This is an optimization exercise on Yosys and OpenROAD, whose aim is small area and a short achievable clock period, not a production implementation.
At most, simulation tests tie the RTL to the original design; equivalence was not proved.
Some runs may be left out. An edit can pass the tests and still lose a function that they never use.
Function not checked in runs 2 to 6: the RTL went through the layout flow alone.

**flow/flow/run.sh**
```bash
#!/bin/bash
set -uo pipefail
here=$(pwd)
bash standard.sh "SYNTH_ARGS=-noabc" \
  "BUFFER_PORTS_ARGS=-buffer_cell sky130_fd_sc_hd__buf_1" \
  "POST_FLOORPLAN_TCL=$here/flow/upsize.tcl" finish > run_make.log 2>&1
status=$?
tail -20 run_make.log
exit $status
```
**flow/flow/upsize.tcl**
```tcl
foreach inst [get_cells -quiet {a_r* c_r* m0_* m1_*}] {
  if {[get_property [get_lib_cells -of_objects $inst] name] == "sky130_fd_sc_hd__dfxtp_1"} {
    replace_cell $inst sky130_fd_sc_hd__dfxtp_4
  }
}
```
**flow/standard.sh**
```bash
#!/bin/bash
# synth_recipe.tcl (not shown) runs the flow's synth.tcl, then flattens the netlist and writes it again
# the make line also repeats each setting of config.mk as NAME=value (left out here)
make -C /OpenROAD-flow-scripts/flow DESIGN_CONFIG=/design/flow/config.mk WORK_HOME=/design/flow/orfs CLKGATE_MAP_FILE= SYNTH_SCRIPT=/design/flow/synth_recipe.tcl "${@:-finish}"
```
**flow/config.mk**
```make
export PLATFORM = sky130hd
export DESIGN_NAME = sig_altmult_add
export DESIGN_NICKNAME = sig_altmult_add
export VERILOG_FILES = /design/flow/design.v
export SDC_FILE = /design/flow/constraint.sdc
export NUM_CORES = 4
export LEC_CHECK = 0
export CAP_MARGIN = 20
export CORE_MARGIN = 2
export CORE_UTILIZATION = 40
export CTS_BUF_LIST = sky130_fd_sc_hd__clkbuf_16
export CTS_CLUSTER_DIAMETER = 100
export CTS_CLUSTER_SIZE = 28
export SETUP_SLACK_MARGIN = 3.95
export SLEW_MARGIN = 20
```
**flow/constraint.sdc**
```tcl
create_clock -name core_clock -period 7.0 [get_ports {clock}]
set_input_delay 1.4000 -clock core_clock [delete_from_list [all_inputs] [get_ports {clock}]]
set_output_delay 1.4000 -clock core_clock [all_outputs]
set_load 0.01 [all_outputs]
```
**flow/design.v**
```verilog
module sig_altmult_add
(
	input signed [15:0] dataa, datab, datac, datad,
	input 		clock, aclr,
	output reg 	[32:0] result
);
  reg [15:0] a_r, c_r;
  reg [7:0] m0_one_r, m0_two_r, m0_neg_r, m1_one_r, m1_two_r, m1_neg_r;
  reg [85:0] t_r;
  reg [32:0] s_r;
  reg v1, v2;
  wire [7:0] one0, two0, neg0;
  wire [7:0] one1, two1, neg1;
  wire m0_pp0_0;
  wire m0_pp0_1;
  wire m0_pp0_2;
  wire m0_pp0_3;
  wire m0_pp0_4;
  wire m0_pp0_5;
  wire m0_pp0_6;
  wire m0_pp0_7;
  wire m0_pp0_8;
  wire m0_pp0_9;
  wire m0_pp0_10;
  wire m0_pp0_11;
  wire m0_pp0_12;
  wire m0_pp0_13;
  wire m0_pp0_14;
  wire m0_pp0_15;
  wire m0_pp0_16;
  wire m0_pp1_0;
  wire m0_pp1_1;
  wire m0_pp1_2;
  wire m0_pp1_3;
  wire m0_pp1_4;
  wire m0_pp1_5;
  wire m0_pp1_6;
  wire m0_pp1_7;
  wire m0_pp1_8;
  wire m0_pp1_9;
  wire m0_pp1_10;
  wire m0_pp1_11;
  wire m0_pp1_12;
  wire m0_pp1_13;
  wire m0_pp1_14;
  wire m0_pp1_15;
  wire m0_pp1_16;
  wire m0_pp2_0;
  wire m0_pp2_1;
  wire m0_pp2_2;
  wire m0_pp2_3;
  wire m0_pp2_4;
  wire m0_pp2_5;
  wire m0_pp2_6;
  wire m0_pp2_7;
  wire m0_pp2_8;
  wire m0_pp2_9;
  wire m0_pp2_10;
  wire m0_pp2_11;
  wire m0_pp2_12;
  wire m0_pp2_13;
  wire m0_pp2_14;
  wire m0_pp2_15;
  wire m0_pp2_16;
  wire m0_pp3_0;
  wire m0_pp3_1;
  wire m0_pp3_2;
  wire m0_pp3_3;
  wire m0_pp3_4;
  wire m0_pp3_5;
  wire m0_pp3_6;
  wire m0_pp3_7;
  wire m0_pp3_8;
  wire m0_pp3_9;
  wire m0_pp3_10;
  wire m0_pp3_11;
  wire m0_pp3_12;
  wire m0_pp3_13;
  wire m0_pp3_14;
  wire m0_pp3_15;
  wire m0_pp3_16;
  wire m0_pp4_0;
  wire m0_pp4_1;
  wire m0_pp4_2;
  wire m0_pp4_3;
  wire m0_pp4_4;
  wire m0_pp4_5;
  wire m0_pp4_6;
  wire m0_pp4_7;
  wire m0_pp4_8;
  wire m0_pp4_9;
  wire m0_pp4_10;
  wire m0_pp4_11;
  wire m0_pp4_12;
  wire m0_pp4_13;
  wire m0_pp4_14;
  wire m0_pp4_15;
  wire m0_pp4_16;
  wire m0_pp5_0;
  wire m0_pp5_1;
  wire m0_pp5_2;
  wire m0_pp5_3;
  wire m0_pp5_4;
  wire m0_pp5_5;
  wire m0_pp5_6;
  wire m0_pp5_7;
  wire m0_pp5_8;
  wire m0_pp5_9;
  wire m0_pp5_10;
  wire m0_pp5_11;
  wire m0_pp5_12;
  wire m0_pp5_13;
  wire m0_pp5_14;
  wire m0_pp5_15;
  wire m0_pp5_16;
  wire m0_pp6_0;
  wire m0_pp6_1;
  wire m0_pp6_2;
  wire m0_pp6_3;
  wire m0_pp6_4;
  wire m0_pp6_5;
  wire m0_pp6_6;
  wire m0_pp6_7;
  wire m0_pp6_8;
  wire m0_pp6_9;
  wire m0_pp6_10;
  wire m0_pp6_11;
  wire m0_pp6_12;
  wire m0_pp6_13;
  wire m0_pp6_14;
  wire m0_pp6_15;
  wire m0_pp6_16;
  wire m0_pp7_0;
  wire m0_pp7_1;
  wire m0_pp7_2;
  wire m0_pp7_3;
  wire m0_pp7_4;
  wire m0_pp7_5;
  wire m0_pp7_6;
  wire m0_pp7_7;
  wire m0_pp7_8;
  wire m0_pp7_9;
  wire m0_pp7_10;
  wire m0_pp7_11;
  wire m0_pp7_12;
  wire m0_pp7_13;
  wire m0_pp7_14;
  wire m0_pp7_15;
  wire m0_pp7_16;
  wire m1_pp0_0;
  wire m1_pp0_1;
  wire m1_pp0_2;
  wire m1_pp0_3;
  wire m1_pp0_4;
  wire m1_pp0_5;
  wire m1_pp0_6;
  wire m1_pp0_7;
  wire m1_pp0_8;
  wire m1_pp0_9;
  wire m1_pp0_10;
  wire m1_pp0_11;
  wire m1_pp0_12;
  wire m1_pp0_13;
  wire m1_pp0_14;
  wire m1_pp0_15;
  wire m1_pp0_16;
  wire m1_pp1_0;
  wire m1_pp1_1;
  wire m1_pp1_2;
  wire m1_pp1_3;
  wire m1_pp1_4;
  wire m1_pp1_5;
  wire m1_pp1_6;
  wire m1_pp1_7;
  wire m1_pp1_8;
  wire m1_pp1_9;
  wire m1_pp1_10;
  wire m1_pp1_11;
  wire m1_pp1_12;
  wire m1_pp1_13;
  wire m1_pp1_14;
  wire m1_pp1_15;
  wire m1_pp1_16;
  wire m1_pp2_0;
  wire m1_pp2_1;
  wire m1_pp2_2;
  wire m1_pp2_3;
  wire m1_pp2_4;
  wire m1_pp2_5;
  wire m1_pp2_6;
  wire m1_pp2_7;
  wire m1_pp2_8;
  wire m1_pp2_9;
  wire m1_pp2_10;
  wire m1_pp2_11;
  wire m1_pp2_12;
  wire m1_pp2_13;
  wire m1_pp2_14;
  wire m1_pp2_15;
  wire m1_pp2_16;
  wire m1_pp3_0;
  wire m1_pp3_1;
  wire m1_pp3_2;
  wire m1_pp3_3;
  wire m1_pp3_4;
  wire m1_pp3_5;
  wire m1_pp3_6;
  wire m1_pp3_7;
  wire m1_pp3_8;
  wire m1_pp3_9;
  wire m1_pp3_10;
  wire m1_pp3_11;
  wire m1_pp3_12;
  wire m1_pp3_13;
  wire m1_pp3_14;
  wire m1_pp3_15;
  wire m1_pp3_16;
  wire m1_pp4_0;
  wire m1_pp4_1;
  wire m1_pp4_2;
  wire m1_pp4_3;
  wire m1_pp4_4;
  wire m1_pp4_5;
  wire m1_pp4_6;
  wire m1_pp4_7;
  wire m1_pp4_8;
  wire m1_pp4_9;
  wire m1_pp4_10;
  wire m1_pp4_11;
  wire m1_pp4_12;
  wire m1_pp4_13;
  wire m1_pp4_14;
  wire m1_pp4_15;
  wire m1_pp4_16;
  wire m1_pp5_0;
  wire m1_pp5_1;
  wire m1_pp5_2;
  wire m1_pp5_3;
  wire m1_pp5_4;
  wire m1_pp5_5;
  wire m1_pp5_6;
  wire m1_pp5_7;
  wire m1_pp5_8;
  wire m1_pp5_9;
  wire m1_pp5_10;
  wire m1_pp5_11;
  wire m1_pp5_12;
  wire m1_pp5_13;
  wire m1_pp5_14;
  wire m1_pp5_15;
  wire m1_pp5_16;
  wire m1_pp6_0;
  wire m1_pp6_1;
  wire m1_pp6_2;
  wire m1_pp6_3;
  wire m1_pp6_4;
  wire m1_pp6_5;
  wire m1_pp6_6;
  wire m1_pp6_7;
  wire m1_pp6_8;
  wire m1_pp6_9;
  wire m1_pp6_10;
  wire m1_pp6_11;
  wire m1_pp6_12;
  wire m1_pp6_13;
  wire m1_pp6_14;
  wire m1_pp6_15;
  wire m1_pp6_16;
  wire m1_pp7_0;
  wire m1_pp7_1;
  wire m1_pp7_2;
  wire m1_pp7_3;
  wire m1_pp7_4;
  wire m1_pp7_5;
  wire m1_pp7_6;
  wire m1_pp7_7;
  wire m1_pp7_8;
  wire m1_pp7_9;
  wire m1_pp7_10;
  wire m1_pp7_11;
  wire m1_pp7_12;
  wire m1_pp7_13;
  wire m1_pp7_14;
  wire m1_pp7_15;
  wire m1_pp7_16;
  wire s1;
  wire c2;
  wire s3;
  wire c4;
  wire s5;
  wire c6;
  wire s7;
  wire c8;
  wire s9;
  wire c10;
  wire s11;
  wire c12;
  wire s13;
  wire c14;
  wire s15;
  wire c16;
  wire s17;
  wire c18;
  wire s19;
  wire c20;
  wire s21;
  wire c22;
  wire s23;
  wire c24;
  wire s25;
  wire c26;
  wire s27;
  wire c28;
  wire s29;
  wire c30;
  wire s31;
  wire c32;
  wire s33;
  wire c34;
  wire s35;
  wire c36;
  wire s37;
  wire c38;
  wire s39;
  wire c40;
  wire s41;
  wire c42;
  wire s43;
  wire c44;
  wire s45;
  wire c46;
  wire s47;
  wire c48;
  wire s49;
  wire c50;
  wire s51;
  wire c52;
  wire s53;
  wire c54;
  wire s55;
  wire c56;
  wire s57;
  wire c58;
  wire s59;
  wire c60;
  wire s61;
  wire c62;
  wire s63;
  wire c64;
  wire s65;
  wire c66;
  wire s67;
  wire c68;
  wire s69;
  wire c70;
  wire s71;
  wire c72;
  wire s73;
  wire c74;
  wire s75;
  wire c76;
  wire s77;
  wire c78;
  wire s79;
  wire c80;
  wire s81;
  wire c82;
  wire s83;
  wire c84;
  wire s85;
  wire c86;
  wire s87;
  wire c88;
  wire s89;
  wire c90;
  wire s91;
  wire c92;
  wire s93;
  wire c94;
  wire s95;
  wire c96;
  wire s97;
  wire c98;
  wire s99;
  wire c100;
  wire s101;
  wire c102;
  wire s103;
  wire c104;
  wire s105;
  wire c106;
  wire s107;
  wire c108;
  wire s109;
  wire c110;
  wire s111;
  wire c112;
  wire s113;
  wire c114;
  wire s115;
  wire c116;
  wire s117;
  wire c118;
  wire s119;
  wire c120;
  wire s121;
  wire c122;
  wire s123;
  wire c124;
  wire s125;
  wire c126;
  wire s127;
  wire c128;
  wire s129;
  wire c130;
  wire s131;
  wire c132;
  wire s133;
  wire c134;
  wire s135;
  wire c136;
  wire s137;
  wire c138;
  wire s139;
  wire c140;
  wire s141;
  wire c142;
  wire s143;
  wire c144;
  wire s145;
  wire c146;
  wire s147;
  wire c148;
  wire s149;
  wire c150;
  wire s151;
  wire c152;
  wire s153;
  wire c154;
  wire s155;
  wire c156;
  wire s157;
  wire c158;
  wire s159;
  wire c160;
  wire s161;
  wire c162;
  wire s163;
  wire c164;
  wire s165;
  wire c166;
  wire s167;
  wire c168;
  wire s169;
  wire c170;
  wire s171;
  wire c172;
  wire s173;
  wire c174;
  wire s175;
  wire c176;
  wire s177;
  wire c178;
  wire s179;
  wire c180;
  wire s181;
  wire c182;
  wire s183;
  wire c184;
  wire s185;
  wire c186;
  wire s187;
  wire c188;
  wire s189;
  wire c190;
  wire s191;
  wire c192;
  wire s193;
  wire c194;
  wire s195;
  wire c196;
  wire s197;
  wire c198;
  wire s199;
  wire c200;
  wire s201;
  wire c202;
  wire s203;
  wire c204;
  wire s205;
  wire c206;
  wire s207;
  wire c208;
  wire s209;
  wire c210;
  wire s211;
  wire c212;
  wire s213;
  wire c214;
  wire s215;
  wire c216;
  wire s217;
  wire c218;
  wire s219;
  wire c220;
  wire s221;
  wire c222;
  wire s223;
  wire c224;
  wire s225;
  wire c226;
  wire s227;
  wire c228;
  wire s229;
  wire c230;
  wire s231;
  wire c232;
  wire s233;
  wire c234;
  wire s235;
  wire c236;
  wire s237;
  wire c238;
  wire s239;
  wire c240;
  wire s241;
  wire c242;
  wire s243;
  wire c244;
  wire s245;
  wire c246;
  wire s247;
  wire c248;
  wire s249;
  wire c250;
  wire s251;
  wire c252;
  wire s253;
  wire c254;
  wire s255;
  wire c256;
  wire s257;
  wire c258;
  wire s259;
  wire c260;
  wire s261;
  wire c262;
  wire s263;
  wire c264;
  wire s265;
  wire c266;
  wire s267;
  wire c268;
  wire s269;
  wire c270;
  wire s271;
  wire c272;
  wire s273;
  wire c274;
  wire s275;
  wire c276;
  wire s277;
  wire c278;
  wire s279;
  wire c280;
  wire s281;
  wire c282;
  wire s283;
  wire c284;
  wire s285;
  wire c286;
  wire s287;
  wire c288;
  wire s289;
  wire c290;
  wire s291;
  wire c292;
  wire s293;
  wire c294;
  wire s295;
  wire c296;
  wire s297;
  wire c298;
  wire s299;
  wire c300;
  wire s301;
  wire c302;
  wire s303;
  wire c304;
  wire s305;
  wire c306;
  wire s307;
  wire c308;
  wire s309;
  wire c310;
  wire s311;
  wire c312;
  wire s313;
  wire c314;
  wire s315;
  wire c316;
  wire s317;
  wire c318;
  wire s319;
  wire c320;
  wire s321;
  wire c322;
  wire s323;
  wire c324;
  wire s325;
  wire c326;
  wire s327;
  wire c328;
  wire s329;
  wire c330;
  wire s331;
  wire c332;
  wire s333;
  wire c334;
  wire s335;
  wire c336;
  wire s337;
  wire c338;
  wire s339;
  wire c340;
  wire s341;
  wire c342;
  wire s343;
  wire c344;
  wire s345;
  wire c346;
  wire s347;
  wire c348;
  wire s349;
  wire c350;
  wire s351;
  wire c352;
  wire s353;
  wire c354;
  wire s355;
  wire c356;
  wire s357;
  wire c358;
  wire s359;
  wire c360;
  wire s361;
  wire c362;
  wire s363;
  wire c364;
  wire s365;
  wire c366;
  wire s367;
  wire c368;
  wire s369;
  wire c370;
  wire s371;
  wire c372;
  wire s373;
  wire c374;
  wire s375;
  wire c376;
  wire s377;
  wire c378;
  wire s379;
  wire c380;
  wire s381;
  wire c382;
  wire s383;
  wire c384;
  wire s385;
  wire c386;
  wire s387;
  wire c388;
  wire s389;
  wire c390;
  wire s391;
  wire c392;
  wire s393;
  wire c394;
  wire s395;
  wire c396;
  wire s397;
  wire c398;
  wire s399;
  wire c400;
  wire s401;
  wire c402;
  wire s403;
  wire c404;
  wire s405;
  wire c406;
  wire s407;
  wire c408;
  wire s409;
  wire c410;
  wire s411;
  wire c412;
  wire s413;
  wire c414;
  wire s415;
  wire c416;
  wire s417;
  wire c418;
  wire s419;
  wire c420;
  wire s421;
  wire c422;
  wire s423;
  wire c424;
  wire s425;
  wire c426;
  wire s427;
  wire c428;
  wire q429;
  wire q430;
  wire co431;
  wire s432;
  wire c433;
  wire s434;
  wire c435;
  wire s436;
  wire c437;
  wire s438;
  wire c439;
  wire s440;
  wire c441;
  wire s442;
  wire c443;
  wire q444;
  wire q445;
  wire co446;
  wire s447;
  wire c448;
  wire q449;
  wire q450;
  wire co451;
  wire s452;
  wire c453;
  wire q454;
  wire q455;
  wire co456;
  wire s457;
  wire c458;
  wire q459;
  wire q460;
  wire co461;
  wire s462;
  wire c463;
  wire q464;
  wire q465;
  wire co466;
  wire s467;
  wire c468;
  wire q469;
  wire q470;
  wire co471;
  wire s472;
  wire c473;
  wire q474;
  wire q475;
  wire co476;
  wire s477;
  wire c478;
  wire q479;
  wire q480;
  wire co481;
  wire s482;
  wire c483;
  wire q484;
  wire q485;
  wire co486;
  wire s487;
  wire c488;
  wire q489;
  wire q490;
  wire co491;
  wire s492;
  wire c493;
  wire q494;
  wire q495;
  wire co496;
  wire s497;
  wire c498;
  wire q499;
  wire q500;
  wire co501;
  wire s502;
  wire c503;
  wire q504;
  wire q505;
  wire co506;
  wire s507;
  wire c508;
  wire q509;
  wire q510;
  wire co511;
  wire s512;
  wire c513;
  wire q514;
  wire q515;
  wire co516;
  wire s517;
  wire c518;
  wire s519;
  wire c520;
  wire s521;
  wire c522;
  wire q523;
  wire q524;
  wire co525;
  wire s526;
  wire c527;
  wire s528;
  wire c529;
  wire q530;
  wire q531;
  wire co532;
  wire s533;
  wire c534;
  wire s535;
  wire c536;
  wire [32:0] g0, p0;
  wire [32:0] row0, row1, sum;
  assign one0[0] = datab[0] ^ 1'b0;
  assign two0[0] = (datab[1] ^ datab[0]) & ~(datab[0] ^ 1'b0);
  assign neg0[0] = datab[1];
  assign one0[1] = datab[2] ^ datab[1];
  assign two0[1] = (datab[3] ^ datab[2]) & ~(datab[2] ^ datab[1]);
  assign neg0[1] = datab[3];
  assign one0[2] = datab[4] ^ datab[3];
  assign two0[2] = (datab[5] ^ datab[4]) & ~(datab[4] ^ datab[3]);
  assign neg0[2] = datab[5];
  assign one0[3] = datab[6] ^ datab[5];
  assign two0[3] = (datab[7] ^ datab[6]) & ~(datab[6] ^ datab[5]);
  assign neg0[3] = datab[7];
  assign one0[4] = datab[8] ^ datab[7];
  assign two0[4] = (datab[9] ^ datab[8]) & ~(datab[8] ^ datab[7]);
  assign neg0[4] = datab[9];
  assign one0[5] = datab[10] ^ datab[9];
  assign two0[5] = (datab[11] ^ datab[10]) & ~(datab[10] ^ datab[9]);
  assign neg0[5] = datab[11];
  assign one0[6] = datab[12] ^ datab[11];
  assign two0[6] = (datab[13] ^ datab[12]) & ~(datab[12] ^ datab[11]);
  assign neg0[6] = datab[13];
  assign one0[7] = datab[14] ^ datab[13];
  assign two0[7] = (datab[15] ^ datab[14]) & ~(datab[14] ^ datab[13]);
  assign neg0[7] = datab[15];
  assign one1[0] = datad[0] ^ 1'b0;
  assign two1[0] = (datad[1] ^ datad[0]) & ~(datad[0] ^ 1'b0);
  assign neg1[0] = datad[1];
  assign one1[1] = datad[2] ^ datad[1];
  assign two1[1] = (datad[3] ^ datad[2]) & ~(datad[2] ^ datad[1]);
  assign neg1[1] = datad[3];
  assign one1[2] = datad[4] ^ datad[3];
  assign two1[2] = (datad[5] ^ datad[4]) & ~(datad[4] ^ datad[3]);
  assign neg1[2] = datad[5];
  assign one1[3] = datad[6] ^ datad[5];
  assign two1[3] = (datad[7] ^ datad[6]) & ~(datad[6] ^ datad[5]);
  assign neg1[3] = datad[7];
  assign one1[4] = datad[8] ^ datad[7];
  assign two1[4] = (datad[9] ^ datad[8]) & ~(datad[8] ^ datad[7]);
  assign neg1[4] = datad[9];
  assign one1[5] = datad[10] ^ datad[9];
  assign two1[5] = (datad[11] ^ datad[10]) & ~(datad[10] ^ datad[9]);
  assign neg1[5] = datad[11];
  assign one1[6] = datad[12] ^ datad[11];
  assign two1[6] = (datad[13] ^ datad[12]) & ~(datad[12] ^ datad[11]);
  assign neg1[6] = datad[13];
  assign one1[7] = datad[14] ^ datad[13];
  assign two1[7] = (datad[15] ^ datad[14]) & ~(datad[14] ^ datad[13]);
  assign neg1[7] = datad[15];
  assign m0_pp0_0 = ((m0_one_r[0] & a_r[0]) | (m0_two_r[0] & 1'b0)) ^ m0_neg_r[0];
  assign m0_pp0_1 = ((m0_one_r[0] & a_r[1]) | (m0_two_r[0] & a_r[0])) ^ m0_neg_r[0];
  assign m0_pp0_2 = ((m0_one_r[0] & a_r[2]) | (m0_two_r[0] & a_r[1])) ^ m0_neg_r[0];
  assign m0_pp0_3 = ((m0_one_r[0] & a_r[3]) | (m0_two_r[0] & a_r[2])) ^ m0_neg_r[0];
  assign m0_pp0_4 = ((m0_one_r[0] & a_r[4]) | (m0_two_r[0] & a_r[3])) ^ m0_neg_r[0];
  assign m0_pp0_5 = ((m0_one_r[0] & a_r[5]) | (m0_two_r[0] & a_r[4])) ^ m0_neg_r[0];
  assign m0_pp0_6 = ((m0_one_r[0] & a_r[6]) | (m0_two_r[0] & a_r[5])) ^ m0_neg_r[0];
  assign m0_pp0_7 = ((m0_one_r[0] & a_r[7]) | (m0_two_r[0] & a_r[6])) ^ m0_neg_r[0];
  assign m0_pp0_8 = ((m0_one_r[0] & a_r[8]) | (m0_two_r[0] & a_r[7])) ^ m0_neg_r[0];
  assign m0_pp0_9 = ((m0_one_r[0] & a_r[9]) | (m0_two_r[0] & a_r[8])) ^ m0_neg_r[0];
  assign m0_pp0_10 = ((m0_one_r[0] & a_r[10]) | (m0_two_r[0] & a_r[9])) ^ m0_neg_r[0];
  assign m0_pp0_11 = ((m0_one_r[0] & a_r[11]) | (m0_two_r[0] & a_r[10])) ^ m0_neg_r[0];
  assign m0_pp0_12 = ((m0_one_r[0] & a_r[12]) | (m0_two_r[0] & a_r[11])) ^ m0_neg_r[0];
  assign m0_pp0_13 = ((m0_one_r[0] & a_r[13]) | (m0_two_r[0] & a_r[12])) ^ m0_neg_r[0];
  assign m0_pp0_14 = ((m0_one_r[0] & a_r[14]) | (m0_two_r[0] & a_r[13])) ^ m0_neg_r[0];
  assign m0_pp0_15 = ((m0_one_r[0] & a_r[15]) | (m0_two_r[0] & a_r[14])) ^ m0_neg_r[0];
  assign m0_pp0_16 = ~(((m0_one_r[0] & a_r[15]) | (m0_two_r[0] & a_r[15])) ^ m0_neg_r[0]);
  assign m0_pp1_0 = ((m0_one_r[1] & a_r[0]) | (m0_two_r[1] & 1'b0)) ^ m0_neg_r[1];
  assign m0_pp1_1 = ((m0_one_r[1] & a_r[1]) | (m0_two_r[1] & a_r[0])) ^ m0_neg_r[1];
  assign m0_pp1_2 = ((m0_one_r[1] & a_r[2]) | (m0_two_r[1] & a_r[1])) ^ m0_neg_r[1];
  assign m0_pp1_3 = ((m0_one_r[1] & a_r[3]) | (m0_two_r[1] & a_r[2])) ^ m0_neg_r[1];
  assign m0_pp1_4 = ((m0_one_r[1] & a_r[4]) | (m0_two_r[1] & a_r[3])) ^ m0_neg_r[1];
  assign m0_pp1_5 = ((m0_one_r[1] & a_r[5]) | (m0_two_r[1] & a_r[4])) ^ m0_neg_r[1];
  assign m0_pp1_6 = ((m0_one_r[1] & a_r[6]) | (m0_two_r[1] & a_r[5])) ^ m0_neg_r[1];
  assign m0_pp1_7 = ((m0_one_r[1] & a_r[7]) | (m0_two_r[1] & a_r[6])) ^ m0_neg_r[1];
  assign m0_pp1_8 = ((m0_one_r[1] & a_r[8]) | (m0_two_r[1] & a_r[7])) ^ m0_neg_r[1];
  assign m0_pp1_9 = ((m0_one_r[1] & a_r[9]) | (m0_two_r[1] & a_r[8])) ^ m0_neg_r[1];
  assign m0_pp1_10 = ((m0_one_r[1] & a_r[10]) | (m0_two_r[1] & a_r[9])) ^ m0_neg_r[1];
  assign m0_pp1_11 = ((m0_one_r[1] & a_r[11]) | (m0_two_r[1] & a_r[10])) ^ m0_neg_r[1];
  assign m0_pp1_12 = ((m0_one_r[1] & a_r[12]) | (m0_two_r[1] & a_r[11])) ^ m0_neg_r[1];
  assign m0_pp1_13 = ((m0_one_r[1] & a_r[13]) | (m0_two_r[1] & a_r[12])) ^ m0_neg_r[1];
  assign m0_pp1_14 = ((m0_one_r[1] & a_r[14]) | (m0_two_r[1] & a_r[13])) ^ m0_neg_r[1];
  assign m0_pp1_15 = ((m0_one_r[1] & a_r[15]) | (m0_two_r[1] & a_r[14])) ^ m0_neg_r[1];
  assign m0_pp1_16 = ~(((m0_one_r[1] & a_r[15]) | (m0_two_r[1] & a_r[15])) ^ m0_neg_r[1]);
  assign m0_pp2_0 = ((m0_one_r[2] & a_r[0]) | (m0_two_r[2] & 1'b0)) ^ m0_neg_r[2];
  assign m0_pp2_1 = ((m0_one_r[2] & a_r[1]) | (m0_two_r[2] & a_r[0])) ^ m0_neg_r[2];
  assign m0_pp2_2 = ((m0_one_r[2] & a_r[2]) | (m0_two_r[2] & a_r[1])) ^ m0_neg_r[2];
  assign m0_pp2_3 = ((m0_one_r[2] & a_r[3]) | (m0_two_r[2] & a_r[2])) ^ m0_neg_r[2];
  assign m0_pp2_4 = ((m0_one_r[2] & a_r[4]) | (m0_two_r[2] & a_r[3])) ^ m0_neg_r[2];
  assign m0_pp2_5 = ((m0_one_r[2] & a_r[5]) | (m0_two_r[2] & a_r[4])) ^ m0_neg_r[2];
  assign m0_pp2_6 = ((m0_one_r[2] & a_r[6]) | (m0_two_r[2] & a_r[5])) ^ m0_neg_r[2];
  assign m0_pp2_7 = ((m0_one_r[2] & a_r[7]) | (m0_two_r[2] & a_r[6])) ^ m0_neg_r[2];
  assign m0_pp2_8 = ((m0_one_r[2] & a_r[8]) | (m0_two_r[2] & a_r[7])) ^ m0_neg_r[2];
  assign m0_pp2_9 = ((m0_one_r[2] & a_r[9]) | (m0_two_r[2] & a_r[8])) ^ m0_neg_r[2];
  assign m0_pp2_10 = ((m0_one_r[2] & a_r[10]) | (m0_two_r[2] & a_r[9])) ^ m0_neg_r[2];
  assign m0_pp2_11 = ((m0_one_r[2] & a_r[11]) | (m0_two_r[2] & a_r[10])) ^ m0_neg_r[2];
  assign m0_pp2_12 = ((m0_one_r[2] & a_r[12]) | (m0_two_r[2] & a_r[11])) ^ m0_neg_r[2];
  assign m0_pp2_13 = ((m0_one_r[2] & a_r[13]) | (m0_two_r[2] & a_r[12])) ^ m0_neg_r[2];
  assign m0_pp2_14 = ((m0_one_r[2] & a_r[14]) | (m0_two_r[2] & a_r[13])) ^ m0_neg_r[2];
  assign m0_pp2_15 = ((m0_one_r[2] & a_r[15]) | (m0_two_r[2] & a_r[14])) ^ m0_neg_r[2];
  assign m0_pp2_16 = ~(((m0_one_r[2] & a_r[15]) | (m0_two_r[2] & a_r[15])) ^ m0_neg_r[2]);
  assign m0_pp3_0 = ((m0_one_r[3] & a_r[0]) | (m0_two_r[3] & 1'b0)) ^ m0_neg_r[3];
  assign m0_pp3_1 = ((m0_one_r[3] & a_r[1]) | (m0_two_r[3] & a_r[0])) ^ m0_neg_r[3];
  assign m0_pp3_2 = ((m0_one_r[3] & a_r[2]) | (m0_two_r[3] & a_r[1])) ^ m0_neg_r[3];
  assign m0_pp3_3 = ((m0_one_r[3] & a_r[3]) | (m0_two_r[3] & a_r[2])) ^ m0_neg_r[3];
  assign m0_pp3_4 = ((m0_one_r[3] & a_r[4]) | (m0_two_r[3] & a_r[3])) ^ m0_neg_r[3];
  assign m0_pp3_5 = ((m0_one_r[3] & a_r[5]) | (m0_two_r[3] & a_r[4])) ^ m0_neg_r[3];
  assign m0_pp3_6 = ((m0_one_r[3] & a_r[6]) | (m0_two_r[3] & a_r[5])) ^ m0_neg_r[3];
  assign m0_pp3_7 = ((m0_one_r[3] & a_r[7]) | (m0_two_r[3] & a_r[6])) ^ m0_neg_r[3];
  assign m0_pp3_8 = ((m0_one_r[3] & a_r[8]) | (m0_two_r[3] & a_r[7])) ^ m0_neg_r[3];
  assign m0_pp3_9 = ((m0_one_r[3] & a_r[9]) | (m0_two_r[3] & a_r[8])) ^ m0_neg_r[3];
  assign m0_pp3_10 = ((m0_one_r[3] & a_r[10]) | (m0_two_r[3] & a_r[9])) ^ m0_neg_r[3];
  assign m0_pp3_11 = ((m0_one_r[3] & a_r[11]) | (m0_two_r[3] & a_r[10])) ^ m0_neg_r[3];
  assign m0_pp3_12 = ((m0_one_r[3] & a_r[12]) | (m0_two_r[3] & a_r[11])) ^ m0_neg_r[3];
  assign m0_pp3_13 = ((m0_one_r[3] & a_r[13]) | (m0_two_r[3] & a_r[12])) ^ m0_neg_r[3];
  assign m0_pp3_14 = ((m0_one_r[3] & a_r[14]) | (m0_two_r[3] & a_r[13])) ^ m0_neg_r[3];
  assign m0_pp3_15 = ((m0_one_r[3] & a_r[15]) | (m0_two_r[3] & a_r[14])) ^ m0_neg_r[3];
  assign m0_pp3_16 = ~(((m0_one_r[3] & a_r[15]) | (m0_two_r[3] & a_r[15])) ^ m0_neg_r[3]);
  assign m0_pp4_0 = ((m0_one_r[4] & a_r[0]) | (m0_two_r[4] & 1'b0)) ^ m0_neg_r[4];
  assign m0_pp4_1 = ((m0_one_r[4] & a_r[1]) | (m0_two_r[4] & a_r[0])) ^ m0_neg_r[4];
  assign m0_pp4_2 = ((m0_one_r[4] & a_r[2]) | (m0_two_r[4] & a_r[1])) ^ m0_neg_r[4];
  assign m0_pp4_3 = ((m0_one_r[4] & a_r[3]) | (m0_two_r[4] & a_r[2])) ^ m0_neg_r[4];
  assign m0_pp4_4 = ((m0_one_r[4] & a_r[4]) | (m0_two_r[4] & a_r[3])) ^ m0_neg_r[4];
  assign m0_pp4_5 = ((m0_one_r[4] & a_r[5]) | (m0_two_r[4] & a_r[4])) ^ m0_neg_r[4];
  assign m0_pp4_6 = ((m0_one_r[4] & a_r[6]) | (m0_two_r[4] & a_r[5])) ^ m0_neg_r[4];
  assign m0_pp4_7 = ((m0_one_r[4] & a_r[7]) | (m0_two_r[4] & a_r[6])) ^ m0_neg_r[4];
  assign m0_pp4_8 = ((m0_one_r[4] & a_r[8]) | (m0_two_r[4] & a_r[7])) ^ m0_neg_r[4];
  assign m0_pp4_9 = ((m0_one_r[4] & a_r[9]) | (m0_two_r[4] & a_r[8])) ^ m0_neg_r[4];
  assign m0_pp4_10 = ((m0_one_r[4] & a_r[10]) | (m0_two_r[4] & a_r[9])) ^ m0_neg_r[4];
  assign m0_pp4_11 = ((m0_one_r[4] & a_r[11]) | (m0_two_r[4] & a_r[10])) ^ m0_neg_r[4];
  assign m0_pp4_12 = ((m0_one_r[4] & a_r[12]) | (m0_two_r[4] & a_r[11])) ^ m0_neg_r[4];
  assign m0_pp4_13 = ((m0_one_r[4] & a_r[13]) | (m0_two_r[4] & a_r[12])) ^ m0_neg_r[4];
  assign m0_pp4_14 = ((m0_one_r[4] & a_r[14]) | (m0_two_r[4] & a_r[13])) ^ m0_neg_r[4];
  assign m0_pp4_15 = ((m0_one_r[4] & a_r[15]) | (m0_two_r[4] & a_r[14])) ^ m0_neg_r[4];
  assign m0_pp4_16 = ~(((m0_one_r[4] & a_r[15]) | (m0_two_r[4] & a_r[15])) ^ m0_neg_r[4]);
  assign m0_pp5_0 = ((m0_one_r[5] & a_r[0]) | (m0_two_r[5] & 1'b0)) ^ m0_neg_r[5];
  assign m0_pp5_1 = ((m0_one_r[5] & a_r[1]) | (m0_two_r[5] & a_r[0])) ^ m0_neg_r[5];
  assign m0_pp5_2 = ((m0_one_r[5] & a_r[2]) | (m0_two_r[5] & a_r[1])) ^ m0_neg_r[5];
  assign m0_pp5_3 = ((m0_one_r[5] & a_r[3]) | (m0_two_r[5] & a_r[2])) ^ m0_neg_r[5];
  assign m0_pp5_4 = ((m0_one_r[5] & a_r[4]) | (m0_two_r[5] & a_r[3])) ^ m0_neg_r[5];
  assign m0_pp5_5 = ((m0_one_r[5] & a_r[5]) | (m0_two_r[5] & a_r[4])) ^ m0_neg_r[5];
  assign m0_pp5_6 = ((m0_one_r[5] & a_r[6]) | (m0_two_r[5] & a_r[5])) ^ m0_neg_r[5];
  assign m0_pp5_7 = ((m0_one_r[5] & a_r[7]) | (m0_two_r[5] & a_r[6])) ^ m0_neg_r[5];
  assign m0_pp5_8 = ((m0_one_r[5] & a_r[8]) | (m0_two_r[5] & a_r[7])) ^ m0_neg_r[5];
  assign m0_pp5_9 = ((m0_one_r[5] & a_r[9]) | (m0_two_r[5] & a_r[8])) ^ m0_neg_r[5];
  assign m0_pp5_10 = ((m0_one_r[5] & a_r[10]) | (m0_two_r[5] & a_r[9])) ^ m0_neg_r[5];
  assign m0_pp5_11 = ((m0_one_r[5] & a_r[11]) | (m0_two_r[5] & a_r[10])) ^ m0_neg_r[5];
  assign m0_pp5_12 = ((m0_one_r[5] & a_r[12]) | (m0_two_r[5] & a_r[11])) ^ m0_neg_r[5];
  assign m0_pp5_13 = ((m0_one_r[5] & a_r[13]) | (m0_two_r[5] & a_r[12])) ^ m0_neg_r[5];
  assign m0_pp5_14 = ((m0_one_r[5] & a_r[14]) | (m0_two_r[5] & a_r[13])) ^ m0_neg_r[5];
  assign m0_pp5_15 = ((m0_one_r[5] & a_r[15]) | (m0_two_r[5] & a_r[14])) ^ m0_neg_r[5];
  assign m0_pp5_16 = ~(((m0_one_r[5] & a_r[15]) | (m0_two_r[5] & a_r[15])) ^ m0_neg_r[5]);
  assign m0_pp6_0 = ((m0_one_r[6] & a_r[0]) | (m0_two_r[6] & 1'b0)) ^ m0_neg_r[6];
  assign m0_pp6_1 = ((m0_one_r[6] & a_r[1]) | (m0_two_r[6] & a_r[0])) ^ m0_neg_r[6];
  assign m0_pp6_2 = ((m0_one_r[6] & a_r[2]) | (m0_two_r[6] & a_r[1])) ^ m0_neg_r[6];
  assign m0_pp6_3 = ((m0_one_r[6] & a_r[3]) | (m0_two_r[6] & a_r[2])) ^ m0_neg_r[6];
  assign m0_pp6_4 = ((m0_one_r[6] & a_r[4]) | (m0_two_r[6] & a_r[3])) ^ m0_neg_r[6];
  assign m0_pp6_5 = ((m0_one_r[6] & a_r[5]) | (m0_two_r[6] & a_r[4])) ^ m0_neg_r[6];
  assign m0_pp6_6 = ((m0_one_r[6] & a_r[6]) | (m0_two_r[6] & a_r[5])) ^ m0_neg_r[6];
  assign m0_pp6_7 = ((m0_one_r[6] & a_r[7]) | (m0_two_r[6] & a_r[6])) ^ m0_neg_r[6];
  assign m0_pp6_8 = ((m0_one_r[6] & a_r[8]) | (m0_two_r[6] & a_r[7])) ^ m0_neg_r[6];
  assign m0_pp6_9 = ((m0_one_r[6] & a_r[9]) | (m0_two_r[6] & a_r[8])) ^ m0_neg_r[6];
  assign m0_pp6_10 = ((m0_one_r[6] & a_r[10]) | (m0_two_r[6] & a_r[9])) ^ m0_neg_r[6];
  assign m0_pp6_11 = ((m0_one_r[6] & a_r[11]) | (m0_two_r[6] & a_r[10])) ^ m0_neg_r[6];
  assign m0_pp6_12 = ((m0_one_r[6] & a_r[12]) | (m0_two_r[6] & a_r[11])) ^ m0_neg_r[6];
  assign m0_pp6_13 = ((m0_one_r[6] & a_r[13]) | (m0_two_r[6] & a_r[12])) ^ m0_neg_r[6];
  assign m0_pp6_14 = ((m0_one_r[6] & a_r[14]) | (m0_two_r[6] & a_r[13])) ^ m0_neg_r[6];
  assign m0_pp6_15 = ((m0_one_r[6] & a_r[15]) | (m0_two_r[6] & a_r[14])) ^ m0_neg_r[6];
  assign m0_pp6_16 = ~(((m0_one_r[6] & a_r[15]) | (m0_two_r[6] & a_r[15])) ^ m0_neg_r[6]);
  assign m0_pp7_0 = ((m0_one_r[7] & a_r[0]) | (m0_two_r[7] & 1'b0)) ^ m0_neg_r[7];
  assign m0_pp7_1 = ((m0_one_r[7] & a_r[1]) | (m0_two_r[7] & a_r[0])) ^ m0_neg_r[7];
  assign m0_pp7_2 = ((m0_one_r[7] & a_r[2]) | (m0_two_r[7] & a_r[1])) ^ m0_neg_r[7];
  assign m0_pp7_3 = ((m0_one_r[7] & a_r[3]) | (m0_two_r[7] & a_r[2])) ^ m0_neg_r[7];
  assign m0_pp7_4 = ((m0_one_r[7] & a_r[4]) | (m0_two_r[7] & a_r[3])) ^ m0_neg_r[7];
  assign m0_pp7_5 = ((m0_one_r[7] & a_r[5]) | (m0_two_r[7] & a_r[4])) ^ m0_neg_r[7];
  assign m0_pp7_6 = ((m0_one_r[7] & a_r[6]) | (m0_two_r[7] & a_r[5])) ^ m0_neg_r[7];
  assign m0_pp7_7 = ((m0_one_r[7] & a_r[7]) | (m0_two_r[7] & a_r[6])) ^ m0_neg_r[7];
  assign m0_pp7_8 = ((m0_one_r[7] & a_r[8]) | (m0_two_r[7] & a_r[7])) ^ m0_neg_r[7];
  assign m0_pp7_9 = ((m0_one_r[7] & a_r[9]) | (m0_two_r[7] & a_r[8])) ^ m0_neg_r[7];
  assign m0_pp7_10 = ((m0_one_r[7] & a_r[10]) | (m0_two_r[7] & a_r[9])) ^ m0_neg_r[7];
  assign m0_pp7_11 = ((m0_one_r[7] & a_r[11]) | (m0_two_r[7] & a_r[10])) ^ m0_neg_r[7];
  assign m0_pp7_12 = ((m0_one_r[7] & a_r[12]) | (m0_two_r[7] & a_r[11])) ^ m0_neg_r[7];
  assign m0_pp7_13 = ((m0_one_r[7] & a_r[13]) | (m0_two_r[7] & a_r[12])) ^ m0_neg_r[7];
  assign m0_pp7_14 = ((m0_one_r[7] & a_r[14]) | (m0_two_r[7] & a_r[13])) ^ m0_neg_r[7];
  assign m0_pp7_15 = ((m0_one_r[7] & a_r[15]) | (m0_two_r[7] & a_r[14])) ^ m0_neg_r[7];
  assign m0_pp7_16 = ~(((m0_one_r[7] & a_r[15]) | (m0_two_r[7] & a_r[15])) ^ m0_neg_r[7]);
  assign m1_pp0_0 = ((m1_one_r[0] & c_r[0]) | (m1_two_r[0] & 1'b0)) ^ m1_neg_r[0];
  assign m1_pp0_1 = ((m1_one_r[0] & c_r[1]) | (m1_two_r[0] & c_r[0])) ^ m1_neg_r[0];
  assign m1_pp0_2 = ((m1_one_r[0] & c_r[2]) | (m1_two_r[0] & c_r[1])) ^ m1_neg_r[0];
  assign m1_pp0_3 = ((m1_one_r[0] & c_r[3]) | (m1_two_r[0] & c_r[2])) ^ m1_neg_r[0];
  assign m1_pp0_4 = ((m1_one_r[0] & c_r[4]) | (m1_two_r[0] & c_r[3])) ^ m1_neg_r[0];
  assign m1_pp0_5 = ((m1_one_r[0] & c_r[5]) | (m1_two_r[0] & c_r[4])) ^ m1_neg_r[0];
  assign m1_pp0_6 = ((m1_one_r[0] & c_r[6]) | (m1_two_r[0] & c_r[5])) ^ m1_neg_r[0];
  assign m1_pp0_7 = ((m1_one_r[0] & c_r[7]) | (m1_two_r[0] & c_r[6])) ^ m1_neg_r[0];
  assign m1_pp0_8 = ((m1_one_r[0] & c_r[8]) | (m1_two_r[0] & c_r[7])) ^ m1_neg_r[0];
  assign m1_pp0_9 = ((m1_one_r[0] & c_r[9]) | (m1_two_r[0] & c_r[8])) ^ m1_neg_r[0];
  assign m1_pp0_10 = ((m1_one_r[0] & c_r[10]) | (m1_two_r[0] & c_r[9])) ^ m1_neg_r[0];
  assign m1_pp0_11 = ((m1_one_r[0] & c_r[11]) | (m1_two_r[0] & c_r[10])) ^ m1_neg_r[0];
  assign m1_pp0_12 = ((m1_one_r[0] & c_r[12]) | (m1_two_r[0] & c_r[11])) ^ m1_neg_r[0];
  assign m1_pp0_13 = ((m1_one_r[0] & c_r[13]) | (m1_two_r[0] & c_r[12])) ^ m1_neg_r[0];
  assign m1_pp0_14 = ((m1_one_r[0] & c_r[14]) | (m1_two_r[0] & c_r[13])) ^ m1_neg_r[0];
  assign m1_pp0_15 = ((m1_one_r[0] & c_r[15]) | (m1_two_r[0] & c_r[14])) ^ m1_neg_r[0];
  assign m1_pp0_16 = ~(((m1_one_r[0] & c_r[15]) | (m1_two_r[0] & c_r[15])) ^ m1_neg_r[0]);
  assign m1_pp1_0 = ((m1_one_r[1] & c_r[0]) | (m1_two_r[1] & 1'b0)) ^ m1_neg_r[1];
  assign m1_pp1_1 = ((m1_one_r[1] & c_r[1]) | (m1_two_r[1] & c_r[0])) ^ m1_neg_r[1];
  assign m1_pp1_2 = ((m1_one_r[1] & c_r[2]) | (m1_two_r[1] & c_r[1])) ^ m1_neg_r[1];
  assign m1_pp1_3 = ((m1_one_r[1] & c_r[3]) | (m1_two_r[1] & c_r[2])) ^ m1_neg_r[1];
  assign m1_pp1_4 = ((m1_one_r[1] & c_r[4]) | (m1_two_r[1] & c_r[3])) ^ m1_neg_r[1];
  assign m1_pp1_5 = ((m1_one_r[1] & c_r[5]) | (m1_two_r[1] & c_r[4])) ^ m1_neg_r[1];
  assign m1_pp1_6 = ((m1_one_r[1] & c_r[6]) | (m1_two_r[1] & c_r[5])) ^ m1_neg_r[1];
  assign m1_pp1_7 = ((m1_one_r[1] & c_r[7]) | (m1_two_r[1] & c_r[6])) ^ m1_neg_r[1];
  assign m1_pp1_8 = ((m1_one_r[1] & c_r[8]) | (m1_two_r[1] & c_r[7])) ^ m1_neg_r[1];
  assign m1_pp1_9 = ((m1_one_r[1] & c_r[9]) | (m1_two_r[1] & c_r[8])) ^ m1_neg_r[1];
  assign m1_pp1_10 = ((m1_one_r[1] & c_r[10]) | (m1_two_r[1] & c_r[9])) ^ m1_neg_r[1];
  assign m1_pp1_11 = ((m1_one_r[1] & c_r[11]) | (m1_two_r[1] & c_r[10])) ^ m1_neg_r[1];
  assign m1_pp1_12 = ((m1_one_r[1] & c_r[12]) | (m1_two_r[1] & c_r[11])) ^ m1_neg_r[1];
  assign m1_pp1_13 = ((m1_one_r[1] & c_r[13]) | (m1_two_r[1] & c_r[12])) ^ m1_neg_r[1];
  assign m1_pp1_14 = ((m1_one_r[1] & c_r[14]) | (m1_two_r[1] & c_r[13])) ^ m1_neg_r[1];
  assign m1_pp1_15 = ((m1_one_r[1] & c_r[15]) | (m1_two_r[1] & c_r[14])) ^ m1_neg_r[1];
  assign m1_pp1_16 = ~(((m1_one_r[1] & c_r[15]) | (m1_two_r[1] & c_r[15])) ^ m1_neg_r[1]);
  assign m1_pp2_0 = ((m1_one_r[2] & c_r[0]) | (m1_two_r[2] & 1'b0)) ^ m1_neg_r[2];
  assign m1_pp2_1 = ((m1_one_r[2] & c_r[1]) | (m1_two_r[2] & c_r[0])) ^ m1_neg_r[2];
  assign m1_pp2_2 = ((m1_one_r[2] & c_r[2]) | (m1_two_r[2] & c_r[1])) ^ m1_neg_r[2];
  assign m1_pp2_3 = ((m1_one_r[2] & c_r[3]) | (m1_two_r[2] & c_r[2])) ^ m1_neg_r[2];
  assign m1_pp2_4 = ((m1_one_r[2] & c_r[4]) | (m1_two_r[2] & c_r[3])) ^ m1_neg_r[2];
  assign m1_pp2_5 = ((m1_one_r[2] & c_r[5]) | (m1_two_r[2] & c_r[4])) ^ m1_neg_r[2];
  assign m1_pp2_6 = ((m1_one_r[2] & c_r[6]) | (m1_two_r[2] & c_r[5])) ^ m1_neg_r[2];
  assign m1_pp2_7 = ((m1_one_r[2] & c_r[7]) | (m1_two_r[2] & c_r[6])) ^ m1_neg_r[2];
  assign m1_pp2_8 = ((m1_one_r[2] & c_r[8]) | (m1_two_r[2] & c_r[7])) ^ m1_neg_r[2];
  assign m1_pp2_9 = ((m1_one_r[2] & c_r[9]) | (m1_two_r[2] & c_r[8])) ^ m1_neg_r[2];
  assign m1_pp2_10 = ((m1_one_r[2] & c_r[10]) | (m1_two_r[2] & c_r[9])) ^ m1_neg_r[2];
  assign m1_pp2_11 = ((m1_one_r[2] & c_r[11]) | (m1_two_r[2] & c_r[10])) ^ m1_neg_r[2];
  assign m1_pp2_12 = ((m1_one_r[2] & c_r[12]) | (m1_two_r[2] & c_r[11])) ^ m1_neg_r[2];
  assign m1_pp2_13 = ((m1_one_r[2] & c_r[13]) | (m1_two_r[2] & c_r[12])) ^ m1_neg_r[2];
  assign m1_pp2_14 = ((m1_one_r[2] & c_r[14]) | (m1_two_r[2] & c_r[13])) ^ m1_neg_r[2];
  assign m1_pp2_15 = ((m1_one_r[2] & c_r[15]) | (m1_two_r[2] & c_r[14])) ^ m1_neg_r[2];
  assign m1_pp2_16 = ~(((m1_one_r[2] & c_r[15]) | (m1_two_r[2] & c_r[15])) ^ m1_neg_r[2]);
  assign m1_pp3_0 = ((m1_one_r[3] & c_r[0]) | (m1_two_r[3] & 1'b0)) ^ m1_neg_r[3];
  assign m1_pp3_1 = ((m1_one_r[3] & c_r[1]) | (m1_two_r[3] & c_r[0])) ^ m1_neg_r[3];
  assign m1_pp3_2 = ((m1_one_r[3] & c_r[2]) | (m1_two_r[3] & c_r[1])) ^ m1_neg_r[3];
  assign m1_pp3_3 = ((m1_one_r[3] & c_r[3]) | (m1_two_r[3] & c_r[2])) ^ m1_neg_r[3];
  assign m1_pp3_4 = ((m1_one_r[3] & c_r[4]) | (m1_two_r[3] & c_r[3])) ^ m1_neg_r[3];
  assign m1_pp3_5 = ((m1_one_r[3] & c_r[5]) | (m1_two_r[3] & c_r[4])) ^ m1_neg_r[3];
  assign m1_pp3_6 = ((m1_one_r[3] & c_r[6]) | (m1_two_r[3] & c_r[5])) ^ m1_neg_r[3];
  assign m1_pp3_7 = ((m1_one_r[3] & c_r[7]) | (m1_two_r[3] & c_r[6])) ^ m1_neg_r[3];
  assign m1_pp3_8 = ((m1_one_r[3] & c_r[8]) | (m1_two_r[3] & c_r[7])) ^ m1_neg_r[3];
  assign m1_pp3_9 = ((m1_one_r[3] & c_r[9]) | (m1_two_r[3] & c_r[8])) ^ m1_neg_r[3];
  assign m1_pp3_10 = ((m1_one_r[3] & c_r[10]) | (m1_two_r[3] & c_r[9])) ^ m1_neg_r[3];
  assign m1_pp3_11 = ((m1_one_r[3] & c_r[11]) | (m1_two_r[3] & c_r[10])) ^ m1_neg_r[3];
  assign m1_pp3_12 = ((m1_one_r[3] & c_r[12]) | (m1_two_r[3] & c_r[11])) ^ m1_neg_r[3];
  assign m1_pp3_13 = ((m1_one_r[3] & c_r[13]) | (m1_two_r[3] & c_r[12])) ^ m1_neg_r[3];
  assign m1_pp3_14 = ((m1_one_r[3] & c_r[14]) | (m1_two_r[3] & c_r[13])) ^ m1_neg_r[3];
  assign m1_pp3_15 = ((m1_one_r[3] & c_r[15]) | (m1_two_r[3] & c_r[14])) ^ m1_neg_r[3];
  assign m1_pp3_16 = ~(((m1_one_r[3] & c_r[15]) | (m1_two_r[3] & c_r[15])) ^ m1_neg_r[3]);
  assign m1_pp4_0 = ((m1_one_r[4] & c_r[0]) | (m1_two_r[4] & 1'b0)) ^ m1_neg_r[4];
  assign m1_pp4_1 = ((m1_one_r[4] & c_r[1]) | (m1_two_r[4] & c_r[0])) ^ m1_neg_r[4];
  assign m1_pp4_2 = ((m1_one_r[4] & c_r[2]) | (m1_two_r[4] & c_r[1])) ^ m1_neg_r[4];
  assign m1_pp4_3 = ((m1_one_r[4] & c_r[3]) | (m1_two_r[4] & c_r[2])) ^ m1_neg_r[4];
  assign m1_pp4_4 = ((m1_one_r[4] & c_r[4]) | (m1_two_r[4] & c_r[3])) ^ m1_neg_r[4];
  assign m1_pp4_5 = ((m1_one_r[4] & c_r[5]) | (m1_two_r[4] & c_r[4])) ^ m1_neg_r[4];
  assign m1_pp4_6 = ((m1_one_r[4] & c_r[6]) | (m1_two_r[4] & c_r[5])) ^ m1_neg_r[4];
  assign m1_pp4_7 = ((m1_one_r[4] & c_r[7]) | (m1_two_r[4] & c_r[6])) ^ m1_neg_r[4];
  assign m1_pp4_8 = ((m1_one_r[4] & c_r[8]) | (m1_two_r[4] & c_r[7])) ^ m1_neg_r[4];
  assign m1_pp4_9 = ((m1_one_r[4] & c_r[9]) | (m1_two_r[4] & c_r[8])) ^ m1_neg_r[4];
  assign m1_pp4_10 = ((m1_one_r[4] & c_r[10]) | (m1_two_r[4] & c_r[9])) ^ m1_neg_r[4];
  assign m1_pp4_11 = ((m1_one_r[4] & c_r[11]) | (m1_two_r[4] & c_r[10])) ^ m1_neg_r[4];
  assign m1_pp4_12 = ((m1_one_r[4] & c_r[12]) | (m1_two_r[4] & c_r[11])) ^ m1_neg_r[4];
  assign m1_pp4_13 = ((m1_one_r[4] & c_r[13]) | (m1_two_r[4] & c_r[12])) ^ m1_neg_r[4];
  assign m1_pp4_14 = ((m1_one_r[4] & c_r[14]) | (m1_two_r[4] & c_r[13])) ^ m1_neg_r[4];
  assign m1_pp4_15 = ((m1_one_r[4] & c_r[15]) | (m1_two_r[4] & c_r[14])) ^ m1_neg_r[4];
  assign m1_pp4_16 = ~(((m1_one_r[4] & c_r[15]) | (m1_two_r[4] & c_r[15])) ^ m1_neg_r[4]);
  assign m1_pp5_0 = ((m1_one_r[5] & c_r[0]) | (m1_two_r[5] & 1'b0)) ^ m1_neg_r[5];
  assign m1_pp5_1 = ((m1_one_r[5] & c_r[1]) | (m1_two_r[5] & c_r[0])) ^ m1_neg_r[5];
  assign m1_pp5_2 = ((m1_one_r[5] & c_r[2]) | (m1_two_r[5] & c_r[1])) ^ m1_neg_r[5];
  assign m1_pp5_3 = ((m1_one_r[5] & c_r[3]) | (m1_two_r[5] & c_r[2])) ^ m1_neg_r[5];
  assign m1_pp5_4 = ((m1_one_r[5] & c_r[4]) | (m1_two_r[5] & c_r[3])) ^ m1_neg_r[5];
  assign m1_pp5_5 = ((m1_one_r[5] & c_r[5]) | (m1_two_r[5] & c_r[4])) ^ m1_neg_r[5];
  assign m1_pp5_6 = ((m1_one_r[5] & c_r[6]) | (m1_two_r[5] & c_r[5])) ^ m1_neg_r[5];
  assign m1_pp5_7 = ((m1_one_r[5] & c_r[7]) | (m1_two_r[5] & c_r[6])) ^ m1_neg_r[5];
  assign m1_pp5_8 = ((m1_one_r[5] & c_r[8]) | (m1_two_r[5] & c_r[7])) ^ m1_neg_r[5];
  assign m1_pp5_9 = ((m1_one_r[5] & c_r[9]) | (m1_two_r[5] & c_r[8])) ^ m1_neg_r[5];
  assign m1_pp5_10 = ((m1_one_r[5] & c_r[10]) | (m1_two_r[5] & c_r[9])) ^ m1_neg_r[5];
  assign m1_pp5_11 = ((m1_one_r[5] & c_r[11]) | (m1_two_r[5] & c_r[10])) ^ m1_neg_r[5];
  assign m1_pp5_12 = ((m1_one_r[5] & c_r[12]) | (m1_two_r[5] & c_r[11])) ^ m1_neg_r[5];
  assign m1_pp5_13 = ((m1_one_r[5] & c_r[13]) | (m1_two_r[5] & c_r[12])) ^ m1_neg_r[5];
  assign m1_pp5_14 = ((m1_one_r[5] & c_r[14]) | (m1_two_r[5] & c_r[13])) ^ m1_neg_r[5];
  assign m1_pp5_15 = ((m1_one_r[5] & c_r[15]) | (m1_two_r[5] & c_r[14])) ^ m1_neg_r[5];
  assign m1_pp5_16 = ~(((m1_one_r[5] & c_r[15]) | (m1_two_r[5] & c_r[15])) ^ m1_neg_r[5]);
  assign m1_pp6_0 = ((m1_one_r[6] & c_r[0]) | (m1_two_r[6] & 1'b0)) ^ m1_neg_r[6];
  assign m1_pp6_1 = ((m1_one_r[6] & c_r[1]) | (m1_two_r[6] & c_r[0])) ^ m1_neg_r[6];
  assign m1_pp6_2 = ((m1_one_r[6] & c_r[2]) | (m1_two_r[6] & c_r[1])) ^ m1_neg_r[6];
  assign m1_pp6_3 = ((m1_one_r[6] & c_r[3]) | (m1_two_r[6] & c_r[2])) ^ m1_neg_r[6];
  assign m1_pp6_4 = ((m1_one_r[6] & c_r[4]) | (m1_two_r[6] & c_r[3])) ^ m1_neg_r[6];
  assign m1_pp6_5 = ((m1_one_r[6] & c_r[5]) | (m1_two_r[6] & c_r[4])) ^ m1_neg_r[6];
  assign m1_pp6_6 = ((m1_one_r[6] & c_r[6]) | (m1_two_r[6] & c_r[5])) ^ m1_neg_r[6];
  assign m1_pp6_7 = ((m1_one_r[6] & c_r[7]) | (m1_two_r[6] & c_r[6])) ^ m1_neg_r[6];
  assign m1_pp6_8 = ((m1_one_r[6] & c_r[8]) | (m1_two_r[6] & c_r[7])) ^ m1_neg_r[6];
  assign m1_pp6_9 = ((m1_one_r[6] & c_r[9]) | (m1_two_r[6] & c_r[8])) ^ m1_neg_r[6];
  assign m1_pp6_10 = ((m1_one_r[6] & c_r[10]) | (m1_two_r[6] & c_r[9])) ^ m1_neg_r[6];
  assign m1_pp6_11 = ((m1_one_r[6] & c_r[11]) | (m1_two_r[6] & c_r[10])) ^ m1_neg_r[6];
  assign m1_pp6_12 = ((m1_one_r[6] & c_r[12]) | (m1_two_r[6] & c_r[11])) ^ m1_neg_r[6];
  assign m1_pp6_13 = ((m1_one_r[6] & c_r[13]) | (m1_two_r[6] & c_r[12])) ^ m1_neg_r[6];
  assign m1_pp6_14 = ((m1_one_r[6] & c_r[14]) | (m1_two_r[6] & c_r[13])) ^ m1_neg_r[6];
  assign m1_pp6_15 = ((m1_one_r[6] & c_r[15]) | (m1_two_r[6] & c_r[14])) ^ m1_neg_r[6];
  assign m1_pp6_16 = ~(((m1_one_r[6] & c_r[15]) | (m1_two_r[6] & c_r[15])) ^ m1_neg_r[6]);
  assign m1_pp7_0 = ((m1_one_r[7] & c_r[0]) | (m1_two_r[7] & 1'b0)) ^ m1_neg_r[7];
  assign m1_pp7_1 = ((m1_one_r[7] & c_r[1]) | (m1_two_r[7] & c_r[0])) ^ m1_neg_r[7];
  assign m1_pp7_2 = ((m1_one_r[7] & c_r[2]) | (m1_two_r[7] & c_r[1])) ^ m1_neg_r[7];
  assign m1_pp7_3 = ((m1_one_r[7] & c_r[3]) | (m1_two_r[7] & c_r[2])) ^ m1_neg_r[7];
  assign m1_pp7_4 = ((m1_one_r[7] & c_r[4]) | (m1_two_r[7] & c_r[3])) ^ m1_neg_r[7];
  assign m1_pp7_5 = ((m1_one_r[7] & c_r[5]) | (m1_two_r[7] & c_r[4])) ^ m1_neg_r[7];
  assign m1_pp7_6 = ((m1_one_r[7] & c_r[6]) | (m1_two_r[7] & c_r[5])) ^ m1_neg_r[7];
  assign m1_pp7_7 = ((m1_one_r[7] & c_r[7]) | (m1_two_r[7] & c_r[6])) ^ m1_neg_r[7];
  assign m1_pp7_8 = ((m1_one_r[7] & c_r[8]) | (m1_two_r[7] & c_r[7])) ^ m1_neg_r[7];
  assign m1_pp7_9 = ((m1_one_r[7] & c_r[9]) | (m1_two_r[7] & c_r[8])) ^ m1_neg_r[7];
  assign m1_pp7_10 = ((m1_one_r[7] & c_r[10]) | (m1_two_r[7] & c_r[9])) ^ m1_neg_r[7];
  assign m1_pp7_11 = ((m1_one_r[7] & c_r[11]) | (m1_two_r[7] & c_r[10])) ^ m1_neg_r[7];
  assign m1_pp7_12 = ((m1_one_r[7] & c_r[12]) | (m1_two_r[7] & c_r[11])) ^ m1_neg_r[7];
  assign m1_pp7_13 = ((m1_one_r[7] & c_r[13]) | (m1_two_r[7] & c_r[12])) ^ m1_neg_r[7];
  assign m1_pp7_14 = ((m1_one_r[7] & c_r[14]) | (m1_two_r[7] & c_r[13])) ^ m1_neg_r[7];
  assign m1_pp7_15 = ((m1_one_r[7] & c_r[15]) | (m1_two_r[7] & c_r[14])) ^ m1_neg_r[7];
  assign m1_pp7_16 = ~(((m1_one_r[7] & c_r[15]) | (m1_two_r[7] & c_r[15])) ^ m1_neg_r[7]);
  assign s1 = m0_neg_r[0] ^ m1_neg_r[0] ^ m0_pp0_0;
  assign c2 = (m0_neg_r[0] & m1_neg_r[0]) | (m0_neg_r[0] & m0_pp0_0) | (m1_neg_r[0] & m0_pp0_0);
  assign s3 = m0_neg_r[1] ^ m1_neg_r[1] ^ m0_pp0_2;
  assign c4 = (m0_neg_r[1] & m1_neg_r[1]) | (m0_neg_r[1] & m0_pp0_2) | (m1_neg_r[1] & m0_pp0_2);
  assign s5 = m0_pp1_0 ^ m1_pp0_2 ^ m1_pp1_0;
  assign c6 = (m0_pp1_0 & m1_pp0_2) | (m0_pp1_0 & m1_pp1_0) | (m1_pp0_2 & m1_pp1_0);
  assign s7 = m0_pp0_3 ^ m0_pp1_1 ^ m1_pp0_3;
  assign c8 = (m0_pp0_3 & m0_pp1_1) | (m0_pp0_3 & m1_pp0_3) | (m0_pp1_1 & m1_pp0_3);
  assign s9 = m0_neg_r[2] ^ m1_neg_r[2] ^ m0_pp0_4;
  assign c10 = (m0_neg_r[2] & m1_neg_r[2]) | (m0_neg_r[2] & m0_pp0_4) | (m1_neg_r[2] & m0_pp0_4);
  assign s11 = m0_pp1_2 ^ m0_pp2_0 ^ m1_pp0_4;
  assign c12 = (m0_pp1_2 & m0_pp2_0) | (m0_pp1_2 & m1_pp0_4) | (m0_pp2_0 & m1_pp0_4);
  assign s13 = m0_pp0_5 ^ m0_pp1_3 ^ m0_pp2_1;
  assign c14 = (m0_pp0_5 & m0_pp1_3) | (m0_pp0_5 & m0_pp2_1) | (m0_pp1_3 & m0_pp2_1);
  assign s15 = m1_pp0_5 ^ m1_pp1_3 ^ m1_pp2_1;
  assign c16 = (m1_pp0_5 & m1_pp1_3) | (m1_pp0_5 & m1_pp2_1) | (m1_pp1_3 & m1_pp2_1);
  assign s17 = m0_neg_r[3] ^ m1_neg_r[3] ^ m0_pp0_6;
  assign c18 = (m0_neg_r[3] & m1_neg_r[3]) | (m0_neg_r[3] & m0_pp0_6) | (m1_neg_r[3] & m0_pp0_6);
  assign s19 = m0_pp1_4 ^ m0_pp2_2 ^ m0_pp3_0;
  assign c20 = (m0_pp1_4 & m0_pp2_2) | (m0_pp1_4 & m0_pp3_0) | (m0_pp2_2 & m0_pp3_0);
  assign s21 = m1_pp0_6 ^ m1_pp1_4 ^ m1_pp2_2;
  assign c22 = (m1_pp0_6 & m1_pp1_4) | (m1_pp0_6 & m1_pp2_2) | (m1_pp1_4 & m1_pp2_2);
  assign s23 = m0_pp0_7 ^ m0_pp1_5 ^ m0_pp2_3;
  assign c24 = (m0_pp0_7 & m0_pp1_5) | (m0_pp0_7 & m0_pp2_3) | (m0_pp1_5 & m0_pp2_3);
  assign s25 = m0_pp3_1 ^ m1_pp0_7 ^ m1_pp1_5;
  assign c26 = (m0_pp3_1 & m1_pp0_7) | (m0_pp3_1 & m1_pp1_5) | (m1_pp0_7 & m1_pp1_5);
  assign s27 = m0_neg_r[4] ^ m1_neg_r[4] ^ m0_pp0_8;
  assign c28 = (m0_neg_r[4] & m1_neg_r[4]) | (m0_neg_r[4] & m0_pp0_8) | (m1_neg_r[4] & m0_pp0_8);
  assign s29 = m0_pp1_6 ^ m0_pp2_4 ^ m0_pp3_2;
  assign c30 = (m0_pp1_6 & m0_pp2_4) | (m0_pp1_6 & m0_pp3_2) | (m0_pp2_4 & m0_pp3_2);
  assign s31 = m0_pp4_0 ^ m1_pp0_8 ^ m1_pp1_6;
  assign c32 = (m0_pp4_0 & m1_pp0_8) | (m0_pp4_0 & m1_pp1_6) | (m1_pp0_8 & m1_pp1_6);
  assign s33 = m1_pp2_4 ^ m1_pp3_2 ^ m1_pp4_0;
  assign c34 = (m1_pp2_4 & m1_pp3_2) | (m1_pp2_4 & m1_pp4_0) | (m1_pp3_2 & m1_pp4_0);
  assign s35 = m0_pp0_9 ^ m0_pp1_7 ^ m0_pp2_5;
  assign c36 = (m0_pp0_9 & m0_pp1_7) | (m0_pp0_9 & m0_pp2_5) | (m0_pp1_7 & m0_pp2_5);
  assign s37 = m0_pp3_3 ^ m0_pp4_1 ^ m1_pp0_9;
  assign c38 = (m0_pp3_3 & m0_pp4_1) | (m0_pp3_3 & m1_pp0_9) | (m0_pp4_1 & m1_pp0_9);
  assign s39 = m1_pp1_7 ^ m1_pp2_5 ^ m1_pp3_3;
  assign c40 = (m1_pp1_7 & m1_pp2_5) | (m1_pp1_7 & m1_pp3_3) | (m1_pp2_5 & m1_pp3_3);
  assign s41 = m0_neg_r[5] ^ m1_neg_r[5] ^ m0_pp0_10;
  assign c42 = (m0_neg_r[5] & m1_neg_r[5]) | (m0_neg_r[5] & m0_pp0_10) | (m1_neg_r[5] & m0_pp0_10);
  assign s43 = m0_pp1_8 ^ m0_pp2_6 ^ m0_pp3_4;
  assign c44 = (m0_pp1_8 & m0_pp2_6) | (m0_pp1_8 & m0_pp3_4) | (m0_pp2_6 & m0_pp3_4);
  assign s45 = m0_pp4_2 ^ m0_pp5_0 ^ m1_pp0_10;
  assign c46 = (m0_pp4_2 & m0_pp5_0) | (m0_pp4_2 & m1_pp0_10) | (m0_pp5_0 & m1_pp0_10);
  assign s47 = m1_pp1_8 ^ m1_pp2_6 ^ m1_pp3_4;
  assign c48 = (m1_pp1_8 & m1_pp2_6) | (m1_pp1_8 & m1_pp3_4) | (m1_pp2_6 & m1_pp3_4);
  assign s49 = m0_pp0_11 ^ m0_pp1_9 ^ m0_pp2_7;
  assign c50 = (m0_pp0_11 & m0_pp1_9) | (m0_pp0_11 & m0_pp2_7) | (m0_pp1_9 & m0_pp2_7);
  assign s51 = m0_pp3_5 ^ m0_pp4_3 ^ m0_pp5_1;
  assign c52 = (m0_pp3_5 & m0_pp4_3) | (m0_pp3_5 & m0_pp5_1) | (m0_pp4_3 & m0_pp5_1);
  assign s53 = m1_pp0_11 ^ m1_pp1_9 ^ m1_pp2_7;
  assign c54 = (m1_pp0_11 & m1_pp1_9) | (m1_pp0_11 & m1_pp2_7) | (m1_pp1_9 & m1_pp2_7);
  assign s55 = m1_pp3_5 ^ m1_pp4_3 ^ m1_pp5_1;
  assign c56 = (m1_pp3_5 & m1_pp4_3) | (m1_pp3_5 & m1_pp5_1) | (m1_pp4_3 & m1_pp5_1);
  assign s57 = m0_neg_r[6] ^ m1_neg_r[6] ^ m0_pp0_12;
  assign c58 = (m0_neg_r[6] & m1_neg_r[6]) | (m0_neg_r[6] & m0_pp0_12) | (m1_neg_r[6] & m0_pp0_12);
  assign s59 = m0_pp1_10 ^ m0_pp2_8 ^ m0_pp3_6;
  assign c60 = (m0_pp1_10 & m0_pp2_8) | (m0_pp1_10 & m0_pp3_6) | (m0_pp2_8 & m0_pp3_6);
  assign s61 = m0_pp4_4 ^ m0_pp5_2 ^ m0_pp6_0;
  assign c62 = (m0_pp4_4 & m0_pp5_2) | (m0_pp4_4 & m0_pp6_0) | (m0_pp5_2 & m0_pp6_0);
  assign s63 = m1_pp0_12 ^ m1_pp1_10 ^ m1_pp2_8;
  assign c64 = (m1_pp0_12 & m1_pp1_10) | (m1_pp0_12 & m1_pp2_8) | (m1_pp1_10 & m1_pp2_8);
  assign s65 = m1_pp3_6 ^ m1_pp4_4 ^ m1_pp5_2;
  assign c66 = (m1_pp3_6 & m1_pp4_4) | (m1_pp3_6 & m1_pp5_2) | (m1_pp4_4 & m1_pp5_2);
  assign s67 = m0_pp0_13 ^ m0_pp1_11 ^ m0_pp2_9;
  assign c68 = (m0_pp0_13 & m0_pp1_11) | (m0_pp0_13 & m0_pp2_9) | (m0_pp1_11 & m0_pp2_9);
  assign s69 = m0_pp3_7 ^ m0_pp4_5 ^ m0_pp5_3;
  assign c70 = (m0_pp3_7 & m0_pp4_5) | (m0_pp3_7 & m0_pp5_3) | (m0_pp4_5 & m0_pp5_3);
  assign s71 = m0_pp6_1 ^ m1_pp0_13 ^ m1_pp1_11;
  assign c72 = (m0_pp6_1 & m1_pp0_13) | (m0_pp6_1 & m1_pp1_11) | (m1_pp0_13 & m1_pp1_11);
  assign s73 = m1_pp2_9 ^ m1_pp3_7 ^ m1_pp4_5;
  assign c74 = (m1_pp2_9 & m1_pp3_7) | (m1_pp2_9 & m1_pp4_5) | (m1_pp3_7 & m1_pp4_5);
  assign s75 = m0_neg_r[7] ^ m1_neg_r[7] ^ m0_pp0_14;
  assign c76 = (m0_neg_r[7] & m1_neg_r[7]) | (m0_neg_r[7] & m0_pp0_14) | (m1_neg_r[7] & m0_pp0_14);
  assign s77 = m0_pp1_12 ^ m0_pp2_10 ^ m0_pp3_8;
  assign c78 = (m0_pp1_12 & m0_pp2_10) | (m0_pp1_12 & m0_pp3_8) | (m0_pp2_10 & m0_pp3_8);
  assign s79 = m0_pp4_6 ^ m0_pp5_4 ^ m0_pp6_2;
  assign c80 = (m0_pp4_6 & m0_pp5_4) | (m0_pp4_6 & m0_pp6_2) | (m0_pp5_4 & m0_pp6_2);
  assign s81 = m0_pp7_0 ^ m1_pp0_14 ^ m1_pp1_12;
  assign c82 = (m0_pp7_0 & m1_pp0_14) | (m0_pp7_0 & m1_pp1_12) | (m1_pp0_14 & m1_pp1_12);
  assign s83 = m1_pp2_10 ^ m1_pp3_8 ^ m1_pp4_6;
  assign c84 = (m1_pp2_10 & m1_pp3_8) | (m1_pp2_10 & m1_pp4_6) | (m1_pp3_8 & m1_pp4_6);
  assign s85 = m1_pp5_4 ^ m1_pp6_2 ^ m1_pp7_0;
  assign c86 = (m1_pp5_4 & m1_pp6_2) | (m1_pp5_4 & m1_pp7_0) | (m1_pp6_2 & m1_pp7_0);
  assign s87 = m0_pp0_15 ^ m0_pp1_13 ^ m0_pp2_11;
  assign c88 = (m0_pp0_15 & m0_pp1_13) | (m0_pp0_15 & m0_pp2_11) | (m0_pp1_13 & m0_pp2_11);
  assign s89 = m0_pp3_9 ^ m0_pp4_7 ^ m0_pp5_5;
  assign c90 = (m0_pp3_9 & m0_pp4_7) | (m0_pp3_9 & m0_pp5_5) | (m0_pp4_7 & m0_pp5_5);
  assign s91 = m0_pp6_3 ^ m0_pp7_1 ^ m1_pp0_15;
  assign c92 = (m0_pp6_3 & m0_pp7_1) | (m0_pp6_3 & m1_pp0_15) | (m0_pp7_1 & m1_pp0_15);
  assign s93 = m1_pp1_13 ^ m1_pp2_11 ^ m1_pp3_9;
  assign c94 = (m1_pp1_13 & m1_pp2_11) | (m1_pp1_13 & m1_pp3_9) | (m1_pp2_11 & m1_pp3_9);
  assign s95 = m1_pp4_7 ^ m1_pp5_5 ^ m1_pp6_3;
  assign c96 = (m1_pp4_7 & m1_pp5_5) | (m1_pp4_7 & m1_pp6_3) | (m1_pp5_5 & m1_pp6_3);
  assign s97 = m0_pp0_16 ^ m0_pp1_14 ^ m0_pp2_12;
  assign c98 = (m0_pp0_16 & m0_pp1_14) | (m0_pp0_16 & m0_pp2_12) | (m0_pp1_14 & m0_pp2_12);
  assign s99 = m0_pp3_10 ^ m0_pp4_8 ^ m0_pp5_6;
  assign c100 = (m0_pp3_10 & m0_pp4_8) | (m0_pp3_10 & m0_pp5_6) | (m0_pp4_8 & m0_pp5_6);
  assign s101 = m0_pp6_4 ^ m0_pp7_2 ^ m1_pp0_16;
  assign c102 = (m0_pp6_4 & m0_pp7_2) | (m0_pp6_4 & m1_pp0_16) | (m0_pp7_2 & m1_pp0_16);
  assign s103 = m1_pp1_14 ^ m1_pp2_12 ^ m1_pp3_10;
  assign c104 = (m1_pp1_14 & m1_pp2_12) | (m1_pp1_14 & m1_pp3_10) | (m1_pp2_12 & m1_pp3_10);
  assign s105 = m1_pp4_8 ^ m1_pp5_6 ^ m1_pp6_4;
  assign c106 = (m1_pp4_8 & m1_pp5_6) | (m1_pp4_8 & m1_pp6_4) | (m1_pp5_6 & m1_pp6_4);
  assign s107 = 1'b1 ^ m0_pp1_15 ^ m0_pp2_13;
  assign c108 = (1'b1 & m0_pp1_15) | (1'b1 & m0_pp2_13) | (m0_pp1_15 & m0_pp2_13);
  assign s109 = m0_pp3_11 ^ m0_pp4_9 ^ m0_pp5_7;
  assign c110 = (m0_pp3_11 & m0_pp4_9) | (m0_pp3_11 & m0_pp5_7) | (m0_pp4_9 & m0_pp5_7);
  assign s111 = m0_pp6_5 ^ m0_pp7_3 ^ m1_pp1_15;
  assign c112 = (m0_pp6_5 & m0_pp7_3) | (m0_pp6_5 & m1_pp1_15) | (m0_pp7_3 & m1_pp1_15);
  assign s113 = m1_pp2_13 ^ m1_pp3_11 ^ m1_pp4_9;
  assign c114 = (m1_pp2_13 & m1_pp3_11) | (m1_pp2_13 & m1_pp4_9) | (m1_pp3_11 & m1_pp4_9);
  assign s115 = m1_pp5_7 ^ m1_pp6_5 ^ m1_pp7_3;
  assign c116 = (m1_pp5_7 & m1_pp6_5) | (m1_pp5_7 & m1_pp7_3) | (m1_pp6_5 & m1_pp7_3);
  assign s117 = 1'b1 ^ m0_pp1_16 ^ m0_pp2_14;
  assign c118 = (1'b1 & m0_pp1_16) | (1'b1 & m0_pp2_14) | (m0_pp1_16 & m0_pp2_14);
  assign s119 = m0_pp3_12 ^ m0_pp4_10 ^ m0_pp5_8;
  assign c120 = (m0_pp3_12 & m0_pp4_10) | (m0_pp3_12 & m0_pp5_8) | (m0_pp4_10 & m0_pp5_8);
  assign s121 = m0_pp6_6 ^ m0_pp7_4 ^ m1_pp1_16;
  assign c122 = (m0_pp6_6 & m0_pp7_4) | (m0_pp6_6 & m1_pp1_16) | (m0_pp7_4 & m1_pp1_16);
  assign s123 = m1_pp2_14 ^ m1_pp3_12 ^ m1_pp4_10;
  assign c124 = (m1_pp2_14 & m1_pp3_12) | (m1_pp2_14 & m1_pp4_10) | (m1_pp3_12 & m1_pp4_10);
  assign s125 = m1_pp5_8 ^ m1_pp6_6 ^ m1_pp7_4;
  assign c126 = (m1_pp5_8 & m1_pp6_6) | (m1_pp5_8 & m1_pp7_4) | (m1_pp6_6 & m1_pp7_4);
  assign s127 = m0_pp2_15 ^ m0_pp3_13 ^ m0_pp4_11;
  assign c128 = (m0_pp2_15 & m0_pp3_13) | (m0_pp2_15 & m0_pp4_11) | (m0_pp3_13 & m0_pp4_11);
  assign s129 = m0_pp5_9 ^ m0_pp6_7 ^ m0_pp7_5;
  assign c130 = (m0_pp5_9 & m0_pp6_7) | (m0_pp5_9 & m0_pp7_5) | (m0_pp6_7 & m0_pp7_5);
  assign s131 = m1_pp2_15 ^ m1_pp3_13 ^ m1_pp4_11;
  assign c132 = (m1_pp2_15 & m1_pp3_13) | (m1_pp2_15 & m1_pp4_11) | (m1_pp3_13 & m1_pp4_11);
  assign s133 = m1_pp5_9 ^ m1_pp6_7 ^ m1_pp7_5;
  assign c134 = (m1_pp5_9 & m1_pp6_7) | (m1_pp5_9 & m1_pp7_5) | (m1_pp6_7 & m1_pp7_5);
  assign s135 = 1'b1 ^ m0_pp2_16 ^ m0_pp3_14;
  assign c136 = (1'b1 & m0_pp2_16) | (1'b1 & m0_pp3_14) | (m0_pp2_16 & m0_pp3_14);
  assign s137 = m0_pp4_12 ^ m0_pp5_10 ^ m0_pp6_8;
  assign c138 = (m0_pp4_12 & m0_pp5_10) | (m0_pp4_12 & m0_pp6_8) | (m0_pp5_10 & m0_pp6_8);
  assign s139 = m0_pp7_6 ^ m1_pp2_16 ^ m1_pp3_14;
  assign c140 = (m0_pp7_6 & m1_pp2_16) | (m0_pp7_6 & m1_pp3_14) | (m1_pp2_16 & m1_pp3_14);
  assign s141 = m1_pp4_12 ^ m1_pp5_10 ^ m1_pp6_8;
  assign c142 = (m1_pp4_12 & m1_pp5_10) | (m1_pp4_12 & m1_pp6_8) | (m1_pp5_10 & m1_pp6_8);
  assign s143 = m0_pp3_15 ^ m0_pp4_13 ^ m0_pp5_11;
  assign c144 = (m0_pp3_15 & m0_pp4_13) | (m0_pp3_15 & m0_pp5_11) | (m0_pp4_13 & m0_pp5_11);
  assign s145 = m0_pp6_9 ^ m0_pp7_7 ^ m1_pp3_15;
  assign c146 = (m0_pp6_9 & m0_pp7_7) | (m0_pp6_9 & m1_pp3_15) | (m0_pp7_7 & m1_pp3_15);
  assign s147 = m1_pp4_13 ^ m1_pp5_11 ^ m1_pp6_9;
  assign c148 = (m1_pp4_13 & m1_pp5_11) | (m1_pp4_13 & m1_pp6_9) | (m1_pp5_11 & m1_pp6_9);
  assign s149 = 1'b1 ^ m0_pp3_16 ^ m0_pp4_14;
  assign c150 = (1'b1 & m0_pp3_16) | (1'b1 & m0_pp4_14) | (m0_pp3_16 & m0_pp4_14);
  assign s151 = m0_pp5_12 ^ m0_pp6_10 ^ m0_pp7_8;
  assign c152 = (m0_pp5_12 & m0_pp6_10) | (m0_pp5_12 & m0_pp7_8) | (m0_pp6_10 & m0_pp7_8);
  assign s153 = m1_pp3_16 ^ m1_pp4_14 ^ m1_pp5_12;
  assign c154 = (m1_pp3_16 & m1_pp4_14) | (m1_pp3_16 & m1_pp5_12) | (m1_pp4_14 & m1_pp5_12);
  assign s155 = m0_pp4_15 ^ m0_pp5_13 ^ m0_pp6_11;
  assign c156 = (m0_pp4_15 & m0_pp5_13) | (m0_pp4_15 & m0_pp6_11) | (m0_pp5_13 & m0_pp6_11);
  assign s157 = m0_pp7_9 ^ m1_pp4_15 ^ m1_pp5_13;
  assign c158 = (m0_pp7_9 & m1_pp4_15) | (m0_pp7_9 & m1_pp5_13) | (m1_pp4_15 & m1_pp5_13);
  assign s159 = 1'b1 ^ m0_pp4_16 ^ m0_pp5_14;
  assign c160 = (1'b1 & m0_pp4_16) | (1'b1 & m0_pp5_14) | (m0_pp4_16 & m0_pp5_14);
  assign s161 = m0_pp6_12 ^ m0_pp7_10 ^ m1_pp4_16;
  assign c162 = (m0_pp6_12 & m0_pp7_10) | (m0_pp6_12 & m1_pp4_16) | (m0_pp7_10 & m1_pp4_16);
  assign s163 = m1_pp5_14 ^ m1_pp6_12 ^ m1_pp7_10;
  assign c164 = (m1_pp5_14 & m1_pp6_12) | (m1_pp5_14 & m1_pp7_10) | (m1_pp6_12 & m1_pp7_10);
  assign s165 = m0_pp5_15 ^ m0_pp6_13 ^ m0_pp7_11;
  assign c166 = (m0_pp5_15 & m0_pp6_13) | (m0_pp5_15 & m0_pp7_11) | (m0_pp6_13 & m0_pp7_11);
  assign s167 = m1_pp5_15 ^ m1_pp6_13 ^ m1_pp7_11;
  assign c168 = (m1_pp5_15 & m1_pp6_13) | (m1_pp5_15 & m1_pp7_11) | (m1_pp6_13 & m1_pp7_11);
  assign s169 = 1'b1 ^ m0_pp5_16 ^ m0_pp6_14;
  assign c170 = (1'b1 & m0_pp5_16) | (1'b1 & m0_pp6_14) | (m0_pp5_16 & m0_pp6_14);
  assign s171 = m0_pp7_12 ^ m1_pp5_16 ^ m1_pp6_14;
  assign c172 = (m0_pp7_12 & m1_pp5_16) | (m0_pp7_12 & m1_pp6_14) | (m1_pp5_16 & m1_pp6_14);
  assign s173 = m0_pp6_15 ^ m0_pp7_13 ^ m1_pp6_15;
  assign c174 = (m0_pp6_15 & m0_pp7_13) | (m0_pp6_15 & m1_pp6_15) | (m0_pp7_13 & m1_pp6_15);
  assign s175 = 1'b1 ^ m0_pp6_16 ^ m0_pp7_14;
  assign c176 = (1'b1 & m0_pp6_16) | (1'b1 & m0_pp7_14) | (m0_pp6_16 & m0_pp7_14);
  assign s177 = 1'b1 ^ m0_pp7_16 ^ m1_pp7_16;
  assign c178 = (1'b1 & m0_pp7_16) | (1'b1 & m1_pp7_16) | (m0_pp7_16 & m1_pp7_16);
  assign s179 = m0_pp0_1 ^ m1_pp0_1 ^ c2;
  assign c180 = (m0_pp0_1 & m1_pp0_1) | (m0_pp0_1 & c2) | (m1_pp0_1 & c2);
  assign s181 = m1_pp1_1 ^ c4 ^ c6;
  assign c182 = (m1_pp1_1 & c4) | (m1_pp1_1 & c6) | (c4 & c6);
  assign s183 = m1_pp1_2 ^ m1_pp2_0 ^ c8;
  assign c184 = (m1_pp1_2 & m1_pp2_0) | (m1_pp1_2 & c8) | (m1_pp2_0 & c8);
  assign s185 = c10 ^ c12 ^ s13;
  assign c186 = (c10 & c12) | (c10 & s13) | (c12 & s13);
  assign s187 = m1_pp3_0 ^ c14 ^ c16;
  assign c188 = (m1_pp3_0 & c14) | (m1_pp3_0 & c16) | (c14 & c16);
  assign s189 = s17 ^ s19 ^ s21;
  assign c190 = (s17 & s19) | (s17 & s21) | (s19 & s21);
  assign s191 = m1_pp2_3 ^ m1_pp3_1 ^ c18;
  assign c192 = (m1_pp2_3 & m1_pp3_1) | (m1_pp2_3 & c18) | (m1_pp3_1 & c18);
  assign s193 = c20 ^ c22 ^ s23;
  assign c194 = (c20 & c22) | (c20 & s23) | (c22 & s23);
  assign s195 = c24 ^ c26 ^ s27;
  assign c196 = (c24 & c26) | (c24 & s27) | (c26 & s27);
  assign s197 = s29 ^ s31 ^ s33;
  assign c198 = (s29 & s31) | (s29 & s33) | (s31 & s33);
  assign s199 = m1_pp4_1 ^ c28 ^ c30;
  assign c200 = (m1_pp4_1 & c28) | (m1_pp4_1 & c30) | (c28 & c30);
  assign s201 = c32 ^ c34 ^ s35;
  assign c202 = (c32 & c34) | (c32 & s35) | (c34 & s35);
  assign s203 = m1_pp4_2 ^ m1_pp5_0 ^ c36;
  assign c204 = (m1_pp4_2 & m1_pp5_0) | (m1_pp4_2 & c36) | (m1_pp5_0 & c36);
  assign s205 = c38 ^ c40 ^ s41;
  assign c206 = (c38 & c40) | (c38 & s41) | (c40 & s41);
  assign s207 = s43 ^ s45 ^ s47;
  assign c208 = (s43 & s45) | (s43 & s47) | (s45 & s47);
  assign s209 = c42 ^ c44 ^ c46;
  assign c210 = (c42 & c44) | (c42 & c46) | (c44 & c46);
  assign s211 = c48 ^ s49 ^ s51;
  assign c212 = (c48 & s49) | (c48 & s51) | (s49 & s51);
  assign s213 = m1_pp6_0 ^ c50 ^ c52;
  assign c214 = (m1_pp6_0 & c50) | (m1_pp6_0 & c52) | (c50 & c52);
  assign s215 = c54 ^ c56 ^ s57;
  assign c216 = (c54 & c56) | (c54 & s57) | (c56 & s57);
  assign s217 = s59 ^ s61 ^ s63;
  assign c218 = (s59 & s61) | (s59 & s63) | (s61 & s63);
  assign s219 = m1_pp5_3 ^ m1_pp6_1 ^ c58;
  assign c220 = (m1_pp5_3 & m1_pp6_1) | (m1_pp5_3 & c58) | (m1_pp6_1 & c58);
  assign s221 = c60 ^ c62 ^ c64;
  assign c222 = (c60 & c62) | (c60 & c64) | (c62 & c64);
  assign s223 = c66 ^ s67 ^ s69;
  assign c224 = (c66 & s67) | (c66 & s69) | (s67 & s69);
  assign s225 = c68 ^ c70 ^ c72;
  assign c226 = (c68 & c70) | (c68 & c72) | (c70 & c72);
  assign s227 = c74 ^ s75 ^ s77;
  assign c228 = (c74 & s75) | (c74 & s77) | (s75 & s77);
  assign s229 = s79 ^ s81 ^ s83;
  assign c230 = (s79 & s81) | (s79 & s83) | (s81 & s83);
  assign s231 = m1_pp7_1 ^ c76 ^ c78;
  assign c232 = (m1_pp7_1 & c76) | (m1_pp7_1 & c78) | (c76 & c78);
  assign s233 = c80 ^ c82 ^ c84;
  assign c234 = (c80 & c82) | (c80 & c84) | (c82 & c84);
  assign s235 = c86 ^ s87 ^ s89;
  assign c236 = (c86 & s87) | (c86 & s89) | (s87 & s89);
  assign s237 = s91 ^ s93 ^ s95;
  assign c238 = (s91 & s93) | (s91 & s95) | (s93 & s95);
  assign s239 = m1_pp7_2 ^ c88 ^ c90;
  assign c240 = (m1_pp7_2 & c88) | (m1_pp7_2 & c90) | (c88 & c90);
  assign s241 = c92 ^ c94 ^ c96;
  assign c242 = (c92 & c94) | (c92 & c96) | (c94 & c96);
  assign s243 = s101 ^ s103 ^ s105;
  assign c244 = (s101 & s103) | (s101 & s105) | (s103 & s105);
  assign s245 = c100 ^ c102 ^ c104;
  assign c246 = (c100 & c102) | (c100 & c104) | (c102 & c104);
  assign s247 = c106 ^ c98 ^ s107;
  assign c248 = (c106 & c98) | (c106 & s107) | (c98 & s107);
  assign s249 = s109 ^ s111 ^ s113;
  assign c250 = (s109 & s111) | (s109 & s113) | (s111 & s113);
  assign s251 = c108 ^ c110 ^ c112;
  assign c252 = (c108 & c110) | (c108 & c112) | (c110 & c112);
  assign s253 = c114 ^ c116 ^ s117;
  assign c254 = (c114 & c116) | (c114 & s117) | (c116 & s117);
  assign s255 = s119 ^ s121 ^ s123;
  assign c256 = (s119 & s121) | (s119 & s123) | (s121 & s123);
  assign s257 = c118 ^ c120 ^ c122;
  assign c258 = (c118 & c120) | (c118 & c122) | (c120 & c122);
  assign s259 = c124 ^ c126 ^ s127;
  assign c260 = (c124 & c126) | (c124 & s127) | (c126 & s127);
  assign s261 = s129 ^ s131 ^ s133;
  assign c262 = (s129 & s131) | (s129 & s133) | (s131 & s133);
  assign s263 = m1_pp7_6 ^ c128 ^ c130;
  assign c264 = (m1_pp7_6 & c128) | (m1_pp7_6 & c130) | (c128 & c130);
  assign s265 = c132 ^ c134 ^ s135;
  assign c266 = (c132 & c134) | (c132 & s135) | (c134 & s135);
  assign s267 = s137 ^ s139 ^ s141;
  assign c268 = (s137 & s139) | (s137 & s141) | (s139 & s141);
  assign s269 = m1_pp7_7 ^ c136 ^ c138;
  assign c270 = (m1_pp7_7 & c136) | (m1_pp7_7 & c138) | (c136 & c138);
  assign s271 = c140 ^ c142 ^ s143;
  assign c272 = (c140 & c142) | (c140 & s143) | (c142 & s143);
  assign s273 = m1_pp6_10 ^ m1_pp7_8 ^ c144;
  assign c274 = (m1_pp6_10 & m1_pp7_8) | (m1_pp6_10 & c144) | (m1_pp7_8 & c144);
  assign s275 = c146 ^ c148 ^ s149;
  assign c276 = (c146 & c148) | (c146 & s149) | (c148 & s149);
  assign s277 = m1_pp6_11 ^ m1_pp7_9 ^ c150;
  assign c278 = (m1_pp6_11 & m1_pp7_9) | (m1_pp6_11 & c150) | (m1_pp7_9 & c150);
  assign s279 = c152 ^ c154 ^ s155;
  assign c280 = (c152 & c154) | (c152 & s155) | (c154 & s155);
  assign s281 = c156 ^ c158 ^ s159;
  assign c282 = (c156 & c158) | (c156 & s159) | (c158 & s159);
  assign s283 = c160 ^ c162 ^ c164;
  assign c284 = (c160 & c162) | (c160 & c164) | (c162 & c164);
  assign s285 = m1_pp7_12 ^ c166 ^ c168;
  assign c286 = (m1_pp7_12 & c166) | (m1_pp7_12 & c168) | (c166 & c168);
  assign s287 = m1_pp7_13 ^ c170 ^ c172;
  assign c288 = (m1_pp7_13 & c170) | (m1_pp7_13 & c172) | (c170 & c172);
  assign s289 = m1_pp6_16 ^ m1_pp7_14 ^ c174;
  assign c290 = (m1_pp6_16 & m1_pp7_14) | (m1_pp6_16 & c174) | (m1_pp7_14 & c174);
  assign s291 = m0_pp7_15 ^ m1_pp7_15 ^ c176;
  assign c292 = (m0_pp7_15 & m1_pp7_15) | (m0_pp7_15 & c176) | (m1_pp7_15 & c176);
  assign s293 = s3 ^ s5 ^ c180;
  assign c294 = (s3 & s5) | (s3 & c180) | (s5 & c180);
  assign s295 = s11 ^ s9 ^ c182;
  assign c296 = (s11 & s9) | (s11 & c182) | (s9 & c182);
  assign s297 = s15 ^ c184 ^ s185;
  assign c298 = (s15 & c184) | (s15 & s185) | (c184 & s185);
  assign s299 = s187 ^ c186 ^ s189;
  assign c300 = (s187 & c186) | (s187 & s189) | (c186 & s189);
  assign s301 = s25 ^ c188 ^ s191;
  assign c302 = (s25 & c188) | (s25 & s191) | (c188 & s191);
  assign s303 = c192 ^ c194 ^ s195;
  assign c304 = (c192 & c194) | (c192 & s195) | (c194 & s195);
  assign s305 = s37 ^ s39 ^ s199;
  assign c306 = (s37 & s39) | (s37 & s199) | (s39 & s199);
  assign s307 = c196 ^ c198 ^ s201;
  assign c308 = (c196 & c198) | (c196 & s201) | (c198 & s201);
  assign s309 = c200 ^ s203 ^ c202;
  assign c310 = (c200 & s203) | (c200 & c202) | (s203 & c202);
  assign s311 = s53 ^ s55 ^ c204;
  assign c312 = (s53 & s55) | (s53 & c204) | (s55 & c204);
  assign s313 = s209 ^ c206 ^ c208;
  assign c314 = (s209 & c206) | (s209 & c208) | (c206 & c208);
  assign s315 = s65 ^ c210 ^ s213;
  assign c316 = (s65 & c210) | (s65 & s213) | (c210 & s213);
  assign s317 = c212 ^ s215 ^ s217;
  assign c318 = (c212 & s215) | (c212 & s217) | (s215 & s217);
  assign s319 = s71 ^ s73 ^ c214;
  assign c320 = (s71 & s73) | (s71 & c214) | (s73 & c214);
  assign s321 = s219 ^ s221 ^ c216;
  assign c322 = (s219 & s221) | (s219 & c216) | (s221 & c216);
  assign s323 = s85 ^ c220 ^ c222;
  assign c324 = (s85 & c220) | (s85 & c222) | (c220 & c222);
  assign s325 = s225 ^ c224 ^ s227;
  assign c326 = (s225 & c224) | (s225 & s227) | (c224 & s227);
  assign s327 = c226 ^ s231 ^ s233;
  assign c328 = (c226 & s231) | (c226 & s233) | (s231 & s233);
  assign s329 = c228 ^ c230 ^ s235;
  assign c330 = (c228 & c230) | (c228 & s235) | (c230 & s235);
  assign s331 = s97 ^ s99 ^ c232;
  assign c332 = (s97 & s99) | (s97 & c232) | (s99 & c232);
  assign s333 = c234 ^ s239 ^ s241;
  assign c334 = (c234 & s239) | (c234 & s241) | (s239 & s241);
  assign s335 = c236 ^ c238 ^ s243;
  assign c336 = (c236 & c238) | (c236 & s243) | (c238 & s243);
  assign s337 = s115 ^ c240 ^ c242;
  assign c338 = (s115 & c240) | (s115 & c242) | (c240 & c242);
  assign s339 = s245 ^ c244 ^ s247;
  assign c340 = (s245 & c244) | (s245 & s247) | (c244 & s247);
  assign s341 = s125 ^ c246 ^ s251;
  assign c342 = (s125 & c246) | (s125 & s251) | (c246 & s251);
  assign s343 = c248 ^ c250 ^ s253;
  assign c344 = (c248 & c250) | (c248 & s253) | (c250 & s253);
  assign s345 = c252 ^ s257 ^ c254;
  assign c346 = (c252 & s257) | (c252 & c254) | (s257 & c254);
  assign s347 = c256 ^ s259 ^ s261;
  assign c348 = (c256 & s259) | (c256 & s261) | (s259 & s261);
  assign s349 = c258 ^ s263 ^ c260;
  assign c350 = (c258 & s263) | (c258 & c260) | (s263 & c260);
  assign s351 = c262 ^ s265 ^ s267;
  assign c352 = (c262 & s265) | (c262 & s267) | (s265 & s267);
  assign s353 = s145 ^ s147 ^ c264;
  assign c354 = (s145 & s147) | (s145 & c264) | (s147 & c264);
  assign s355 = s269 ^ c266 ^ c268;
  assign c356 = (s269 & c266) | (s269 & c268) | (c266 & c268);
  assign s357 = s151 ^ s153 ^ c270;
  assign c358 = (s151 & s153) | (s151 & c270) | (s153 & c270);
  assign s359 = s273 ^ c272 ^ s275;
  assign c360 = (s273 & c272) | (s273 & s275) | (c272 & s275);
  assign s361 = s157 ^ c274 ^ s277;
  assign c362 = (s157 & c274) | (s157 & s277) | (c274 & s277);
  assign s363 = s161 ^ s163 ^ c278;
  assign c364 = (s161 & s163) | (s161 & c278) | (s163 & c278);
  assign s365 = s165 ^ s167 ^ s283;
  assign c366 = (s165 & s167) | (s165 & s283) | (s167 & s283);
  assign s367 = s169 ^ s171 ^ c284;
  assign c368 = (s169 & s171) | (s169 & c284) | (s171 & c284);
  assign s369 = s173 ^ c286 ^ s287;
  assign c370 = (s173 & c286) | (s173 & s287) | (c286 & s287);
  assign s371 = s175 ^ c288 ^ s289;
  assign c372 = (s175 & c288) | (s175 & s289) | (c288 & s289);
  assign s373 = s7 ^ s181 ^ c294;
  assign c374 = (s7 & s181) | (s7 & c294) | (s181 & c294);
  assign s375 = c190 ^ s193 ^ c300;
  assign c376 = (c190 & s193) | (c190 & c300) | (s193 & c300);
  assign s377 = s197 ^ c302 ^ s303;
  assign c378 = (s197 & c302) | (s197 & s303) | (c302 & s303);
  assign s379 = c304 ^ s305 ^ s307;
  assign c380 = (c304 & s305) | (c304 & s307) | (s305 & s307);
  assign s381 = s205 ^ s207 ^ c306;
  assign c382 = (s205 & s207) | (s205 & c306) | (s207 & c306);
  assign s383 = s211 ^ s311 ^ c310;
  assign c384 = (s211 & s311) | (s211 & c310) | (s311 & c310);
  assign s385 = c312 ^ c314 ^ s315;
  assign c386 = (c312 & c314) | (c312 & s315) | (c314 & s315);
  assign s387 = c218 ^ s223 ^ s319;
  assign c388 = (c218 & s223) | (c218 & s319) | (s223 & s319);
  assign s389 = c316 ^ c318 ^ s321;
  assign c390 = (c316 & c318) | (c316 & s321) | (c318 & s321);
  assign s391 = s229 ^ c320 ^ s323;
  assign c392 = (s229 & c320) | (s229 & s323) | (c320 & s323);
  assign s393 = s237 ^ c324 ^ c326;
  assign c394 = (s237 & c324) | (s237 & c326) | (c324 & c326);
  assign s395 = s331 ^ c328 ^ c330;
  assign c396 = (s331 & c328) | (s331 & c330) | (c328 & c330);
  assign s397 = s249 ^ c332 ^ s337;
  assign c398 = (s249 & c332) | (s249 & s337) | (c332 & s337);
  assign s399 = c334 ^ c336 ^ s339;
  assign c400 = (c334 & c336) | (c334 & s339) | (c336 & s339);
  assign s401 = s255 ^ c338 ^ c340;
  assign c402 = (s255 & c338) | (s255 & c340) | (c338 & c340);
  assign s403 = c342 ^ c344 ^ s345;
  assign c404 = (c342 & c344) | (c342 & s345) | (c344 & s345);
  assign s405 = c346 ^ c348 ^ s349;
  assign c406 = (c346 & c348) | (c346 & s349) | (c348 & s349);
  assign s407 = s271 ^ s353 ^ c350;
  assign c408 = (s271 & s353) | (s271 & c350) | (s353 & c350);
  assign s409 = c354 ^ s357 ^ c356;
  assign c410 = (c354 & s357) | (c354 & c356) | (s357 & c356);
  assign s411 = c276 ^ s279 ^ c358;
  assign c412 = (c276 & s279) | (c276 & c358) | (s279 & c358);
  assign s413 = c280 ^ s281 ^ s363;
  assign c414 = (c280 & s281) | (c280 & s363) | (s281 & s363);
  assign s415 = c282 ^ c364 ^ s365;
  assign c416 = (c282 & c364) | (c282 & s365) | (c364 & s365);
  assign s417 = s285 ^ s367 ^ c366;
  assign c418 = (s285 & s367) | (s285 & c366) | (s367 & c366);
  assign s419 = c290 ^ s291 ^ c372;
  assign c420 = (c290 & s291) | (c290 & c372) | (s291 & c372);
  assign s421 = t_r[31] ^ t_r[32];
  assign c422 = t_r[31] & t_r[32];
  assign s423 = t_r[36] ^ t_r[37];
  assign c424 = t_r[36] & t_r[37];
  assign s425 = t_r[40] ^ t_r[41];
  assign c426 = t_r[40] & t_r[41];
  assign s427 = t_r[47] ^ t_r[48];
  assign c428 = t_r[47] & t_r[48];
  assign q429 = t_r[5] ^ t_r[6];
  assign q430 = q429 ^ t_r[7] ^ 1'b0;
  assign co431 = q429 ? t_r[7] : t_r[5];
  assign s432 = q430 ^ 1'b0;
  assign c433 = q430 ? 1'b0 : 1'b0;
  assign s434 = t_r[8] ^ t_r[9] ^ co431;
  assign c435 = (t_r[8] & t_r[9]) | (t_r[8] & co431) | (t_r[9] & co431);
  assign s436 = t_r[10] ^ t_r[11];
  assign c437 = t_r[10] & t_r[11];
  assign s438 = t_r[12] ^ t_r[13];
  assign c439 = t_r[12] & t_r[13];
  assign s440 = t_r[14] ^ t_r[15];
  assign c441 = t_r[14] & t_r[15];
  assign s442 = t_r[16] ^ t_r[17];
  assign c443 = t_r[16] & t_r[17];
  assign q444 = t_r[18] ^ t_r[19];
  assign q445 = q444 ^ t_r[20] ^ t_r[21];
  assign co446 = q444 ? t_r[20] : t_r[18];
  assign s447 = q445 ^ 1'b0;
  assign c448 = q445 ? 1'b0 : t_r[21];
  assign q449 = t_r[22] ^ t_r[23];
  assign q450 = q449 ^ t_r[24] ^ 1'b0;
  assign co451 = q449 ? t_r[24] : t_r[22];
  assign s452 = q450 ^ co446;
  assign c453 = q450 ? co446 : 1'b0;
  assign q454 = t_r[25] ^ t_r[26];
  assign q455 = q454 ^ t_r[27] ^ 1'b0;
  assign co456 = q454 ? t_r[27] : t_r[25];
  assign s457 = q455 ^ co451;
  assign c458 = q455 ? co451 : 1'b0;
  assign q459 = t_r[28] ^ t_r[29];
  assign q460 = q459 ^ t_r[30] ^ 1'b0;
  assign co461 = q459 ? t_r[30] : t_r[28];
  assign s462 = q460 ^ co456;
  assign c463 = q460 ? co456 : 1'b0;
  assign q464 = t_r[33] ^ t_r[34];
  assign q465 = q464 ^ t_r[35] ^ s421;
  assign co466 = q464 ? t_r[35] : t_r[33];
  assign s467 = q465 ^ co461;
  assign c468 = q465 ? co461 : s421;
  assign q469 = t_r[38] ^ t_r[39];
  assign q470 = q469 ^ c422 ^ s423;
  assign co471 = q469 ? c422 : t_r[38];
  assign s472 = q470 ^ co466;
  assign c473 = q470 ? co466 : s423;
  assign q474 = t_r[42] ^ t_r[43];
  assign q475 = q474 ^ c424 ^ s425;
  assign co476 = q474 ? c424 : t_r[42];
  assign s477 = q475 ^ co471;
  assign c478 = q475 ? co471 : s425;
  assign q479 = t_r[44] ^ t_r[45];
  assign q480 = q479 ^ t_r[46] ^ c426;
  assign co481 = q479 ? t_r[46] : t_r[44];
  assign s482 = q480 ^ co476;
  assign c483 = q480 ? co476 : c426;
  assign q484 = t_r[49] ^ t_r[50];
  assign q485 = q484 ^ t_r[51] ^ s427;
  assign co486 = q484 ? t_r[51] : t_r[49];
  assign s487 = q485 ^ co481;
  assign c488 = q485 ? co481 : s427;
  assign q489 = t_r[52] ^ t_r[53];
  assign q490 = q489 ^ t_r[54] ^ c428;
  assign co491 = q489 ? t_r[54] : t_r[52];
  assign s492 = q490 ^ co486;
  assign c493 = q490 ? co486 : c428;
  assign q494 = t_r[55] ^ t_r[56];
  assign q495 = q494 ^ t_r[57] ^ 1'b0;
  assign co496 = q494 ? t_r[57] : t_r[55];
  assign s497 = q495 ^ co491;
  assign c498 = q495 ? co491 : 1'b0;
  assign q499 = t_r[58] ^ t_r[59];
  assign q500 = q499 ^ t_r[60] ^ t_r[61];
  assign co501 = q499 ? t_r[60] : t_r[58];
  assign s502 = q500 ^ co496;
  assign c503 = q500 ? co496 : t_r[61];
  assign q504 = t_r[62] ^ t_r[63];
  assign q505 = q504 ^ t_r[64] ^ 1'b0;
  assign co506 = q504 ? t_r[64] : t_r[62];
  assign s507 = q505 ^ co501;
  assign c508 = q505 ? co501 : 1'b0;
  assign q509 = t_r[65] ^ t_r[66];
  assign q510 = q509 ^ t_r[67] ^ t_r[68];
  assign co511 = q509 ? t_r[67] : t_r[65];
  assign s512 = q510 ^ co506;
  assign c513 = q510 ? co506 : t_r[68];
  assign q514 = t_r[69] ^ t_r[70];
  assign q515 = q514 ^ t_r[71] ^ 1'b0;
  assign co516 = q514 ? t_r[71] : t_r[69];
  assign s517 = q515 ^ co511;
  assign c518 = q515 ? co511 : 1'b0;
  assign s519 = t_r[72] ^ t_r[73] ^ co516;
  assign c520 = (t_r[72] & t_r[73]) | (t_r[72] & co516) | (t_r[73] & co516);
  assign s521 = t_r[74] ^ t_r[75];
  assign c522 = t_r[74] & t_r[75];
  assign q523 = t_r[76] ^ t_r[77];
  assign q524 = q523 ^ t_r[78] ^ 1'b0;
  assign co525 = q523 ? t_r[78] : t_r[76];
  assign s526 = q524 ^ 1'b0;
  assign c527 = q524 ? 1'b0 : 1'b0;
  assign s528 = t_r[79] ^ t_r[80] ^ co525;
  assign c529 = (t_r[79] & t_r[80]) | (t_r[79] & co525) | (t_r[80] & co525);
  assign q530 = t_r[82] ^ t_r[83];
  assign q531 = q530 ^ t_r[84] ^ 1'b0;
  assign co532 = q530 ? t_r[84] : t_r[82];
  assign s533 = q531 ^ 1'b0;
  assign c534 = q531 ? 1'b0 : 1'b0;
  assign s535 = t_r[85] ^ co532;
  assign c536 = t_r[85] & co532;
  assign row0 = {c536, c534, s533, c529, c527, c522, c520, c518, c513, c508, c503, c498, c493, c488, c483, c478, c473, c468, c463, c458, c453, c448, c443, c441, c439, c437, c435, c433, s432, t_r[4], t_r[3], t_r[2], t_r[0]};
  assign row1 = {1'b1, s535, 1'b0, t_r[81], s528, s526, s521, s519, s517, s512, s507, s502, s497, s492, s487, s482, s477, s472, s467, s462, s457, s452, s447, s442, s440, s438, s436, s434, 1'b0, 1'b0, 1'b0, 1'b0, t_r[1]};
  assign g0 = row0 & row1;
  assign p0 = row0 ^ row1;
  assign sum = row0 + row1;
  always @(posedge clock) begin
    a_r <= dataa;
    c_r <= datac;
    m0_one_r <= one0;
    m0_two_r <= two0;
    m0_neg_r <= neg0;
    m1_one_r <= one1;
    m1_two_r <= two1;
    m1_neg_r <= neg1;
    t_r[0] <= m1_pp0_0;
    t_r[1] <= s1;
    t_r[2] <= s179;
    t_r[3] <= s293;
    t_r[4] <= s373;
    t_r[5] <= s183;
    t_r[6] <= s295;
    t_r[7] <= c374;
    t_r[8] <= c296;
    t_r[9] <= s297;
    t_r[10] <= c298;
    t_r[11] <= s299;
    t_r[12] <= s301;
    t_r[13] <= s375;
    t_r[14] <= c376;
    t_r[15] <= s377;
    t_r[16] <= c378;
    t_r[17] <= s379;
    t_r[18] <= c308;
    t_r[19] <= s309;
    t_r[20] <= s381;
    t_r[21] <= c380;
    t_r[22] <= s313;
    t_r[23] <= c382;
    t_r[24] <= s383;
    t_r[25] <= s317;
    t_r[26] <= c384;
    t_r[27] <= s385;
    t_r[28] <= c386;
    t_r[29] <= s387;
    t_r[30] <= s389;
    t_r[31] <= c322;
    t_r[32] <= s325;
    t_r[33] <= c388;
    t_r[34] <= s391;
    t_r[35] <= c390;
    t_r[36] <= s327;
    t_r[37] <= s329;
    t_r[38] <= c392;
    t_r[39] <= s393;
    t_r[40] <= s333;
    t_r[41] <= s335;
    t_r[42] <= c394;
    t_r[43] <= s395;
    t_r[44] <= c396;
    t_r[45] <= s397;
    t_r[46] <= s399;
    t_r[47] <= s341;
    t_r[48] <= s343;
    t_r[49] <= c398;
    t_r[50] <= c400;
    t_r[51] <= s401;
    t_r[52] <= s347;
    t_r[53] <= c402;
    t_r[54] <= s403;
    t_r[55] <= s351;
    t_r[56] <= c404;
    t_r[57] <= s405;
    t_r[58] <= c352;
    t_r[59] <= s355;
    t_r[60] <= c406;
    t_r[61] <= s407;
    t_r[62] <= s359;
    t_r[63] <= c408;
    t_r[64] <= s409;
    t_r[65] <= c360;
    t_r[66] <= s361;
    t_r[67] <= c410;
    t_r[68] <= s411;
    t_r[69] <= c362;
    t_r[70] <= c412;
    t_r[71] <= s413;
    t_r[72] <= c414;
    t_r[73] <= s415;
    t_r[74] <= c416;
    t_r[75] <= s417;
    t_r[76] <= c368;
    t_r[77] <= s369;
    t_r[78] <= c418;
    t_r[79] <= c370;
    t_r[80] <= s371;
    t_r[81] <= s419;
    t_r[82] <= s177;
    t_r[83] <= c292;
    t_r[84] <= c420;
    t_r[85] <= c178;
  end
  always @(posedge clock or posedge aclr) begin
    if (aclr) begin
      v1 <= 1'b0;
      v2 <= 1'b0;
      s_r <= {33{1'b0}};
    end else begin
      v1 <= 1'b1;
      v2 <= v1;
      s_r <= v2 ? sum : {33{1'b0}};
    end
  end
  always @* result = s_r;
endmodule
```
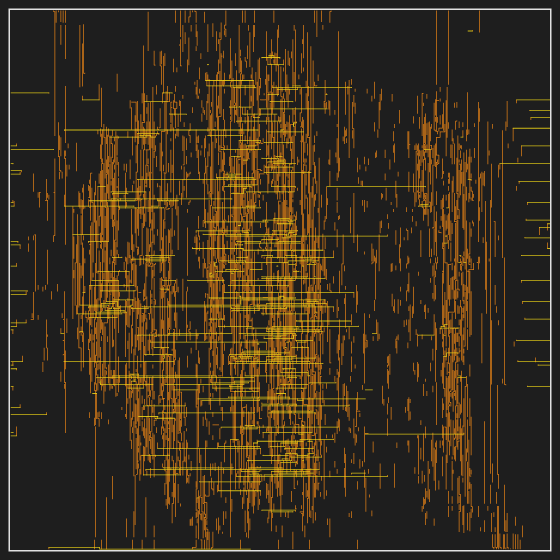
run_1/layers.png
Only two layers are drawn.
Key: yellow = M3 [wire length 3,920 µm]; orange = M2 [wire length 19,500 µm]
Routed WL per cell: 21.9 µm
Routed WL: 45,300 µm

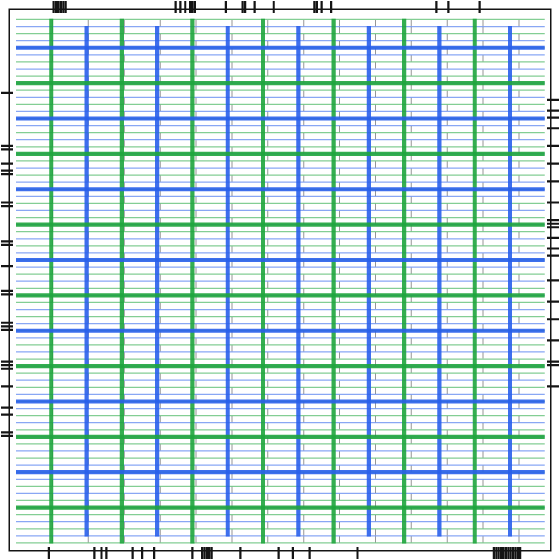
run_1/floorplan.png
Pins as bars on the die edge. Tap cells in grey.
Key: blue = VDD; green = VSS
14 straps on met4. 14 straps on met5.

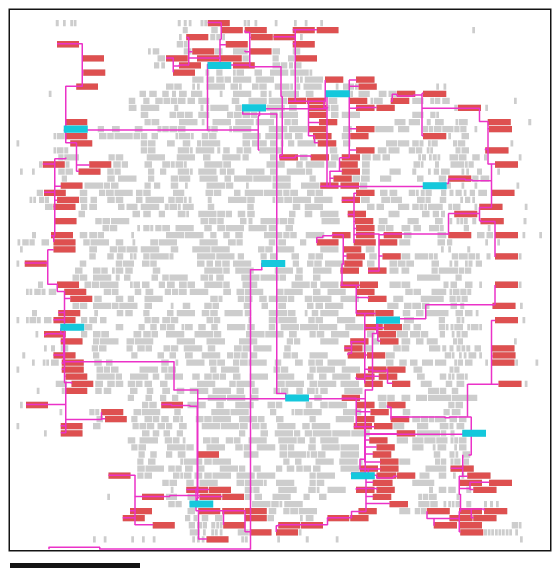
run_1/clock_wires.png
The bar under the picture is 50 µm long.
Key: red = flip-flops [count 201]; cyan = clock-net drivers [count 12]; magenta = clock wires [length 2,500 µm]
There are 13 routed clock nets. Position of the flops: all over the die.

==> metrics.md, run 1 <==
| Metric | Value |
|---|---|
| Vias | `11,727` |
| Core Footprint | `around 0.04 mm²` |
| Avg Inst Size Synth | `10.6 µm²` |
| Syn Inst Count | `1,571` |
| Top-count cell post-synth | `xnor2_1` |
| Design area | `~0.018 mm²` |
| Tap Count | `532` |
| Ys Warns | `1` |
| RD Place Congestion | `0.892` |
| Synth Register Bits | `201` |
| CP Capture Type | `flop` |
| Biggest Area Class | `multi-input combinational cells` |
| Fin. Hold Viols | `0` |
| Actual slew at the worst max-slew pin | `715 ps` |
| Drt first pass iters | `6` |
| Delay-heaviest family, CP | `compound AO/OA/AOI/OAI gates` |
| Post-synthesis adder-cell area fraction | `a little under a third` |
| Share of cells above drive strength 1 | `8.97%` |
| Status | `no timing/DRC/antenna violations` |
| MaxCap Viol Count | `0` |
| Syn nets | `1,901` |
| Reg-to-reg startpoint | `t_r[6]$_DFF_P_` |
| Non-clock buffer share | `2.26%` |
| Max transition margin | `52.3%` |
| Met1 wire length | `20,600 µm` |
| Simple-gate share of the synthesized area | `4.72%` |
| GR Util met1 | `a little under a third` |
| Inverters | `49` |
| Yosys top cell by area | `fa_1` |
| Crit-path cells | `maj3_2 -> fa_2 -> ha_4 -> a21oi_2 -> nor2b_1 -> o311a_1 -> or2_4 -> a311o_1 -> a21boi_1 -> mux2i_1` |
| Remaining routing DRC violations | `0` |
| Vias per cell | `roughly 5.7` |
| Final setup fails | `0` |
| Non-Filler Instances | `2,071` |
| Crit path kind | `flop to flop` |
| Critical path startpoint category | `flop` |
| Top-area cell type share of the netlist area | `24.7%` |
| Multi-input logic area | `0.0118 mm²` |
| Diode count | `0` |
| Post-route ant nets | `0` |
| Setup WS pre-CTS | `3740 ps` |
| Global-route wire length before repair | `71,700 µm` |
| Share of cell area taken by multi-input logic gates | `between 60% and 70%` |
| Worst r2r dst | `s_r[27]$_DFF_PP0_` |
| Die Span Y | `208 µm` |
| CTS buffer count | `12` |
| Largest net degree at the start of global routing | `36` |
| Clk buf depth | `3` |
| Rows | `74` |
| Top cells by count, synth | `xnor2_1 (304), a22oi_1 (240), fa_1 (205)` |
| Final min period | `3010 ps` |
| Most used DFF post-synth | `dfxtp_1` |
| R2R Setup Slk | `3990 ps` |
| Worst hold stages | `0` |
| Final setup margin | `3990 ps` |
| CTS clock-pin slew for the worst setup and hold paths | `100 ps` |
| Sequential share of the synthesized area | `25.3%` |
| Worst Hold End | `v2$_DFF_PP0_` |
| Clock-cell share of area | `2.20%` |
| Max Fclk | `approximately 0.33 GHz` |
| Post-CTS Resized | `9` |
| Area after DPL | `0.0173 mm²` |
| Placed insts | `about 2,000` |
| DR top layer | `met4` |
| Initial antenna violation count | `0` |
| Ranking of synthesized cells by area | `fa_1 (25%), dfxtp_1 (20%), xnor2_1 (16%)` |
| GRT Max-Usage Layer | `met2` |
| WP data arrival | `3430 ps` |
| Hold-fix buffers at CTS | `0` |
| CP Data Required Time | `7420 ps` |
| Xor/xnor share of the synthesized area | `between 10% and 20%` |
| Ys async rst share | `~17%` |
| Buffers excl. clock | `103` |
| Setup TNS | `0 ps` |
| Multi-Input Combinational | `~1,200` |
| Sequential share of cell area | `25.1%` |
| Grt ovf | `0` |
| Vias in the first global route | `approximately 12,000` |
| Post-synth EDFFs | `0` |
| Wire length on met3 | `3920 µm` |
| Seq_cells | `201` |
| Met2 usage | `31.0%` |
| RSZ-0062 raised after global routing | `true` |
| DRT iter0 DRCs | `1,212` |
| Slowest CP cell | `fa_2` |
| H-tree depth | `1` |
| Clock buffer count | `13` |
| Chip Width | `208 µm` |
| Fill count | `between 3,000 and 4,000` |
| Worst-skew pair later-pin latency | `510 ps` |
| Worst hold path class | `flop to flop` |
| Clock root buffer | `clkbuf_16` |
| Final worst-path cycle share | `between 40% and 50%` |
| Slowest stage delay, CP | `410 ps` |
| Mux share of post-synthesis cell area | `0.302%` |
| CTS tree | `built` |
[run 1: registers in the layout (all words and copies together) (netlist names)]
name / cells
m0_two_r: 8
m0_neg_r: 8
m1_neg_r: 8
v1: 1
s_r: 33
m1_two_r: 8
m0_one_r: 8
v2: 1
t_r: 86
a_r: 16
c_r: 16
m1_one_r: 8
[run 1: placed cells by master, fill, tap and decap left out, drive strengths merged, types with 2 or more instances in the layout]
cell type / Yosys / layout
buf: 1 / 103
a311o: 2 / 2
nand2: 48 / 48
ha: 59 / 59
nand3: 6 / 6
o221ai: 2 / 2
o21a: 5 / 5
clkinv: 0 / 3
clkbuf: 154 / 13
o21bai: 6 / 6
or3: 2 / 2
maj3: 26 / 26
a211oi: 2 / 2
o211ai: 3 / 3
a21o: 15 / 15
xnor2: 304 / 304
nor3b: 2 / 2
a22oi: 241 / 241
nand4: 6 / 6
dfrtp: 35 / 35
a21oi: 20 / 20
a31oi: 4 / 4
and2: 8 / 8
and4: 2 / 2
mux2i: 5 / 5
nor3: 9 / 9
nand2b: 17 / 17
or2: 4 / 4
nor2: 34 / 34
o21ai: 42 / 42
nand3b: 12 / 12
dfxtp: 166 / 166
inv: 49 / 53
nor2b: 3 / 3
xor2: 53 / 53
fa: 205 / 205
and3: 2 / 2
a21boi: 3 / 3
[run 1: stage by stage]
step                      hold WS [ps]  utilization, %
final                              361            43.8
after global routing               368            43.8
after CTS                          360            43.5
after detailed placement           344            42.4
after global placement             334            42.4
after floorplan                    331               -
[run 1: how the worst max path moves through the flow]
stage / cells past startpoint / slack [ps] / end / startpoint
final: 10 / 3990 / s_r[27]$_DFF_PP0_ / t_r[6]$_DFF_P_
after global placement: 10 / 3820 / s_r[32]$_DFF_PP0_ / t_r[6]$_DFF_P_
after global routing: 10 / 3870 / s_r[32]$_DFF_PP0_ / t_r[50]$_DFF_P_
after CTS: 10 / 3900 / s_r[32]$_DFF_PP0_ / t_r[6]$_DFF_P_
after detailed placement: 10 / 3740 / s_r[32]$_DFF_PP0_ / t_r[6]$_DFF_P_
after floorplan: 8 / 3950 / t_r[46]$_DFF_P_ / c_r[13]$_DFF_P_
==> run 2: changes to the inputs <==
--- a/flow/design.v
+++ b/flow/design.v
@@ -9,5 +9,5 @@
   reg [85:0] t_r;
   reg [32:0] s_r;
-  reg v1, v2;
+  reg v1, v2, v3;
   wire [7:0] one0, two0, neg0;
   wire [7:0] one1, two1, neg1;
@@ -1778,4 +1778,5 @@
     t_r[84] <= c420;
     t_r[85] <= c178;
+    s_r <= sum;
   end
   always @(posedge clock or posedge aclr) begin
@@ -1783,11 +1784,11 @@
       v1 <= 1'b0;
       v2 <= 1'b0;
-      s_r <= {33{1'b0}};
+      v3 <= 1'b0;
     end else begin
       v1 <= 1'b1;
       v2 <= v1;
-      s_r <= v2 ? sum : {33{1'b0}};
+      v3 <= v2;
     end
   end
-  always @* result = s_r;
+  always @* result = s_r & {33{v3}};
 endmodule
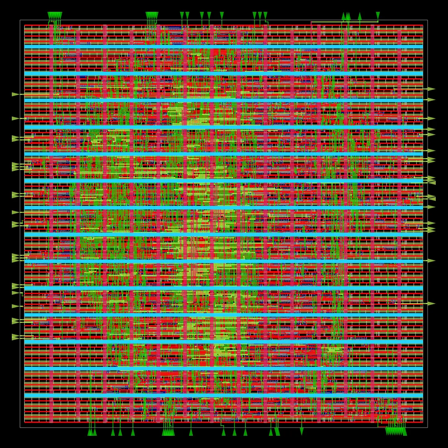
run_2/top_view.png
design area: 0.0178 mm²
Rows: 74

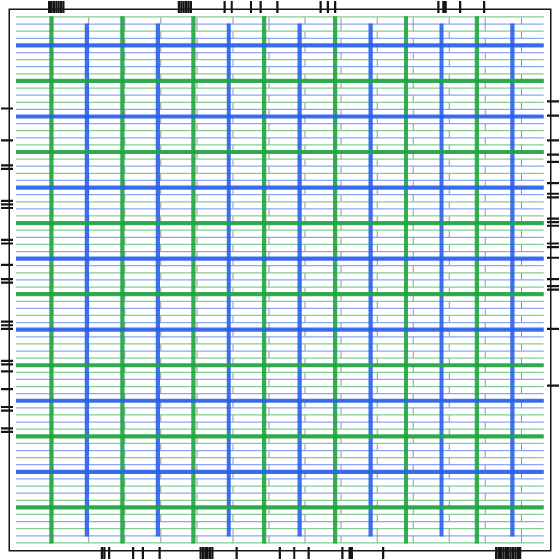
run_2/floorplan.png
Pins as bars on the die edge. Tap cells in grey.
Key: blue = VDD; green = VSS
99 signal pins sit on the boundary. 14 straps on met5. 532 tap cells.

==> metrics.md, run 2 <==
| Metric | Value |
|---|---|
| Worst Hold End | `v3$_DFF_PP0_` |
| Top cells by count, synth | `xnor2_1 (309), a22oi_1 (240), fa_1 (205)` |
| CTS tree | `built` |
| Global-route wire length before repair | `69,000 µm (-3.8%)` |
| CTS buffer count | `13 (+1)` |
| Clock root buffer | `clkbuf_16` |
| IO Port Bufs | `98` |
| Crit path kind | `flop to flop` |
| Largest regs | `t_r x86, s_r x33` |
| Commonest cells after routing, fill and taps aside | `xnor2_1 (309), a22oi_1 (240), fa_1 (204)` |
| Top-count cell post-synth | `xnor2_1` |
| Hold WS | `359 ps (-1.33 ps)` |
| Worst-skew pair later-pin latency | `510 ps (about the same)` |
| Post-synth EDFFs | `0 (unchanged)` |
| Largest net degree at the start of global routing | `34 (-5.6%)` |
| CP Capture Type | `flop` |
| Worst r2r dst | `t_r[46]$_DFF_P_` |
| Clk buf depth | `3 (unchanged)` |
| Commonest non-fill, non-tap cell in the layout | `xnor2_1` |
| Max transition margin | `65.1% (+13 points)` |
| Top-area cell type share of the netlist area | `25.0% (+0.24 points)` |
| Initial antenna violation count | `0 (unchanged)` |
| DR top layer | `met4` |
| Most used DFF post-synth | `dfxtp_1` |
| Yosys top cell by area | `fa_1` |
| Final min period | `2990 ps (-18.7 ps)` |
| Ports | `99` |
| WP data arrival | `3390 ps (-40 ps)` |
| Routed WL per cell | `21.3 µm (-2.7%)` |
| GRT Max-Usage Layer | `met2` |
| Post-route ant nets | `0 (unchanged)` |
| Avg Inst Size Synth | `10.5 µm² (-0.58%)` |
| Hold-fix buffers at CTS | `0 (unchanged)` |
| Fin. Hold Viols | `0 (unchanged)` |
| Ys Warns | `1 (unchanged)` |
| Area after DPL | `0.0172 mm² (-0.83%)` |
| Final setup fails | `0 (unchanged)` |
| Critical path startpoint category | `flop` |
| Grt ovf | `0 (unchanged)` |
| Actual slew at the worst max-slew pin | `524 ps (-191 ps)` |
| Syn nets | `1,895 (-0.32%)` |
| Max Fclk | `0.334 GHz (+0.63%)` |
| Overall global routing resource usage | `20.9%` |
| CP Data Required Time | `7400 ps (-20 ps)` |
| Final worst-path cycle share | `42.8% (-0.27 points)` |
| MaxCap Viol Count | `0 (unchanged)` |
| Share of cells above drive strength 1 | `9.01% (+0.047 points)` |
| Diode count | `0 (unchanged)` |
| Met1 wire length | `20,000 µm (-2.9%)` |
| Netlist cell types | `50` |
| Core Footprint | `0.0406 mm² (-0.68%)` |
| Reg-to-reg startpoint | `m1_one_r[0]$_DFF_P_` |
| DRT iter0 DRCs | `1,311 (+8.2%)` |
| RSZ-0062 raised after global routing | `true` |
| DR WL met2 | `19,300 µm` |
| Vias per cell | `5.58 (-1.5%)` |
| Worst hold stages | `0 (unchanged)` |
| RD Place Congestion | `0.909 (+2.0%)` |
| Remaining routing DRC violations | `0 (unchanged)` |
| Max FFs per register | `86 (unchanged)` |
| Syn Inst Count | `1,565 (-0.38%)` |
| R2R Setup Slk | `4010 ps (+20 ps)` |
| Setup TNS | `0 ps (unchanged)` |
| Post-synthesis cell area | `0.0164 mm²` |
| Die Span Y | `207 µm (-0.47%)` |
| Worst hold path class | `flop to flop` |
| Initial Utilization | `40.4%` |
| Fill count | `3,816 (-2.6%)` |
| Sequential share of the synthesized area | `24.7% (-0.61 points)` |
| Status | `no timing/DRC/antenna violations` |
| Final Slew Violations | `0` |
| CTS clock-pin slew for the worst setup and hold paths | `100 ps (about the same)` |
| Wire length on met3 | `3840 µm (-2.0%)` |
| GR Util met1 | `30.5% (-0.42 points)` |
| Chip Width | `207 µm (-0.47%)` |
| Synth Register Bits | `202 (+0.50%)` |
| Dpl hpwl | `about 33,000 µm` |
| Max FO, Critical Path | `17` |
| Drt first pass iters | `6 (unchanged)` |
| Vias in the first global route | `11,675 (-2.4%)` |
| H-tree depth | `1 (unchanged)` |
| Post-CTS Setup Bufs | `2` |
| Met2 usage | `32.0% (+1.0 points)` |
| Ys async rst share | `1.49% (-16 points)` |
| Post-CTS Resized | `12 (+3)` |
| Largest register by flop count | `t_r` |
| Net count, final | `1,866` |
| Ranking of synthesized cells by area | `fa_1 (25%), dfxtp_1 (24%), xnor2_1 (16%)` |
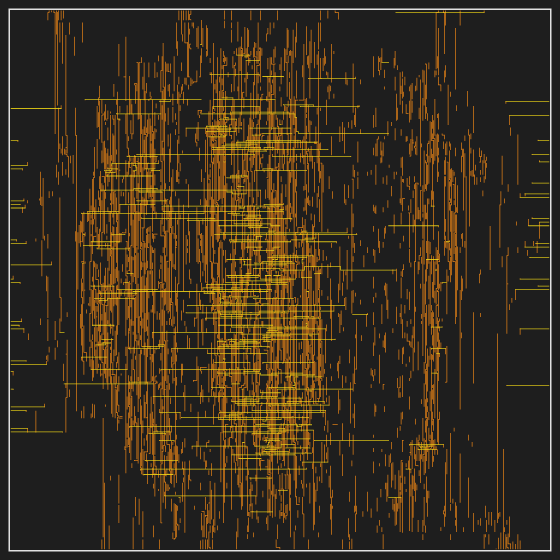
run_2/layers.png
Only two layers are drawn.
Key: yellow = M3 [wire length 3,840 µm]; orange = M2 [wire length 19,300 µm]
Routed WL: 44,100 µm
Vias: 11,567

-- run 2: changes by cell type in the layout (fill, tap and decap cells not counted), sizes merged, moves of 6 or more --
cell,previous run,this run
a21o,15,2
a21oi,20,26
and2,8,36
dfrtp,35,3
dfxtp,166,199
inv,53,61
nand3,6,12
nor2,34,21
nor3,9,1
-- run 2: cells by family after synthesis --
kind of cell	count (synthesis)	synth area share, %
buffers and inverters	202	4.61
and+or+nand+nor	160	5.14
adders and majority gates	290	31.1
DFF	202	24.7
xor gates and xnor gates	366	19.7
other	1	0.0228
AOI/OAI and AO/OA	344	14.8
-- run 2: area by class of cell --
class | count | area, µm² | share of cell area [%]
clock buffers | 13 | 325 | 1.82
clock inverters | 8 | 93.8 | 0.526
inverters | 53 | 199 | 1.11
multi-input cells | 1161 | 11800 | 66.0
flip-flops and latches | 202 | 4370 | 24.5
well taps | 532 | 666 | 3.73
repair buffers | 105 | 420 | 2.36
-- run 2: worst max-delay path, cell delays in order (launching register included) --
cell and delay, ps:
dfxtp_4 430, o21ai_0 250, xor2_1 210, fa_1 480
fa_1 460, fa_1 620, fa_1 420
-- run 2: worst max path at each step --
| stage | end | slack, ps | startpoint |
|---|---|---|---|
| after CTS | s_r[29]$_DFF_P_ | 3950 | t_r[31]$_DFF_P_ |
| after detailed placement | s_r[30]$_DFF_P_ | 3840 | t_r[6]$_DFF_P_ |
| final | t_r[46]$_DFF_P_ | 4010 | m1_one_r[0]$_DFF_P_ |
| after global placement | s_r[26]$_DFF_P_ | 3890 | t_r[31]$_DFF_P_ |
| after global routing | s_r[31]$_DFF_P_ | 3880 | t_r[26]$_DFF_P_ |
| after floorplan | t_r[46]$_DFF_P_ | 3950 | c_r[13]$_DFF_P_ |
-- run 2: per-stage QoR --
stage	util, %	setup WS (ps)	cells
2_1_floorplan	-	3950	1565
3_3_place_gp	42.3	3890	2046
3_5_place_dp	42.3	3840	2046
4_1_cts	43.6	3950	2069
5_1_grt	43.9	3880	2074
6_report	43.9	4010	2074
==> run 3: changes to the inputs <==
--- a/flow/design.v
+++ b/flow/design.v
@@ -9,5 +9,5 @@
   reg [85:0] t_r;
   reg [32:0] s_r;
-  reg v1, v2, v3;
+  reg v1, v2;
   wire [7:0] one0, two0, neg0;
   wire [7:0] one1, two1, neg1;
@@ -1440,72 +1440,72 @@
   assign s297 = s15 ^ c184 ^ s185;
   assign c298 = (s15 & c184) | (s15 & s185) | (c184 & s185);
-  assign s299 = s187 ^ c186 ^ s189;
-  assign c300 = (s187 & c186) | (s187 & s189) | (c186 & s189);
-  assign s301 = s25 ^ c188 ^ s191;
-  assign c302 = (s25 & c188) | (s25 & s191) | (c188 & s191);
+  assign s299 = c186 ^ s187 ^ s189;
+  assign c300 = (c186 & s187) | (c186 & s189) | (s187 & s189);
+  assign s301 = s25 ^ c188 ^ c190;
+  assign c302 = (s25 & c188) | (s25 & c190) | (c188 & c190);
   assign s303 = c192 ^ c194 ^ s195;
   assign c304 = (c192 & c194) | (c192 & s195) | (c194 & s195);
-  assign s305 = s37 ^ s39 ^ s199;
-  assign c306 = (s37 & s39) | (s37 & s199) | (s39 & s199);
-  assign s307 = c196 ^ c198 ^ s201;
-  assign c308 = (c196 & c198) | (c196 & s201) | (c198 & s201);
-  assign s309 = c200 ^ s203 ^ c202;
-  assign c310 = (c200 & s203) | (c200 & c202) | (s203 & c202);
+  assign s305 = s37 ^ s39 ^ c196;
+  assign c306 = (s37 & s39) | (s37 & c196) | (s39 & c196);
+  assign s307 = c198 ^ s199 ^ s201;
+  assign c308 = (c198 & s199) | (c198 & s201) | (s199 & s201);
+  assign s309 = c200 ^ c202 ^ s203;
+  assign c310 = (c200 & c202) | (c200 & s203) | (c202 & s203);
   assign s311 = s53 ^ s55 ^ c204;
   assign c312 = (s53 & s55) | (s53 & c204) | (s55 & c204);
-  assign s313 = s209 ^ c206 ^ c208;
-  assign c314 = (s209 & c206) | (s209 & c208) | (c206 & c208);
-  assign s315 = s65 ^ c210 ^ s213;
-  assign c316 = (s65 & c210) | (s65 & s213) | (c210 & s213);
-  assign s317 = c212 ^ s215 ^ s217;
-  assign c318 = (c212 & s215) | (c212 & s217) | (s215 & s217);
+  assign s313 = c206 ^ c208 ^ s209;
+  assign c314 = (c206 & c208) | (c206 & s209) | (c208 & s209);
+  assign s315 = s65 ^ c210 ^ c212;
+  assign c316 = (s65 & c210) | (s65 & c212) | (c210 & c212);
+  assign s317 = s213 ^ s215 ^ s217;
+  assign c318 = (s213 & s215) | (s213 & s217) | (s215 & s217);
   assign s319 = s71 ^ s73 ^ c214;
   assign c320 = (s71 & s73) | (s71 & c214) | (s73 & c214);
-  assign s321 = s219 ^ s221 ^ c216;
-  assign c322 = (s219 & s221) | (s219 & c216) | (s221 & c216);
+  assign s321 = c216 ^ c218 ^ s219;
+  assign c322 = (c216 & c218) | (c216 & s219) | (c218 & s219);
   assign s323 = s85 ^ c220 ^ c222;
   assign c324 = (s85 & c220) | (s85 & c222) | (c220 & c222);
-  assign s325 = s225 ^ c224 ^ s227;
-  assign c326 = (s225 & c224) | (s225 & s227) | (c224 & s227);
-  assign s327 = c226 ^ s231 ^ s233;
-  assign c328 = (c226 & s231) | (c226 & s233) | (s231 & s233);
-  assign s329 = c228 ^ c230 ^ s235;
-  assign c330 = (c228 & c230) | (c228 & s235) | (c230 & s235);
+  assign s325 = c224 ^ s225 ^ s227;
+  assign c326 = (c224 & s225) | (c224 & s227) | (s225 & s227);
+  assign s327 = c226 ^ c228 ^ c230;
+  assign c328 = (c226 & c228) | (c226 & c230) | (c228 & c230);
+  assign s329 = s231 ^ s233 ^ s235;
+  assign c330 = (s231 & s233) | (s231 & s235) | (s233 & s235);
   assign s331 = s97 ^ s99 ^ c232;
   assign c332 = (s97 & s99) | (s97 & c232) | (s99 & c232);
-  assign s333 = c234 ^ s239 ^ s241;
-  assign c334 = (c234 & s239) | (c234 & s241) | (s239 & s241);
-  assign s335 = c236 ^ c238 ^ s243;
-  assign c336 = (c236 & c238) | (c236 & s243) | (c238 & s243);
+  assign s333 = c234 ^ c236 ^ c238;
+  assign c334 = (c234 & c236) | (c234 & c238) | (c236 & c238);
+  assign s335 = s239 ^ s241 ^ s243;
+  assign c336 = (s239 & s241) | (s239 & s243) | (s241 & s243);
   assign s337 = s115 ^ c240 ^ c242;
   assign c338 = (s115 & c240) | (s115 & c242) | (c240 & c242);
-  assign s339 = s245 ^ c244 ^ s247;
-  assign c340 = (s245 & c244) | (s245 & s247) | (c244 & s247);
-  assign s341 = s125 ^ c246 ^ s251;
-  assign c342 = (s125 & c246) | (s125 & s251) | (c246 & s251);
-  assign s343 = c248 ^ c250 ^ s253;
-  assign c344 = (c248 & c250) | (c248 & s253) | (c250 & s253);
-  assign s345 = c252 ^ s257 ^ c254;
-  assign c346 = (c252 & s257) | (c252 & c254) | (s257 & c254);
-  assign s347 = c256 ^ s259 ^ s261;
-  assign c348 = (c256 & s259) | (c256 & s261) | (s259 & s261);
-  assign s349 = c258 ^ s263 ^ c260;
-  assign c350 = (c258 & s263) | (c258 & c260) | (s263 & c260);
-  assign s351 = c262 ^ s265 ^ s267;
-  assign c352 = (c262 & s265) | (c262 & s267) | (s265 & s267);
+  assign s339 = c244 ^ s245 ^ s247;
+  assign c340 = (c244 & s245) | (c244 & s247) | (s245 & s247);
+  assign s341 = s125 ^ c246 ^ c248;
+  assign c342 = (s125 & c246) | (s125 & c248) | (c246 & c248);
+  assign s343 = c250 ^ s251 ^ s253;
+  assign c344 = (c250 & s251) | (c250 & s253) | (s251 & s253);
+  assign s345 = c252 ^ c254 ^ c256;
+  assign c346 = (c252 & c254) | (c252 & c256) | (c254 & c256);
+  assign s347 = s257 ^ s259 ^ s261;
+  assign c348 = (s257 & s259) | (s257 & s261) | (s259 & s261);
+  assign s349 = c258 ^ c260 ^ c262;
+  assign c350 = (c258 & c260) | (c258 & c262) | (c260 & c262);
+  assign s351 = s263 ^ s265 ^ s267;
+  assign c352 = (s263 & s265) | (s263 & s267) | (s265 & s267);
   assign s353 = s145 ^ s147 ^ c264;
   assign c354 = (s145 & s147) | (s145 & c264) | (s147 & c264);
-  assign s355 = s269 ^ c266 ^ c268;
-  assign c356 = (s269 & c266) | (s269 & c268) | (c266 & c268);
+  assign s355 = c266 ^ c268 ^ s269;
+  assign c356 = (c266 & c268) | (c266 & s269) | (c268 & s269);
   assign s357 = s151 ^ s153 ^ c270;
   assign c358 = (s151 & s153) | (s151 & c270) | (s153 & c270);
-  assign s359 = s273 ^ c272 ^ s275;
-  assign c360 = (s273 & c272) | (s273 & s275) | (c272 & s275);
-  assign s361 = s157 ^ c274 ^ s277;
-  assign c362 = (s157 & c274) | (s157 & s277) | (c274 & s277);
+  assign s359 = c272 ^ s273 ^ s275;
+  assign c360 = (c272 & s273) | (c272 & s275) | (s273 & s275);
+  assign s361 = s157 ^ c274 ^ c276;
+  assign c362 = (s157 & c274) | (s157 & c276) | (c274 & c276);
   assign s363 = s161 ^ s163 ^ c278;
   assign c364 = (s161 & s163) | (s161 & c278) | (s163 & c278);
-  assign s365 = s165 ^ s167 ^ s283;
-  assign c366 = (s165 & s167) | (s165 & s283) | (s167 & s283);
+  assign s365 = s165 ^ s167 ^ c282;
+  assign c366 = (s165 & s167) | (s165 & c282) | (s167 & c282);
   assign s367 = s169 ^ s171 ^ c284;
   assign c368 = (s169 & s171) | (s169 & c284) | (s171 & c284);
@@ -1516,6 +1516,6 @@
   assign s373 = s7 ^ s181 ^ c294;
   assign c374 = (s7 & s181) | (s7 & c294) | (s181 & c294);
-  assign s375 = c190 ^ s193 ^ c300;
-  assign c376 = (c190 & s193) | (c190 & c300) | (s193 & c300);
+  assign s375 = s191 ^ s193 ^ c300;
+  assign c376 = (s191 & s193) | (s191 & c300) | (s193 & c300);
   assign s377 = s197 ^ c302 ^ s303;
   assign c378 = (s197 & c302) | (s197 & s303) | (c302 & s303);
@@ -1524,22 +1524,22 @@
   assign s381 = s205 ^ s207 ^ c306;
   assign c382 = (s205 & s207) | (s205 & c306) | (s207 & c306);
-  assign s383 = s211 ^ s311 ^ c310;
-  assign c384 = (s211 & s311) | (s211 & c310) | (s311 & c310);
+  assign s383 = s211 ^ c310 ^ s311;
+  assign c384 = (s211 & c310) | (s211 & s311) | (c310 & s311);
   assign s385 = c312 ^ c314 ^ s315;
   assign c386 = (c312 & c314) | (c312 & s315) | (c314 & s315);
-  assign s387 = c218 ^ s223 ^ s319;
-  assign c388 = (c218 & s223) | (c218 & s319) | (s223 & s319);
-  assign s389 = c316 ^ c318 ^ s321;
-  assign c390 = (c316 & c318) | (c316 & s321) | (c318 & s321);
-  assign s391 = s229 ^ c320 ^ s323;
-  assign c392 = (s229 & c320) | (s229 & s323) | (c320 & s323);
+  assign s387 = s221 ^ s223 ^ c316;
+  assign c388 = (s221 & s223) | (s221 & c316) | (s223 & c316);
+  assign s389 = c318 ^ s319 ^ s321;
+  assign c390 = (c318 & s319) | (c318 & s321) | (s319 & s321);
+  assign s391 = s229 ^ c320 ^ c322;
+  assign c392 = (s229 & c320) | (s229 & c322) | (c320 & c322);
   assign s393 = s237 ^ c324 ^ c326;
   assign c394 = (s237 & c324) | (s237 & c326) | (c324 & c326);
-  assign s395 = s331 ^ c328 ^ c330;
-  assign c396 = (s331 & c328) | (s331 & c330) | (c328 & c330);
-  assign s397 = s249 ^ c332 ^ s337;
-  assign c398 = (s249 & c332) | (s249 & s337) | (c332 & s337);
-  assign s399 = c334 ^ c336 ^ s339;
-  assign c400 = (c334 & c336) | (c334 & s339) | (c336 & s339);
+  assign s395 = c328 ^ c330 ^ s331;
+  assign c396 = (c328 & c330) | (c328 & s331) | (c330 & s331);
+  assign s397 = s249 ^ c332 ^ c334;
+  assign c398 = (s249 & c332) | (s249 & c334) | (c332 & c334);
+  assign s399 = c336 ^ s337 ^ s339;
+  assign c400 = (c336 & s337) | (c336 & s339) | (s337 & s339);
   assign s401 = s255 ^ c338 ^ c340;
   assign c402 = (s255 & c338) | (s255 & c340) | (c338 & c340);
@@ -1548,16 +1548,16 @@
   assign s405 = c346 ^ c348 ^ s349;
   assign c406 = (c346 & c348) | (c346 & s349) | (c348 & s349);
-  assign s407 = s271 ^ s353 ^ c350;
-  assign c408 = (s271 & s353) | (s271 & c350) | (s353 & c350);
-  assign s409 = c354 ^ s357 ^ c356;
-  assign c410 = (c354 & s357) | (c354 & c356) | (s357 & c356);
-  assign s411 = c276 ^ s279 ^ c358;
-  assign c412 = (c276 & s279) | (c276 & c358) | (s279 & c358);
-  assign s413 = c280 ^ s281 ^ s363;
-  assign c414 = (c280 & s281) | (c280 & s363) | (s281 & s363);
-  assign s415 = c282 ^ c364 ^ s365;
-  assign c416 = (c282 & c364) | (c282 & s365) | (c364 & s365);
-  assign s417 = s285 ^ s367 ^ c366;
-  assign c418 = (s285 & s367) | (s285 & c366) | (s367 & c366);
+  assign s407 = s271 ^ c350 ^ c352;
+  assign c408 = (s271 & c350) | (s271 & c352) | (c350 & c352);
+  assign s409 = c354 ^ c356 ^ s357;
+  assign c410 = (c354 & c356) | (c354 & s357) | (c356 & s357);
+  assign s411 = s277 ^ s279 ^ c358;
+  assign c412 = (s277 & s279) | (s277 & c358) | (s279 & c358);
+  assign s413 = c280 ^ s281 ^ c362;
+  assign c414 = (c280 & s281) | (c280 & c362) | (s281 & c362);
+  assign s415 = s283 ^ c364 ^ s365;
+  assign c416 = (s283 & c364) | (s283 & s365) | (c364 & s365);
+  assign s417 = s285 ^ c366 ^ s367;
+  assign c418 = (s285 & c366) | (s285 & s367) | (c366 & s367);
   assign s419 = c290 ^ s291 ^ c372;
   assign c420 = (c290 & s291) | (c290 & c372) | (s291 & c372);
@@ -1712,6 +1712,6 @@
     t_r[18] <= c308;
     t_r[19] <= s309;
-    t_r[20] <= s381;
-    t_r[21] <= c380;
+    t_r[20] <= c380;
+    t_r[21] <= s381;
     t_r[22] <= s313;
     t_r[23] <= c382;
@@ -1723,9 +1723,9 @@
     t_r[29] <= s387;
     t_r[30] <= s389;
-    t_r[31] <= c322;
+    t_r[31] <= s323;
     t_r[32] <= s325;
     t_r[33] <= c388;
-    t_r[34] <= s391;
-    t_r[35] <= c390;
+    t_r[34] <= c390;
+    t_r[35] <= s391;
     t_r[36] <= s327;
     t_r[37] <= s329;
@@ -1750,5 +1750,5 @@
     t_r[56] <= c404;
     t_r[57] <= s405;
-    t_r[58] <= c352;
+    t_r[58] <= s353;
     t_r[59] <= s355;
     t_r[60] <= c406;
@@ -1761,5 +1761,5 @@
     t_r[67] <= c410;
     t_r[68] <= s411;
-    t_r[69] <= c362;
+    t_r[69] <= s363;
     t_r[70] <= c412;
     t_r[71] <= s413;
@@ -1778,5 +1778,4 @@
     t_r[84] <= c420;
     t_r[85] <= c178;
-    s_r <= sum;
   end
   always @(posedge clock or posedge aclr) begin
@@ -1784,11 +1783,11 @@
       v1 <= 1'b0;
       v2 <= 1'b0;
-      v3 <= 1'b0;
+      s_r <= {33{1'b0}};
     end else begin
       v1 <= 1'b1;
       v2 <= v1;
-      v3 <= v2;
+      s_r <= v2 ? sum : {33{1'b0}};
     end
   end
-  always @* result = s_r & {33{v3}};
+  always @* result = s_r;
 endmodule
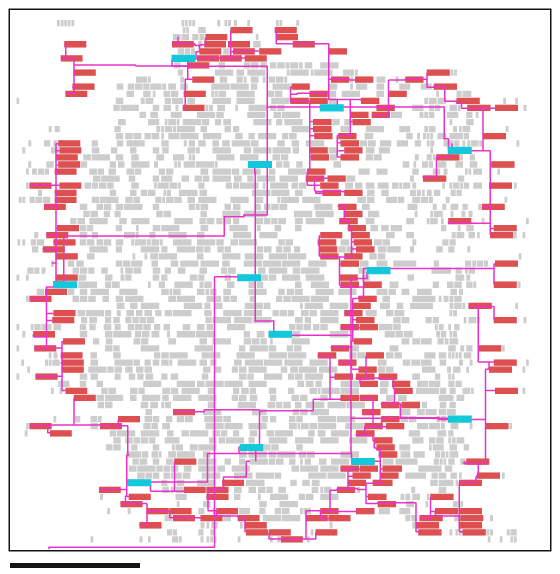
run_3/clock_wires.png
The bar under the picture is 50 µm long.
Key: red = flip-flops [count 201]; magenta = clock wires [length 2,530 µm]; cyan = clock-net drivers [count 12]
There are 13 routed clock nets. Position of the flops: all over the die.

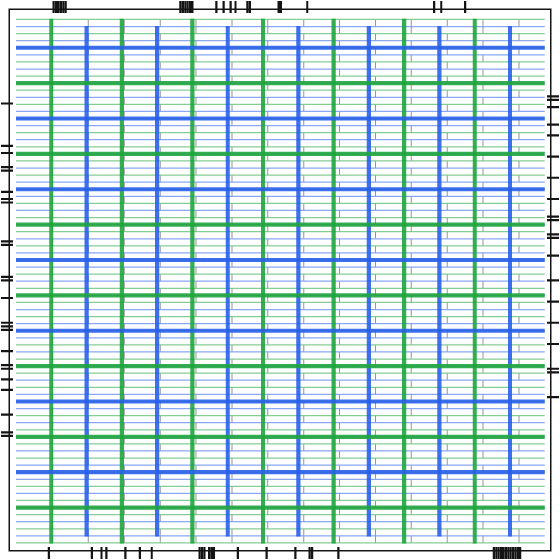
run_3/floorplan.png
Pins as bars on the die edge. Tap cells in grey.
Key: blue = VDD; green = VSS
75 met1 rails follow the rows. 99 signal pins sit on the boundary. 14 straps on met5. The core has 74 rows.
Die Span Y: 208 µm
Chip Width: 208 µm
Core Footprint: 0.0409 mm²

==> metrics.md, run 3 <==
| Metric | Value |
|---|---|
| Status | `no timing/DRC/antenna violations` |
| Critical path startpoint category | `flop` |
| Global-route wire length before repair | `71,200 µm (+3.2%)` |
| WP data arrival | `3360 ps (-30 ps)` |
| Routed WL per cell | `21.8 µm (+2.4%)` |
| Post-synth EDFFs | `0 (unchanged)` |
| Dpl hpwl | `33,600 µm (+2.8%)` |
| Fin. Hold Viols | `0 (unchanged)` |
| CTS tree | `built` |
| Final min period | `2990 ps (-5.65 ps)` |
| RD Place Congestion | `0.910 (about the same)` |
| Hold WS | `365 ps (+5.37 ps)` |
| Max Fclk | `0.335 GHz (+0.19%)` |
| Ranking of synthesized cells by area | `fa_1 (25%), dfxtp_1 (20%), xnor2_1 (16%)` |
| Slowest CP cell | `fa_1` |
| DRT iter0 DRCs | `1,284 (-2.1%)` |
| Top-count cell post-synth | `xnor2_1` |
| Area after DPL | `0.0173 mm² (+0.84%)` |
| Clk buf depth | `3 (unchanged)` |
| Design area | `0.0180 mm² (+0.90%)` |
| Fill count | `3,903 (+2.3%)` |
| Worst path bufs/invs | `2 (+2)` |
| Largest register by flop count | `t_r` |
| CTS clock-pin slew for the worst setup and hold paths | `100 ps (about the same)` |
| H-tree depth | `1 (unchanged)` |
| RSZ-0062 raised after global routing | `true` |
| Max FO, Critical Path | `15 (-2)` |
| Final setup fails | `0 (unchanged)` |
| Largest regs | `t_r x86, s_r x33` |
| Ys Warns | `1 (unchanged)` |
| Diode count | `0 (unchanged)` |
| Hold-fix buffers at CTS | `0 (unchanged)` |
| CP Data Required Time | `7370 ps (-30 ps)` |
| Remaining routing DRC violations | `0 (unchanged)` |
| Overall global routing resource usage | `20.8% (-0.084 points)` |
| Crit path kind | `flop to flop` |
| Slowest stage delay, CP | `520 ps (-100 ps)` |
| Netlist cell types | `54 (+8.0%)` |
| Final Slew Violations | `0 (unchanged)` |
| Synth Register Bits | `201 (-0.50%)` |
| Delay-heaviest family, CP | `adder cells` |
| Commonest cells after routing, fill and taps aside | `xnor2_1 (303), a22oi_1 (240), fa_1 (204)` |
| IO Port Bufs | `98 (unchanged)` |
| Sequential share of the synthesized area | `25.3% (+0.61 points)` |
| Top-area cell type share of the netlist area | `24.7% (-0.24 points)` |
| Syn Inst Count | `1,571 (+0.38%)` |
| Most used DFF post-synth | `dfxtp_1` |
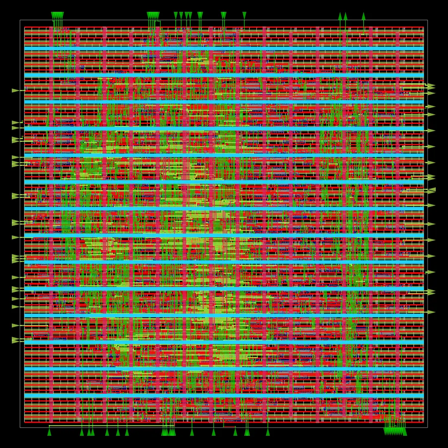
run_3/top_view.png
fin util: 44.0%
Non-Filler Instances: 2,078
Ports: 99

## run 3: cells by family (layout without fill, tap and decap cells)
kind of cell	Yosys count	after routing	synth area share, %
muxes	5	5	0.302
other	1	1	0.0226
DFF	201	201	25.3
adders and majority gates	290	290	30.8
xor gates and xnor gates	358	358	19.0
and+or+nand+nor	157	157	4.72
AOI/OAI and AO/OA	355	355	15.3
buffers and inverters	204	179	4.62
## run 3: what timing repair did
| action | CTS | global route |
|---|---|---|
| setup buffers | 1 | 10 |
| resized for setup | 9 | 36 |
| setup endpoints to repair | 13 | 16 |
| pin swaps | 2 | 15 |
## run 3: path summary, 6_finish.rpt
check	startpoint	endpoint	slack [ps]	cells past startpoint
setup / recovery	m0_one_r[1]$_DFF_P_	t_r[46]$_DFF_P_	4010	8
min in group asynchronous	aclr	s_r[4]$_DFF_PP0_	970	3
setup reg to reg	m0_one_r[1]$_DFF_P_	t_r[46]$_DFF_P_	4010	8
max in group asynchronous	aclr	s_r[19]$_DFF_PP0_	5700	3
hold reg to reg	v1$_DFF_PP0_	v2$_DFF_PP0_	360	0
hold / removal	v1$_DFF_PP0_	v2$_DFF_PP0_	360	0
## run 3: through the flow
step                setup slack, ps  cells  util (%)
CTS                            3880   2068      43.5
global route                   3920   2078      44.0
detailed placement             3690   2047      42.4
global placement               3750   2047      42.4
floorplan                      3950   1571         -
finish                         4010   2078      44.0
## run 3: per-layer routing
metal / track usage (%) / up-vias / part of all wire, %
li1: - / 5226 / -
met1: 29.8 / 5815 / 45
met2: 32.1 / 543 / 44
met3: 4.61 / 85 / 9.3
met4: 4.87 / 0 / 2.2
met5: 0 / - / 0
## run 3: layout make-up
cell class	instances	area, µm²	area share, %
well taps	532	666	3.70
clock inverters	7	68.8	0.382
multi-input cells	1166	11800	65.6
flip-flops and latches	201	4500	25.0
inverters	49	184	1.02
repair buffers	110	458	2.54
clock buffers	13	325	1.81
==> run 4: changes to the inputs <==
--- a/flow/design.v
+++ b/flow/design.v
@@ -7,5 +7,5 @@
   reg [15:0] a_r, c_r;
   reg [7:0] m0_one_r, m0_two_r, m0_neg_r, m1_one_r, m1_two_r, m1_neg_r;
-  reg [85:0] t_r;
+  reg [76:0] t_r;
   reg [32:0] s_r;
   reg v1, v2;
@@ -712,112 +712,110 @@
   wire s427;
   wire c428;
-  wire q429;
-  wire q430;
-  wire co431;
-  wire s432;
-  wire c433;
-  wire s434;
-  wire c435;
-  wire s436;
-  wire c437;
-  wire s438;
-  wire c439;
-  wire s440;
-  wire c441;
+  wire s429;
+  wire c430;
+  wire s431;
+  wire c432;
+  wire s433;
+  wire c434;
+  wire s435;
+  wire c436;
+  wire s437;
+  wire c438;
+  wire q439;
+  wire q440;
+  wire co441;
   wire s442;
   wire c443;
-  wire q444;
-  wire q445;
-  wire co446;
-  wire s447;
-  wire c448;
-  wire q449;
-  wire q450;
-  wire co451;
-  wire s452;
-  wire c453;
-  wire q454;
-  wire q455;
-  wire co456;
-  wire s457;
-  wire c458;
-  wire q459;
-  wire q460;
-  wire co461;
-  wire s462;
-  wire c463;
-  wire q464;
-  wire q465;
-  wire co466;
-  wire s467;
-  wire c468;
-  wire q469;
-  wire q470;
-  wire co471;
-  wire s472;
-  wire c473;
-  wire q474;
-  wire q475;
-  wire co476;
-  wire s477;
-  wire c478;
-  wire q479;
-  wire q480;
-  wire co481;
-  wire s482;
-  wire c483;
-  wire q484;
-  wire q485;
-  wire co486;
-  wire s487;
-  wire c488;
-  wire q489;
-  wire q490;
-  wire co491;
-  wire s492;
-  wire c493;
-  wire q494;
-  wire q495;
-  wire co496;
-  wire s497;
-  wire c498;
-  wire q499;
-  wire q500;
-  wire co501;
-  wire s502;
-  wire c503;
-  wire q504;
-  wire q505;
-  wire co506;
-  wire s507;
-  wire c508;
-  wire q509;
-  wire q510;
-  wire co511;
-  wire s512;
-  wire c513;
-  wire q514;
-  wire q515;
-  wire co516;
+  wire s444;
+  wire c445;
+  wire s446;
+  wire c447;
+  wire s448;
+  wire c449;
+  wire s450;
+  wire c451;
+  wire q452;
+  wire q453;
+  wire co454;
+  wire s455;
+  wire c456;
+  wire q457;
+  wire q458;
+  wire co459;
+  wire s460;
+  wire c461;
+  wire q462;
+  wire q463;
+  wire co464;
+  wire s465;
+  wire c466;
+  wire q467;
+  wire q468;
+  wire co469;
+  wire s470;
+  wire c471;
+  wire q472;
+  wire q473;
+  wire co474;
+  wire s475;
+  wire c476;
+  wire q477;
+  wire q478;
+  wire co479;
+  wire s480;
+  wire c481;
+  wire q482;
+  wire q483;
+  wire co484;
+  wire s485;
+  wire c486;
+  wire q487;
+  wire q488;
+  wire co489;
+  wire s490;
+  wire c491;
+  wire q492;
+  wire q493;
+  wire co494;
+  wire s495;
+  wire c496;
+  wire q497;
+  wire q498;
+  wire co499;
+  wire s500;
+  wire c501;
+  wire q502;
+  wire q503;
+  wire co504;
+  wire s505;
+  wire c506;
+  wire q507;
+  wire q508;
+  wire co509;
+  wire s510;
+  wire c511;
+  wire q512;
+  wire q513;
+  wire co514;
+  wire s515;
+  wire c516;
   wire s517;
   wire c518;
   wire s519;
   wire c520;
-  wire s521;
-  wire c522;
-  wire q523;
-  wire q524;
-  wire co525;
+  wire q521;
+  wire q522;
+  wire co523;
+  wire s524;
+  wire c525;
   wire s526;
   wire c527;
-  wire s528;
-  wire c529;
-  wire q530;
-  wire q531;
-  wire co532;
+  wire q528;
+  wire q529;
+  wire co530;
+  wire s531;
+  wire c532;
   wire s533;
   wire c534;
-  wire s535;
-  wire c536;
   wire [32:0] g0, p0;
   wire [32:0] row0, row1, sum;
@@ -1440,72 +1438,72 @@
   assign s297 = s15 ^ c184 ^ s185;
   assign c298 = (s15 & c184) | (s15 & s185) | (c184 & s185);
-  assign s299 = c186 ^ s187 ^ s189;
-  assign c300 = (c186 & s187) | (c186 & s189) | (s187 & s189);
-  assign s301 = s25 ^ c188 ^ c190;
-  assign c302 = (s25 & c188) | (s25 & c190) | (c188 & c190);
+  assign s299 = s187 ^ c186 ^ s189;
+  assign c300 = (s187 & c186) | (s187 & s189) | (c186 & s189);
+  assign s301 = s25 ^ c188 ^ s191;
+  assign c302 = (s25 & c188) | (s25 & s191) | (c188 & s191);
   assign s303 = c192 ^ c194 ^ s195;
   assign c304 = (c192 & c194) | (c192 & s195) | (c194 & s195);
-  assign s305 = s37 ^ s39 ^ c196;
-  assign c306 = (s37 & s39) | (s37 & c196) | (s39 & c196);
-  assign s307 = c198 ^ s199 ^ s201;
-  assign c308 = (c198 & s199) | (c198 & s201) | (s199 & s201);
-  assign s309 = c200 ^ c202 ^ s203;
-  assign c310 = (c200 & c202) | (c200 & s203) | (c202 & s203);
+  assign s305 = s37 ^ s39 ^ s199;
+  assign c306 = (s37 & s39) | (s37 & s199) | (s39 & s199);
+  assign s307 = c196 ^ c198 ^ s201;
+  assign c308 = (c196 & c198) | (c196 & s201) | (c198 & s201);
+  assign s309 = c200 ^ s203 ^ c202;
+  assign c310 = (c200 & s203) | (c200 & c202) | (s203 & c202);
   assign s311 = s53 ^ s55 ^ c204;
   assign c312 = (s53 & s55) | (s53 & c204) | (s55 & c204);
-  assign s313 = c206 ^ c208 ^ s209;
-  assign c314 = (c206 & c208) | (c206 & s209) | (c208 & s209);
-  assign s315 = s65 ^ c210 ^ c212;
-  assign c316 = (s65 & c210) | (s65 & c212) | (c210 & c212);
-  assign s317 = s213 ^ s215 ^ s217;
-  assign c318 = (s213 & s215) | (s213 & s217) | (s215 & s217);
+  assign s313 = s209 ^ c206 ^ c208;
+  assign c314 = (s209 & c206) | (s209 & c208) | (c206 & c208);
+  assign s315 = s65 ^ c210 ^ s213;
+  assign c316 = (s65 & c210) | (s65 & s213) | (c210 & s213);
+  assign s317 = c212 ^ s215 ^ s217;
+  assign c318 = (c212 & s215) | (c212 & s217) | (s215 & s217);
   assign s319 = s71 ^ s73 ^ c214;
   assign c320 = (s71 & s73) | (s71 & c214) | (s73 & c214);
-  assign s321 = c216 ^ c218 ^ s219;
-  assign c322 = (c216 & c218) | (c216 & s219) | (c218 & s219);
+  assign s321 = s219 ^ s221 ^ c216;
+  assign c322 = (s219 & s221) | (s219 & c216) | (s221 & c216);
   assign s323 = s85 ^ c220 ^ c222;
   assign c324 = (s85 & c220) | (s85 & c222) | (c220 & c222);
-  assign s325 = c224 ^ s225 ^ s227;
-  assign c326 = (c224 & s225) | (c224 & s227) | (s225 & s227);
-  assign s327 = c226 ^ c228 ^ c230;
-  assign c328 = (c226 & c228) | (c226 & c230) | (c228 & c230);
-  assign s329 = s231 ^ s233 ^ s235;
-  assign c330 = (s231 & s233) | (s231 & s235) | (s233 & s235);
+  assign s325 = s225 ^ c224 ^ s227;
+  assign c326 = (s225 & c224) | (s225 & s227) | (c224 & s227);
+  assign s327 = c226 ^ s231 ^ s233;
+  assign c328 = (c226 & s231) | (c226 & s233) | (s231 & s233);
+  assign s329 = c228 ^ c230 ^ s235;
+  assign c330 = (c228 & c230) | (c228 & s235) | (c230 & s235);
   assign s331 = s97 ^ s99 ^ c232;
   assign c332 = (s97 & s99) | (s97 & c232) | (s99 & c232);
-  assign s333 = c234 ^ c236 ^ c238;
-  assign c334 = (c234 & c236) | (c234 & c238) | (c236 & c238);
-  assign s335 = s239 ^ s241 ^ s243;
-  assign c336 = (s239 & s241) | (s239 & s243) | (s241 & s243);
+  assign s333 = c234 ^ s239 ^ s241;
+  assign c334 = (c234 & s239) | (c234 & s241) | (s239 & s241);
+  assign s335 = c236 ^ c238 ^ s243;
+  assign c336 = (c236 & c238) | (c236 & s243) | (c238 & s243);
   assign s337 = s115 ^ c240 ^ c242;
   assign c338 = (s115 & c240) | (s115 & c242) | (c240 & c242);
-  assign s339 = c244 ^ s245 ^ s247;
-  assign c340 = (c244 & s245) | (c244 & s247) | (s245 & s247);
-  assign s341 = s125 ^ c246 ^ c248;
-  assign c342 = (s125 & c246) | (s125 & c248) | (c246 & c248);
-  assign s343 = c250 ^ s251 ^ s253;
-  assign c344 = (c250 & s251) | (c250 & s253) | (s251 & s253);
-  assign s345 = c252 ^ c254 ^ c256;
-  assign c346 = (c252 & c254) | (c252 & c256) | (c254 & c256);
-  assign s347 = s257 ^ s259 ^ s261;
-  assign c348 = (s257 & s259) | (s257 & s261) | (s259 & s261);
-  assign s349 = c258 ^ c260 ^ c262;
-  assign c350 = (c258 & c260) | (c258 & c262) | (c260 & c262);
-  assign s351 = s263 ^ s265 ^ s267;
-  assign c352 = (s263 & s265) | (s263 & s267) | (s265 & s267);
+  assign s339 = s245 ^ c244 ^ s247;
+  assign c340 = (s245 & c244) | (s245 & s247) | (c244 & s247);
+  assign s341 = s125 ^ c246 ^ s251;
+  assign c342 = (s125 & c246) | (s125 & s251) | (c246 & s251);
+  assign s343 = c248 ^ c250 ^ s253;
+  assign c344 = (c248 & c250) | (c248 & s253) | (c250 & s253);
+  assign s345 = c252 ^ s257 ^ c254;
+  assign c346 = (c252 & s257) | (c252 & c254) | (s257 & c254);
+  assign s347 = c256 ^ s259 ^ s261;
+  assign c348 = (c256 & s259) | (c256 & s261) | (s259 & s261);
+  assign s349 = c258 ^ s263 ^ c260;
+  assign c350 = (c258 & s263) | (c258 & c260) | (s263 & c260);
+  assign s351 = c262 ^ s265 ^ s267;
+  assign c352 = (c262 & s265) | (c262 & s267) | (s265 & s267);
   assign s353 = s145 ^ s147 ^ c264;
   assign c354 = (s145 & s147) | (s145 & c264) | (s147 & c264);
-  assign s355 = c266 ^ c268 ^ s269;
-  assign c356 = (c266 & c268) | (c266 & s269) | (c268 & s269);
+  assign s355 = s269 ^ c266 ^ c268;
+  assign c356 = (s269 & c266) | (s269 & c268) | (c266 & c268);
   assign s357 = s151 ^ s153 ^ c270;
   assign c358 = (s151 & s153) | (s151 & c270) | (s153 & c270);
-  assign s359 = c272 ^ s273 ^ s275;
-  assign c360 = (c272 & s273) | (c272 & s275) | (s273 & s275);
-  assign s361 = s157 ^ c274 ^ c276;
-  assign c362 = (s157 & c274) | (s157 & c276) | (c274 & c276);
+  assign s359 = s273 ^ c272 ^ s275;
+  assign c360 = (s273 & c272) | (s273 & s275) | (c272 & s275);
+  assign s361 = s157 ^ c274 ^ s277;
+  assign c362 = (s157 & c274) | (s157 & s277) | (c274 & s277);
   assign s363 = s161 ^ s163 ^ c278;
   assign c364 = (s161 & s163) | (s161 & c278) | (s163 & c278);
-  assign s365 = s165 ^ s167 ^ c282;
-  assign c366 = (s165 & s167) | (s165 & c282) | (s167 & c282);
+  assign s365 = s165 ^ s167 ^ s283;
+  assign c366 = (s165 & s167) | (s165 & s283) | (s167 & s283);
   assign s367 = s169 ^ s171 ^ c284;
   assign c368 = (s169 & s171) | (s169 & c284) | (s171 & c284);
@@ -1516,6 +1514,6 @@
   assign s373 = s7 ^ s181 ^ c294;
   assign c374 = (s7 & s181) | (s7 & c294) | (s181 & c294);
-  assign s375 = s191 ^ s193 ^ c300;
-  assign c376 = (s191 & s193) | (s191 & c300) | (s193 & c300);
+  assign s375 = c190 ^ s193 ^ c300;
+  assign c376 = (c190 & s193) | (c190 & c300) | (s193 & c300);
   assign s377 = s197 ^ c302 ^ s303;
   assign c378 = (s197 & c302) | (s197 & s303) | (c302 & s303);
@@ -1524,22 +1522,22 @@
   assign s381 = s205 ^ s207 ^ c306;
   assign c382 = (s205 & s207) | (s205 & c306) | (s207 & c306);
-  assign s383 = s211 ^ c310 ^ s311;
-  assign c384 = (s211 & c310) | (s211 & s311) | (c310 & s311);
+  assign s383 = s211 ^ s311 ^ c310;
+  assign c384 = (s211 & s311) | (s211 & c310) | (s311 & c310);
   assign s385 = c312 ^ c314 ^ s315;
   assign c386 = (c312 & c314) | (c312 & s315) | (c314 & s315);
-  assign s387 = s221 ^ s223 ^ c316;
-  assign c388 = (s221 & s223) | (s221 & c316) | (s223 & c316);
-  assign s389 = c318 ^ s319 ^ s321;
-  assign c390 = (c318 & s319) | (c318 & s321) | (s319 & s321);
-  assign s391 = s229 ^ c320 ^ c322;
-  assign c392 = (s229 & c320) | (s229 & c322) | (c320 & c322);
+  assign s387 = c218 ^ s223 ^ s319;
+  assign c388 = (c218 & s223) | (c218 & s319) | (s223 & s319);
+  assign s389 = c316 ^ c318 ^ s321;
+  assign c390 = (c316 & c318) | (c316 & s321) | (c318 & s321);
+  assign s391 = s229 ^ c320 ^ s323;
+  assign c392 = (s229 & c320) | (s229 & s323) | (c320 & s323);
   assign s393 = s237 ^ c324 ^ c326;
   assign c394 = (s237 & c324) | (s237 & c326) | (c324 & c326);
-  assign s395 = c328 ^ c330 ^ s331;
-  assign c396 = (c328 & c330) | (c328 & s331) | (c330 & s331);
-  assign s397 = s249 ^ c332 ^ c334;
-  assign c398 = (s249 & c332) | (s249 & c334) | (c332 & c334);
-  assign s399 = c336 ^ s337 ^ s339;
-  assign c400 = (c336 & s337) | (c336 & s339) | (s337 & s339);
+  assign s395 = s331 ^ c328 ^ c330;
+  assign c396 = (s331 & c328) | (s331 & c330) | (c328 & c330);
+  assign s397 = s249 ^ c332 ^ s337;
+  assign c398 = (s249 & c332) | (s249 & s337) | (c332 & s337);
+  assign s399 = c334 ^ c336 ^ s339;
+  assign c400 = (c334 & c336) | (c334 & s339) | (c336 & s339);
   assign s401 = s255 ^ c338 ^ c340;
   assign c402 = (s255 & c338) | (s255 & c340) | (c338 & c340);
@@ -1548,136 +1546,134 @@
   assign s405 = c346 ^ c348 ^ s349;
   assign c406 = (c346 & c348) | (c346 & s349) | (c348 & s349);
-  assign s407 = s271 ^ c350 ^ c352;
-  assign c408 = (s271 & c350) | (s271 & c352) | (c350 & c352);
-  assign s409 = c354 ^ c356 ^ s357;
-  assign c410 = (c354 & c356) | (c354 & s357) | (c356 & s357);
-  assign s411 = s277 ^ s279 ^ c358;
-  assign c412 = (s277 & s279) | (s277 & c358) | (s279 & c358);
-  assign s413 = c280 ^ s281 ^ c362;
-  assign c414 = (c280 & s281) | (c280 & c362) | (s281 & c362);
-  assign s415 = s283 ^ c364 ^ s365;
-  assign c416 = (s283 & c364) | (s283 & s365) | (c364 & s365);
-  assign s417 = s285 ^ c366 ^ s367;
-  assign c418 = (s285 & c366) | (s285 & s367) | (c366 & s367);
+  assign s407 = s271 ^ s353 ^ c350;
+  assign c408 = (s271 & s353) | (s271 & c350) | (s353 & c350);
+  assign s409 = c354 ^ s357 ^ c356;
+  assign c410 = (c354 & s357) | (c354 & c356) | (s357 & c356);
+  assign s411 = c276 ^ s279 ^ c358;
+  assign c412 = (c276 & s279) | (c276 & c358) | (s279 & c358);
+  assign s413 = c280 ^ s281 ^ s363;
+  assign c414 = (c280 & s281) | (c280 & s363) | (s281 & s363);
+  assign s415 = c282 ^ c364 ^ s365;
+  assign c416 = (c282 & c364) | (c282 & s365) | (c364 & s365);
+  assign s417 = s285 ^ s367 ^ c366;
+  assign c418 = (s285 & s367) | (s285 & c366) | (s367 & c366);
   assign s419 = c290 ^ s291 ^ c372;
   assign c420 = (c290 & s291) | (c290 & c372) | (s291 & c372);
-  assign s421 = t_r[31] ^ t_r[32];
-  assign c422 = t_r[31] & t_r[32];
-  assign s423 = t_r[36] ^ t_r[37];
-  assign c424 = t_r[36] & t_r[37];
-  assign s425 = t_r[40] ^ t_r[41];
-  assign c426 = t_r[40] & t_r[41];
-  assign s427 = t_r[47] ^ t_r[48];
-  assign c428 = t_r[47] & t_r[48];
-  assign q429 = t_r[5] ^ t_r[6];
-  assign q430 = q429 ^ t_r[7] ^ 1'b0;
-  assign co431 = q429 ? t_r[7] : t_r[5];
-  assign s432 = q430 ^ 1'b0;
-  assign c433 = q430 ? 1'b0 : 1'b0;
-  assign s434 = t_r[8] ^ t_r[9] ^ co431;
-  assign c435 = (t_r[8] & t_r[9]) | (t_r[8] & co431) | (t_r[9] & co431);
-  assign s436 = t_r[10] ^ t_r[11];
-  assign c437 = t_r[10] & t_r[11];
-  assign s438 = t_r[12] ^ t_r[13];
-  assign c439 = t_r[12] & t_r[13];
-  assign s440 = t_r[14] ^ t_r[15];
-  assign c441 = t_r[14] & t_r[15];
-  assign s442 = t_r[16] ^ t_r[17];
-  assign c443 = t_r[16] & t_r[17];
-  assign q444 = t_r[18] ^ t_r[19];
-  assign q445 = q444 ^ t_r[20] ^ t_r[21];
-  assign co446 = q444 ? t_r[20] : t_r[18];
-  assign s447 = q445 ^ 1'b0;
-  assign c448 = q445 ? 1'b0 : t_r[21];
-  assign q449 = t_r[22] ^ t_r[23];
-  assign q450 = q449 ^ t_r[24] ^ 1'b0;
-  assign co451 = q449 ? t_r[24] : t_r[22];
-  assign s452 = q450 ^ co446;
-  assign c453 = q450 ? co446 : 1'b0;
-  assign q454 = t_r[25] ^ t_r[26];
-  assign q455 = q454 ^ t_r[27] ^ 1'b0;
-  assign co456 = q454 ? t_r[27] : t_r[25];
-  assign s457 = q455 ^ co451;
-  assign c458 = q455 ? co451 : 1'b0;
-  assign q459 = t_r[28] ^ t_r[29];
-  assign q460 = q459 ^ t_r[30] ^ 1'b0;
-  assign co461 = q459 ? t_r[30] : t_r[28];
-  assign s462 = q460 ^ co456;
-  assign c463 = q460 ? co456 : 1'b0;
-  assign q464 = t_r[33] ^ t_r[34];
-  assign q465 = q464 ^ t_r[35] ^ s421;
-  assign co466 = q464 ? t_r[35] : t_r[33];
-  assign s467 = q465 ^ co461;
-  assign c468 = q465 ? co461 : s421;
-  assign q469 = t_r[38] ^ t_r[39];
-  assign q470 = q469 ^ c422 ^ s423;
-  assign co471 = q469 ? c422 : t_r[38];
-  assign s472 = q470 ^ co466;
-  assign c473 = q470 ? co466 : s423;
-  assign q474 = t_r[42] ^ t_r[43];
-  assign q475 = q474 ^ c424 ^ s425;
-  assign co476 = q474 ? c424 : t_r[42];
-  assign s477 = q475 ^ co471;
-  assign c478 = q475 ? co471 : s425;
-  assign q479 = t_r[44] ^ t_r[45];
-  assign q480 = q479 ^ t_r[46] ^ c426;
-  assign co481 = q479 ? t_r[46] : t_r[44];
-  assign s482 = q480 ^ co476;
-  assign c483 = q480 ? co476 : c426;
-  assign q484 = t_r[49] ^ t_r[50];
-  assign q485 = q484 ^ t_r[51] ^ s427;
-  assign co486 = q484 ? t_r[51] : t_r[49];
-  assign s487 = q485 ^ co481;
-  assign c488 = q485 ? co481 : s427;
-  assign q489 = t_r[52] ^ t_r[53];
-  assign q490 = q489 ^ t_r[54] ^ c428;
-  assign co491 = q489 ? t_r[54] : t_r[52];
-  assign s492 = q490 ^ co486;
-  assign c493 = q490 ? co486 : c428;
-  assign q494 = t_r[55] ^ t_r[56];
-  assign q495 = q494 ^ t_r[57] ^ 1'b0;
-  assign co496 = q494 ? t_r[57] : t_r[55];
-  assign s497 = q495 ^ co491;
-  assign c498 = q495 ? co491 : 1'b0;
-  assign q499 = t_r[58] ^ t_r[59];
-  assign q500 = q499 ^ t_r[60] ^ t_r[61];
-  assign co501 = q499 ? t_r[60] : t_r[58];
-  assign s502 = q500 ^ co496;
-  assign c503 = q500 ? co496 : t_r[61];
-  assign q504 = t_r[62] ^ t_r[63];
-  assign q505 = q504 ^ t_r[64] ^ 1'b0;
-  assign co506 = q504 ? t_r[64] : t_r[62];
-  assign s507 = q505 ^ co501;
-  assign c508 = q505 ? co501 : 1'b0;
-  assign q509 = t_r[65] ^ t_r[66];
-  assign q510 = q509 ^ t_r[67] ^ t_r[68];
-  assign co511 = q509 ? t_r[67] : t_r[65];
-  assign s512 = q510 ^ co506;
-  assign c513 = q510 ? co506 : t_r[68];
-  assign q514 = t_r[69] ^ t_r[70];
-  assign q515 = q514 ^ t_r[71] ^ 1'b0;
-  assign co516 = q514 ? t_r[71] : t_r[69];
-  assign s517 = q515 ^ co511;
-  assign c518 = q515 ? co511 : 1'b0;
-  assign s519 = t_r[72] ^ t_r[73] ^ co516;
-  assign c520 = (t_r[72] & t_r[73]) | (t_r[72] & co516) | (t_r[73] & co516);
-  assign s521 = t_r[74] ^ t_r[75];
-  assign c522 = t_r[74] & t_r[75];
-  assign q523 = t_r[76] ^ t_r[77];
-  assign q524 = q523 ^ t_r[78] ^ 1'b0;
-  assign co525 = q523 ? t_r[78] : t_r[76];
-  assign s526 = q524 ^ 1'b0;
-  assign c527 = q524 ? 1'b0 : 1'b0;
-  assign s528 = t_r[79] ^ t_r[80] ^ co525;
-  assign c529 = (t_r[79] & t_r[80]) | (t_r[79] & co525) | (t_r[80] & co525);
-  assign q530 = t_r[82] ^ t_r[83];
-  assign q531 = q530 ^ t_r[84] ^ 1'b0;
-  assign co532 = q530 ? t_r[84] : t_r[82];
-  assign s533 = q531 ^ 1'b0;
-  assign c534 = q531 ? 1'b0 : 1'b0;
-  assign s535 = t_r[85] ^ co532;
-  assign c536 = t_r[85] & co532;
-  assign row0 = {c536, c534, s533, c529, c527, c522, c520, c518, c513, c508, c503, c498, c493, c488, c483, c478, c473, c468, c463, c458, c453, c448, c443, c441, c439, c437, c435, c433, s432, t_r[4], t_r[3], t_r[2], t_r[0]};
-  assign row1 = {1'b1, s535, 1'b0, t_r[81], s528, s526, s521, s519, s517, s512, s507, s502, s497, s492, s487, s482, s477, s472, s467, s462, s457, s452, s447, s442, s440, s438, s436, s434, 1'b0, 1'b0, 1'b0, 1'b0, t_r[1]};
+  assign s421 = s183 ^ s295 ^ c374;
+  assign c422 = (s183 & s295) | (s183 & c374) | (s295 & c374);
+  assign s423 = c322 ^ s325 ^ c388;
+  assign c424 = (c322 & s325) | (c322 & c388) | (s325 & c388);
+  assign s425 = s327 ^ s329 ^ c392;
+  assign c426 = (s327 & s329) | (s327 & c392) | (s329 & c392);
+  assign s427 = s333 ^ s335 ^ c394;
+  assign c428 = (s333 & s335) | (s333 & c394) | (s335 & c394);
+  assign s429 = s341 ^ s343 ^ c398;
+  assign c430 = (s341 & s343) | (s341 & c398) | (s343 & c398);
+  assign s431 = c360 ^ s361 ^ c410;
+  assign c432 = (c360 & s361) | (c360 & c410) | (s361 & c410);
+  assign s433 = c362 ^ c412 ^ s413;
+  assign c434 = (c362 & c412) | (c362 & s413) | (c412 & s413);
+  assign s435 = c368 ^ s369 ^ c418;
+  assign c436 = (c368 & s369) | (c368 & c418) | (s369 & c418);
+  assign s437 = s177 ^ c292 ^ c420;
+  assign c438 = (s177 & c292) | (s177 & c420) | (c292 & c420);
+  assign q439 = t_r[6] ^ t_r[7];
+  assign q440 = q439 ^ t_r[8] ^ 1'b0;
+  assign co441 = q439 ? t_r[8] : t_r[6];
+  assign s442 = q440 ^ 1'b0;
+  assign c443 = q440 ? 1'b0 : 1'b0;
+  assign s444 = t_r[10] ^ t_r[9] ^ co441;
+  assign c445 = (t_r[10] & t_r[9]) | (t_r[10] & co441) | (t_r[9] & co441);
+  assign s446 = t_r[11] ^ t_r[12];
+  assign c447 = t_r[11] & t_r[12];
+  assign s448 = t_r[13] ^ t_r[14];
+  assign c449 = t_r[13] & t_r[14];
+  assign s450 = t_r[15] ^ t_r[16];
+  assign c451 = t_r[15] & t_r[16];
+  assign q452 = t_r[17] ^ t_r[18];
+  assign q453 = q452 ^ t_r[19] ^ t_r[20];
+  assign co454 = q452 ? t_r[19] : t_r[17];
+  assign s455 = q453 ^ 1'b0;
+  assign c456 = q453 ? 1'b0 : t_r[20];
+  assign q457 = t_r[21] ^ t_r[22];
+  assign q458 = q457 ^ t_r[23] ^ 1'b0;
+  assign co459 = q457 ? t_r[23] : t_r[21];
+  assign s460 = q458 ^ co454;
+  assign c461 = q458 ? co454 : 1'b0;
+  assign q462 = t_r[24] ^ t_r[25];
+  assign q463 = q462 ^ t_r[26] ^ 1'b0;
+  assign co464 = q462 ? t_r[26] : t_r[24];
+  assign s465 = q463 ^ co459;
+  assign c466 = q463 ? co459 : 1'b0;
+  assign q467 = t_r[27] ^ t_r[28];
+  assign q468 = q467 ^ t_r[29] ^ 1'b0;
+  assign co469 = q467 ? t_r[29] : t_r[27];
+  assign s470 = q468 ^ co464;
+  assign c471 = q468 ? co464 : 1'b0;
+  assign q472 = t_r[30] ^ t_r[31];
+  assign q473 = q472 ^ t_r[32] ^ 1'b0;
+  assign co474 = q472 ? t_r[32] : t_r[30];
+  assign s475 = q473 ^ co469;
+  assign c476 = q473 ? co469 : 1'b0;
+  assign q477 = t_r[33] ^ t_r[34];
+  assign q478 = q477 ^ t_r[35] ^ 1'b0;
+  assign co479 = q477 ? t_r[35] : t_r[33];
+  assign s480 = q478 ^ co474;
+  assign c481 = q478 ? co474 : 1'b0;
+  assign q482 = t_r[36] ^ t_r[37];
+  assign q483 = q482 ^ t_r[38] ^ 1'b0;
+  assign co484 = q482 ? t_r[38] : t_r[36];
+  assign s485 = q483 ^ co479;
+  assign c486 = q483 ? co479 : 1'b0;
+  assign q487 = t_r[39] ^ t_r[40];
+  assign q488 = q487 ^ t_r[41] ^ t_r[42];
+  assign co489 = q487 ? t_r[41] : t_r[39];
+  assign s490 = q488 ^ co484;
+  assign c491 = q488 ? co484 : t_r[42];
+  assign q492 = t_r[43] ^ t_r[44];
+  assign q493 = q492 ^ t_r[45] ^ 1'b0;
+  assign co494 = q492 ? t_r[45] : t_r[43];
+  assign s495 = q493 ^ co489;
+  assign c496 = q493 ? co489 : 1'b0;
+  assign q497 = t_r[46] ^ t_r[47];
+  assign q498 = q497 ^ t_r[48] ^ t_r[49];
+  assign co499 = q497 ? t_r[48] : t_r[46];
+  assign s500 = q498 ^ co494;
+  assign c501 = q498 ? co494 : t_r[49];
+  assign q502 = t_r[50] ^ t_r[51];
+  assign q503 = q502 ^ t_r[52] ^ 1'b0;
+  assign co504 = q502 ? t_r[52] : t_r[50];
+  assign s505 = q503 ^ co499;
+  assign c506 = q503 ? co499 : 1'b0;
+  assign q507 = t_r[53] ^ t_r[54];
+  assign q508 = q507 ^ t_r[55] ^ t_r[56];
+  assign co509 = q507 ? t_r[55] : t_r[53];
+  assign s510 = q508 ^ co504;
+  assign c511 = q508 ? co504 : t_r[56];
+  assign q512 = t_r[57] ^ t_r[58];
+  assign q513 = q512 ^ t_r[59] ^ 1'b0;
+  assign co514 = q512 ? t_r[59] : t_r[57];
+  assign s515 = q513 ^ co509;
+  assign c516 = q513 ? co509 : 1'b0;
+  assign s517 = t_r[60] ^ t_r[61] ^ co514;
+  assign c518 = (t_r[60] & t_r[61]) | (t_r[60] & co514) | (t_r[61] & co514);
+  assign s519 = t_r[62] ^ t_r[63];
+  assign c520 = t_r[62] & t_r[63];
+  assign q521 = t_r[64] ^ t_r[65];
+  assign q522 = q521 ^ t_r[66] ^ 1'b0;
+  assign co523 = q521 ? t_r[66] : t_r[64];
+  assign s524 = q522 ^ 1'b0;
+  assign c525 = q522 ? 1'b0 : 1'b0;
+  assign s526 = t_r[67] ^ t_r[68] ^ co523;
+  assign c527 = (t_r[67] & t_r[68]) | (t_r[67] & co523) | (t_r[68] & co523);
+  assign q528 = t_r[70] ^ t_r[71];
+  assign q529 = q528 ^ t_r[72] ^ 1'b0;
+  assign co530 = q528 ? t_r[72] : t_r[70];
+  assign s531 = q529 ^ 1'b0;
+  assign c532 = q529 ? 1'b0 : 1'b0;
+  assign s533 = t_r[73] ^ co530;
+  assign c534 = t_r[73] & co530;
+  assign row0 = {1'b1, t_r[75], c534, c532, s531, c527, c525, c520, c518, c516, c511, c506, c501, c496, c491, c486, c481, c476, c471, c466, c461, c456, c451, c449, c447, c445, c443, s442, t_r[5], t_r[4], t_r[3], t_r[2], t_r[0]};
+  assign row1 = {1'b0, t_r[76], t_r[74], s533, 1'b0, t_r[69], s526, s524, s519, s517, s515, s510, s505, s500, s495, s490, s485, s480, s475, s470, s465, s460, s455, s450, s448, s446, s444, 1'b0, 1'b0, 1'b0, 1'b0, 1'b0, t_r[1]};
   assign g0 = row0 & row1;
   assign p0 = row0 ^ row1;
@@ -1697,85 +1693,76 @@
     t_r[3] <= s293;
     t_r[4] <= s373;
-    t_r[5] <= s183;
-    t_r[6] <= s295;
-    t_r[7] <= c374;
-    t_r[8] <= c296;
-    t_r[9] <= s297;
-    t_r[10] <= c298;
-    t_r[11] <= s299;
-    t_r[12] <= s301;
-    t_r[13] <= s375;
-    t_r[14] <= c376;
-    t_r[15] <= s377;
-    t_r[16] <= c378;
-    t_r[17] <= s379;
-    t_r[18] <= c308;
-    t_r[19] <= s309;
+    t_r[5] <= s421;
+    t_r[6] <= c296;
+    t_r[7] <= s297;
+    t_r[8] <= c422;
+    t_r[9] <= c298;
+    t_r[10] <= s299;
+    t_r[11] <= s301;
+    t_r[12] <= s375;
+    t_r[13] <= c376;
+    t_r[14] <= s377;
+    t_r[15] <= c378;
+    t_r[16] <= s379;
+    t_r[17] <= c308;
+    t_r[18] <= s309;
+    t_r[19] <= s381;
     t_r[20] <= c380;
-    t_r[21] <= s381;
-    t_r[22] <= s313;
-    t_r[23] <= c382;
-    t_r[24] <= s383;
-    t_r[25] <= s317;
-    t_r[26] <= c384;
-    t_r[27] <= s385;
-    t_r[28] <= c386;
-    t_r[29] <= s387;
-    t_r[30] <= s389;
-    t_r[31] <= s323;
-    t_r[32] <= s325;
-    t_r[33] <= c388;
-    t_r[34] <= c390;
-    t_r[35] <= s391;
-    t_r[36] <= s327;
-    t_r[37] <= s329;
-    t_r[38] <= c392;
-    t_r[39] <= s393;
-    t_r[40] <= s333;
-    t_r[41] <= s335;
-    t_r[42] <= c394;
-    t_r[43] <= s395;
-    t_r[44] <= c396;
-    t_r[45] <= s397;
-    t_r[46] <= s399;
-    t_r[47] <= s341;
-    t_r[48] <= s343;
-    t_r[49] <= c398;
-    t_r[50] <= c400;
-    t_r[51] <= s401;
-    t_r[52] <= s347;
-    t_r[53] <= c402;
-    t_r[54] <= s403;
-    t_r[55] <= s351;
-    t_r[56] <= c404;
-    t_r[57] <= s405;
-    t_r[58] <= s353;
-    t_r[59] <= s355;
-    t_r[60] <= c406;
-    t_r[61] <= s407;
-    t_r[62] <= s359;
-    t_r[63] <= c408;
-    t_r[64] <= s409;
-    t_r[65] <= c360;
-    t_r[66] <= s361;
-    t_r[67] <= c410;
-    t_r[68] <= s411;
-    t_r[69] <= s363;
-    t_r[70] <= c412;
-    t_r[71] <= s413;
-    t_r[72] <= c414;
-    t_r[73] <= s415;
-    t_r[74] <= c416;
-    t_r[75] <= s417;
-    t_r[76] <= c368;
-    t_r[77] <= s369;
-    t_r[78] <= c418;
-    t_r[79] <= c370;
-    t_r[80] <= s371;
-    t_r[81] <= s419;
-    t_r[82] <= s177;
-    t_r[83] <= c292;
-    t_r[84] <= c420;
-    t_r[85] <= c178;
+    t_r[21] <= s313;
+    t_r[22] <= c382;
+    t_r[23] <= s383;
+    t_r[24] <= s317;
+    t_r[25] <= c384;
+    t_r[26] <= s385;
+    t_r[27] <= c386;
+    t_r[28] <= s387;
+    t_r[29] <= s389;
+    t_r[30] <= s391;
+    t_r[31] <= c390;
+    t_r[32] <= s423;
+    t_r[33] <= s393;
+    t_r[34] <= c424;
+    t_r[35] <= s425;
+    t_r[36] <= s395;
+    t_r[37] <= c426;
+    t_r[38] <= s427;
+    t_r[39] <= c396;
+    t_r[40] <= s397;
+    t_r[41] <= s399;
+    t_r[42] <= c428;
+    t_r[43] <= c400;
+    t_r[44] <= s401;
+    t_r[45] <= s429;
+    t_r[46] <= s347;
+    t_r[47] <= c402;
+    t_r[48] <= s403;
+    t_r[49] <= c430;
+    t_r[50] <= s351;
+    t_r[51] <= c404;
+    t_r[52] <= s405;
+    t_r[53] <= c352;
+    t_r[54] <= s355;
+    t_r[55] <= c406;
+    t_r[56] <= s407;
+    t_r[57] <= s359;
+    t_r[58] <= c408;
+    t_r[59] <= s409;
+    t_r[60] <= s411;
+    t_r[61] <= s431;
+    t_r[62] <= c432;
+    t_r[63] <= s433;
+    t_r[64] <= c414;
+    t_r[65] <= s415;
+    t_r[66] <= c434;
+    t_r[67] <= c416;
+    t_r[68] <= s417;
+    t_r[69] <= s435;
+    t_r[70] <= c370;
+    t_r[71] <= s371;
+    t_r[72] <= c436;
+    t_r[73] <= s419;
+    t_r[74] <= s437;
+    t_r[75] <= c178;
+    t_r[76] <= c438;
   end
   always @(posedge clock or posedge aclr) begin
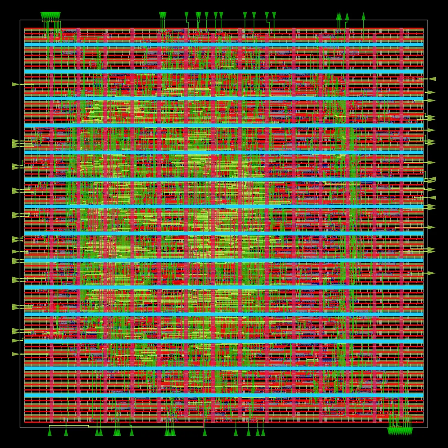
run_4/top_view.png
Die Span Y: 205 µm
fin util: 49.9%
design area: 0.0199 mm²

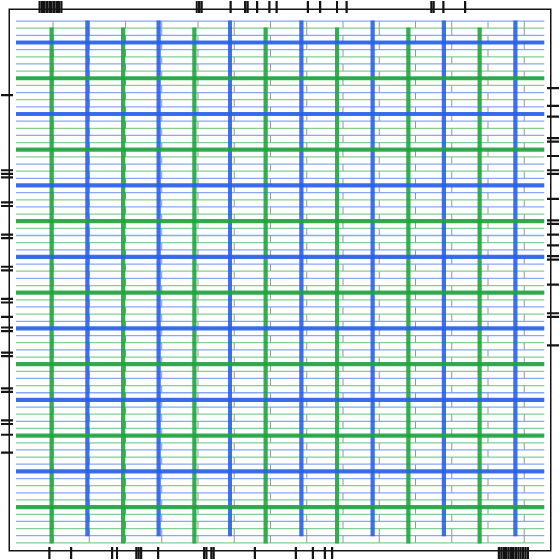
run_4/floorplan.png
Pins as bars on the die edge. Tap cells in grey.
Key: blue = VDD; green = VSS
525 tap cells. 99 signal pins sit on the boundary. The core has 73 rows. 14 straps on met4. 14 straps on met5.

==> metrics.md, run 4 <==
| Metric | Value |
|---|---|
| Slowest CP cell | `fa_2` |
| H-tree depth | `4 (+3)` |
| Max FO, Critical Path | `8 (-7)` |
| Seq_cells | `192 (-4.5%)` |
| Ranking of synthesized cells by area | `fa_1 (26%), dfxtp_1 (19%), xnor2_1 (16%)` |
| Buffers excl. clock | `302 (+170%)` |
| Critical path startpoint category | `flop` |
| RD Place Congestion | `0.899 (-1.2%)` |
| Tap Count | `525 (-1.3%)` |
| Inverters | `51 (+4.1%)` |
| Top-count cell post-synth | `xnor2_1` |
| Hold-fix buffers at CTS | `0 (unchanged)` |
| Share of cell area taken by multi-input logic gates | `60.9% (-4.7 points)` |
| DRT iter0 DRCs | `1,389 (+8.2%)` |
| Clock-cell share of area | `2.88% (+0.69 points)` |
| Largest register by flop count | `t_r` |
| Post-synth EDFFs | `0 (unchanged)` |
| Clk buf depth | `2 (-1)` |
| Slowest stage delay, CP | `600 ps (+80 ps)` |
| Routed WL per cell | `22.4 µm (+3.1%)` |
| Fill count | `3,535 (-9.4%)` |
| RSZ-0062 raised after global routing | `true` |
| Register area | `0.00432 mm² (-4.1%)` |
| Multi-Input Combinational | `1,127 (-3.3%)` |
| Netlist cell types | `53 (-1.9%)` |
| Multi-input logic area | `0.0121 mm² (+2.8%)` |
| IO Port Bufs | `98 (unchanged)` |
| Crit-path cells | `buf_6 -> buf_6 -> a22oi_2 -> xnor2_2 -> fa_2 -> fa_2 -> fa_2 -> fa_2` |
| Top-area cell type share of the netlist area | `26.4% (+1.6 points)` |
| P&R area growth vs syn | `22.7%` |
| Syn Inst Count | `1,520 (-3.2%)` |
| Crit path kind | `flop to flop` |
| Final min period | `3150 ps (+161 ps)` |
| Grt ovf | `0` |
| Net count, final | `2,027` |
| Most used DFF post-synth | `dfxtp_1` |
| Fin. Hold Viols | `0 (unchanged)` |
| Biggest Area Class | `multi-input combinational cells` |
| Status | `no timing/DRC/antenna violations` |
| Ys Warns | `1 (unchanged)` |
| Non-clock buffer share | `10.3% (+7.7 points)` |
| WP data arrival | `3500 ps (+140 ps)` |
| Remaining routing DRC violations | `0 (unchanged)` |
| Global-route wire length before repair | `72,100 µm (+1.4%)` |
| Synth Register Bits | `192 (-4.5%)` |
| Max FFs per register | `77` |
| CTS clock-pin slew for the worst setup and hold paths | `70 ps (-30 ps)` |
| Commonest cells after routing, fill and taps aside | `xnor2_1 (277), a22oi_1 (186), buf_4 (183)` |
| Chip Width | `205 µm (-1.0%)` |
| Dpl hpwl | `33,500 µm (-0.55%)` |
| Clock buffer count | `18 (+5)` |
| Max Fclk | `0.318 GHz (-5.1%)` |
| Sequential share of the synthesized area | `24.7% (-0.56 points)` |
| CTS tree | `built` |
| Final setup fails | `0 (unchanged)` |
| Ports | `99 (unchanged)` |
| Final Slew Violations | `0 (unchanged)` |
| Overall global routing resource usage | `22.8% (+2.0 points)` |
| CP Data Required Time | `7350 ps (-20 ps)` |
| Diode count | `0 (unchanged)` |
| Largest regs | `t_r x77, s_r x33` |
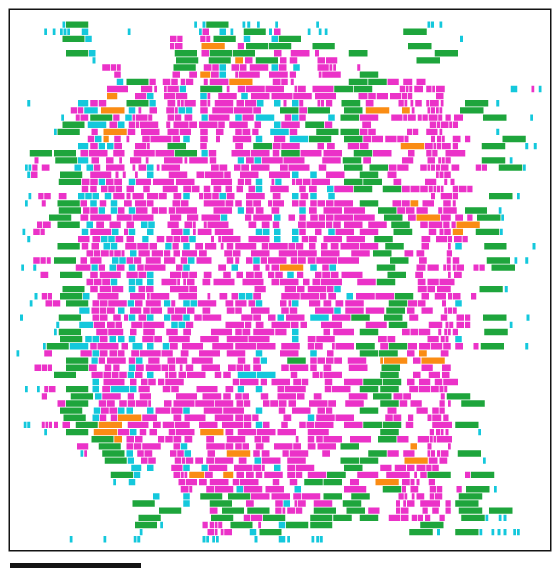
run_4/class_map.png
The bar under the picture is 50 µm long.
Key: magenta = remaining logic cells [cells 1,178]; cyan = remaining buffers and delay cells [cells 302]; orange = clock drivers and dummy loads [cells 31]; green = registers [cells 192]
Core Footprint: 0.0399 mm²
sequential share of cell area: 21.7%
Rows: 73

## run 4: worst paths after layout
kind	from	to	slack (ps)	cells after the start
max	a_r[7]$_DFF_P_	t_r[14]$_DFF_P_	3850	8
min	v1$_DFF_PP0_	v2$_DFF_PP0_	350	0
max reg2reg	a_r[7]$_DFF_P_	t_r[14]$_DFF_P_	3850	8
min reg2reg	v1$_DFF_PP0_	v2$_DFF_PP0_	350	0
max in group asynchronous	aclr	s_r[12]$_DFF_PP0_	5680	3
min in group asynchronous	aclr	s_r[31]$_DFF_PP0_	990	3
## run 4: critical path: cells and delay by family (launching register included)
kind	cells	cell delay (ps)
flip-flops	1	390
AO/OA/AOI/OAI	1	210
adder cells (fa/ha/maj)	4	2060
XOR/XNOR	1	120
buffers and inverters	2	260
## run 4: cells by family (layout without fill, tap and decap cells)
logic type / Yosys count / after routing / synth area share (%)
adders and majority gates: 289 / 289 / 31.9
xor gates and xnor gates: 345 / 345 / 18.7
DFF: 192 / 192 / 24.7
buffers and inverters: 201 / 384 / 4.76
other: 1 / 1 / 0.0231
and+or+nand+nor: 148 / 148 / 4.82
AOI/OAI and AO/OA: 339 / 339 / 14.8
muxes: 5 / 5 / 0.308
## run 4: metal layers
metal  vias to the layer above  global-route usage [%]  share of wire [%]
li1                       5451                       -                  -
met1                      6235                    31.7                 42
met2                       772                    34.6                 45
met3                       139                    6.30                 10
met4                         0                    7.04                3.1
met5                         -                       0                  0
## run 4: what timing repair did
item                       CTS  global route
setup buffers               52           151
pin swaps                    2            56
setup endpoints to repair   18            47
resized for setup           10           134
## run 4: metrics by stage
step / utilization, % / cells / instance area [µm²] / hold slack [ps] / setup slack (ps)
6_report: 49.9 / 2228 / 19900 / 352 / 3850
5_1_grt: 49.9 / 2228 / 19900 / 363 / 3790
4_1_cts: 45.5 / 2077 / 18200 / 356 / 3900
3_5_place_dp: 42.9 / 1994 / 17100 / 339 / 3850
3_3_place_gp: 42.9 / 1994 / 17100 / 335 / 3870
2_1_floorplan: - / 1520 / 16900 / 331 / 3910
==> run 5: changes to the inputs <==
--- a/flow/design.v
+++ b/flow/design.v
@@ -9,5 +9,5 @@
   reg [76:0] t_r;
   reg [32:0] s_r;
-  reg v1, v2;
+  reg v1, v2, v3;
   wire [7:0] one0, two0, neg0;
   wire [7:0] one1, two1, neg1;
@@ -819,4 +819,166 @@
   wire c534;
   wire [32:0] g0, p0;
+  wire cg1_1;
+  wire cp1_1;
+  wire cg1_3;
+  wire cp1_3;
+  wire cg1_5;
+  wire cp1_5;
+  wire cg1_7;
+  wire cp1_7;
+  wire cg1_9;
+  wire cp1_9;
+  wire cg1_11;
+  wire cp1_11;
+  wire cg1_13;
+  wire cp1_13;
+  wire cg1_15;
+  wire cp1_15;
+  wire cg1_17;
+  wire cp1_17;
+  wire cg1_19;
+  wire cp1_19;
+  wire cg1_21;
+  wire cp1_21;
+  wire cg1_23;
+  wire cp1_23;
+  wire cg1_25;
+  wire cp1_25;
+  wire cg1_27;
+  wire cp1_27;
+  wire cg1_29;
+  wire cp1_29;
+  wire cg1_31;
+  wire cp1_31;
+  wire cg2_2;
+  wire cp2_2;
+  wire cg2_3;
+  wire cp2_3;
+  wire cg2_6;
+  wire cp2_6;
+  wire cg2_7;
+  wire cp2_7;
+  wire cg2_10;
+  wire cp2_10;
+  wire cg2_11;
+  wire cp2_11;
+  wire cg2_14;
+  wire cp2_14;
+  wire cg2_15;
+  wire cp2_15;
+  wire cg2_18;
+  wire cp2_18;
+  wire cg2_19;
+  wire cp2_19;
+  wire cg2_22;
+  wire cp2_22;
+  wire cg2_23;
+  wire cp2_23;
+  wire cg2_26;
+  wire cp2_26;
+  wire cg2_27;
+  wire cp2_27;
+  wire cg2_30;
+  wire cp2_30;
+  wire cg2_31;
+  wire cp2_31;
+  wire cg3_4;
+  wire cp3_4;
+  wire cg3_5;
+  wire cp3_5;
+  wire cg3_6;
+  wire cp3_6;
+  wire cg3_7;
+  wire cp3_7;
+  wire cg3_12;
+  wire cp3_12;
+  wire cg3_13;
+  wire cp3_13;
+  wire cg3_14;
+  wire cp3_14;
+  wire cg3_15;
+  wire cp3_15;
+  wire cg3_20;
+  wire cp3_20;
+  wire cg3_21;
+  wire cp3_21;
+  wire cg3_22;
+  wire cp3_22;
+  wire cg3_23;
+  wire cp3_23;
+  wire cg3_28;
+  wire cp3_28;
+  wire cg3_29;
+  wire cp3_29;
+  wire cg3_30;
+  wire cp3_30;
+  wire cg3_31;
+  wire cp3_31;
+  wire cg4_8;
+  wire cp4_8;
+  wire cg4_9;
+  wire cp4_9;
+  wire cg4_10;
+  wire cp4_10;
+  wire cg4_11;
+  wire cp4_11;
+  wire cg4_12;
+  wire cp4_12;
+  wire cg4_13;
+  wire cp4_13;
+  wire cg4_14;
+  wire cp4_14;
+  wire cg4_15;
+  wire cp4_15;
+  wire cg4_24;
+  wire cp4_24;
+  wire cg4_25;
+  wire cp4_25;
+  wire cg4_26;
+  wire cp4_26;
+  wire cg4_27;
+  wire cp4_27;
+  wire cg4_28;
+  wire cp4_28;
+  wire cg4_29;
+  wire cp4_29;
+  wire cg4_30;
+  wire cp4_30;
+  wire cg4_31;
+  wire cp4_31;
+  wire cg5_16;
+  wire cp5_16;
+  wire cg5_17;
+  wire cp5_17;
+  wire cg5_18;
+  wire cp5_18;
+  wire cg5_19;
+  wire cp5_19;
+  wire cg5_20;
+  wire cp5_20;
+  wire cg5_21;
+  wire cp5_21;
+  wire cg5_22;
+  wire cp5_22;
+  wire cg5_23;
+  wire cp5_23;
+  wire cg5_24;
+  wire cp5_24;
+  wire cg5_25;
+  wire cp5_25;
+  wire cg5_26;
+  wire cp5_26;
+  wire cg5_27;
+  wire cp5_27;
+  wire cg5_28;
+  wire cp5_28;
+  wire cg5_29;
+  wire cp5_29;
+  wire cg5_30;
+  wire cp5_30;
+  wire cg5_31;
+  wire cp5_31;
+  wire cg6_32;
+  wire cp6_32;
   wire [32:0] row0, row1, sum;
   assign one0[0] = datab[0] ^ 1'b0;
@@ -1678,5 +1840,199 @@
   assign g0 = row0 & row1;
   assign p0 = row0 ^ row1;
-  assign sum = row0 + row1;
+  assign cg1_1 = g0[1] | (p0[1] & g0[0]);
+  assign cp1_1 = p0[1] & p0[0];
+  assign cg1_3 = g0[3] | (p0[3] & g0[2]);
+  assign cp1_3 = p0[3] & p0[2];
+  assign cg1_5 = g0[5] | (p0[5] & g0[4]);
+  assign cp1_5 = p0[5] & p0[4];
+  assign cg1_7 = g0[7] | (p0[7] & g0[6]);
+  assign cp1_7 = p0[7] & p0[6];
+  assign cg1_9 = g0[9] | (p0[9] & g0[8]);
+  assign cp1_9 = p0[9] & p0[8];
+  assign cg1_11 = g0[11] | (p0[11] & g0[10]);
+  assign cp1_11 = p0[11] & p0[10];
+  assign cg1_13 = g0[13] | (p0[13] & g0[12]);
+  assign cp1_13 = p0[13] & p0[12];
+  assign cg1_15 = g0[15] | (p0[15] & g0[14]);
+  assign cp1_15 = p0[15] & p0[14];
+  assign cg1_17 = g0[17] | (p0[17] & g0[16]);
+  assign cp1_17 = p0[17] & p0[16];
+  assign cg1_19 = g0[19] | (p0[19] & g0[18]);
+  assign cp1_19 = p0[19] & p0[18];
+  assign cg1_21 = g0[21] | (p0[21] & g0[20]);
+  assign cp1_21 = p0[21] & p0[20];
+  assign cg1_23 = g0[23] | (p0[23] & g0[22]);
+  assign cp1_23 = p0[23] & p0[22];
+  assign cg1_25 = g0[25] | (p0[25] & g0[24]);
+  assign cp1_25 = p0[25] & p0[24];
+  assign cg1_27 = g0[27] | (p0[27] & g0[26]);
+  assign cp1_27 = p0[27] & p0[26];
+  assign cg1_29 = g0[29] | (p0[29] & g0[28]);
+  assign cp1_29 = p0[29] & p0[28];
+  assign cg1_31 = g0[31] | (p0[31] & g0[30]);
+  assign cp1_31 = p0[31] & p0[30];
+  assign cg2_2 = g0[2] | (p0[2] & cg1_1);
+  assign cp2_2 = p0[2] & cp1_1;
+  assign cg2_3 = cg1_3 | (cp1_3 & cg1_1);
+  assign cp2_3 = cp1_3 & cp1_1;
+  assign cg2_6 = g0[6] | (p0[6] & cg1_5);
+  assign cp2_6 = p0[6] & cp1_5;
+  assign cg2_7 = cg1_7 | (cp1_7 & cg1_5);
+  assign cp2_7 = cp1_7 & cp1_5;
+  assign cg2_10 = g0[10] | (p0[10] & cg1_9);
+  assign cp2_10 = p0[10] & cp1_9;
+  assign cg2_11 = cg1_11 | (cp1_11 & cg1_9);
+  assign cp2_11 = cp1_11 & cp1_9;
+  assign cg2_14 = g0[14] | (p0[14] & cg1_13);
+  assign cp2_14 = p0[14] & cp1_13;
+  assign cg2_15 = cg1_15 | (cp1_15 & cg1_13);
+  assign cp2_15 = cp1_15 & cp1_13;
+  assign cg2_18 = g0[18] | (p0[18] & cg1_17);
+  assign cp2_18 = p0[18] & cp1_17;
+  assign cg2_19 = cg1_19 | (cp1_19 & cg1_17);
+  assign cp2_19 = cp1_19 & cp1_17;
+  assign cg2_22 = g0[22] | (p0[22] & cg1_21);
+  assign cp2_22 = p0[22] & cp1_21;
+  assign cg2_23 = cg1_23 | (cp1_23 & cg1_21);
+  assign cp2_23 = cp1_23 & cp1_21;
+  assign cg2_26 = g0[26] | (p0[26] & cg1_25);
+  assign cp2_26 = p0[26] & cp1_25;
+  assign cg2_27 = cg1_27 | (cp1_27 & cg1_25);
+  assign cp2_27 = cp1_27 & cp1_25;
+  assign cg2_30 = g0[30] | (p0[30] & cg1_29);
+  assign cp2_30 = p0[30] & cp1_29;
+  assign cg2_31 = cg1_31 | (cp1_31 & cg1_29);
+  assign cp2_31 = cp1_31 & cp1_29;
+  assign cg3_4 = g0[4] | (p0[4] & cg2_3);
+  assign cp3_4 = p0[4] & cp2_3;
+  assign cg3_5 = cg1_5 | (cp1_5 & cg2_3);
+  assign cp3_5 = cp1_5 & cp2_3;
+  assign cg3_6 = cg2_6 | (cp2_6 & cg2_3);
+  assign cp3_6 = cp2_6 & cp2_3;
+  assign cg3_7 = cg2_7 | (cp2_7 & cg2_3);
+  assign cp3_7 = cp2_7 & cp2_3;
+  assign cg3_12 = g0[12] | (p0[12] & cg2_11);
+  assign cp3_12 = p0[12] & cp2_11;
+  assign cg3_13 = cg1_13 | (cp1_13 & cg2_11);
+  assign cp3_13 = cp1_13 & cp2_11;
+  assign cg3_14 = cg2_14 | (cp2_14 & cg2_11);
+  assign cp3_14 = cp2_14 & cp2_11;
+  assign cg3_15 = cg2_15 | (cp2_15 & cg2_11);
+  assign cp3_15 = cp2_15 & cp2_11;
+  assign cg3_20 = g0[20] | (p0[20] & cg2_19);
+  assign cp3_20 = p0[20] & cp2_19;
+  assign cg3_21 = cg1_21 | (cp1_21 & cg2_19);
+  assign cp3_21 = cp1_21 & cp2_19;
+  assign cg3_22 = cg2_22 | (cp2_22 & cg2_19);
+  assign cp3_22 = cp2_22 & cp2_19;
+  assign cg3_23 = cg2_23 | (cp2_23 & cg2_19);
+  assign cp3_23 = cp2_23 & cp2_19;
+  assign cg3_28 = g0[28] | (p0[28] & cg2_27);
+  assign cp3_28 = p0[28] & cp2_27;
+  assign cg3_29 = cg1_29 | (cp1_29 & cg2_27);
+  assign cp3_29 = cp1_29 & cp2_27;
+  assign cg3_30 = cg2_30 | (cp2_30 & cg2_27);
+  assign cp3_30 = cp2_30 & cp2_27;
+  assign cg3_31 = cg2_31 | (cp2_31 & cg2_27);
+  assign cp3_31 = cp2_31 & cp2_27;
+  assign cg4_8 = g0[8] | (p0[8] & cg3_7);
+  assign cp4_8 = p0[8] & cp3_7;
+  assign cg4_9 = cg1_9 | (cp1_9 & cg3_7);
+  assign cp4_9 = cp1_9 & cp3_7;
+  assign cg4_10 = cg2_10 | (cp2_10 & cg3_7);
+  assign cp4_10 = cp2_10 & cp3_7;
+  assign cg4_11 = cg2_11 | (cp2_11 & cg3_7);
+  assign cp4_11 = cp2_11 & cp3_7;
+  assign cg4_12 = cg3_12 | (cp3_12 & cg3_7);
+  assign cp4_12 = cp3_12 & cp3_7;
+  assign cg4_13 = cg3_13 | (cp3_13 & cg3_7);
+  assign cp4_13 = cp3_13 & cp3_7;
+  assign cg4_14 = cg3_14 | (cp3_14 & cg3_7);
+  assign cp4_14 = cp3_14 & cp3_7;
+  assign cg4_15 = cg3_15 | (cp3_15 & cg3_7);
+  assign cp4_15 = cp3_15 & cp3_7;
+  assign cg4_24 = g0[24] | (p0[24] & cg3_23);
+  assign cp4_24 = p0[24] & cp3_23;
+  assign cg4_25 = cg1_25 | (cp1_25 & cg3_23);
+  assign cp4_25 = cp1_25 & cp3_23;
+  assign cg4_26 = cg2_26 | (cp2_26 & cg3_23);
+  assign cp4_26 = cp2_26 & cp3_23;
+  assign cg4_27 = cg2_27 | (cp2_27 & cg3_23);
+  assign cp4_27 = cp2_27 & cp3_23;
+  assign cg4_28 = cg3_28 | (cp3_28 & cg3_23);
+  assign cp4_28 = cp3_28 & cp3_23;
+  assign cg4_29 = cg3_29 | (cp3_29 & cg3_23);
+  assign cp4_29 = cp3_29 & cp3_23;
+  assign cg4_30 = cg3_30 | (cp3_30 & cg3_23);
+  assign cp4_30 = cp3_30 & cp3_23;
+  assign cg4_31 = cg3_31 | (cp3_31 & cg3_23);
+  assign cp4_31 = cp3_31 & cp3_23;
+  assign cg5_16 = g0[16] | (p0[16] & cg4_15);
+  assign cp5_16 = p0[16] & cp4_15;
+  assign cg5_17 = cg1_17 | (cp1_17 & cg4_15);
+  assign cp5_17 = cp1_17 & cp4_15;
+  assign cg5_18 = cg2_18 | (cp2_18 & cg4_15);
+  assign cp5_18 = cp2_18 & cp4_15;
+  assign cg5_19 = cg2_19 | (cp2_19 & cg4_15);
+  assign cp5_19 = cp2_19 & cp4_15;
+  assign cg5_20 = cg3_20 | (cp3_20 & cg4_15);
+  assign cp5_20 = cp3_20 & cp4_15;
+  assign cg5_21 = cg3_21 | (cp3_21 & cg4_15);
+  assign cp5_21 = cp3_21 & cp4_15;
+  assign cg5_22 = cg3_22 | (cp3_22 & cg4_15);
+  assign cp5_22 = cp3_22 & cp4_15;
+  assign cg5_23 = cg3_23 | (cp3_23 & cg4_15);
+  assign cp5_23 = cp3_23 & cp4_15;
+  assign cg5_24 = cg4_24 | (cp4_24 & cg4_15);
+  assign cp5_24 = cp4_24 & cp4_15;
+  assign cg5_25 = cg4_25 | (cp4_25 & cg4_15);
+  assign cp5_25 = cp4_25 & cp4_15;
+  assign cg5_26 = cg4_26 | (cp4_26 & cg4_15);
+  assign cp5_26 = cp4_26 & cp4_15;
+  assign cg5_27 = cg4_27 | (cp4_27 & cg4_15);
+  assign cp5_27 = cp4_27 & cp4_15;
+  assign cg5_28 = cg4_28 | (cp4_28 & cg4_15);
+  assign cp5_28 = cp4_28 & cp4_15;
+  assign cg5_29 = cg4_29 | (cp4_29 & cg4_15);
+  assign cp5_29 = cp4_29 & cp4_15;
+  assign cg5_30 = cg4_30 | (cp4_30 & cg4_15);
+  assign cp5_30 = cp4_30 & cp4_15;
+  assign cg5_31 = cg4_31 | (cp4_31 & cg4_15);
+  assign cp5_31 = cp4_31 & cp4_15;
+  assign cg6_32 = g0[32] | (p0[32] & cg5_31);
+  assign cp6_32 = p0[32] & cp5_31;
+  assign sum[0] = p0[0];
+  assign sum[1] = p0[1] ^ g0[0];
+  assign sum[2] = p0[2] ^ cg1_1;
+  assign sum[3] = p0[3] ^ cg2_2;
+  assign sum[4] = p0[4] ^ cg2_3;
+  assign sum[5] = p0[5] ^ cg3_4;
+  assign sum[6] = p0[6] ^ cg3_5;
+  assign sum[7] = p0[7] ^ cg3_6;
+  assign sum[8] = p0[8] ^ cg3_7;
+  assign sum[9] = p0[9] ^ cg4_8;
+  assign sum[10] = p0[10] ^ cg4_9;
+  assign sum[11] = p0[11] ^ cg4_10;
+  assign sum[12] = p0[12] ^ cg4_11;
+  assign sum[13] = p0[13] ^ cg4_12;
+  assign sum[14] = p0[14] ^ cg4_13;
+  assign sum[15] = p0[15] ^ cg4_14;
+  assign sum[16] = p0[16] ^ cg4_15;
+  assign sum[17] = p0[17] ^ cg5_16;
+  assign sum[18] = p0[18] ^ cg5_17;
+  assign sum[19] = p0[19] ^ cg5_18;
+  assign sum[20] = p0[20] ^ cg5_19;
+  assign sum[21] = p0[21] ^ cg5_20;
+  assign sum[22] = p0[22] ^ cg5_21;
+  assign sum[23] = p0[23] ^ cg5_22;
+  assign sum[24] = p0[24] ^ cg5_23;
+  assign sum[25] = p0[25] ^ cg5_24;
+  assign sum[26] = p0[26] ^ cg5_25;
+  assign sum[27] = p0[27] ^ cg5_26;
+  assign sum[28] = p0[28] ^ cg5_27;
+  assign sum[29] = p0[29] ^ cg5_28;
+  assign sum[30] = p0[30] ^ cg5_29;
+  assign sum[31] = p0[31] ^ cg5_30;
+  assign sum[32] = p0[32] ^ cg5_31;
   always @(posedge clock) begin
     a_r <= dataa;
@@ -1765,4 +2121,5 @@
     t_r[75] <= c178;
     t_r[76] <= c438;
+    s_r <= sum;
   end
   always @(posedge clock or posedge aclr) begin
@@ -1770,11 +2127,11 @@
       v1 <= 1'b0;
       v2 <= 1'b0;
-      s_r <= {33{1'b0}};
+      v3 <= 1'b0;
     end else begin
       v1 <= 1'b1;
       v2 <= v1;
-      s_r <= v2 ? sum : {33{1'b0}};
+      v3 <= v2;
     end
   end
-  always @* result = s_r;
+  always @* result = s_r & {33{v3}};
 endmodule
--- a/flow/config.mk
+++ b/flow/config.mk
@@ -9,7 +9,4 @@
 export CORE_MARGIN = 2
 export CORE_UTILIZATION = 40
-export CTS_BUF_LIST = sky130_fd_sc_hd__clkbuf_16
-export CTS_CLUSTER_DIAMETER = 100
-export CTS_CLUSTER_SIZE = 28
-export SETUP_SLACK_MARGIN = 3.95
+export SETUP_SLACK_MARGIN = 4.1
 export SLEW_MARGIN = 20
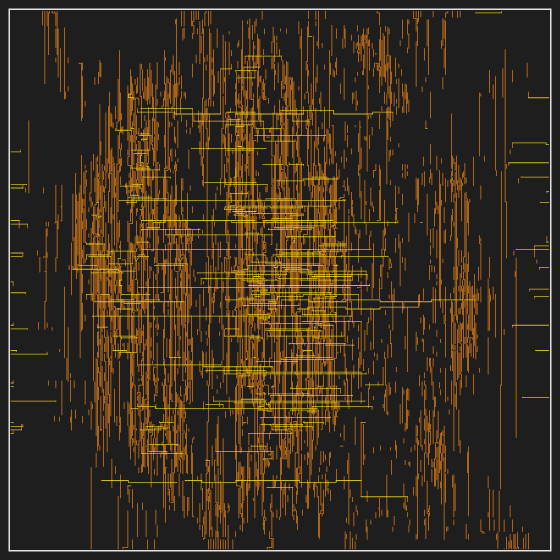
run_5/layers.png
Only two layers are drawn.
Key: orange = M2 [wire length 20,000 µm]; yellow = M3 [wire length 3,490 µm]

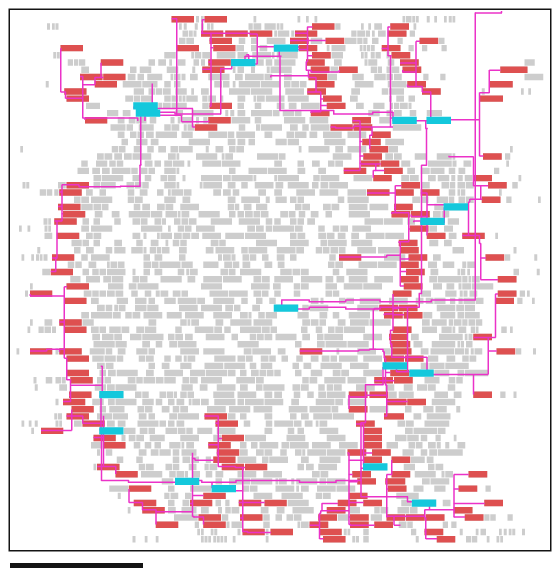
run_5/clock_wires.png
The bar under the picture is 50 µm long.
Key: magenta = clock wires [length 2,530 µm]; red = flip-flops [count 193]; cyan = clock-net drivers [count 17]
There are 18 routed clock nets.

==> metrics.md, run 5 <==
| Metric | Value |
|---|---|
| Status | `no timing/DRC/antenna violations` |
| Largest register by flop count | `t_r` |
| Max FO, Critical Path | `16 (+8)` |
| Worst Hold End | `v3$_DFF_PP0_` |
| Clk buf depth | `2 (unchanged)` |
| Netlist cell types | `41 (-23%)` |
| RD Place Congestion | `0.905 (+0.72%)` |
| Top-count cell post-synth | `xnor2_1` |
| Dpl hpwl | `31,400 µm (-6.2%)` |
| Grt ovf | `0 (unchanged)` |
| Net count, final | `1,888 (-6.9%)` |
| Ports | `99 (unchanged)` |
| Worst hold stages | `0 (unchanged)` |
| CP Capture Point | `t_r[38]$_DFF_P_` |
| Worst r2r dst | `t_r[38]$_DFF_P_` |
| Ranking of synthesized cells by area | `fa_1 (27%), dfxtp_1 (24%), xnor2_1 (16%)` |
| Core Footprint | `0.0395 mm² (-1.1%)` |
| Rows | `73 (unchanged)` |
| Commonest cells after routing, fill and taps aside | `xnor2_1 (269), a22oi_1 (189), fa_1 (125)` |
| Most used DFF post-synth | `dfxtp_1` |
| Top-area cell type share of the netlist area | `27.2% (+0.81 points)` |
| Hold Path Origin | `v2$_DFF_PP0_` |
| Reg2Reg Depth | `7 (-1)` |
| Largest regs | `t_r x77, s_r x33` |
| Synth Register Bits | `193 (+0.52%)` |
| CP Data Required Time | `7340 ps (about the same)` |
| Die Span Y | `203 µm (-1.0%)` |
| Crit. Startpoint | `m0_two_r[1]$_DFF_P_` |
| Global-route wire length before repair | `67,600 µm (-6.3%)` |
| Routed WL per cell | `21.2 µm (-5.6%)` |
| CTS clock-pin slew for the worst setup and hold paths | `70 ps (about the same)` |
| Ys Warns | `1 (unchanged)` |
| H-tree depth | `4 (unchanged)` |
| Critical path startpoint category | `flop` |
| Overall global routing resource usage | `21.6% (-1.2 points)` |
| DRT iter0 DRCs | `1,080 (-22%)` |
| Final setup fails | `0 (unchanged)` |
| Remaining routing DRC violations | `0 (unchanged)` |
| RSZ-0062 raised after global routing | `true` |
| Fin util | `48.3% (-1.6 points)` |
| Final Slew Violations | `0 (unchanged)` |
| Fin. Hold Viols | `0 (unchanged)` |
| Hold WS | `356 ps (+3.97 ps)` |
| Final min period | `3100 ps (-50.2 ps)` |
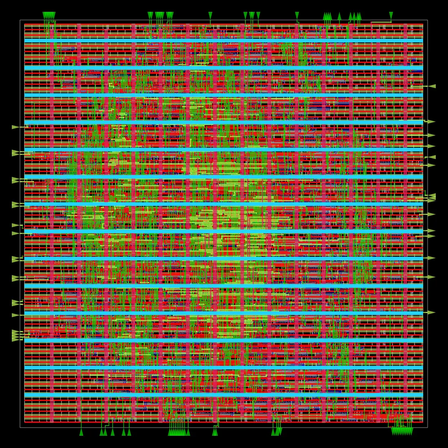
run_5/top_view.png
Die ar.: 0.0414 mm²
design area: 0.0191 mm²

## run 5: changes by cell type in the layout (fill, tap and decap cells not counted), moves of 6 or more
cell     delta
o21ai_0     -6
ha_1        -9
buf_4      -95
ha_4       +10
dfrtp_1    -33
fa_1       -25
dfxtp_1    +27
nand2_1    -14
xnor2_1     -8
and2_1     +13
a21oi_1     -9
dfxtp_2     +6
fa_2       +27
## run 5: per-stage QoR
step | instances | setup slack, ps
4_1_cts | 2056 | 3920
3_3_place_gp | 1953 | 3880
6_report | 2086 | 3900
2_1_floorplan | 1476 | 3940
5_1_grt | 2086 | 3840
3_5_place_dp | 1953 | 3840
## run 5: layout make-up
| cell class | count | area, µm² |
|---|---|---|
| multi-input cells | 1087 | 12200 |
| inverters | 50 | 188 |
| flip-flops and latches | 193 | 4190 |
| fillers | 3637 | 20400 |
| clock buffers | 17 | 425 |
| well taps | 525 | 657 |
| clock inverters | 15 | 195 |
| repair buffers | 199 | 1220 |
## run 5: logic make-up (layout without fill, tap and decap cells)
family	after synthesis	count (layout)	synth area share (%)
AO/OA/AOI/OAI	316	316	14.4
XOR/XNOR	346	346	19.2
adder cells (fa/ha/maj)	293	293	33.0
buffers and inverters	196	281	4.63
flip-flops	193	193	24.4
other	1	1	0.0236
AND/OR/NAND/NOR	131	131	4.44
## run 5: worst max-delay path, stage by stage (launching register included)
cell	delay (ps)
dfxtp_4	490
a22oi_2	80
xnor2_1	160
fa_1	590
fa_1	460
fa_2	390
fa_2	370
fa_1	430
## run 5: per-layer routing
| layer | track usage [%] | part of all wire (%) |
|---|---|---|
| met2 | 32.7 | 45 |
| met1 | 31.0 | 45 |
| met4 | 5.68 | 1.7 |
| met3 | 4.99 | 7.9 |
| met5 | 0 | 0 |
## run 5: timing repair
item | CTS | global route
setup buffers | 71 | 30
pin swaps | 42 | 36
gates cloned | 0 | 0
hold buffers | 0 | 0
endpoints found under the setup margin | 70 | 56
gates resized for setup | 78 | 81
==> run 6: too many edits to list; what changed since run 5 <==
flow/design.v: 2137 -> 2104 lines; modules unchanged: 0
  sig_altmult_add: edited, 2137 -> 2104 lines
--- a/flow/config.mk
+++ b/flow/config.mk
@@ -9,4 +9,4 @@
 export CORE_MARGIN = 2
 export CORE_UTILIZATION = 40
-export SETUP_SLACK_MARGIN = 4.1
+export SETUP_SLACK_MARGIN = 3.8
 export SLEW_MARGIN = 20
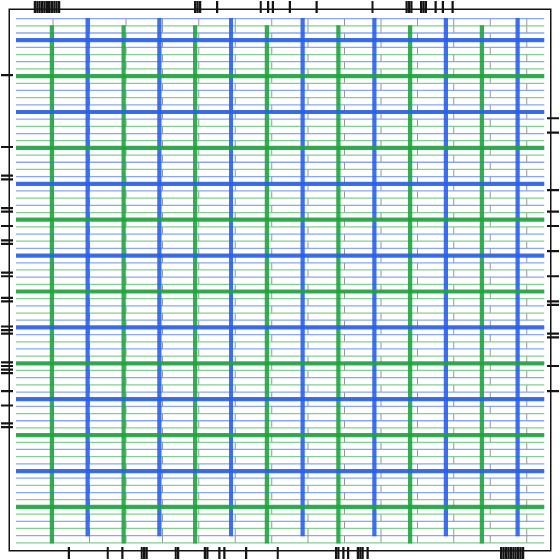
run_6/floorplan.png
Pins as bars on the die edge. Tap cells in grey.
Key: green = VSS; blue = VDD
525 tap cells. The core has 73 rows. 99 signal pins sit on the boundary. 14 straps on met4. 14 straps on met5.
Chip Width: 205 µm
Core Footprint: 0.0397 mm²
Die Span Y: 205 µm

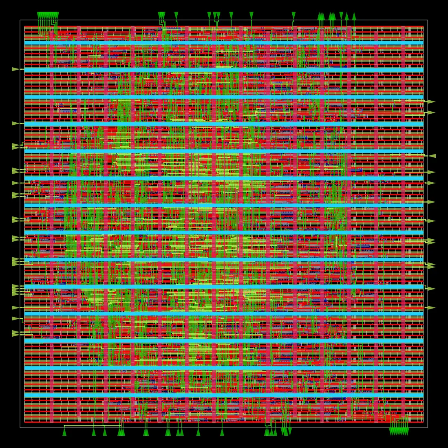
run_6/top_view.png
Routed WL: 43,800 µm
Non-Filler Instances: 1,985
Die ar.: 0.0418 mm²

==> metrics.md, run 6 <==
| Metric | Value |
|---|---|
| Commonest cells after routing, fill and taps aside | `xnor2_1 (255), a22oi_1 (240), fa_1 (228)` |
| Final Slew Violations | `0 (unchanged)` |
| Routed WL per cell | `22.1 µm (+4.2%)` |
| DRT iter0 DRCs | `1,115 (+3.2%)` |
| Tap Count | `525 (unchanged)` |
| Max FO, Critical Path | `3 (-13)` |
| Worst path bufs/invs | `0 (unchanged)` |
| Post-synth EDFFs | `0` |
| Vias per cell | `5.51` |
| Global-route wire length before repair | `68,600 µm (+1.4%)` |
| Top-count cell post-synth | `xnor2_1` |
| Clk buf depth | `3 (+1)` |
| Final min period | `3330 ps (+229 ps)` |
| Vias | `approximately 11,000` |
| Worst hold path class | `flop to flop` |
| Top cells by count, synth | `xnor2_1 (255), a22oi_1 (240), fa_1 (230)` |
| Final setup margin | `3670 ps (-229 ps)` |
| Ys async rst share | `1.44%` |
| Grt ovf | `0 (unchanged)` |
| Syn nets | `1,826` |
| Crit-path cells | `ha_4 -> fa_2 -> fa_2 -> ha_4 -> nand4_1 -> a21oi_1 -> or3_1 -> a21oi_2 -> a31oi_1 -> a211o_1 -> a21oi_2 -> xnor2_1` |
| Slowest stage delay, CP | `560 ps (-30 ps)` |
| Fill count | `3,667 (+0.82%)` |
| Share of cell area taken by multi-input logic gates | `63.3% (-0.57 points)` |
| Setup TNS | `0 ps` |
| Ys Warns | `1 (unchanged)` |
| Register area | `0.00448 mm² (+7.0%)` |
| CTS clock-pin slew for the worst setup and hold paths | `60 ps (about the same)` |
| Ports | `99 (unchanged)` |
| Max Fclk | `0.301 GHz` |
| Hold WS | `348 ps (-8.00 ps)` |
| Ranking of synthesized cells by area | `fa_1 (29%), dfxtp_1 (26%), xnor2_1 (14%)` |
| Sequential share of cell area | `25.1% (+3.1 points)` |
| CTS buffer count | `24` |
| Synth Register Bits | `208 (+7.8%)` |
| CP Data Required Time | `7460 ps (+120 ps)` |
| Dpl hpwl | `32,000 µm (+1.9%)` |
| Inverters | `51 (+2.0%)` |
| Top-area cell type share of the netlist area | `28.6% (+1.4 points)` |
| Clock root buffer | `clkbuf_16` |
| Net count, final | `1,808 (-4.2%)` |
| Placed insts | `1,938 (-0.77%)` |
| Vias in the first global route | `~11,000` |
| RSZ-0062 raised after global routing | `true` |
| Fin util | `45.0% (-3.3 points)` |
| Clock-cell share of area | `4.61% (+1.4 points)` |
| Critical path startpoint category | `flop` |
| Final setup fails | `0 (unchanged)` |
| Initial Utilization | `40.5%` |
| Seq_cells | `208 (+7.8%)` |
| Netlist cell types | `46 (+12%)` |
| Multi-Input Combinational | `1,056 (-2.9%)` |
| Delay-heaviest family, CP | `adder cells` |
| Largest register by flop count | `t_r` |
| Largest regs | `t_r x92, s_r x33` |
| Biggest Area Class | `multi-input combinational cells` |
| H-tree depth | `1 (-3)` |
| Multi-input logic area | `0.0113 mm² (-6.9%)` |
| Remaining routing DRC violations | `0 (unchanged)` |
| Buffers excl. clock | `102 (-49%)` |
| IO Port Bufs | `98` |
| Fin. Hold Viols | `0 (unchanged)` |
| Overall global routing resource usage | `21.2% (-0.36 points)` |
| CTS tree | `built` |
| RD Place Congestion | `0.902 (-0.34%)` |
| Worst-skew pair later-pin latency | `540 ps` |
| Rows | `73 (unchanged)` |
| Initial antenna violation count | `0` |
| Non-clock buffer share | `2.24% (-4.2 points)` |
| Clock buffer count | `32 (+15)` |
| Avg Inst Size Synth | `between 10 and 15 µm²` |
| Status | `no timing/DRC/antenna violations` |
| Setup WS pre-CTS | `3560 ps (-287 ps)` |
| Slowest CP cell | `fa_2` |
| Most used DFF post-synth | `dfxtp_1` |
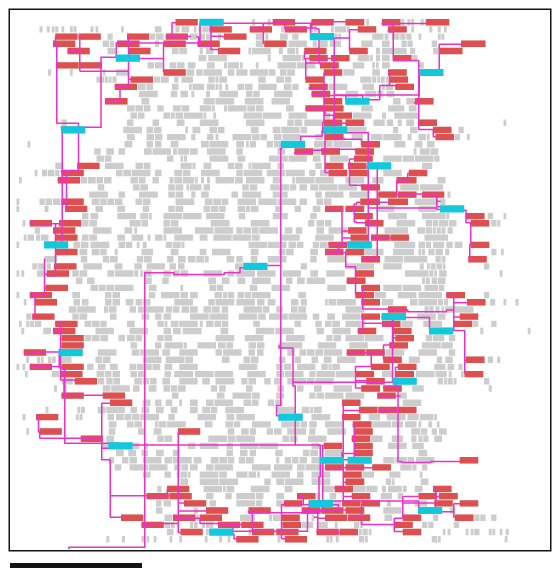
run_6/clock_wires.png
The bar under the picture is 50 µm long.
Key: magenta = clock wires [length 2,900 µm]; red = flip-flops [count 208]; cyan = clock-net drivers [count 24]
There are 25 routed clock nets. Position of the flops: all over the die.

[run 6: changes by cell type after synthesis, sizes merged, moves of 3 or more]
cell and delta:
maj3 -19, dfxtp +15, fa +14, a21oi +5, a21o -4, nand2 -4, xor2 -4, xnor2 -34
o21ai -3, ha +11
[run 6: per-stage QoR]
| step | area, µm² |
|---|---|
| 2_1_floorplan | 16100 |
| 3_3_place_gp | 16900 |
| 3_5_place_dp | 16900 |
| 4_1_cts | 17800 |
| 5_1_grt | 17900 |
| 6_report | 17900 |
[run 6: cells by family (layout without fill, tap and decap cells)]
family / Yosys count / count (layout) / synth area share, %
AND/OR/NAND/NOR: 135 / 135 / 4.55
XOR/XNOR: 307 / 307 / 16.7
other: 1 / 1 / 0.0233
multiplexers: 1 / 1 / 0.0622
buffers and inverters: 197 / 196 / 4.60
flip-flops: 208 / 208 / 26.0
AO/OA/AOI/OAI: 313 / 313 / 14.1
adder cells (fa/ha/maj): 299 / 299 / 34.0
[run 6: metal layers]
| metal | track usage [%] | part of all wire, % |
|---|---|---|
| met1 | 30.8 | 45 |
| met2 | 31.5 | 43 |
| met3 | 5.01 | 9.6 |
| met4 | 6.11 | 2.0 |
| met5 | 0 | 0 |
[run 6: final timing paths]
kind,from,depth (start not counted),slack [ps],end
setup / recovery,t_r[52]$_DFF_P_,12,3670,s_r[26]$_DFF_P_
hold / removal,v2$_DFF_PP0_,0,350,v3$_DFF_PP0_
setup reg to reg,t_r[52]$_DFF_P_,12,3670,s_r[26]$_DFF_P_
hold reg to reg,v2$_DFF_PP0_,0,350,v3$_DFF_PP0_
max in group asynchronous,aclr,2,6160,v3$_DFF_PP0_
min in group asynchronous,aclr,2,700,v1$_DFF_PP0_
[run 6: timing repair]
item,4_1_cts,5_1_grt
pin swaps,12,4
hold buffers,0,0
hold endpoints to repair,0,0
setup endpoints to repair,43,11
setup buffers,3,1
resized for setup,19,11
==> run 7: changes to the inputs <==
--- a/flow/design.v
+++ b/flow/design.v
@@ -708,90 +708,118 @@
   wire s423;
   wire c424;
-  wire s425;
-  wire c426;
-  wire s427;
-  wire c428;
-  wire s429;
-  wire c430;
-  wire s431;
-  wire c432;
-  wire s433;
-  wire c434;
-  wire s435;
-  wire c436;
-  wire s437;
-  wire c438;
+  wire q425;
+  wire q426;
+  wire co427;
+  wire s428;
+  wire c429;
+  wire s430;
+  wire c431;
+  wire s432;
+  wire c433;
+  wire s434;
+  wire c435;
+  wire q436;
+  wire q437;
+  wire co438;
   wire s439;
   wire c440;
-  wire s441;
-  wire c442;
-  wire s443;
-  wire c444;
-  wire s445;
-  wire c446;
-  wire s447;
-  wire c448;
+  wire q441;
+  wire q442;
+  wire co443;
+  wire s444;
+  wire c445;
+  wire q446;
+  wire q447;
+  wire co448;
   wire s449;
   wire c450;
-  wire s451;
-  wire c452;
-  wire s453;
-  wire c454;
-  wire s455;
-  wire c456;
-  wire s457;
-  wire c458;
+  wire q451;
+  wire q452;
+  wire co453;
+  wire s454;
+  wire c455;
+  wire q456;
+  wire q457;
+  wire co458;
   wire s459;
   wire c460;
-  wire s461;
-  wire c462;
-  wire s463;
-  wire c464;
-  wire s465;
-  wire c466;
-  wire s467;
-  wire c468;
+  wire q461;
+  wire q462;
+  wire co463;
+  wire s464;
+  wire c465;
+  wire q466;
+  wire q467;
+  wire co468;
   wire s469;
   wire c470;
-  wire s471;
-  wire c472;
-  wire s473;
-  wire c474;
-  wire s475;
-  wire c476;
-  wire s477;
-  wire c478;
+  wire q471;
+  wire q472;
+  wire co473;
+  wire s474;
+  wire c475;
+  wire q476;
+  wire q477;
+  wire co478;
   wire s479;
   wire c480;
-  wire s481;
-  wire c482;
-  wire s483;
-  wire c484;
-  wire s485;
-  wire c486;
-  wire s487;
-  wire c488;
+  wire q481;
+  wire q482;
+  wire co483;
+  wire s484;
+  wire c485;
+  wire q486;
+  wire q487;
+  wire co488;
   wire s489;
   wire c490;
-  wire s491;
-  wire c492;
-  wire s493;
-  wire c494;
-  wire s495;
-  wire c496;
-  wire s497;
-  wire c498;
+  wire q491;
+  wire q492;
+  wire co493;
+  wire s494;
+  wire c495;
+  wire q496;
+  wire q497;
+  wire co498;
   wire s499;
   wire c500;
-  wire s501;
-  wire c502;
-  wire s503;
-  wire c504;
-  wire s505;
-  wire c506;
-  wire s507;
-  wire c508;
+  wire q501;
+  wire q502;
+  wire co503;
+  wire s504;
+  wire c505;
+  wire q506;
+  wire q507;
+  wire co508;
   wire s509;
   wire c510;
+  wire q511;
+  wire q512;
+  wire co513;
+  wire s514;
+  wire c515;
+  wire q516;
+  wire q517;
+  wire co518;
+  wire s519;
+  wire c520;
+  wire s521;
+  wire c522;
+  wire s523;
+  wire c524;
+  wire q525;
+  wire q526;
+  wire co527;
+  wire s528;
+  wire c529;
+  wire s530;
+  wire c531;
+  wire q532;
+  wire q533;
+  wire co534;
+  wire s535;
+  wire c536;
+  wire s537;
+  wire c538;
   wire [32:0] g0, p0;
   wire cg1_1;
@@ -1702,92 +1730,120 @@
   assign s423 = t_r[61] ^ t_r[62];
   assign c424 = t_r[61] & t_r[62];
-  assign s425 = t_r[14] ^ t_r[15];
-  assign c426 = t_r[14] & t_r[15];
-  assign s427 = t_r[18] ^ t_r[19];
-  assign c428 = t_r[18] & t_r[19];
-  assign s429 = t_r[21] ^ t_r[22];
-  assign c430 = t_r[21] & t_r[22];
-  assign s431 = t_r[24] ^ t_r[25];
-  assign c432 = t_r[24] & t_r[25];
-  assign s433 = t_r[27] ^ t_r[28];
-  assign c434 = t_r[27] & t_r[28];
-  assign s435 = t_r[32] ^ t_r[33] ^ t_r[34];
-  assign c436 = (t_r[32] & t_r[33]) | (t_r[32] & t_r[34]) | (t_r[33] & t_r[34]);
-  assign s437 = t_r[37] ^ t_r[38] ^ c410;
-  assign c438 = (t_r[37] & t_r[38]) | (t_r[37] & c410) | (t_r[38] & c410);
-  assign s439 = t_r[41] ^ t_r[42] ^ c412;
-  assign c440 = (t_r[41] & t_r[42]) | (t_r[41] & c412) | (t_r[42] & c412);
-  assign s441 = t_r[45] ^ t_r[46] ^ c414;
-  assign c442 = (t_r[45] & t_r[46]) | (t_r[45] & c414) | (t_r[46] & c414);
-  assign s443 = t_r[50] ^ t_r[51] ^ c416;
-  assign c444 = (t_r[50] & t_r[51]) | (t_r[50] & c416) | (t_r[51] & c416);
-  assign s445 = t_r[54] ^ t_r[55] ^ s419;
-  assign c446 = (t_r[54] & t_r[55]) | (t_r[54] & s419) | (t_r[55] & s419);
-  assign s447 = t_r[59] ^ t_r[60] ^ c420;
-  assign c448 = (t_r[59] & t_r[60]) | (t_r[59] & c420) | (t_r[60] & c420);
-  assign s449 = t_r[63] ^ t_r[64] ^ s423;
-  assign c450 = (t_r[63] & t_r[64]) | (t_r[63] & s423) | (t_r[64] & s423);
-  assign s451 = t_r[65] ^ t_r[66] ^ t_r[67];
-  assign c452 = (t_r[65] & t_r[66]) | (t_r[65] & t_r[67]) | (t_r[66] & t_r[67]);
-  assign s453 = t_r[68] ^ t_r[69];
-  assign c454 = t_r[68] & t_r[69];
-  assign s455 = t_r[71] ^ t_r[72] ^ t_r[73];
-  assign c456 = (t_r[71] & t_r[72]) | (t_r[71] & t_r[73]) | (t_r[72] & t_r[73]);
-  assign s457 = t_r[75] ^ t_r[76];
-  assign c458 = t_r[75] & t_r[76];
-  assign s459 = t_r[5] ^ t_r[6];
-  assign c460 = t_r[5] & t_r[6];
-  assign s461 = t_r[8] ^ t_r[9];
-  assign c462 = t_r[8] & t_r[9];
-  assign s463 = t_r[10] ^ t_r[11];
-  assign c464 = t_r[10] & t_r[11];
-  assign s465 = t_r[12] ^ t_r[13];
-  assign c466 = t_r[12] & t_r[13];
-  assign s467 = t_r[16] ^ t_r[17] ^ s425;
-  assign c468 = (t_r[16] & t_r[17]) | (t_r[16] & s425) | (t_r[17] & s425);
-  assign s469 = t_r[20] ^ c426 ^ s427;
-  assign c470 = (t_r[20] & c426) | (t_r[20] & s427) | (c426 & s427);
-  assign s471 = t_r[23] ^ c428 ^ s429;
-  assign c472 = (t_r[23] & c428) | (t_r[23] & s429) | (c428 & s429);
-  assign s473 = t_r[26] ^ c430 ^ s431;
-  assign c474 = (t_r[26] & c430) | (t_r[26] & s431) | (c430 & s431);
-  assign s475 = t_r[29] ^ c432 ^ s433;
-  assign c476 = (t_r[29] & c432) | (t_r[29] & s433) | (c432 & s433);
-  assign s477 = c434 ^ s409 ^ s435;
-  assign c478 = (c434 & s409) | (c434 & s435) | (s409 & s435);
-  assign s479 = s411 ^ c436 ^ s437;
-  assign c480 = (s411 & c436) | (s411 & s437) | (c436 & s437);
-  assign s481 = s413 ^ c438 ^ s439;
-  assign c482 = (s413 & c438) | (s413 & s439) | (c438 & s439);
-  assign s483 = s415 ^ c440 ^ s441;
-  assign c484 = (s415 & c440) | (s415 & s441) | (c440 & s441);
-  assign s485 = s417 ^ c442 ^ s443;
-  assign c486 = (s417 & c442) | (s417 & s443) | (c442 & s443);
-  assign s487 = c418 ^ c444 ^ s445;
-  assign c488 = (c418 & c444) | (c418 & s445) | (c444 & s445);
-  assign s489 = s421 ^ c446 ^ s447;
-  assign c490 = (s421 & c446) | (s421 & s447) | (c446 & s447);
-  assign s491 = c422 ^ c448 ^ s449;
-  assign c492 = (c422 & c448) | (c422 & s449) | (c448 & s449);
-  assign s493 = c424 ^ s451 ^ c450;
-  assign c494 = (c424 & s451) | (c424 & c450) | (s451 & c450);
-  assign s495 = t_r[70] ^ s453 ^ c452;
-  assign c496 = (t_r[70] & s453) | (t_r[70] & c452) | (s453 & c452);
-  assign s497 = t_r[74] ^ c454 ^ s455;
-  assign c498 = (t_r[74] & c454) | (t_r[74] & s455) | (c454 & s455);
-  assign s499 = t_r[77] ^ s457 ^ c456;
-  assign c500 = (t_r[77] & s457) | (t_r[77] & c456) | (s457 & c456);
-  assign s501 = t_r[78] ^ t_r[79] ^ c458;
-  assign c502 = (t_r[78] & t_r[79]) | (t_r[78] & c458) | (t_r[79] & c458);
-  assign s503 = t_r[80] ^ t_r[81];
-  assign c504 = t_r[80] & t_r[81];
-  assign s505 = t_r[82] ^ t_r[83] ^ t_r[84];
-  assign c506 = (t_r[82] & t_r[83]) | (t_r[82] & t_r[84]) | (t_r[83] & t_r[84]);
-  assign s507 = t_r[85] ^ t_r[86];
-  assign c508 = t_r[85] & t_r[86];
-  assign s509 = t_r[88] ^ t_r[89];
-  assign c510 = t_r[88] & t_r[89];
-  assign row0 = {1'b1, t_r[91], t_r[90], t_r[87], s507, c504, s503, s501, c498, c496, s495, s493, c490, s489, c486, c484, c482, c480, c478, c476, c474, c472, c470, c468, c466, c464, c462, c460, t_r[7], t_r[4], t_r[3], t_r[2], t_r[0]};
-  assign row1 = {1'b0, c510, s509, c508, c506, s505, c502, c500, s499, s497, c494, c492, s491, c488, s487, s485, s483, s481, s479, s477, s475, s473, s471, s469, s467, s465, s463, s461, s459, 1'b0, 1'b0, 1'b0, t_r[1]};
+  assign q425 = t_r[5] ^ t_r[6];
+  assign q426 = q425 ^ t_r[7] ^ 1'b0;
+  assign co427 = q425 ? t_r[7] : t_r[5];
+  assign s428 = q426 ^ 1'b0;
+  assign c429 = q426 ? 1'b0 : 1'b0;
+  assign s430 = t_r[8] ^ t_r[9] ^ co427;
+  assign c431 = (t_r[8] & t_r[9]) | (t_r[8] & co427) | (t_r[9] & co427);
+  assign s432 = t_r[10] ^ t_r[11];
+  assign c433 = t_r[10] & t_r[11];
+  assign s434 = t_r[12] ^ t_r[13];
+  assign c435 = t_r[12] & t_r[13];
+  assign q436 = t_r[14] ^ t_r[15];
+  assign q437 = q436 ^ t_r[16] ^ t_r[17];
+  assign co438 = q436 ? t_r[16] : t_r[14];
+  assign s439 = q437 ^ 1'b0;
+  assign c440 = q437 ? 1'b0 : t_r[17];
+  assign q441 = t_r[18] ^ t_r[19];
+  assign q442 = q441 ^ t_r[20] ^ 1'b0;
+  assign co443 = q441 ? t_r[20] : t_r[18];
+  assign s444 = q442 ^ co438;
+  assign c445 = q442 ? co438 : 1'b0;
+  assign q446 = t_r[21] ^ t_r[22];
+  assign q447 = q446 ^ t_r[23] ^ 1'b0;
+  assign co448 = q446 ? t_r[23] : t_r[21];
+  assign s449 = q447 ^ co443;
+  assign c450 = q447 ? co443 : 1'b0;
+  assign q451 = t_r[24] ^ t_r[25];
+  assign q452 = q451 ^ t_r[26] ^ 1'b0;
+  assign co453 = q451 ? t_r[26] : t_r[24];
+  assign s454 = q452 ^ co448;
+  assign c455 = q452 ? co448 : 1'b0;
+  assign q456 = t_r[27] ^ t_r[28];
+  assign q457 = q456 ^ t_r[29] ^ 1'b0;
+  assign co458 = q456 ? t_r[29] : t_r[27];
+  assign s459 = q457 ^ co453;
+  assign c460 = q457 ? co453 : 1'b0;
+  assign q461 = t_r[32] ^ t_r[33];
+  assign q462 = q461 ^ t_r[34] ^ s409;
+  assign co463 = q461 ? t_r[34] : t_r[32];
+  assign s464 = q462 ^ co458;
+  assign c465 = q462 ? co458 : s409;
+  assign q466 = t_r[37] ^ t_r[38];
+  assign q467 = q466 ^ c410 ^ s411;
+  assign co468 = q466 ? c410 : t_r[37];
+  assign s469 = q467 ^ co463;
+  assign c470 = q467 ? co463 : s411;
+  assign q471 = t_r[41] ^ t_r[42];
+  assign q472 = q471 ^ c412 ^ s413;
+  assign co473 = q471 ? c412 : t_r[41];
+  assign s474 = q472 ^ co468;
+  assign c475 = q472 ? co468 : s413;
+  assign q476 = t_r[45] ^ t_r[46];
+  assign q477 = q476 ^ c414 ^ s415;
+  assign co478 = q476 ? c414 : t_r[45];
+  assign s479 = q477 ^ co473;
+  assign c480 = q477 ? co473 : s415;
+  assign q481 = t_r[50] ^ t_r[51];
+  assign q482 = q481 ^ c416 ^ s417;
+  assign co483 = q481 ? c416 : t_r[50];
+  assign s484 = q482 ^ co478;
+  assign c485 = q482 ? co478 : s417;
+  assign q486 = t_r[54] ^ t_r[55];
+  assign q487 = q486 ^ s419 ^ c418;
+  assign co488 = q486 ? s419 : t_r[54];
+  assign s489 = q487 ^ co483;
+  assign c490 = q487 ? co483 : c418;
+  assign q491 = t_r[59] ^ t_r[60];
+  assign q492 = q491 ^ c420 ^ s421;
+  assign co493 = q491 ? c420 : t_r[59];
+  assign s494 = q492 ^ co488;
+  assign c495 = q492 ? co488 : s421;
+  assign q496 = t_r[63] ^ t_r[64];
+  assign q497 = q496 ^ s423 ^ c422;
+  assign co498 = q496 ? s423 : t_r[63];
+  assign s499 = q497 ^ co493;
+  assign c500 = q497 ? co493 : c422;
+  assign q501 = t_r[65] ^ t_r[66];
+  assign q502 = q501 ^ t_r[67] ^ c424;
+  assign co503 = q501 ? t_r[67] : t_r[65];
+  assign s504 = q502 ^ co498;
+  assign c505 = q502 ? co498 : c424;
+  assign q506 = t_r[68] ^ t_r[69];
+  assign q507 = q506 ^ t_r[70] ^ 1'b0;
+  assign co508 = q506 ? t_r[70] : t_r[68];
+  assign s509 = q507 ^ co503;
+  assign c510 = q507 ? co503 : 1'b0;
+  assign q511 = t_r[71] ^ t_r[72];
+  assign q512 = q511 ^ t_r[73] ^ t_r[74];
+  assign co513 = q511 ? t_r[73] : t_r[71];
+  assign s514 = q512 ^ co508;
+  assign c515 = q512 ? co508 : t_r[74];
+  assign q516 = t_r[75] ^ t_r[76];
+  assign q517 = q516 ^ t_r[77] ^ 1'b0;
+  assign co518 = q516 ? t_r[77] : t_r[75];
+  assign s519 = q517 ^ co513;
+  assign c520 = q517 ? co513 : 1'b0;
+  assign s521 = t_r[78] ^ t_r[79] ^ co518;
+  assign c522 = (t_r[78] & t_r[79]) | (t_r[78] & co518) | (t_r[79] & co518);
+  assign s523 = t_r[80] ^ t_r[81];
+  assign c524 = t_r[80] & t_r[81];
+  assign q525 = t_r[82] ^ t_r[83];
+  assign q526 = q525 ^ t_r[84] ^ 1'b0;
+  assign co527 = q525 ? t_r[84] : t_r[82];
+  assign s528 = q526 ^ 1'b0;
+  assign c529 = q526 ? 1'b0 : 1'b0;
+  assign s530 = t_r[85] ^ t_r[86] ^ co527;
+  assign c531 = (t_r[85] & t_r[86]) | (t_r[85] & co527) | (t_r[86] & co527);
+  assign q532 = t_r[88] ^ t_r[89];
+  assign q533 = q532 ^ t_r[90] ^ 1'b0;
+  assign co534 = q532 ? t_r[90] : t_r[88];
+  assign s535 = q533 ^ 1'b0;
+  assign c536 = q533 ? 1'b0 : 1'b0;
+  assign s537 = t_r[91] ^ co534;
+  assign c538 = t_r[91] & co534;
+  assign row0 = {c538, c536, s535, c531, c529, c524, c522, c520, c515, c510, c505, c500, c495, c490, c485, c480, c475, c470, c465, c460, c455, c450, c445, c440, c435, c433, c431, c429, s428, t_r[4], t_r[3], t_r[2], t_r[0]};
+  assign row1 = {1'b1, s537, 1'b0, t_r[87], s530, s528, s523, s521, s519, s514, s509, s504, s499, s494, s489, s484, s479, s474, s469, s464, s459, s454, s449, s444, s439, s434, s432, s430, 1'b0, 1'b0, 1'b0, 1'b0, t_r[1]};
   assign g0 = row0 & row1;
   assign p0 = row0 ^ row1;
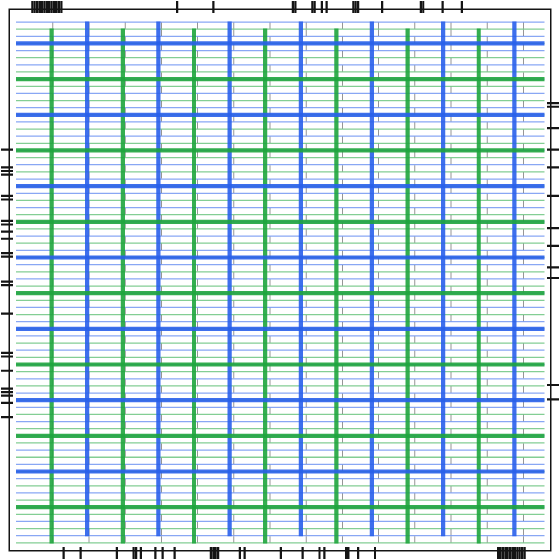
run_7/floorplan.png
Pins as bars on the die edge. Tap cells in grey.
Key: blue = VDD; green = VSS
The core has 73 rows. 14 straps on met5.

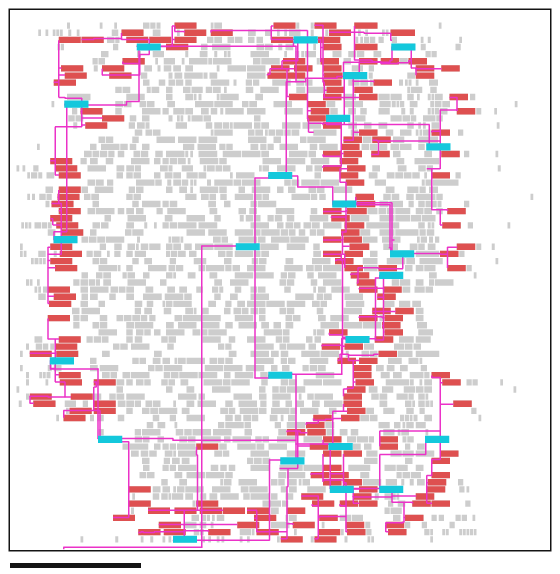
run_7/clock_wires.png
The bar under the picture is 50 µm long.
Key: magenta = clock wires [length 2,870 µm]; cyan = clock-net drivers [count 23]; red = flip-flops [count 208]
Position of the flops: all over the die. There are 24 routed clock nets.
worst-skew pair later-pin latency: 530 ps

==> metrics.md, run 7 <==
| Metric | Value |
|---|---|
| Status | `no timing/DRC/antenna violations` |
| Hold WS | `360 ps (+11.5 ps)` |
| Worst hold path class | `flop to flop` |
| Ranking of synthesized cells by area | `dfxtp_1 (25%), fa_1 (25%), xnor2_1 (17%)` |
| Final Slew Violations | `0 (unchanged)` |
| DRT iter0 DRCs | `1,259 (+13%)` |
| Vias in the first global route | `11,406 (+0.16%)` |
| Worst path bufs/invs | `0 (unchanged)` |
| CTS clock-pin slew for the worst setup and hold paths | `60 ps (about the same)` |
| Commonest non-fill, non-tap cell in the layout | `xnor2_1` |
| Placed insts | `1,989 (+2.6%)` |
| Die Span Y | `206 µm (+0.65%)` |
| Syn nets | `1,841 (+0.82%)` |
| Wire length on met3 | `3870 µm (-8.5%)` |
| Slowest stage delay, CP | `520 ps (-40 ps)` |
| RSZ-0062 raised after global routing | `true` |
| IO Port Bufs | `98 (unchanged)` |
| Max FFs per register | `92` |
| Ports | `99 (unchanged)` |
| Remaining routing DRC violations | `0 (unchanged)` |
| Largest regs | `t_r x92, s_r x33` |
| Initial antenna violation count | `0 (unchanged)` |
| Die ar. | `0.0424 mm² (+1.3%)` |
| Hold-fix buffers at CTS | `0 (unchanged)` |
| Top-count cell post-synth | `xnor2_1` |
| Met1 wire length | `19,500 µm (-1.4%)` |
| Fin util | `45.4% (+0.34 points)` |
| Rows | `73 (unchanged)` |
| Ys Warns | `1 (unchanged)` |
| CP Data Required Time | `7470 ps (about the same)` |
| Final worst-path cycle share | `between 40% and 50%` |
| Global-route wire length before repair | `67,800 µm (-1.1%)` |
| DR top layer | `met4` |
| CTS tree | `built` |
| Setup TNS | `0 ps (unchanged)` |
| Net count, final | `1,829 (+1.2%)` |
| Met2 usage | `31.9% (+0.44 points)` |
| Final min period | `3160 ps (-164 ps)` |
| Routed WL | `43,700 µm (-0.32%)` |
| Slowest CP cell | `or4b_1` |
| Crit path kind | `flop to flop` |
| Netlist cell types | `54 (+17%)` |
| Max Fclk | `0.316 GHz (+5.2%)` |
| Routed WL per cell | `21.4 µm (-3.0%)` |
| Initial Utilization | `40.7% (+0.25 points)` |
| Core Footprint | `0.0400 mm² (+0.69%)` |
| WP data arrival | `3630 ps` |
| CP Capture Type | `flop` |
| Post-route ant nets | `0` |
| Synth Register Bits | `208 (unchanged)` |
| R2R Setup Slk | `3840 ps (+160 ps)` |
| GRT Max-Usage Layer | `met2` |
| Critical path startpoint category | `flop` |
| Top cells by count, synth | `xnor2_1 (311), a22oi_1 (240), dfxtp_1 (205)` |
| Vias | `11,236 (+2.7%)` |
| Non-Filler Instances | `2,040 (+2.8%)` |
| Most used DFF post-synth | `dfxtp_1` |
| Grt ovf | `0 (unchanged)` |
| Drt first pass iters | `6` |
| Commonest cells after routing, fill and taps aside | `xnor2_1 (300), a22oi_1 (240), fa_1 (203)` |
| H-tree depth | `1 (unchanged)` |
| Clk buf depth | `3 (unchanged)` |
| Fill count | `3,766 (+2.7%)` |
| Vias per cell | `5.51 (about the same)` |
| Clock root buffer | `clkbuf_16` |
| Sequential share of the synthesized area | `between 20% and 30%` |
| Dpl hpwl | `32,200 µm (+0.63%)` |
| Delay-heaviest family, CP | `simple AND/OR/NAND/NOR gates` |
| Yosys top cell by area | `dfxtp_1` |
| Post-synth EDFFs | `0 (unchanged)` |
| Clk_skew | `13.2 ps` |
| CTS buffer count | `23 (-4.2%)` |
| Largest register by flop count | `t_r` |
| Largest net degree at the start of global routing | `34` |
| Top-area cell type share of the netlist area | `25.2% (-3.4 points)` |
| MaxCap Viol Count | `0` |
| Avg Inst Size Synth | `10.8 µm² (-2.0%)` |
| GR Util met1 | `29.6% (-1.2 points)` |
| Chip Width | `206 µm (+0.65%)` |
| Crit-path cells | `ha_4 -> maj3_2 -> xnor2_2 -> xnor2_2 -> ha_4 -> and2_4 -> a211o_1 -> a31oi_4 -> nand2b_4 -> a31oi_4 -> or4b_1 -> nand4b_1` |
| Post-synthesis cell area | `0.0163 mm²` |
| Final setup fails | `0 (unchanged)` |
| RD Place Congestion | `0.909 (+0.79%)` |
| Grt met3 use | `4.21% (-0.80 points)` |
| DR WL met2 | `19,300 µm (+1.8%)` |
| Max FO, Critical Path | `5 (+2)` |
| Sink Count | `about 210` |
| Ys async rst share | `1.44% (unchanged)` |
| Fin. Hold Viols | `0 (unchanged)` |
| Overall global routing resource usage | `20.8% (-0.44 points)` |
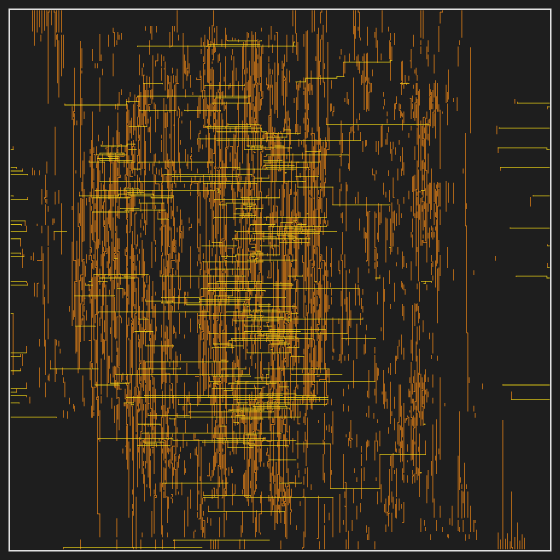
run_7/layers.png
Only two layers are drawn.
Key: yellow = M3 [wire length 3,870 µm]; orange = M2 [wire length 19,300 µm]

run 7: cell types whose count changed after synthesis, sizes merged, moves of 4 or more:
| cell | before | now |
|---|---|---|
| maj3 | 0 | 30 |
| nor2 | 20 | 16 |
| and3 | 6 | 2 |
| fa | 230 | 203 |
| nand3 | 6 | 2 |
| ha | 69 | 61 |
| xnor2 | 255 | 311 |
| a21oi | 16 | 12 |
| nand2 | 30 | 34 |
run 7: logic make-up (layout without fill, tap and decap cells):
| group | after synthesis | count (layout) | synth area share [%] |
|---|---|---|---|
| XOR/XNOR | 367 | 367 | 19.8 |
| buffers and inverters | 199 | 203 | 4.58 |
| flip-flops | 208 | 208 | 25.6 |
| other | 1 | 1 | 0.0230 |
| AO/OA/AOI/OAI | 313 | 313 | 14.1 |
| AND/OR/NAND/NOR | 129 | 129 | 4.37 |
| adder cells (fa/ha/maj) | 294 | 294 | 31.5 |
run 7: final cells by class:
class | instances | area, µm² | area share, %
Clock buffer | 30 | 686 | 3.78
Clock inverter | 11 | 66.3 | 0.365
Inverter | 54 | 203 | 1.12
Multi-Input combinational cell | 1104 | 11600 | 64.0
Sequential cell | 208 | 4480 | 24.7
Tap cell | 525 | 657 | 3.62
Timing Repair Buffer | 108 | 443 | 2.44
run 7: timing repair:
item | CTS | global route
setup buffers | 1 | 9
endpoints found under the setup margin | 41 | 12
pin swaps | 5 | 26
cloned | 0 | 0
resized for setup | 9 | 39
run 7: final timing paths:
path | startpoint | depth (start not counted) | endpoint
setup / recovery | t_r[52]$_DFF_P_ | 12 | s_r[26]$_DFF_P_
hold / removal | v2$_DFF_PP0_ | 0 | v3$_DFF_PP0_
setup reg to reg | t_r[52]$_DFF_P_ | 12 | s_r[26]$_DFF_P_
hold reg to reg | v2$_DFF_PP0_ | 0 | v3$_DFF_PP0_
max in group asynchronous | aclr | 2 | v3$_DFF_PP0_
min in group asynchronous | aclr | 2 | v3$_DFF_PP0_
run 7: per-stage QoR:
| stage | setup WS (ps) | area (µm²) |
|---|---|---|
| floorplan | 3820 | 16300 |
| global placement | 3650 | 17100 |
| detailed placement | 3610 | 17100 |
| CTS | 3710 | 17900 |
| global route | 3750 | 18200 |
| finish | 3840 | 18200 |
==> run 8: changes to the inputs <==
--- a/flow/config.mk
+++ b/flow/config.mk
@@ -9,4 +9,4 @@
 export CORE_MARGIN = 2
 export CORE_UTILIZATION = 40
-export SETUP_SLACK_MARGIN = 3.8
+export SETUP_SLACK_MARGIN = 4.1
 export SLEW_MARGIN = 20
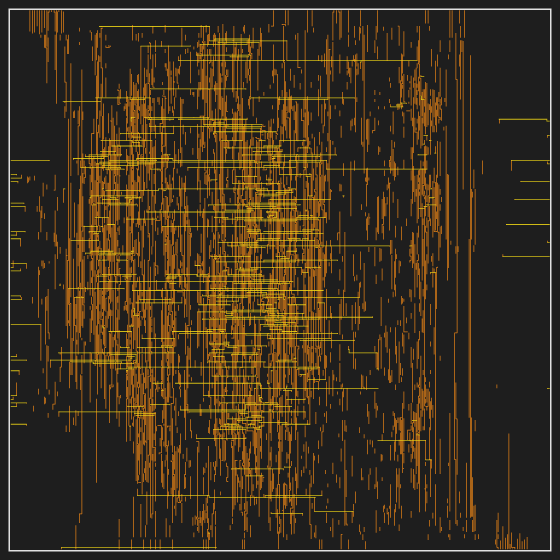
run_8/layers.png
Only two layers are drawn.
Key: yellow = M3 [wire length 4,040 µm]; orange = M2 [wire length 21.2 mm]

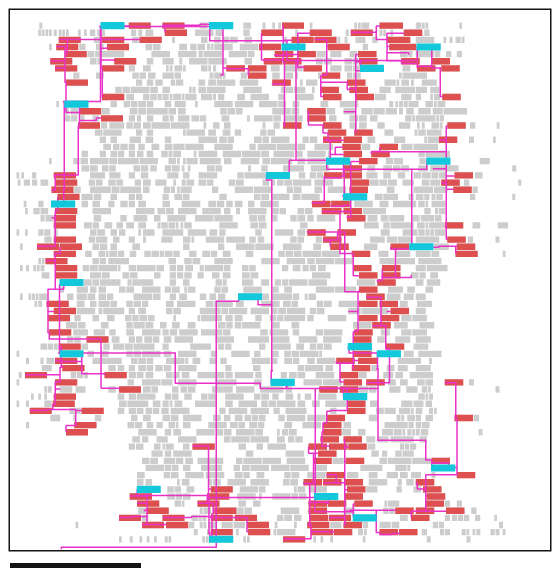
run_8/clock_wires.png
The bar under the picture is 50 µm long.
Key: magenta = clock wires [length 2,730 µm]; red = flip-flops [count 208]; cyan = clock-net drivers [count 24]
There are 25 routed clock nets.
clk_skew: 11.0 ps

==> metrics.md, run 8 <==
| Metric | Value |
|---|---|
| Placed insts | `1,989 (unchanged)` |
| Status | `no timing/DRC/antenna violations` |
| Largest regs | `t_r x92, s_r x33` |
| Vias per cell | `5.53 (+0.34%)` |
| Synth Register Bits | `208 (unchanged)` |
| CP Data Required Time | `7440 ps (-30 ps)` |
| Largest register by flop count | `t_r` |
| Non-Filler Instances | `2,132 (+4.5%)` |
| R2R Setup Slk | `3940 ps (+110 ps)` |
| Yosys top cell by area | `dfxtp_1` |
| Final worst-path cycle share | `43.7% (-1.5 points)` |
| RSZ-0062 raised after global routing | `true` |
| Initial antenna violation count | `0 (unchanged)` |
| Hold-fix buffers at CTS | `0 (unchanged)` |
| Vias in the first global route | `11,711 (+2.7%)` |
| Register area | `0.00449 mm² (about the same)` |
| Initial Utilization | `40.7% (unchanged)` |
| Largest net degree at the start of global routing | `19 (-44%)` |
| Final Slew Violations | `0 (unchanged)` |
| Routed WL | `46,700 µm (+6.9%)` |
| Post-synth EDFFs | `0 (unchanged)` |
| Syn nets | `1,841 (unchanged)` |
| Post-synthesis cell area | `0.0163 mm² (unchanged)` |
| CP Capture Type | `flop` |
| Rows | `73 (unchanged)` |
| Net count, final | `1,919 (+4.9%)` |
| Final setup fails | `0 (unchanged)` |
| Dpl hpwl | `32,300 µm (+0.22%)` |
| CTS clock-pin slew for the worst setup and hold paths | `60 ps (about the same)` |
| Max Fclk | `0.327 GHz (+3.5%)` |
| Critical path startpoint category | `flop` |
| Fill count | `3,643 (-3.3%)` |
| Worst-skew pair later-pin latency | `530 ps (about the same)` |
| Clock root buffer | `clkbuf_16` |
| CTS buffer count | `24 (+4.3%)` |
| Max FFs per register | `92 (unchanged)` |
| Clk buf depth | `3 (unchanged)` |
| MaxCap Viol Count | `0 (unchanged)` |
| Multi-input logic area | `0.0120 mm² (+3.7%)` |
| Remaining routing DRC violations | `0 (unchanged)` |
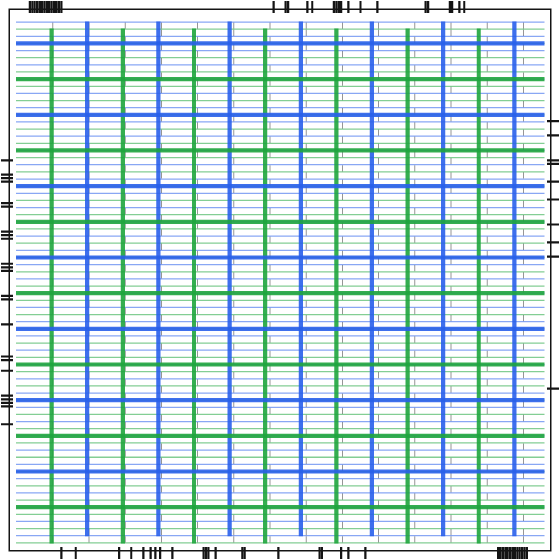
run_8/floorplan.png
Pins as bars on the die edge. Tap cells in grey.
Key: blue = VDD; green = VSS
74 met1 rails follow the rows. 99 signal pins sit on the boundary. 14 straps on met5. 525 tap cells.
Chip Width: 206 µm
Die Span Y: 206 µm
Core Footprint: 0.0400 mm²

[run 8: repair_timing]
item,CTS,global route
pin swaps,31,55
resized for setup,46,115
endpoints found under the setup margin,51,50
setup buffers,15,83
gates cloned,0,1
[run 8: final timing paths]
check / cells past startpoint / start / end
max: 11 / t_r[31]$_DFF_P_ / s_r[19]$_DFF_P_
min: 0 / v2$_DFF_PP0_ / v3$_DFF_PP0_
max reg2reg: 11 / t_r[31]$_DFF_P_ / s_r[19]$_DFF_P_
min reg2reg: 0 / v2$_DFF_PP0_ / v3$_DFF_PP0_
max in group asynchronous: 2 / aclr / v3$_DFF_PP0_
min in group asynchronous: 2 / aclr / v1$_DFF_PP0_
[run 8: cell type report]
type	count	area share, %
clock buffers	32	3.67
inverters	54	1.04
well taps	525	3.38
clock inverters	12	0.547
flip-flops and latches	208	23.1
repair buffers	197	6.37
multi-input cells	1104	61.9
[run 8: logic make-up after synthesis]
group	count (synthesis)	share of synthesized area, %
XOR/XNOR	367	19.8
AO/OA/AOI/OAI	313	14.1
adder cells (fa/ha/maj)	294	31.5
flip-flops	208	25.6
buffers and inverters	199	4.58
AND/OR/NAND/NOR	129	4.37
other	1	0.0230
[run 8: metal layers]
layer | vias up | share of wire [%] | wire length, µm
li1 | 5216 | - | -
met3 | 108 | 8.6 | 4040
met5 | - | 0 | 0
met4 | 0 | 2.6 | 1230
met1 | 5845 | 43 | 20300
met2 | 614 | 45 | 21200
[run 8: critical path: stages, from the launching register on]
cell and delay, ps:
dfxtp_2 330, ha_4 160, maj3_2 340, xnor2_2 160, xnor2_2 170, ha_4 230
and4_1 190, a221o_2 420, o21a_1 220, o21a_4 220, or4_4 420, o311ai_2 90

==> gallery <==
Placed cells, one colour a class.
The bar under the picture is 50 µm long.
(a)
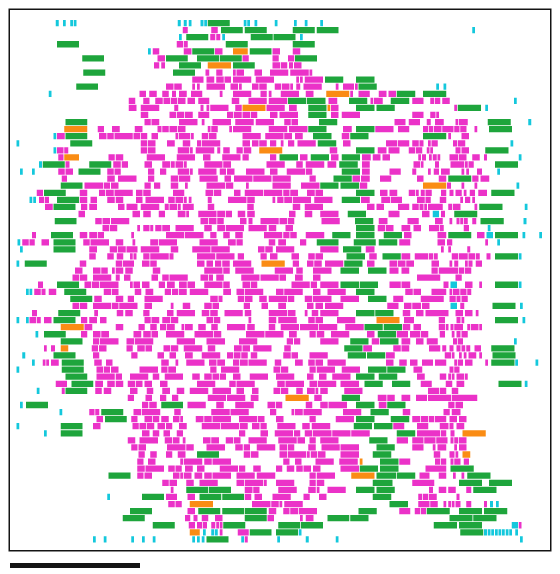
(b)
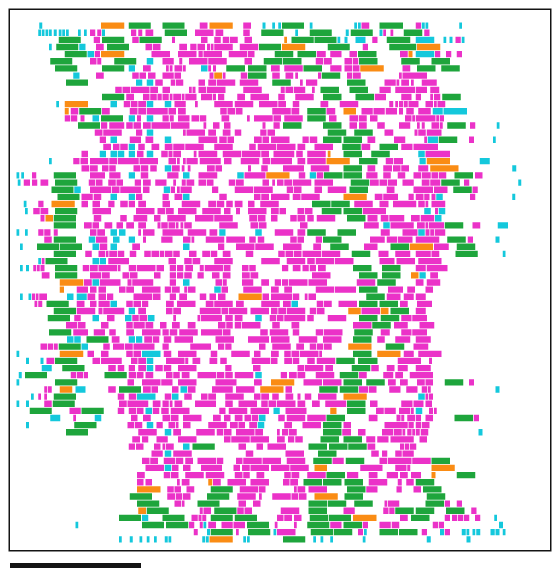
(a) comes from run 1.
(b) comes from run 8.

Key to (b):
Key: magenta = remaining logic cells [cells 1,158]; cyan = remaining buffers and delay cells [cells 197]; orange = clock drivers and dummy loads [cells 44]; green = registers [cells 208]


==> gallery <==
Placed cells, one colour a class.
The bar under the picture is 50 µm long.
Plate I
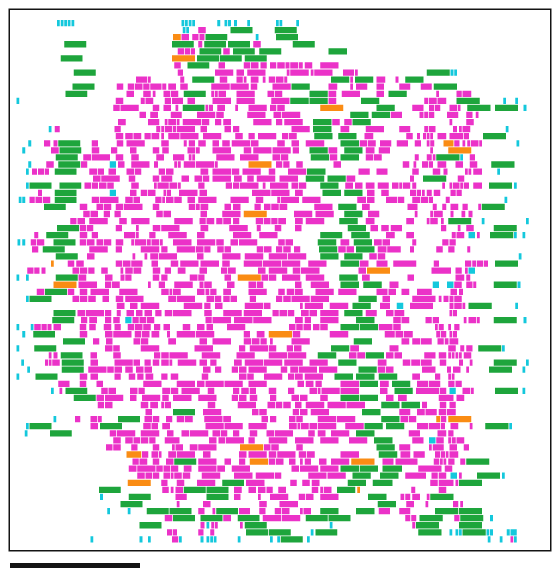
Plate II
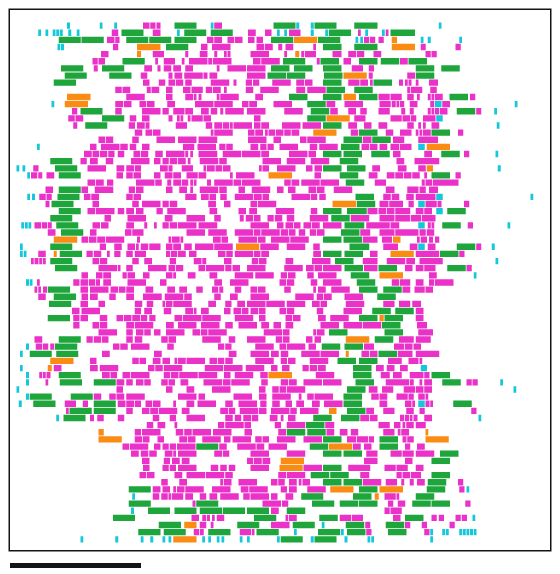
Plate I is run 3.
Plate II is run 7.

Key to Plate I:
Key: green = registers [cells 201]; magenta = remaining logic cells [cells 1,215]; cyan = remaining buffers and delay cells [cells 110]; orange = clock drivers and dummy loads [cells 20]

## separate check: timing with driven ports
The results above use ideal ports. As a check the final layouts listed here were re-extracted and re-timed, cells and wires unchanged. Step 1 sets driving cells, clkbuf_16 on the clock port and buf_2 on the other inputs (assumed; they add their load-dependent delay and slew). Step 2 times the ports against the registers' clock, not the clock port: input delays grow and output delays shrink by t, the midpoint of the rising clock arrivals with the driver on. a / b / c = ideal ports / drivers / drivers and shift; a / b = the first two.
run	t, ns	setup slack, ns	worst setup path at the end	worst register clock-pin slew, ns
run 1	0.549	3.988 / 3.988 / 3.988	register to register	0.10 / 0.10
run 2	0.546	4.007 / 4.007 / 4.007	register to register	0.10 / 0.10
run 3	0.541	4.013 / 4.013 / 4.013	register to register	0.10 / 0.10
run 4	0.516	3.852 / 3.852 / 3.852	register to register	0.08 / 0.08
run 5	0.513	3.902 / 3.902 / 3.902	register to register	0.08 / 0.08
run 6	0.581	3.673 / 3.673 / 3.673	register to register	0.06 / 0.06
run 7	0.577	3.836 / 3.836 / 3.836	register to register	0.07 / 0.07
run 8	0.577	3.943 / 3.943 / 3.943	register to register	0.06 / 0.06
After both steps setup and hold are still met in every run listed.
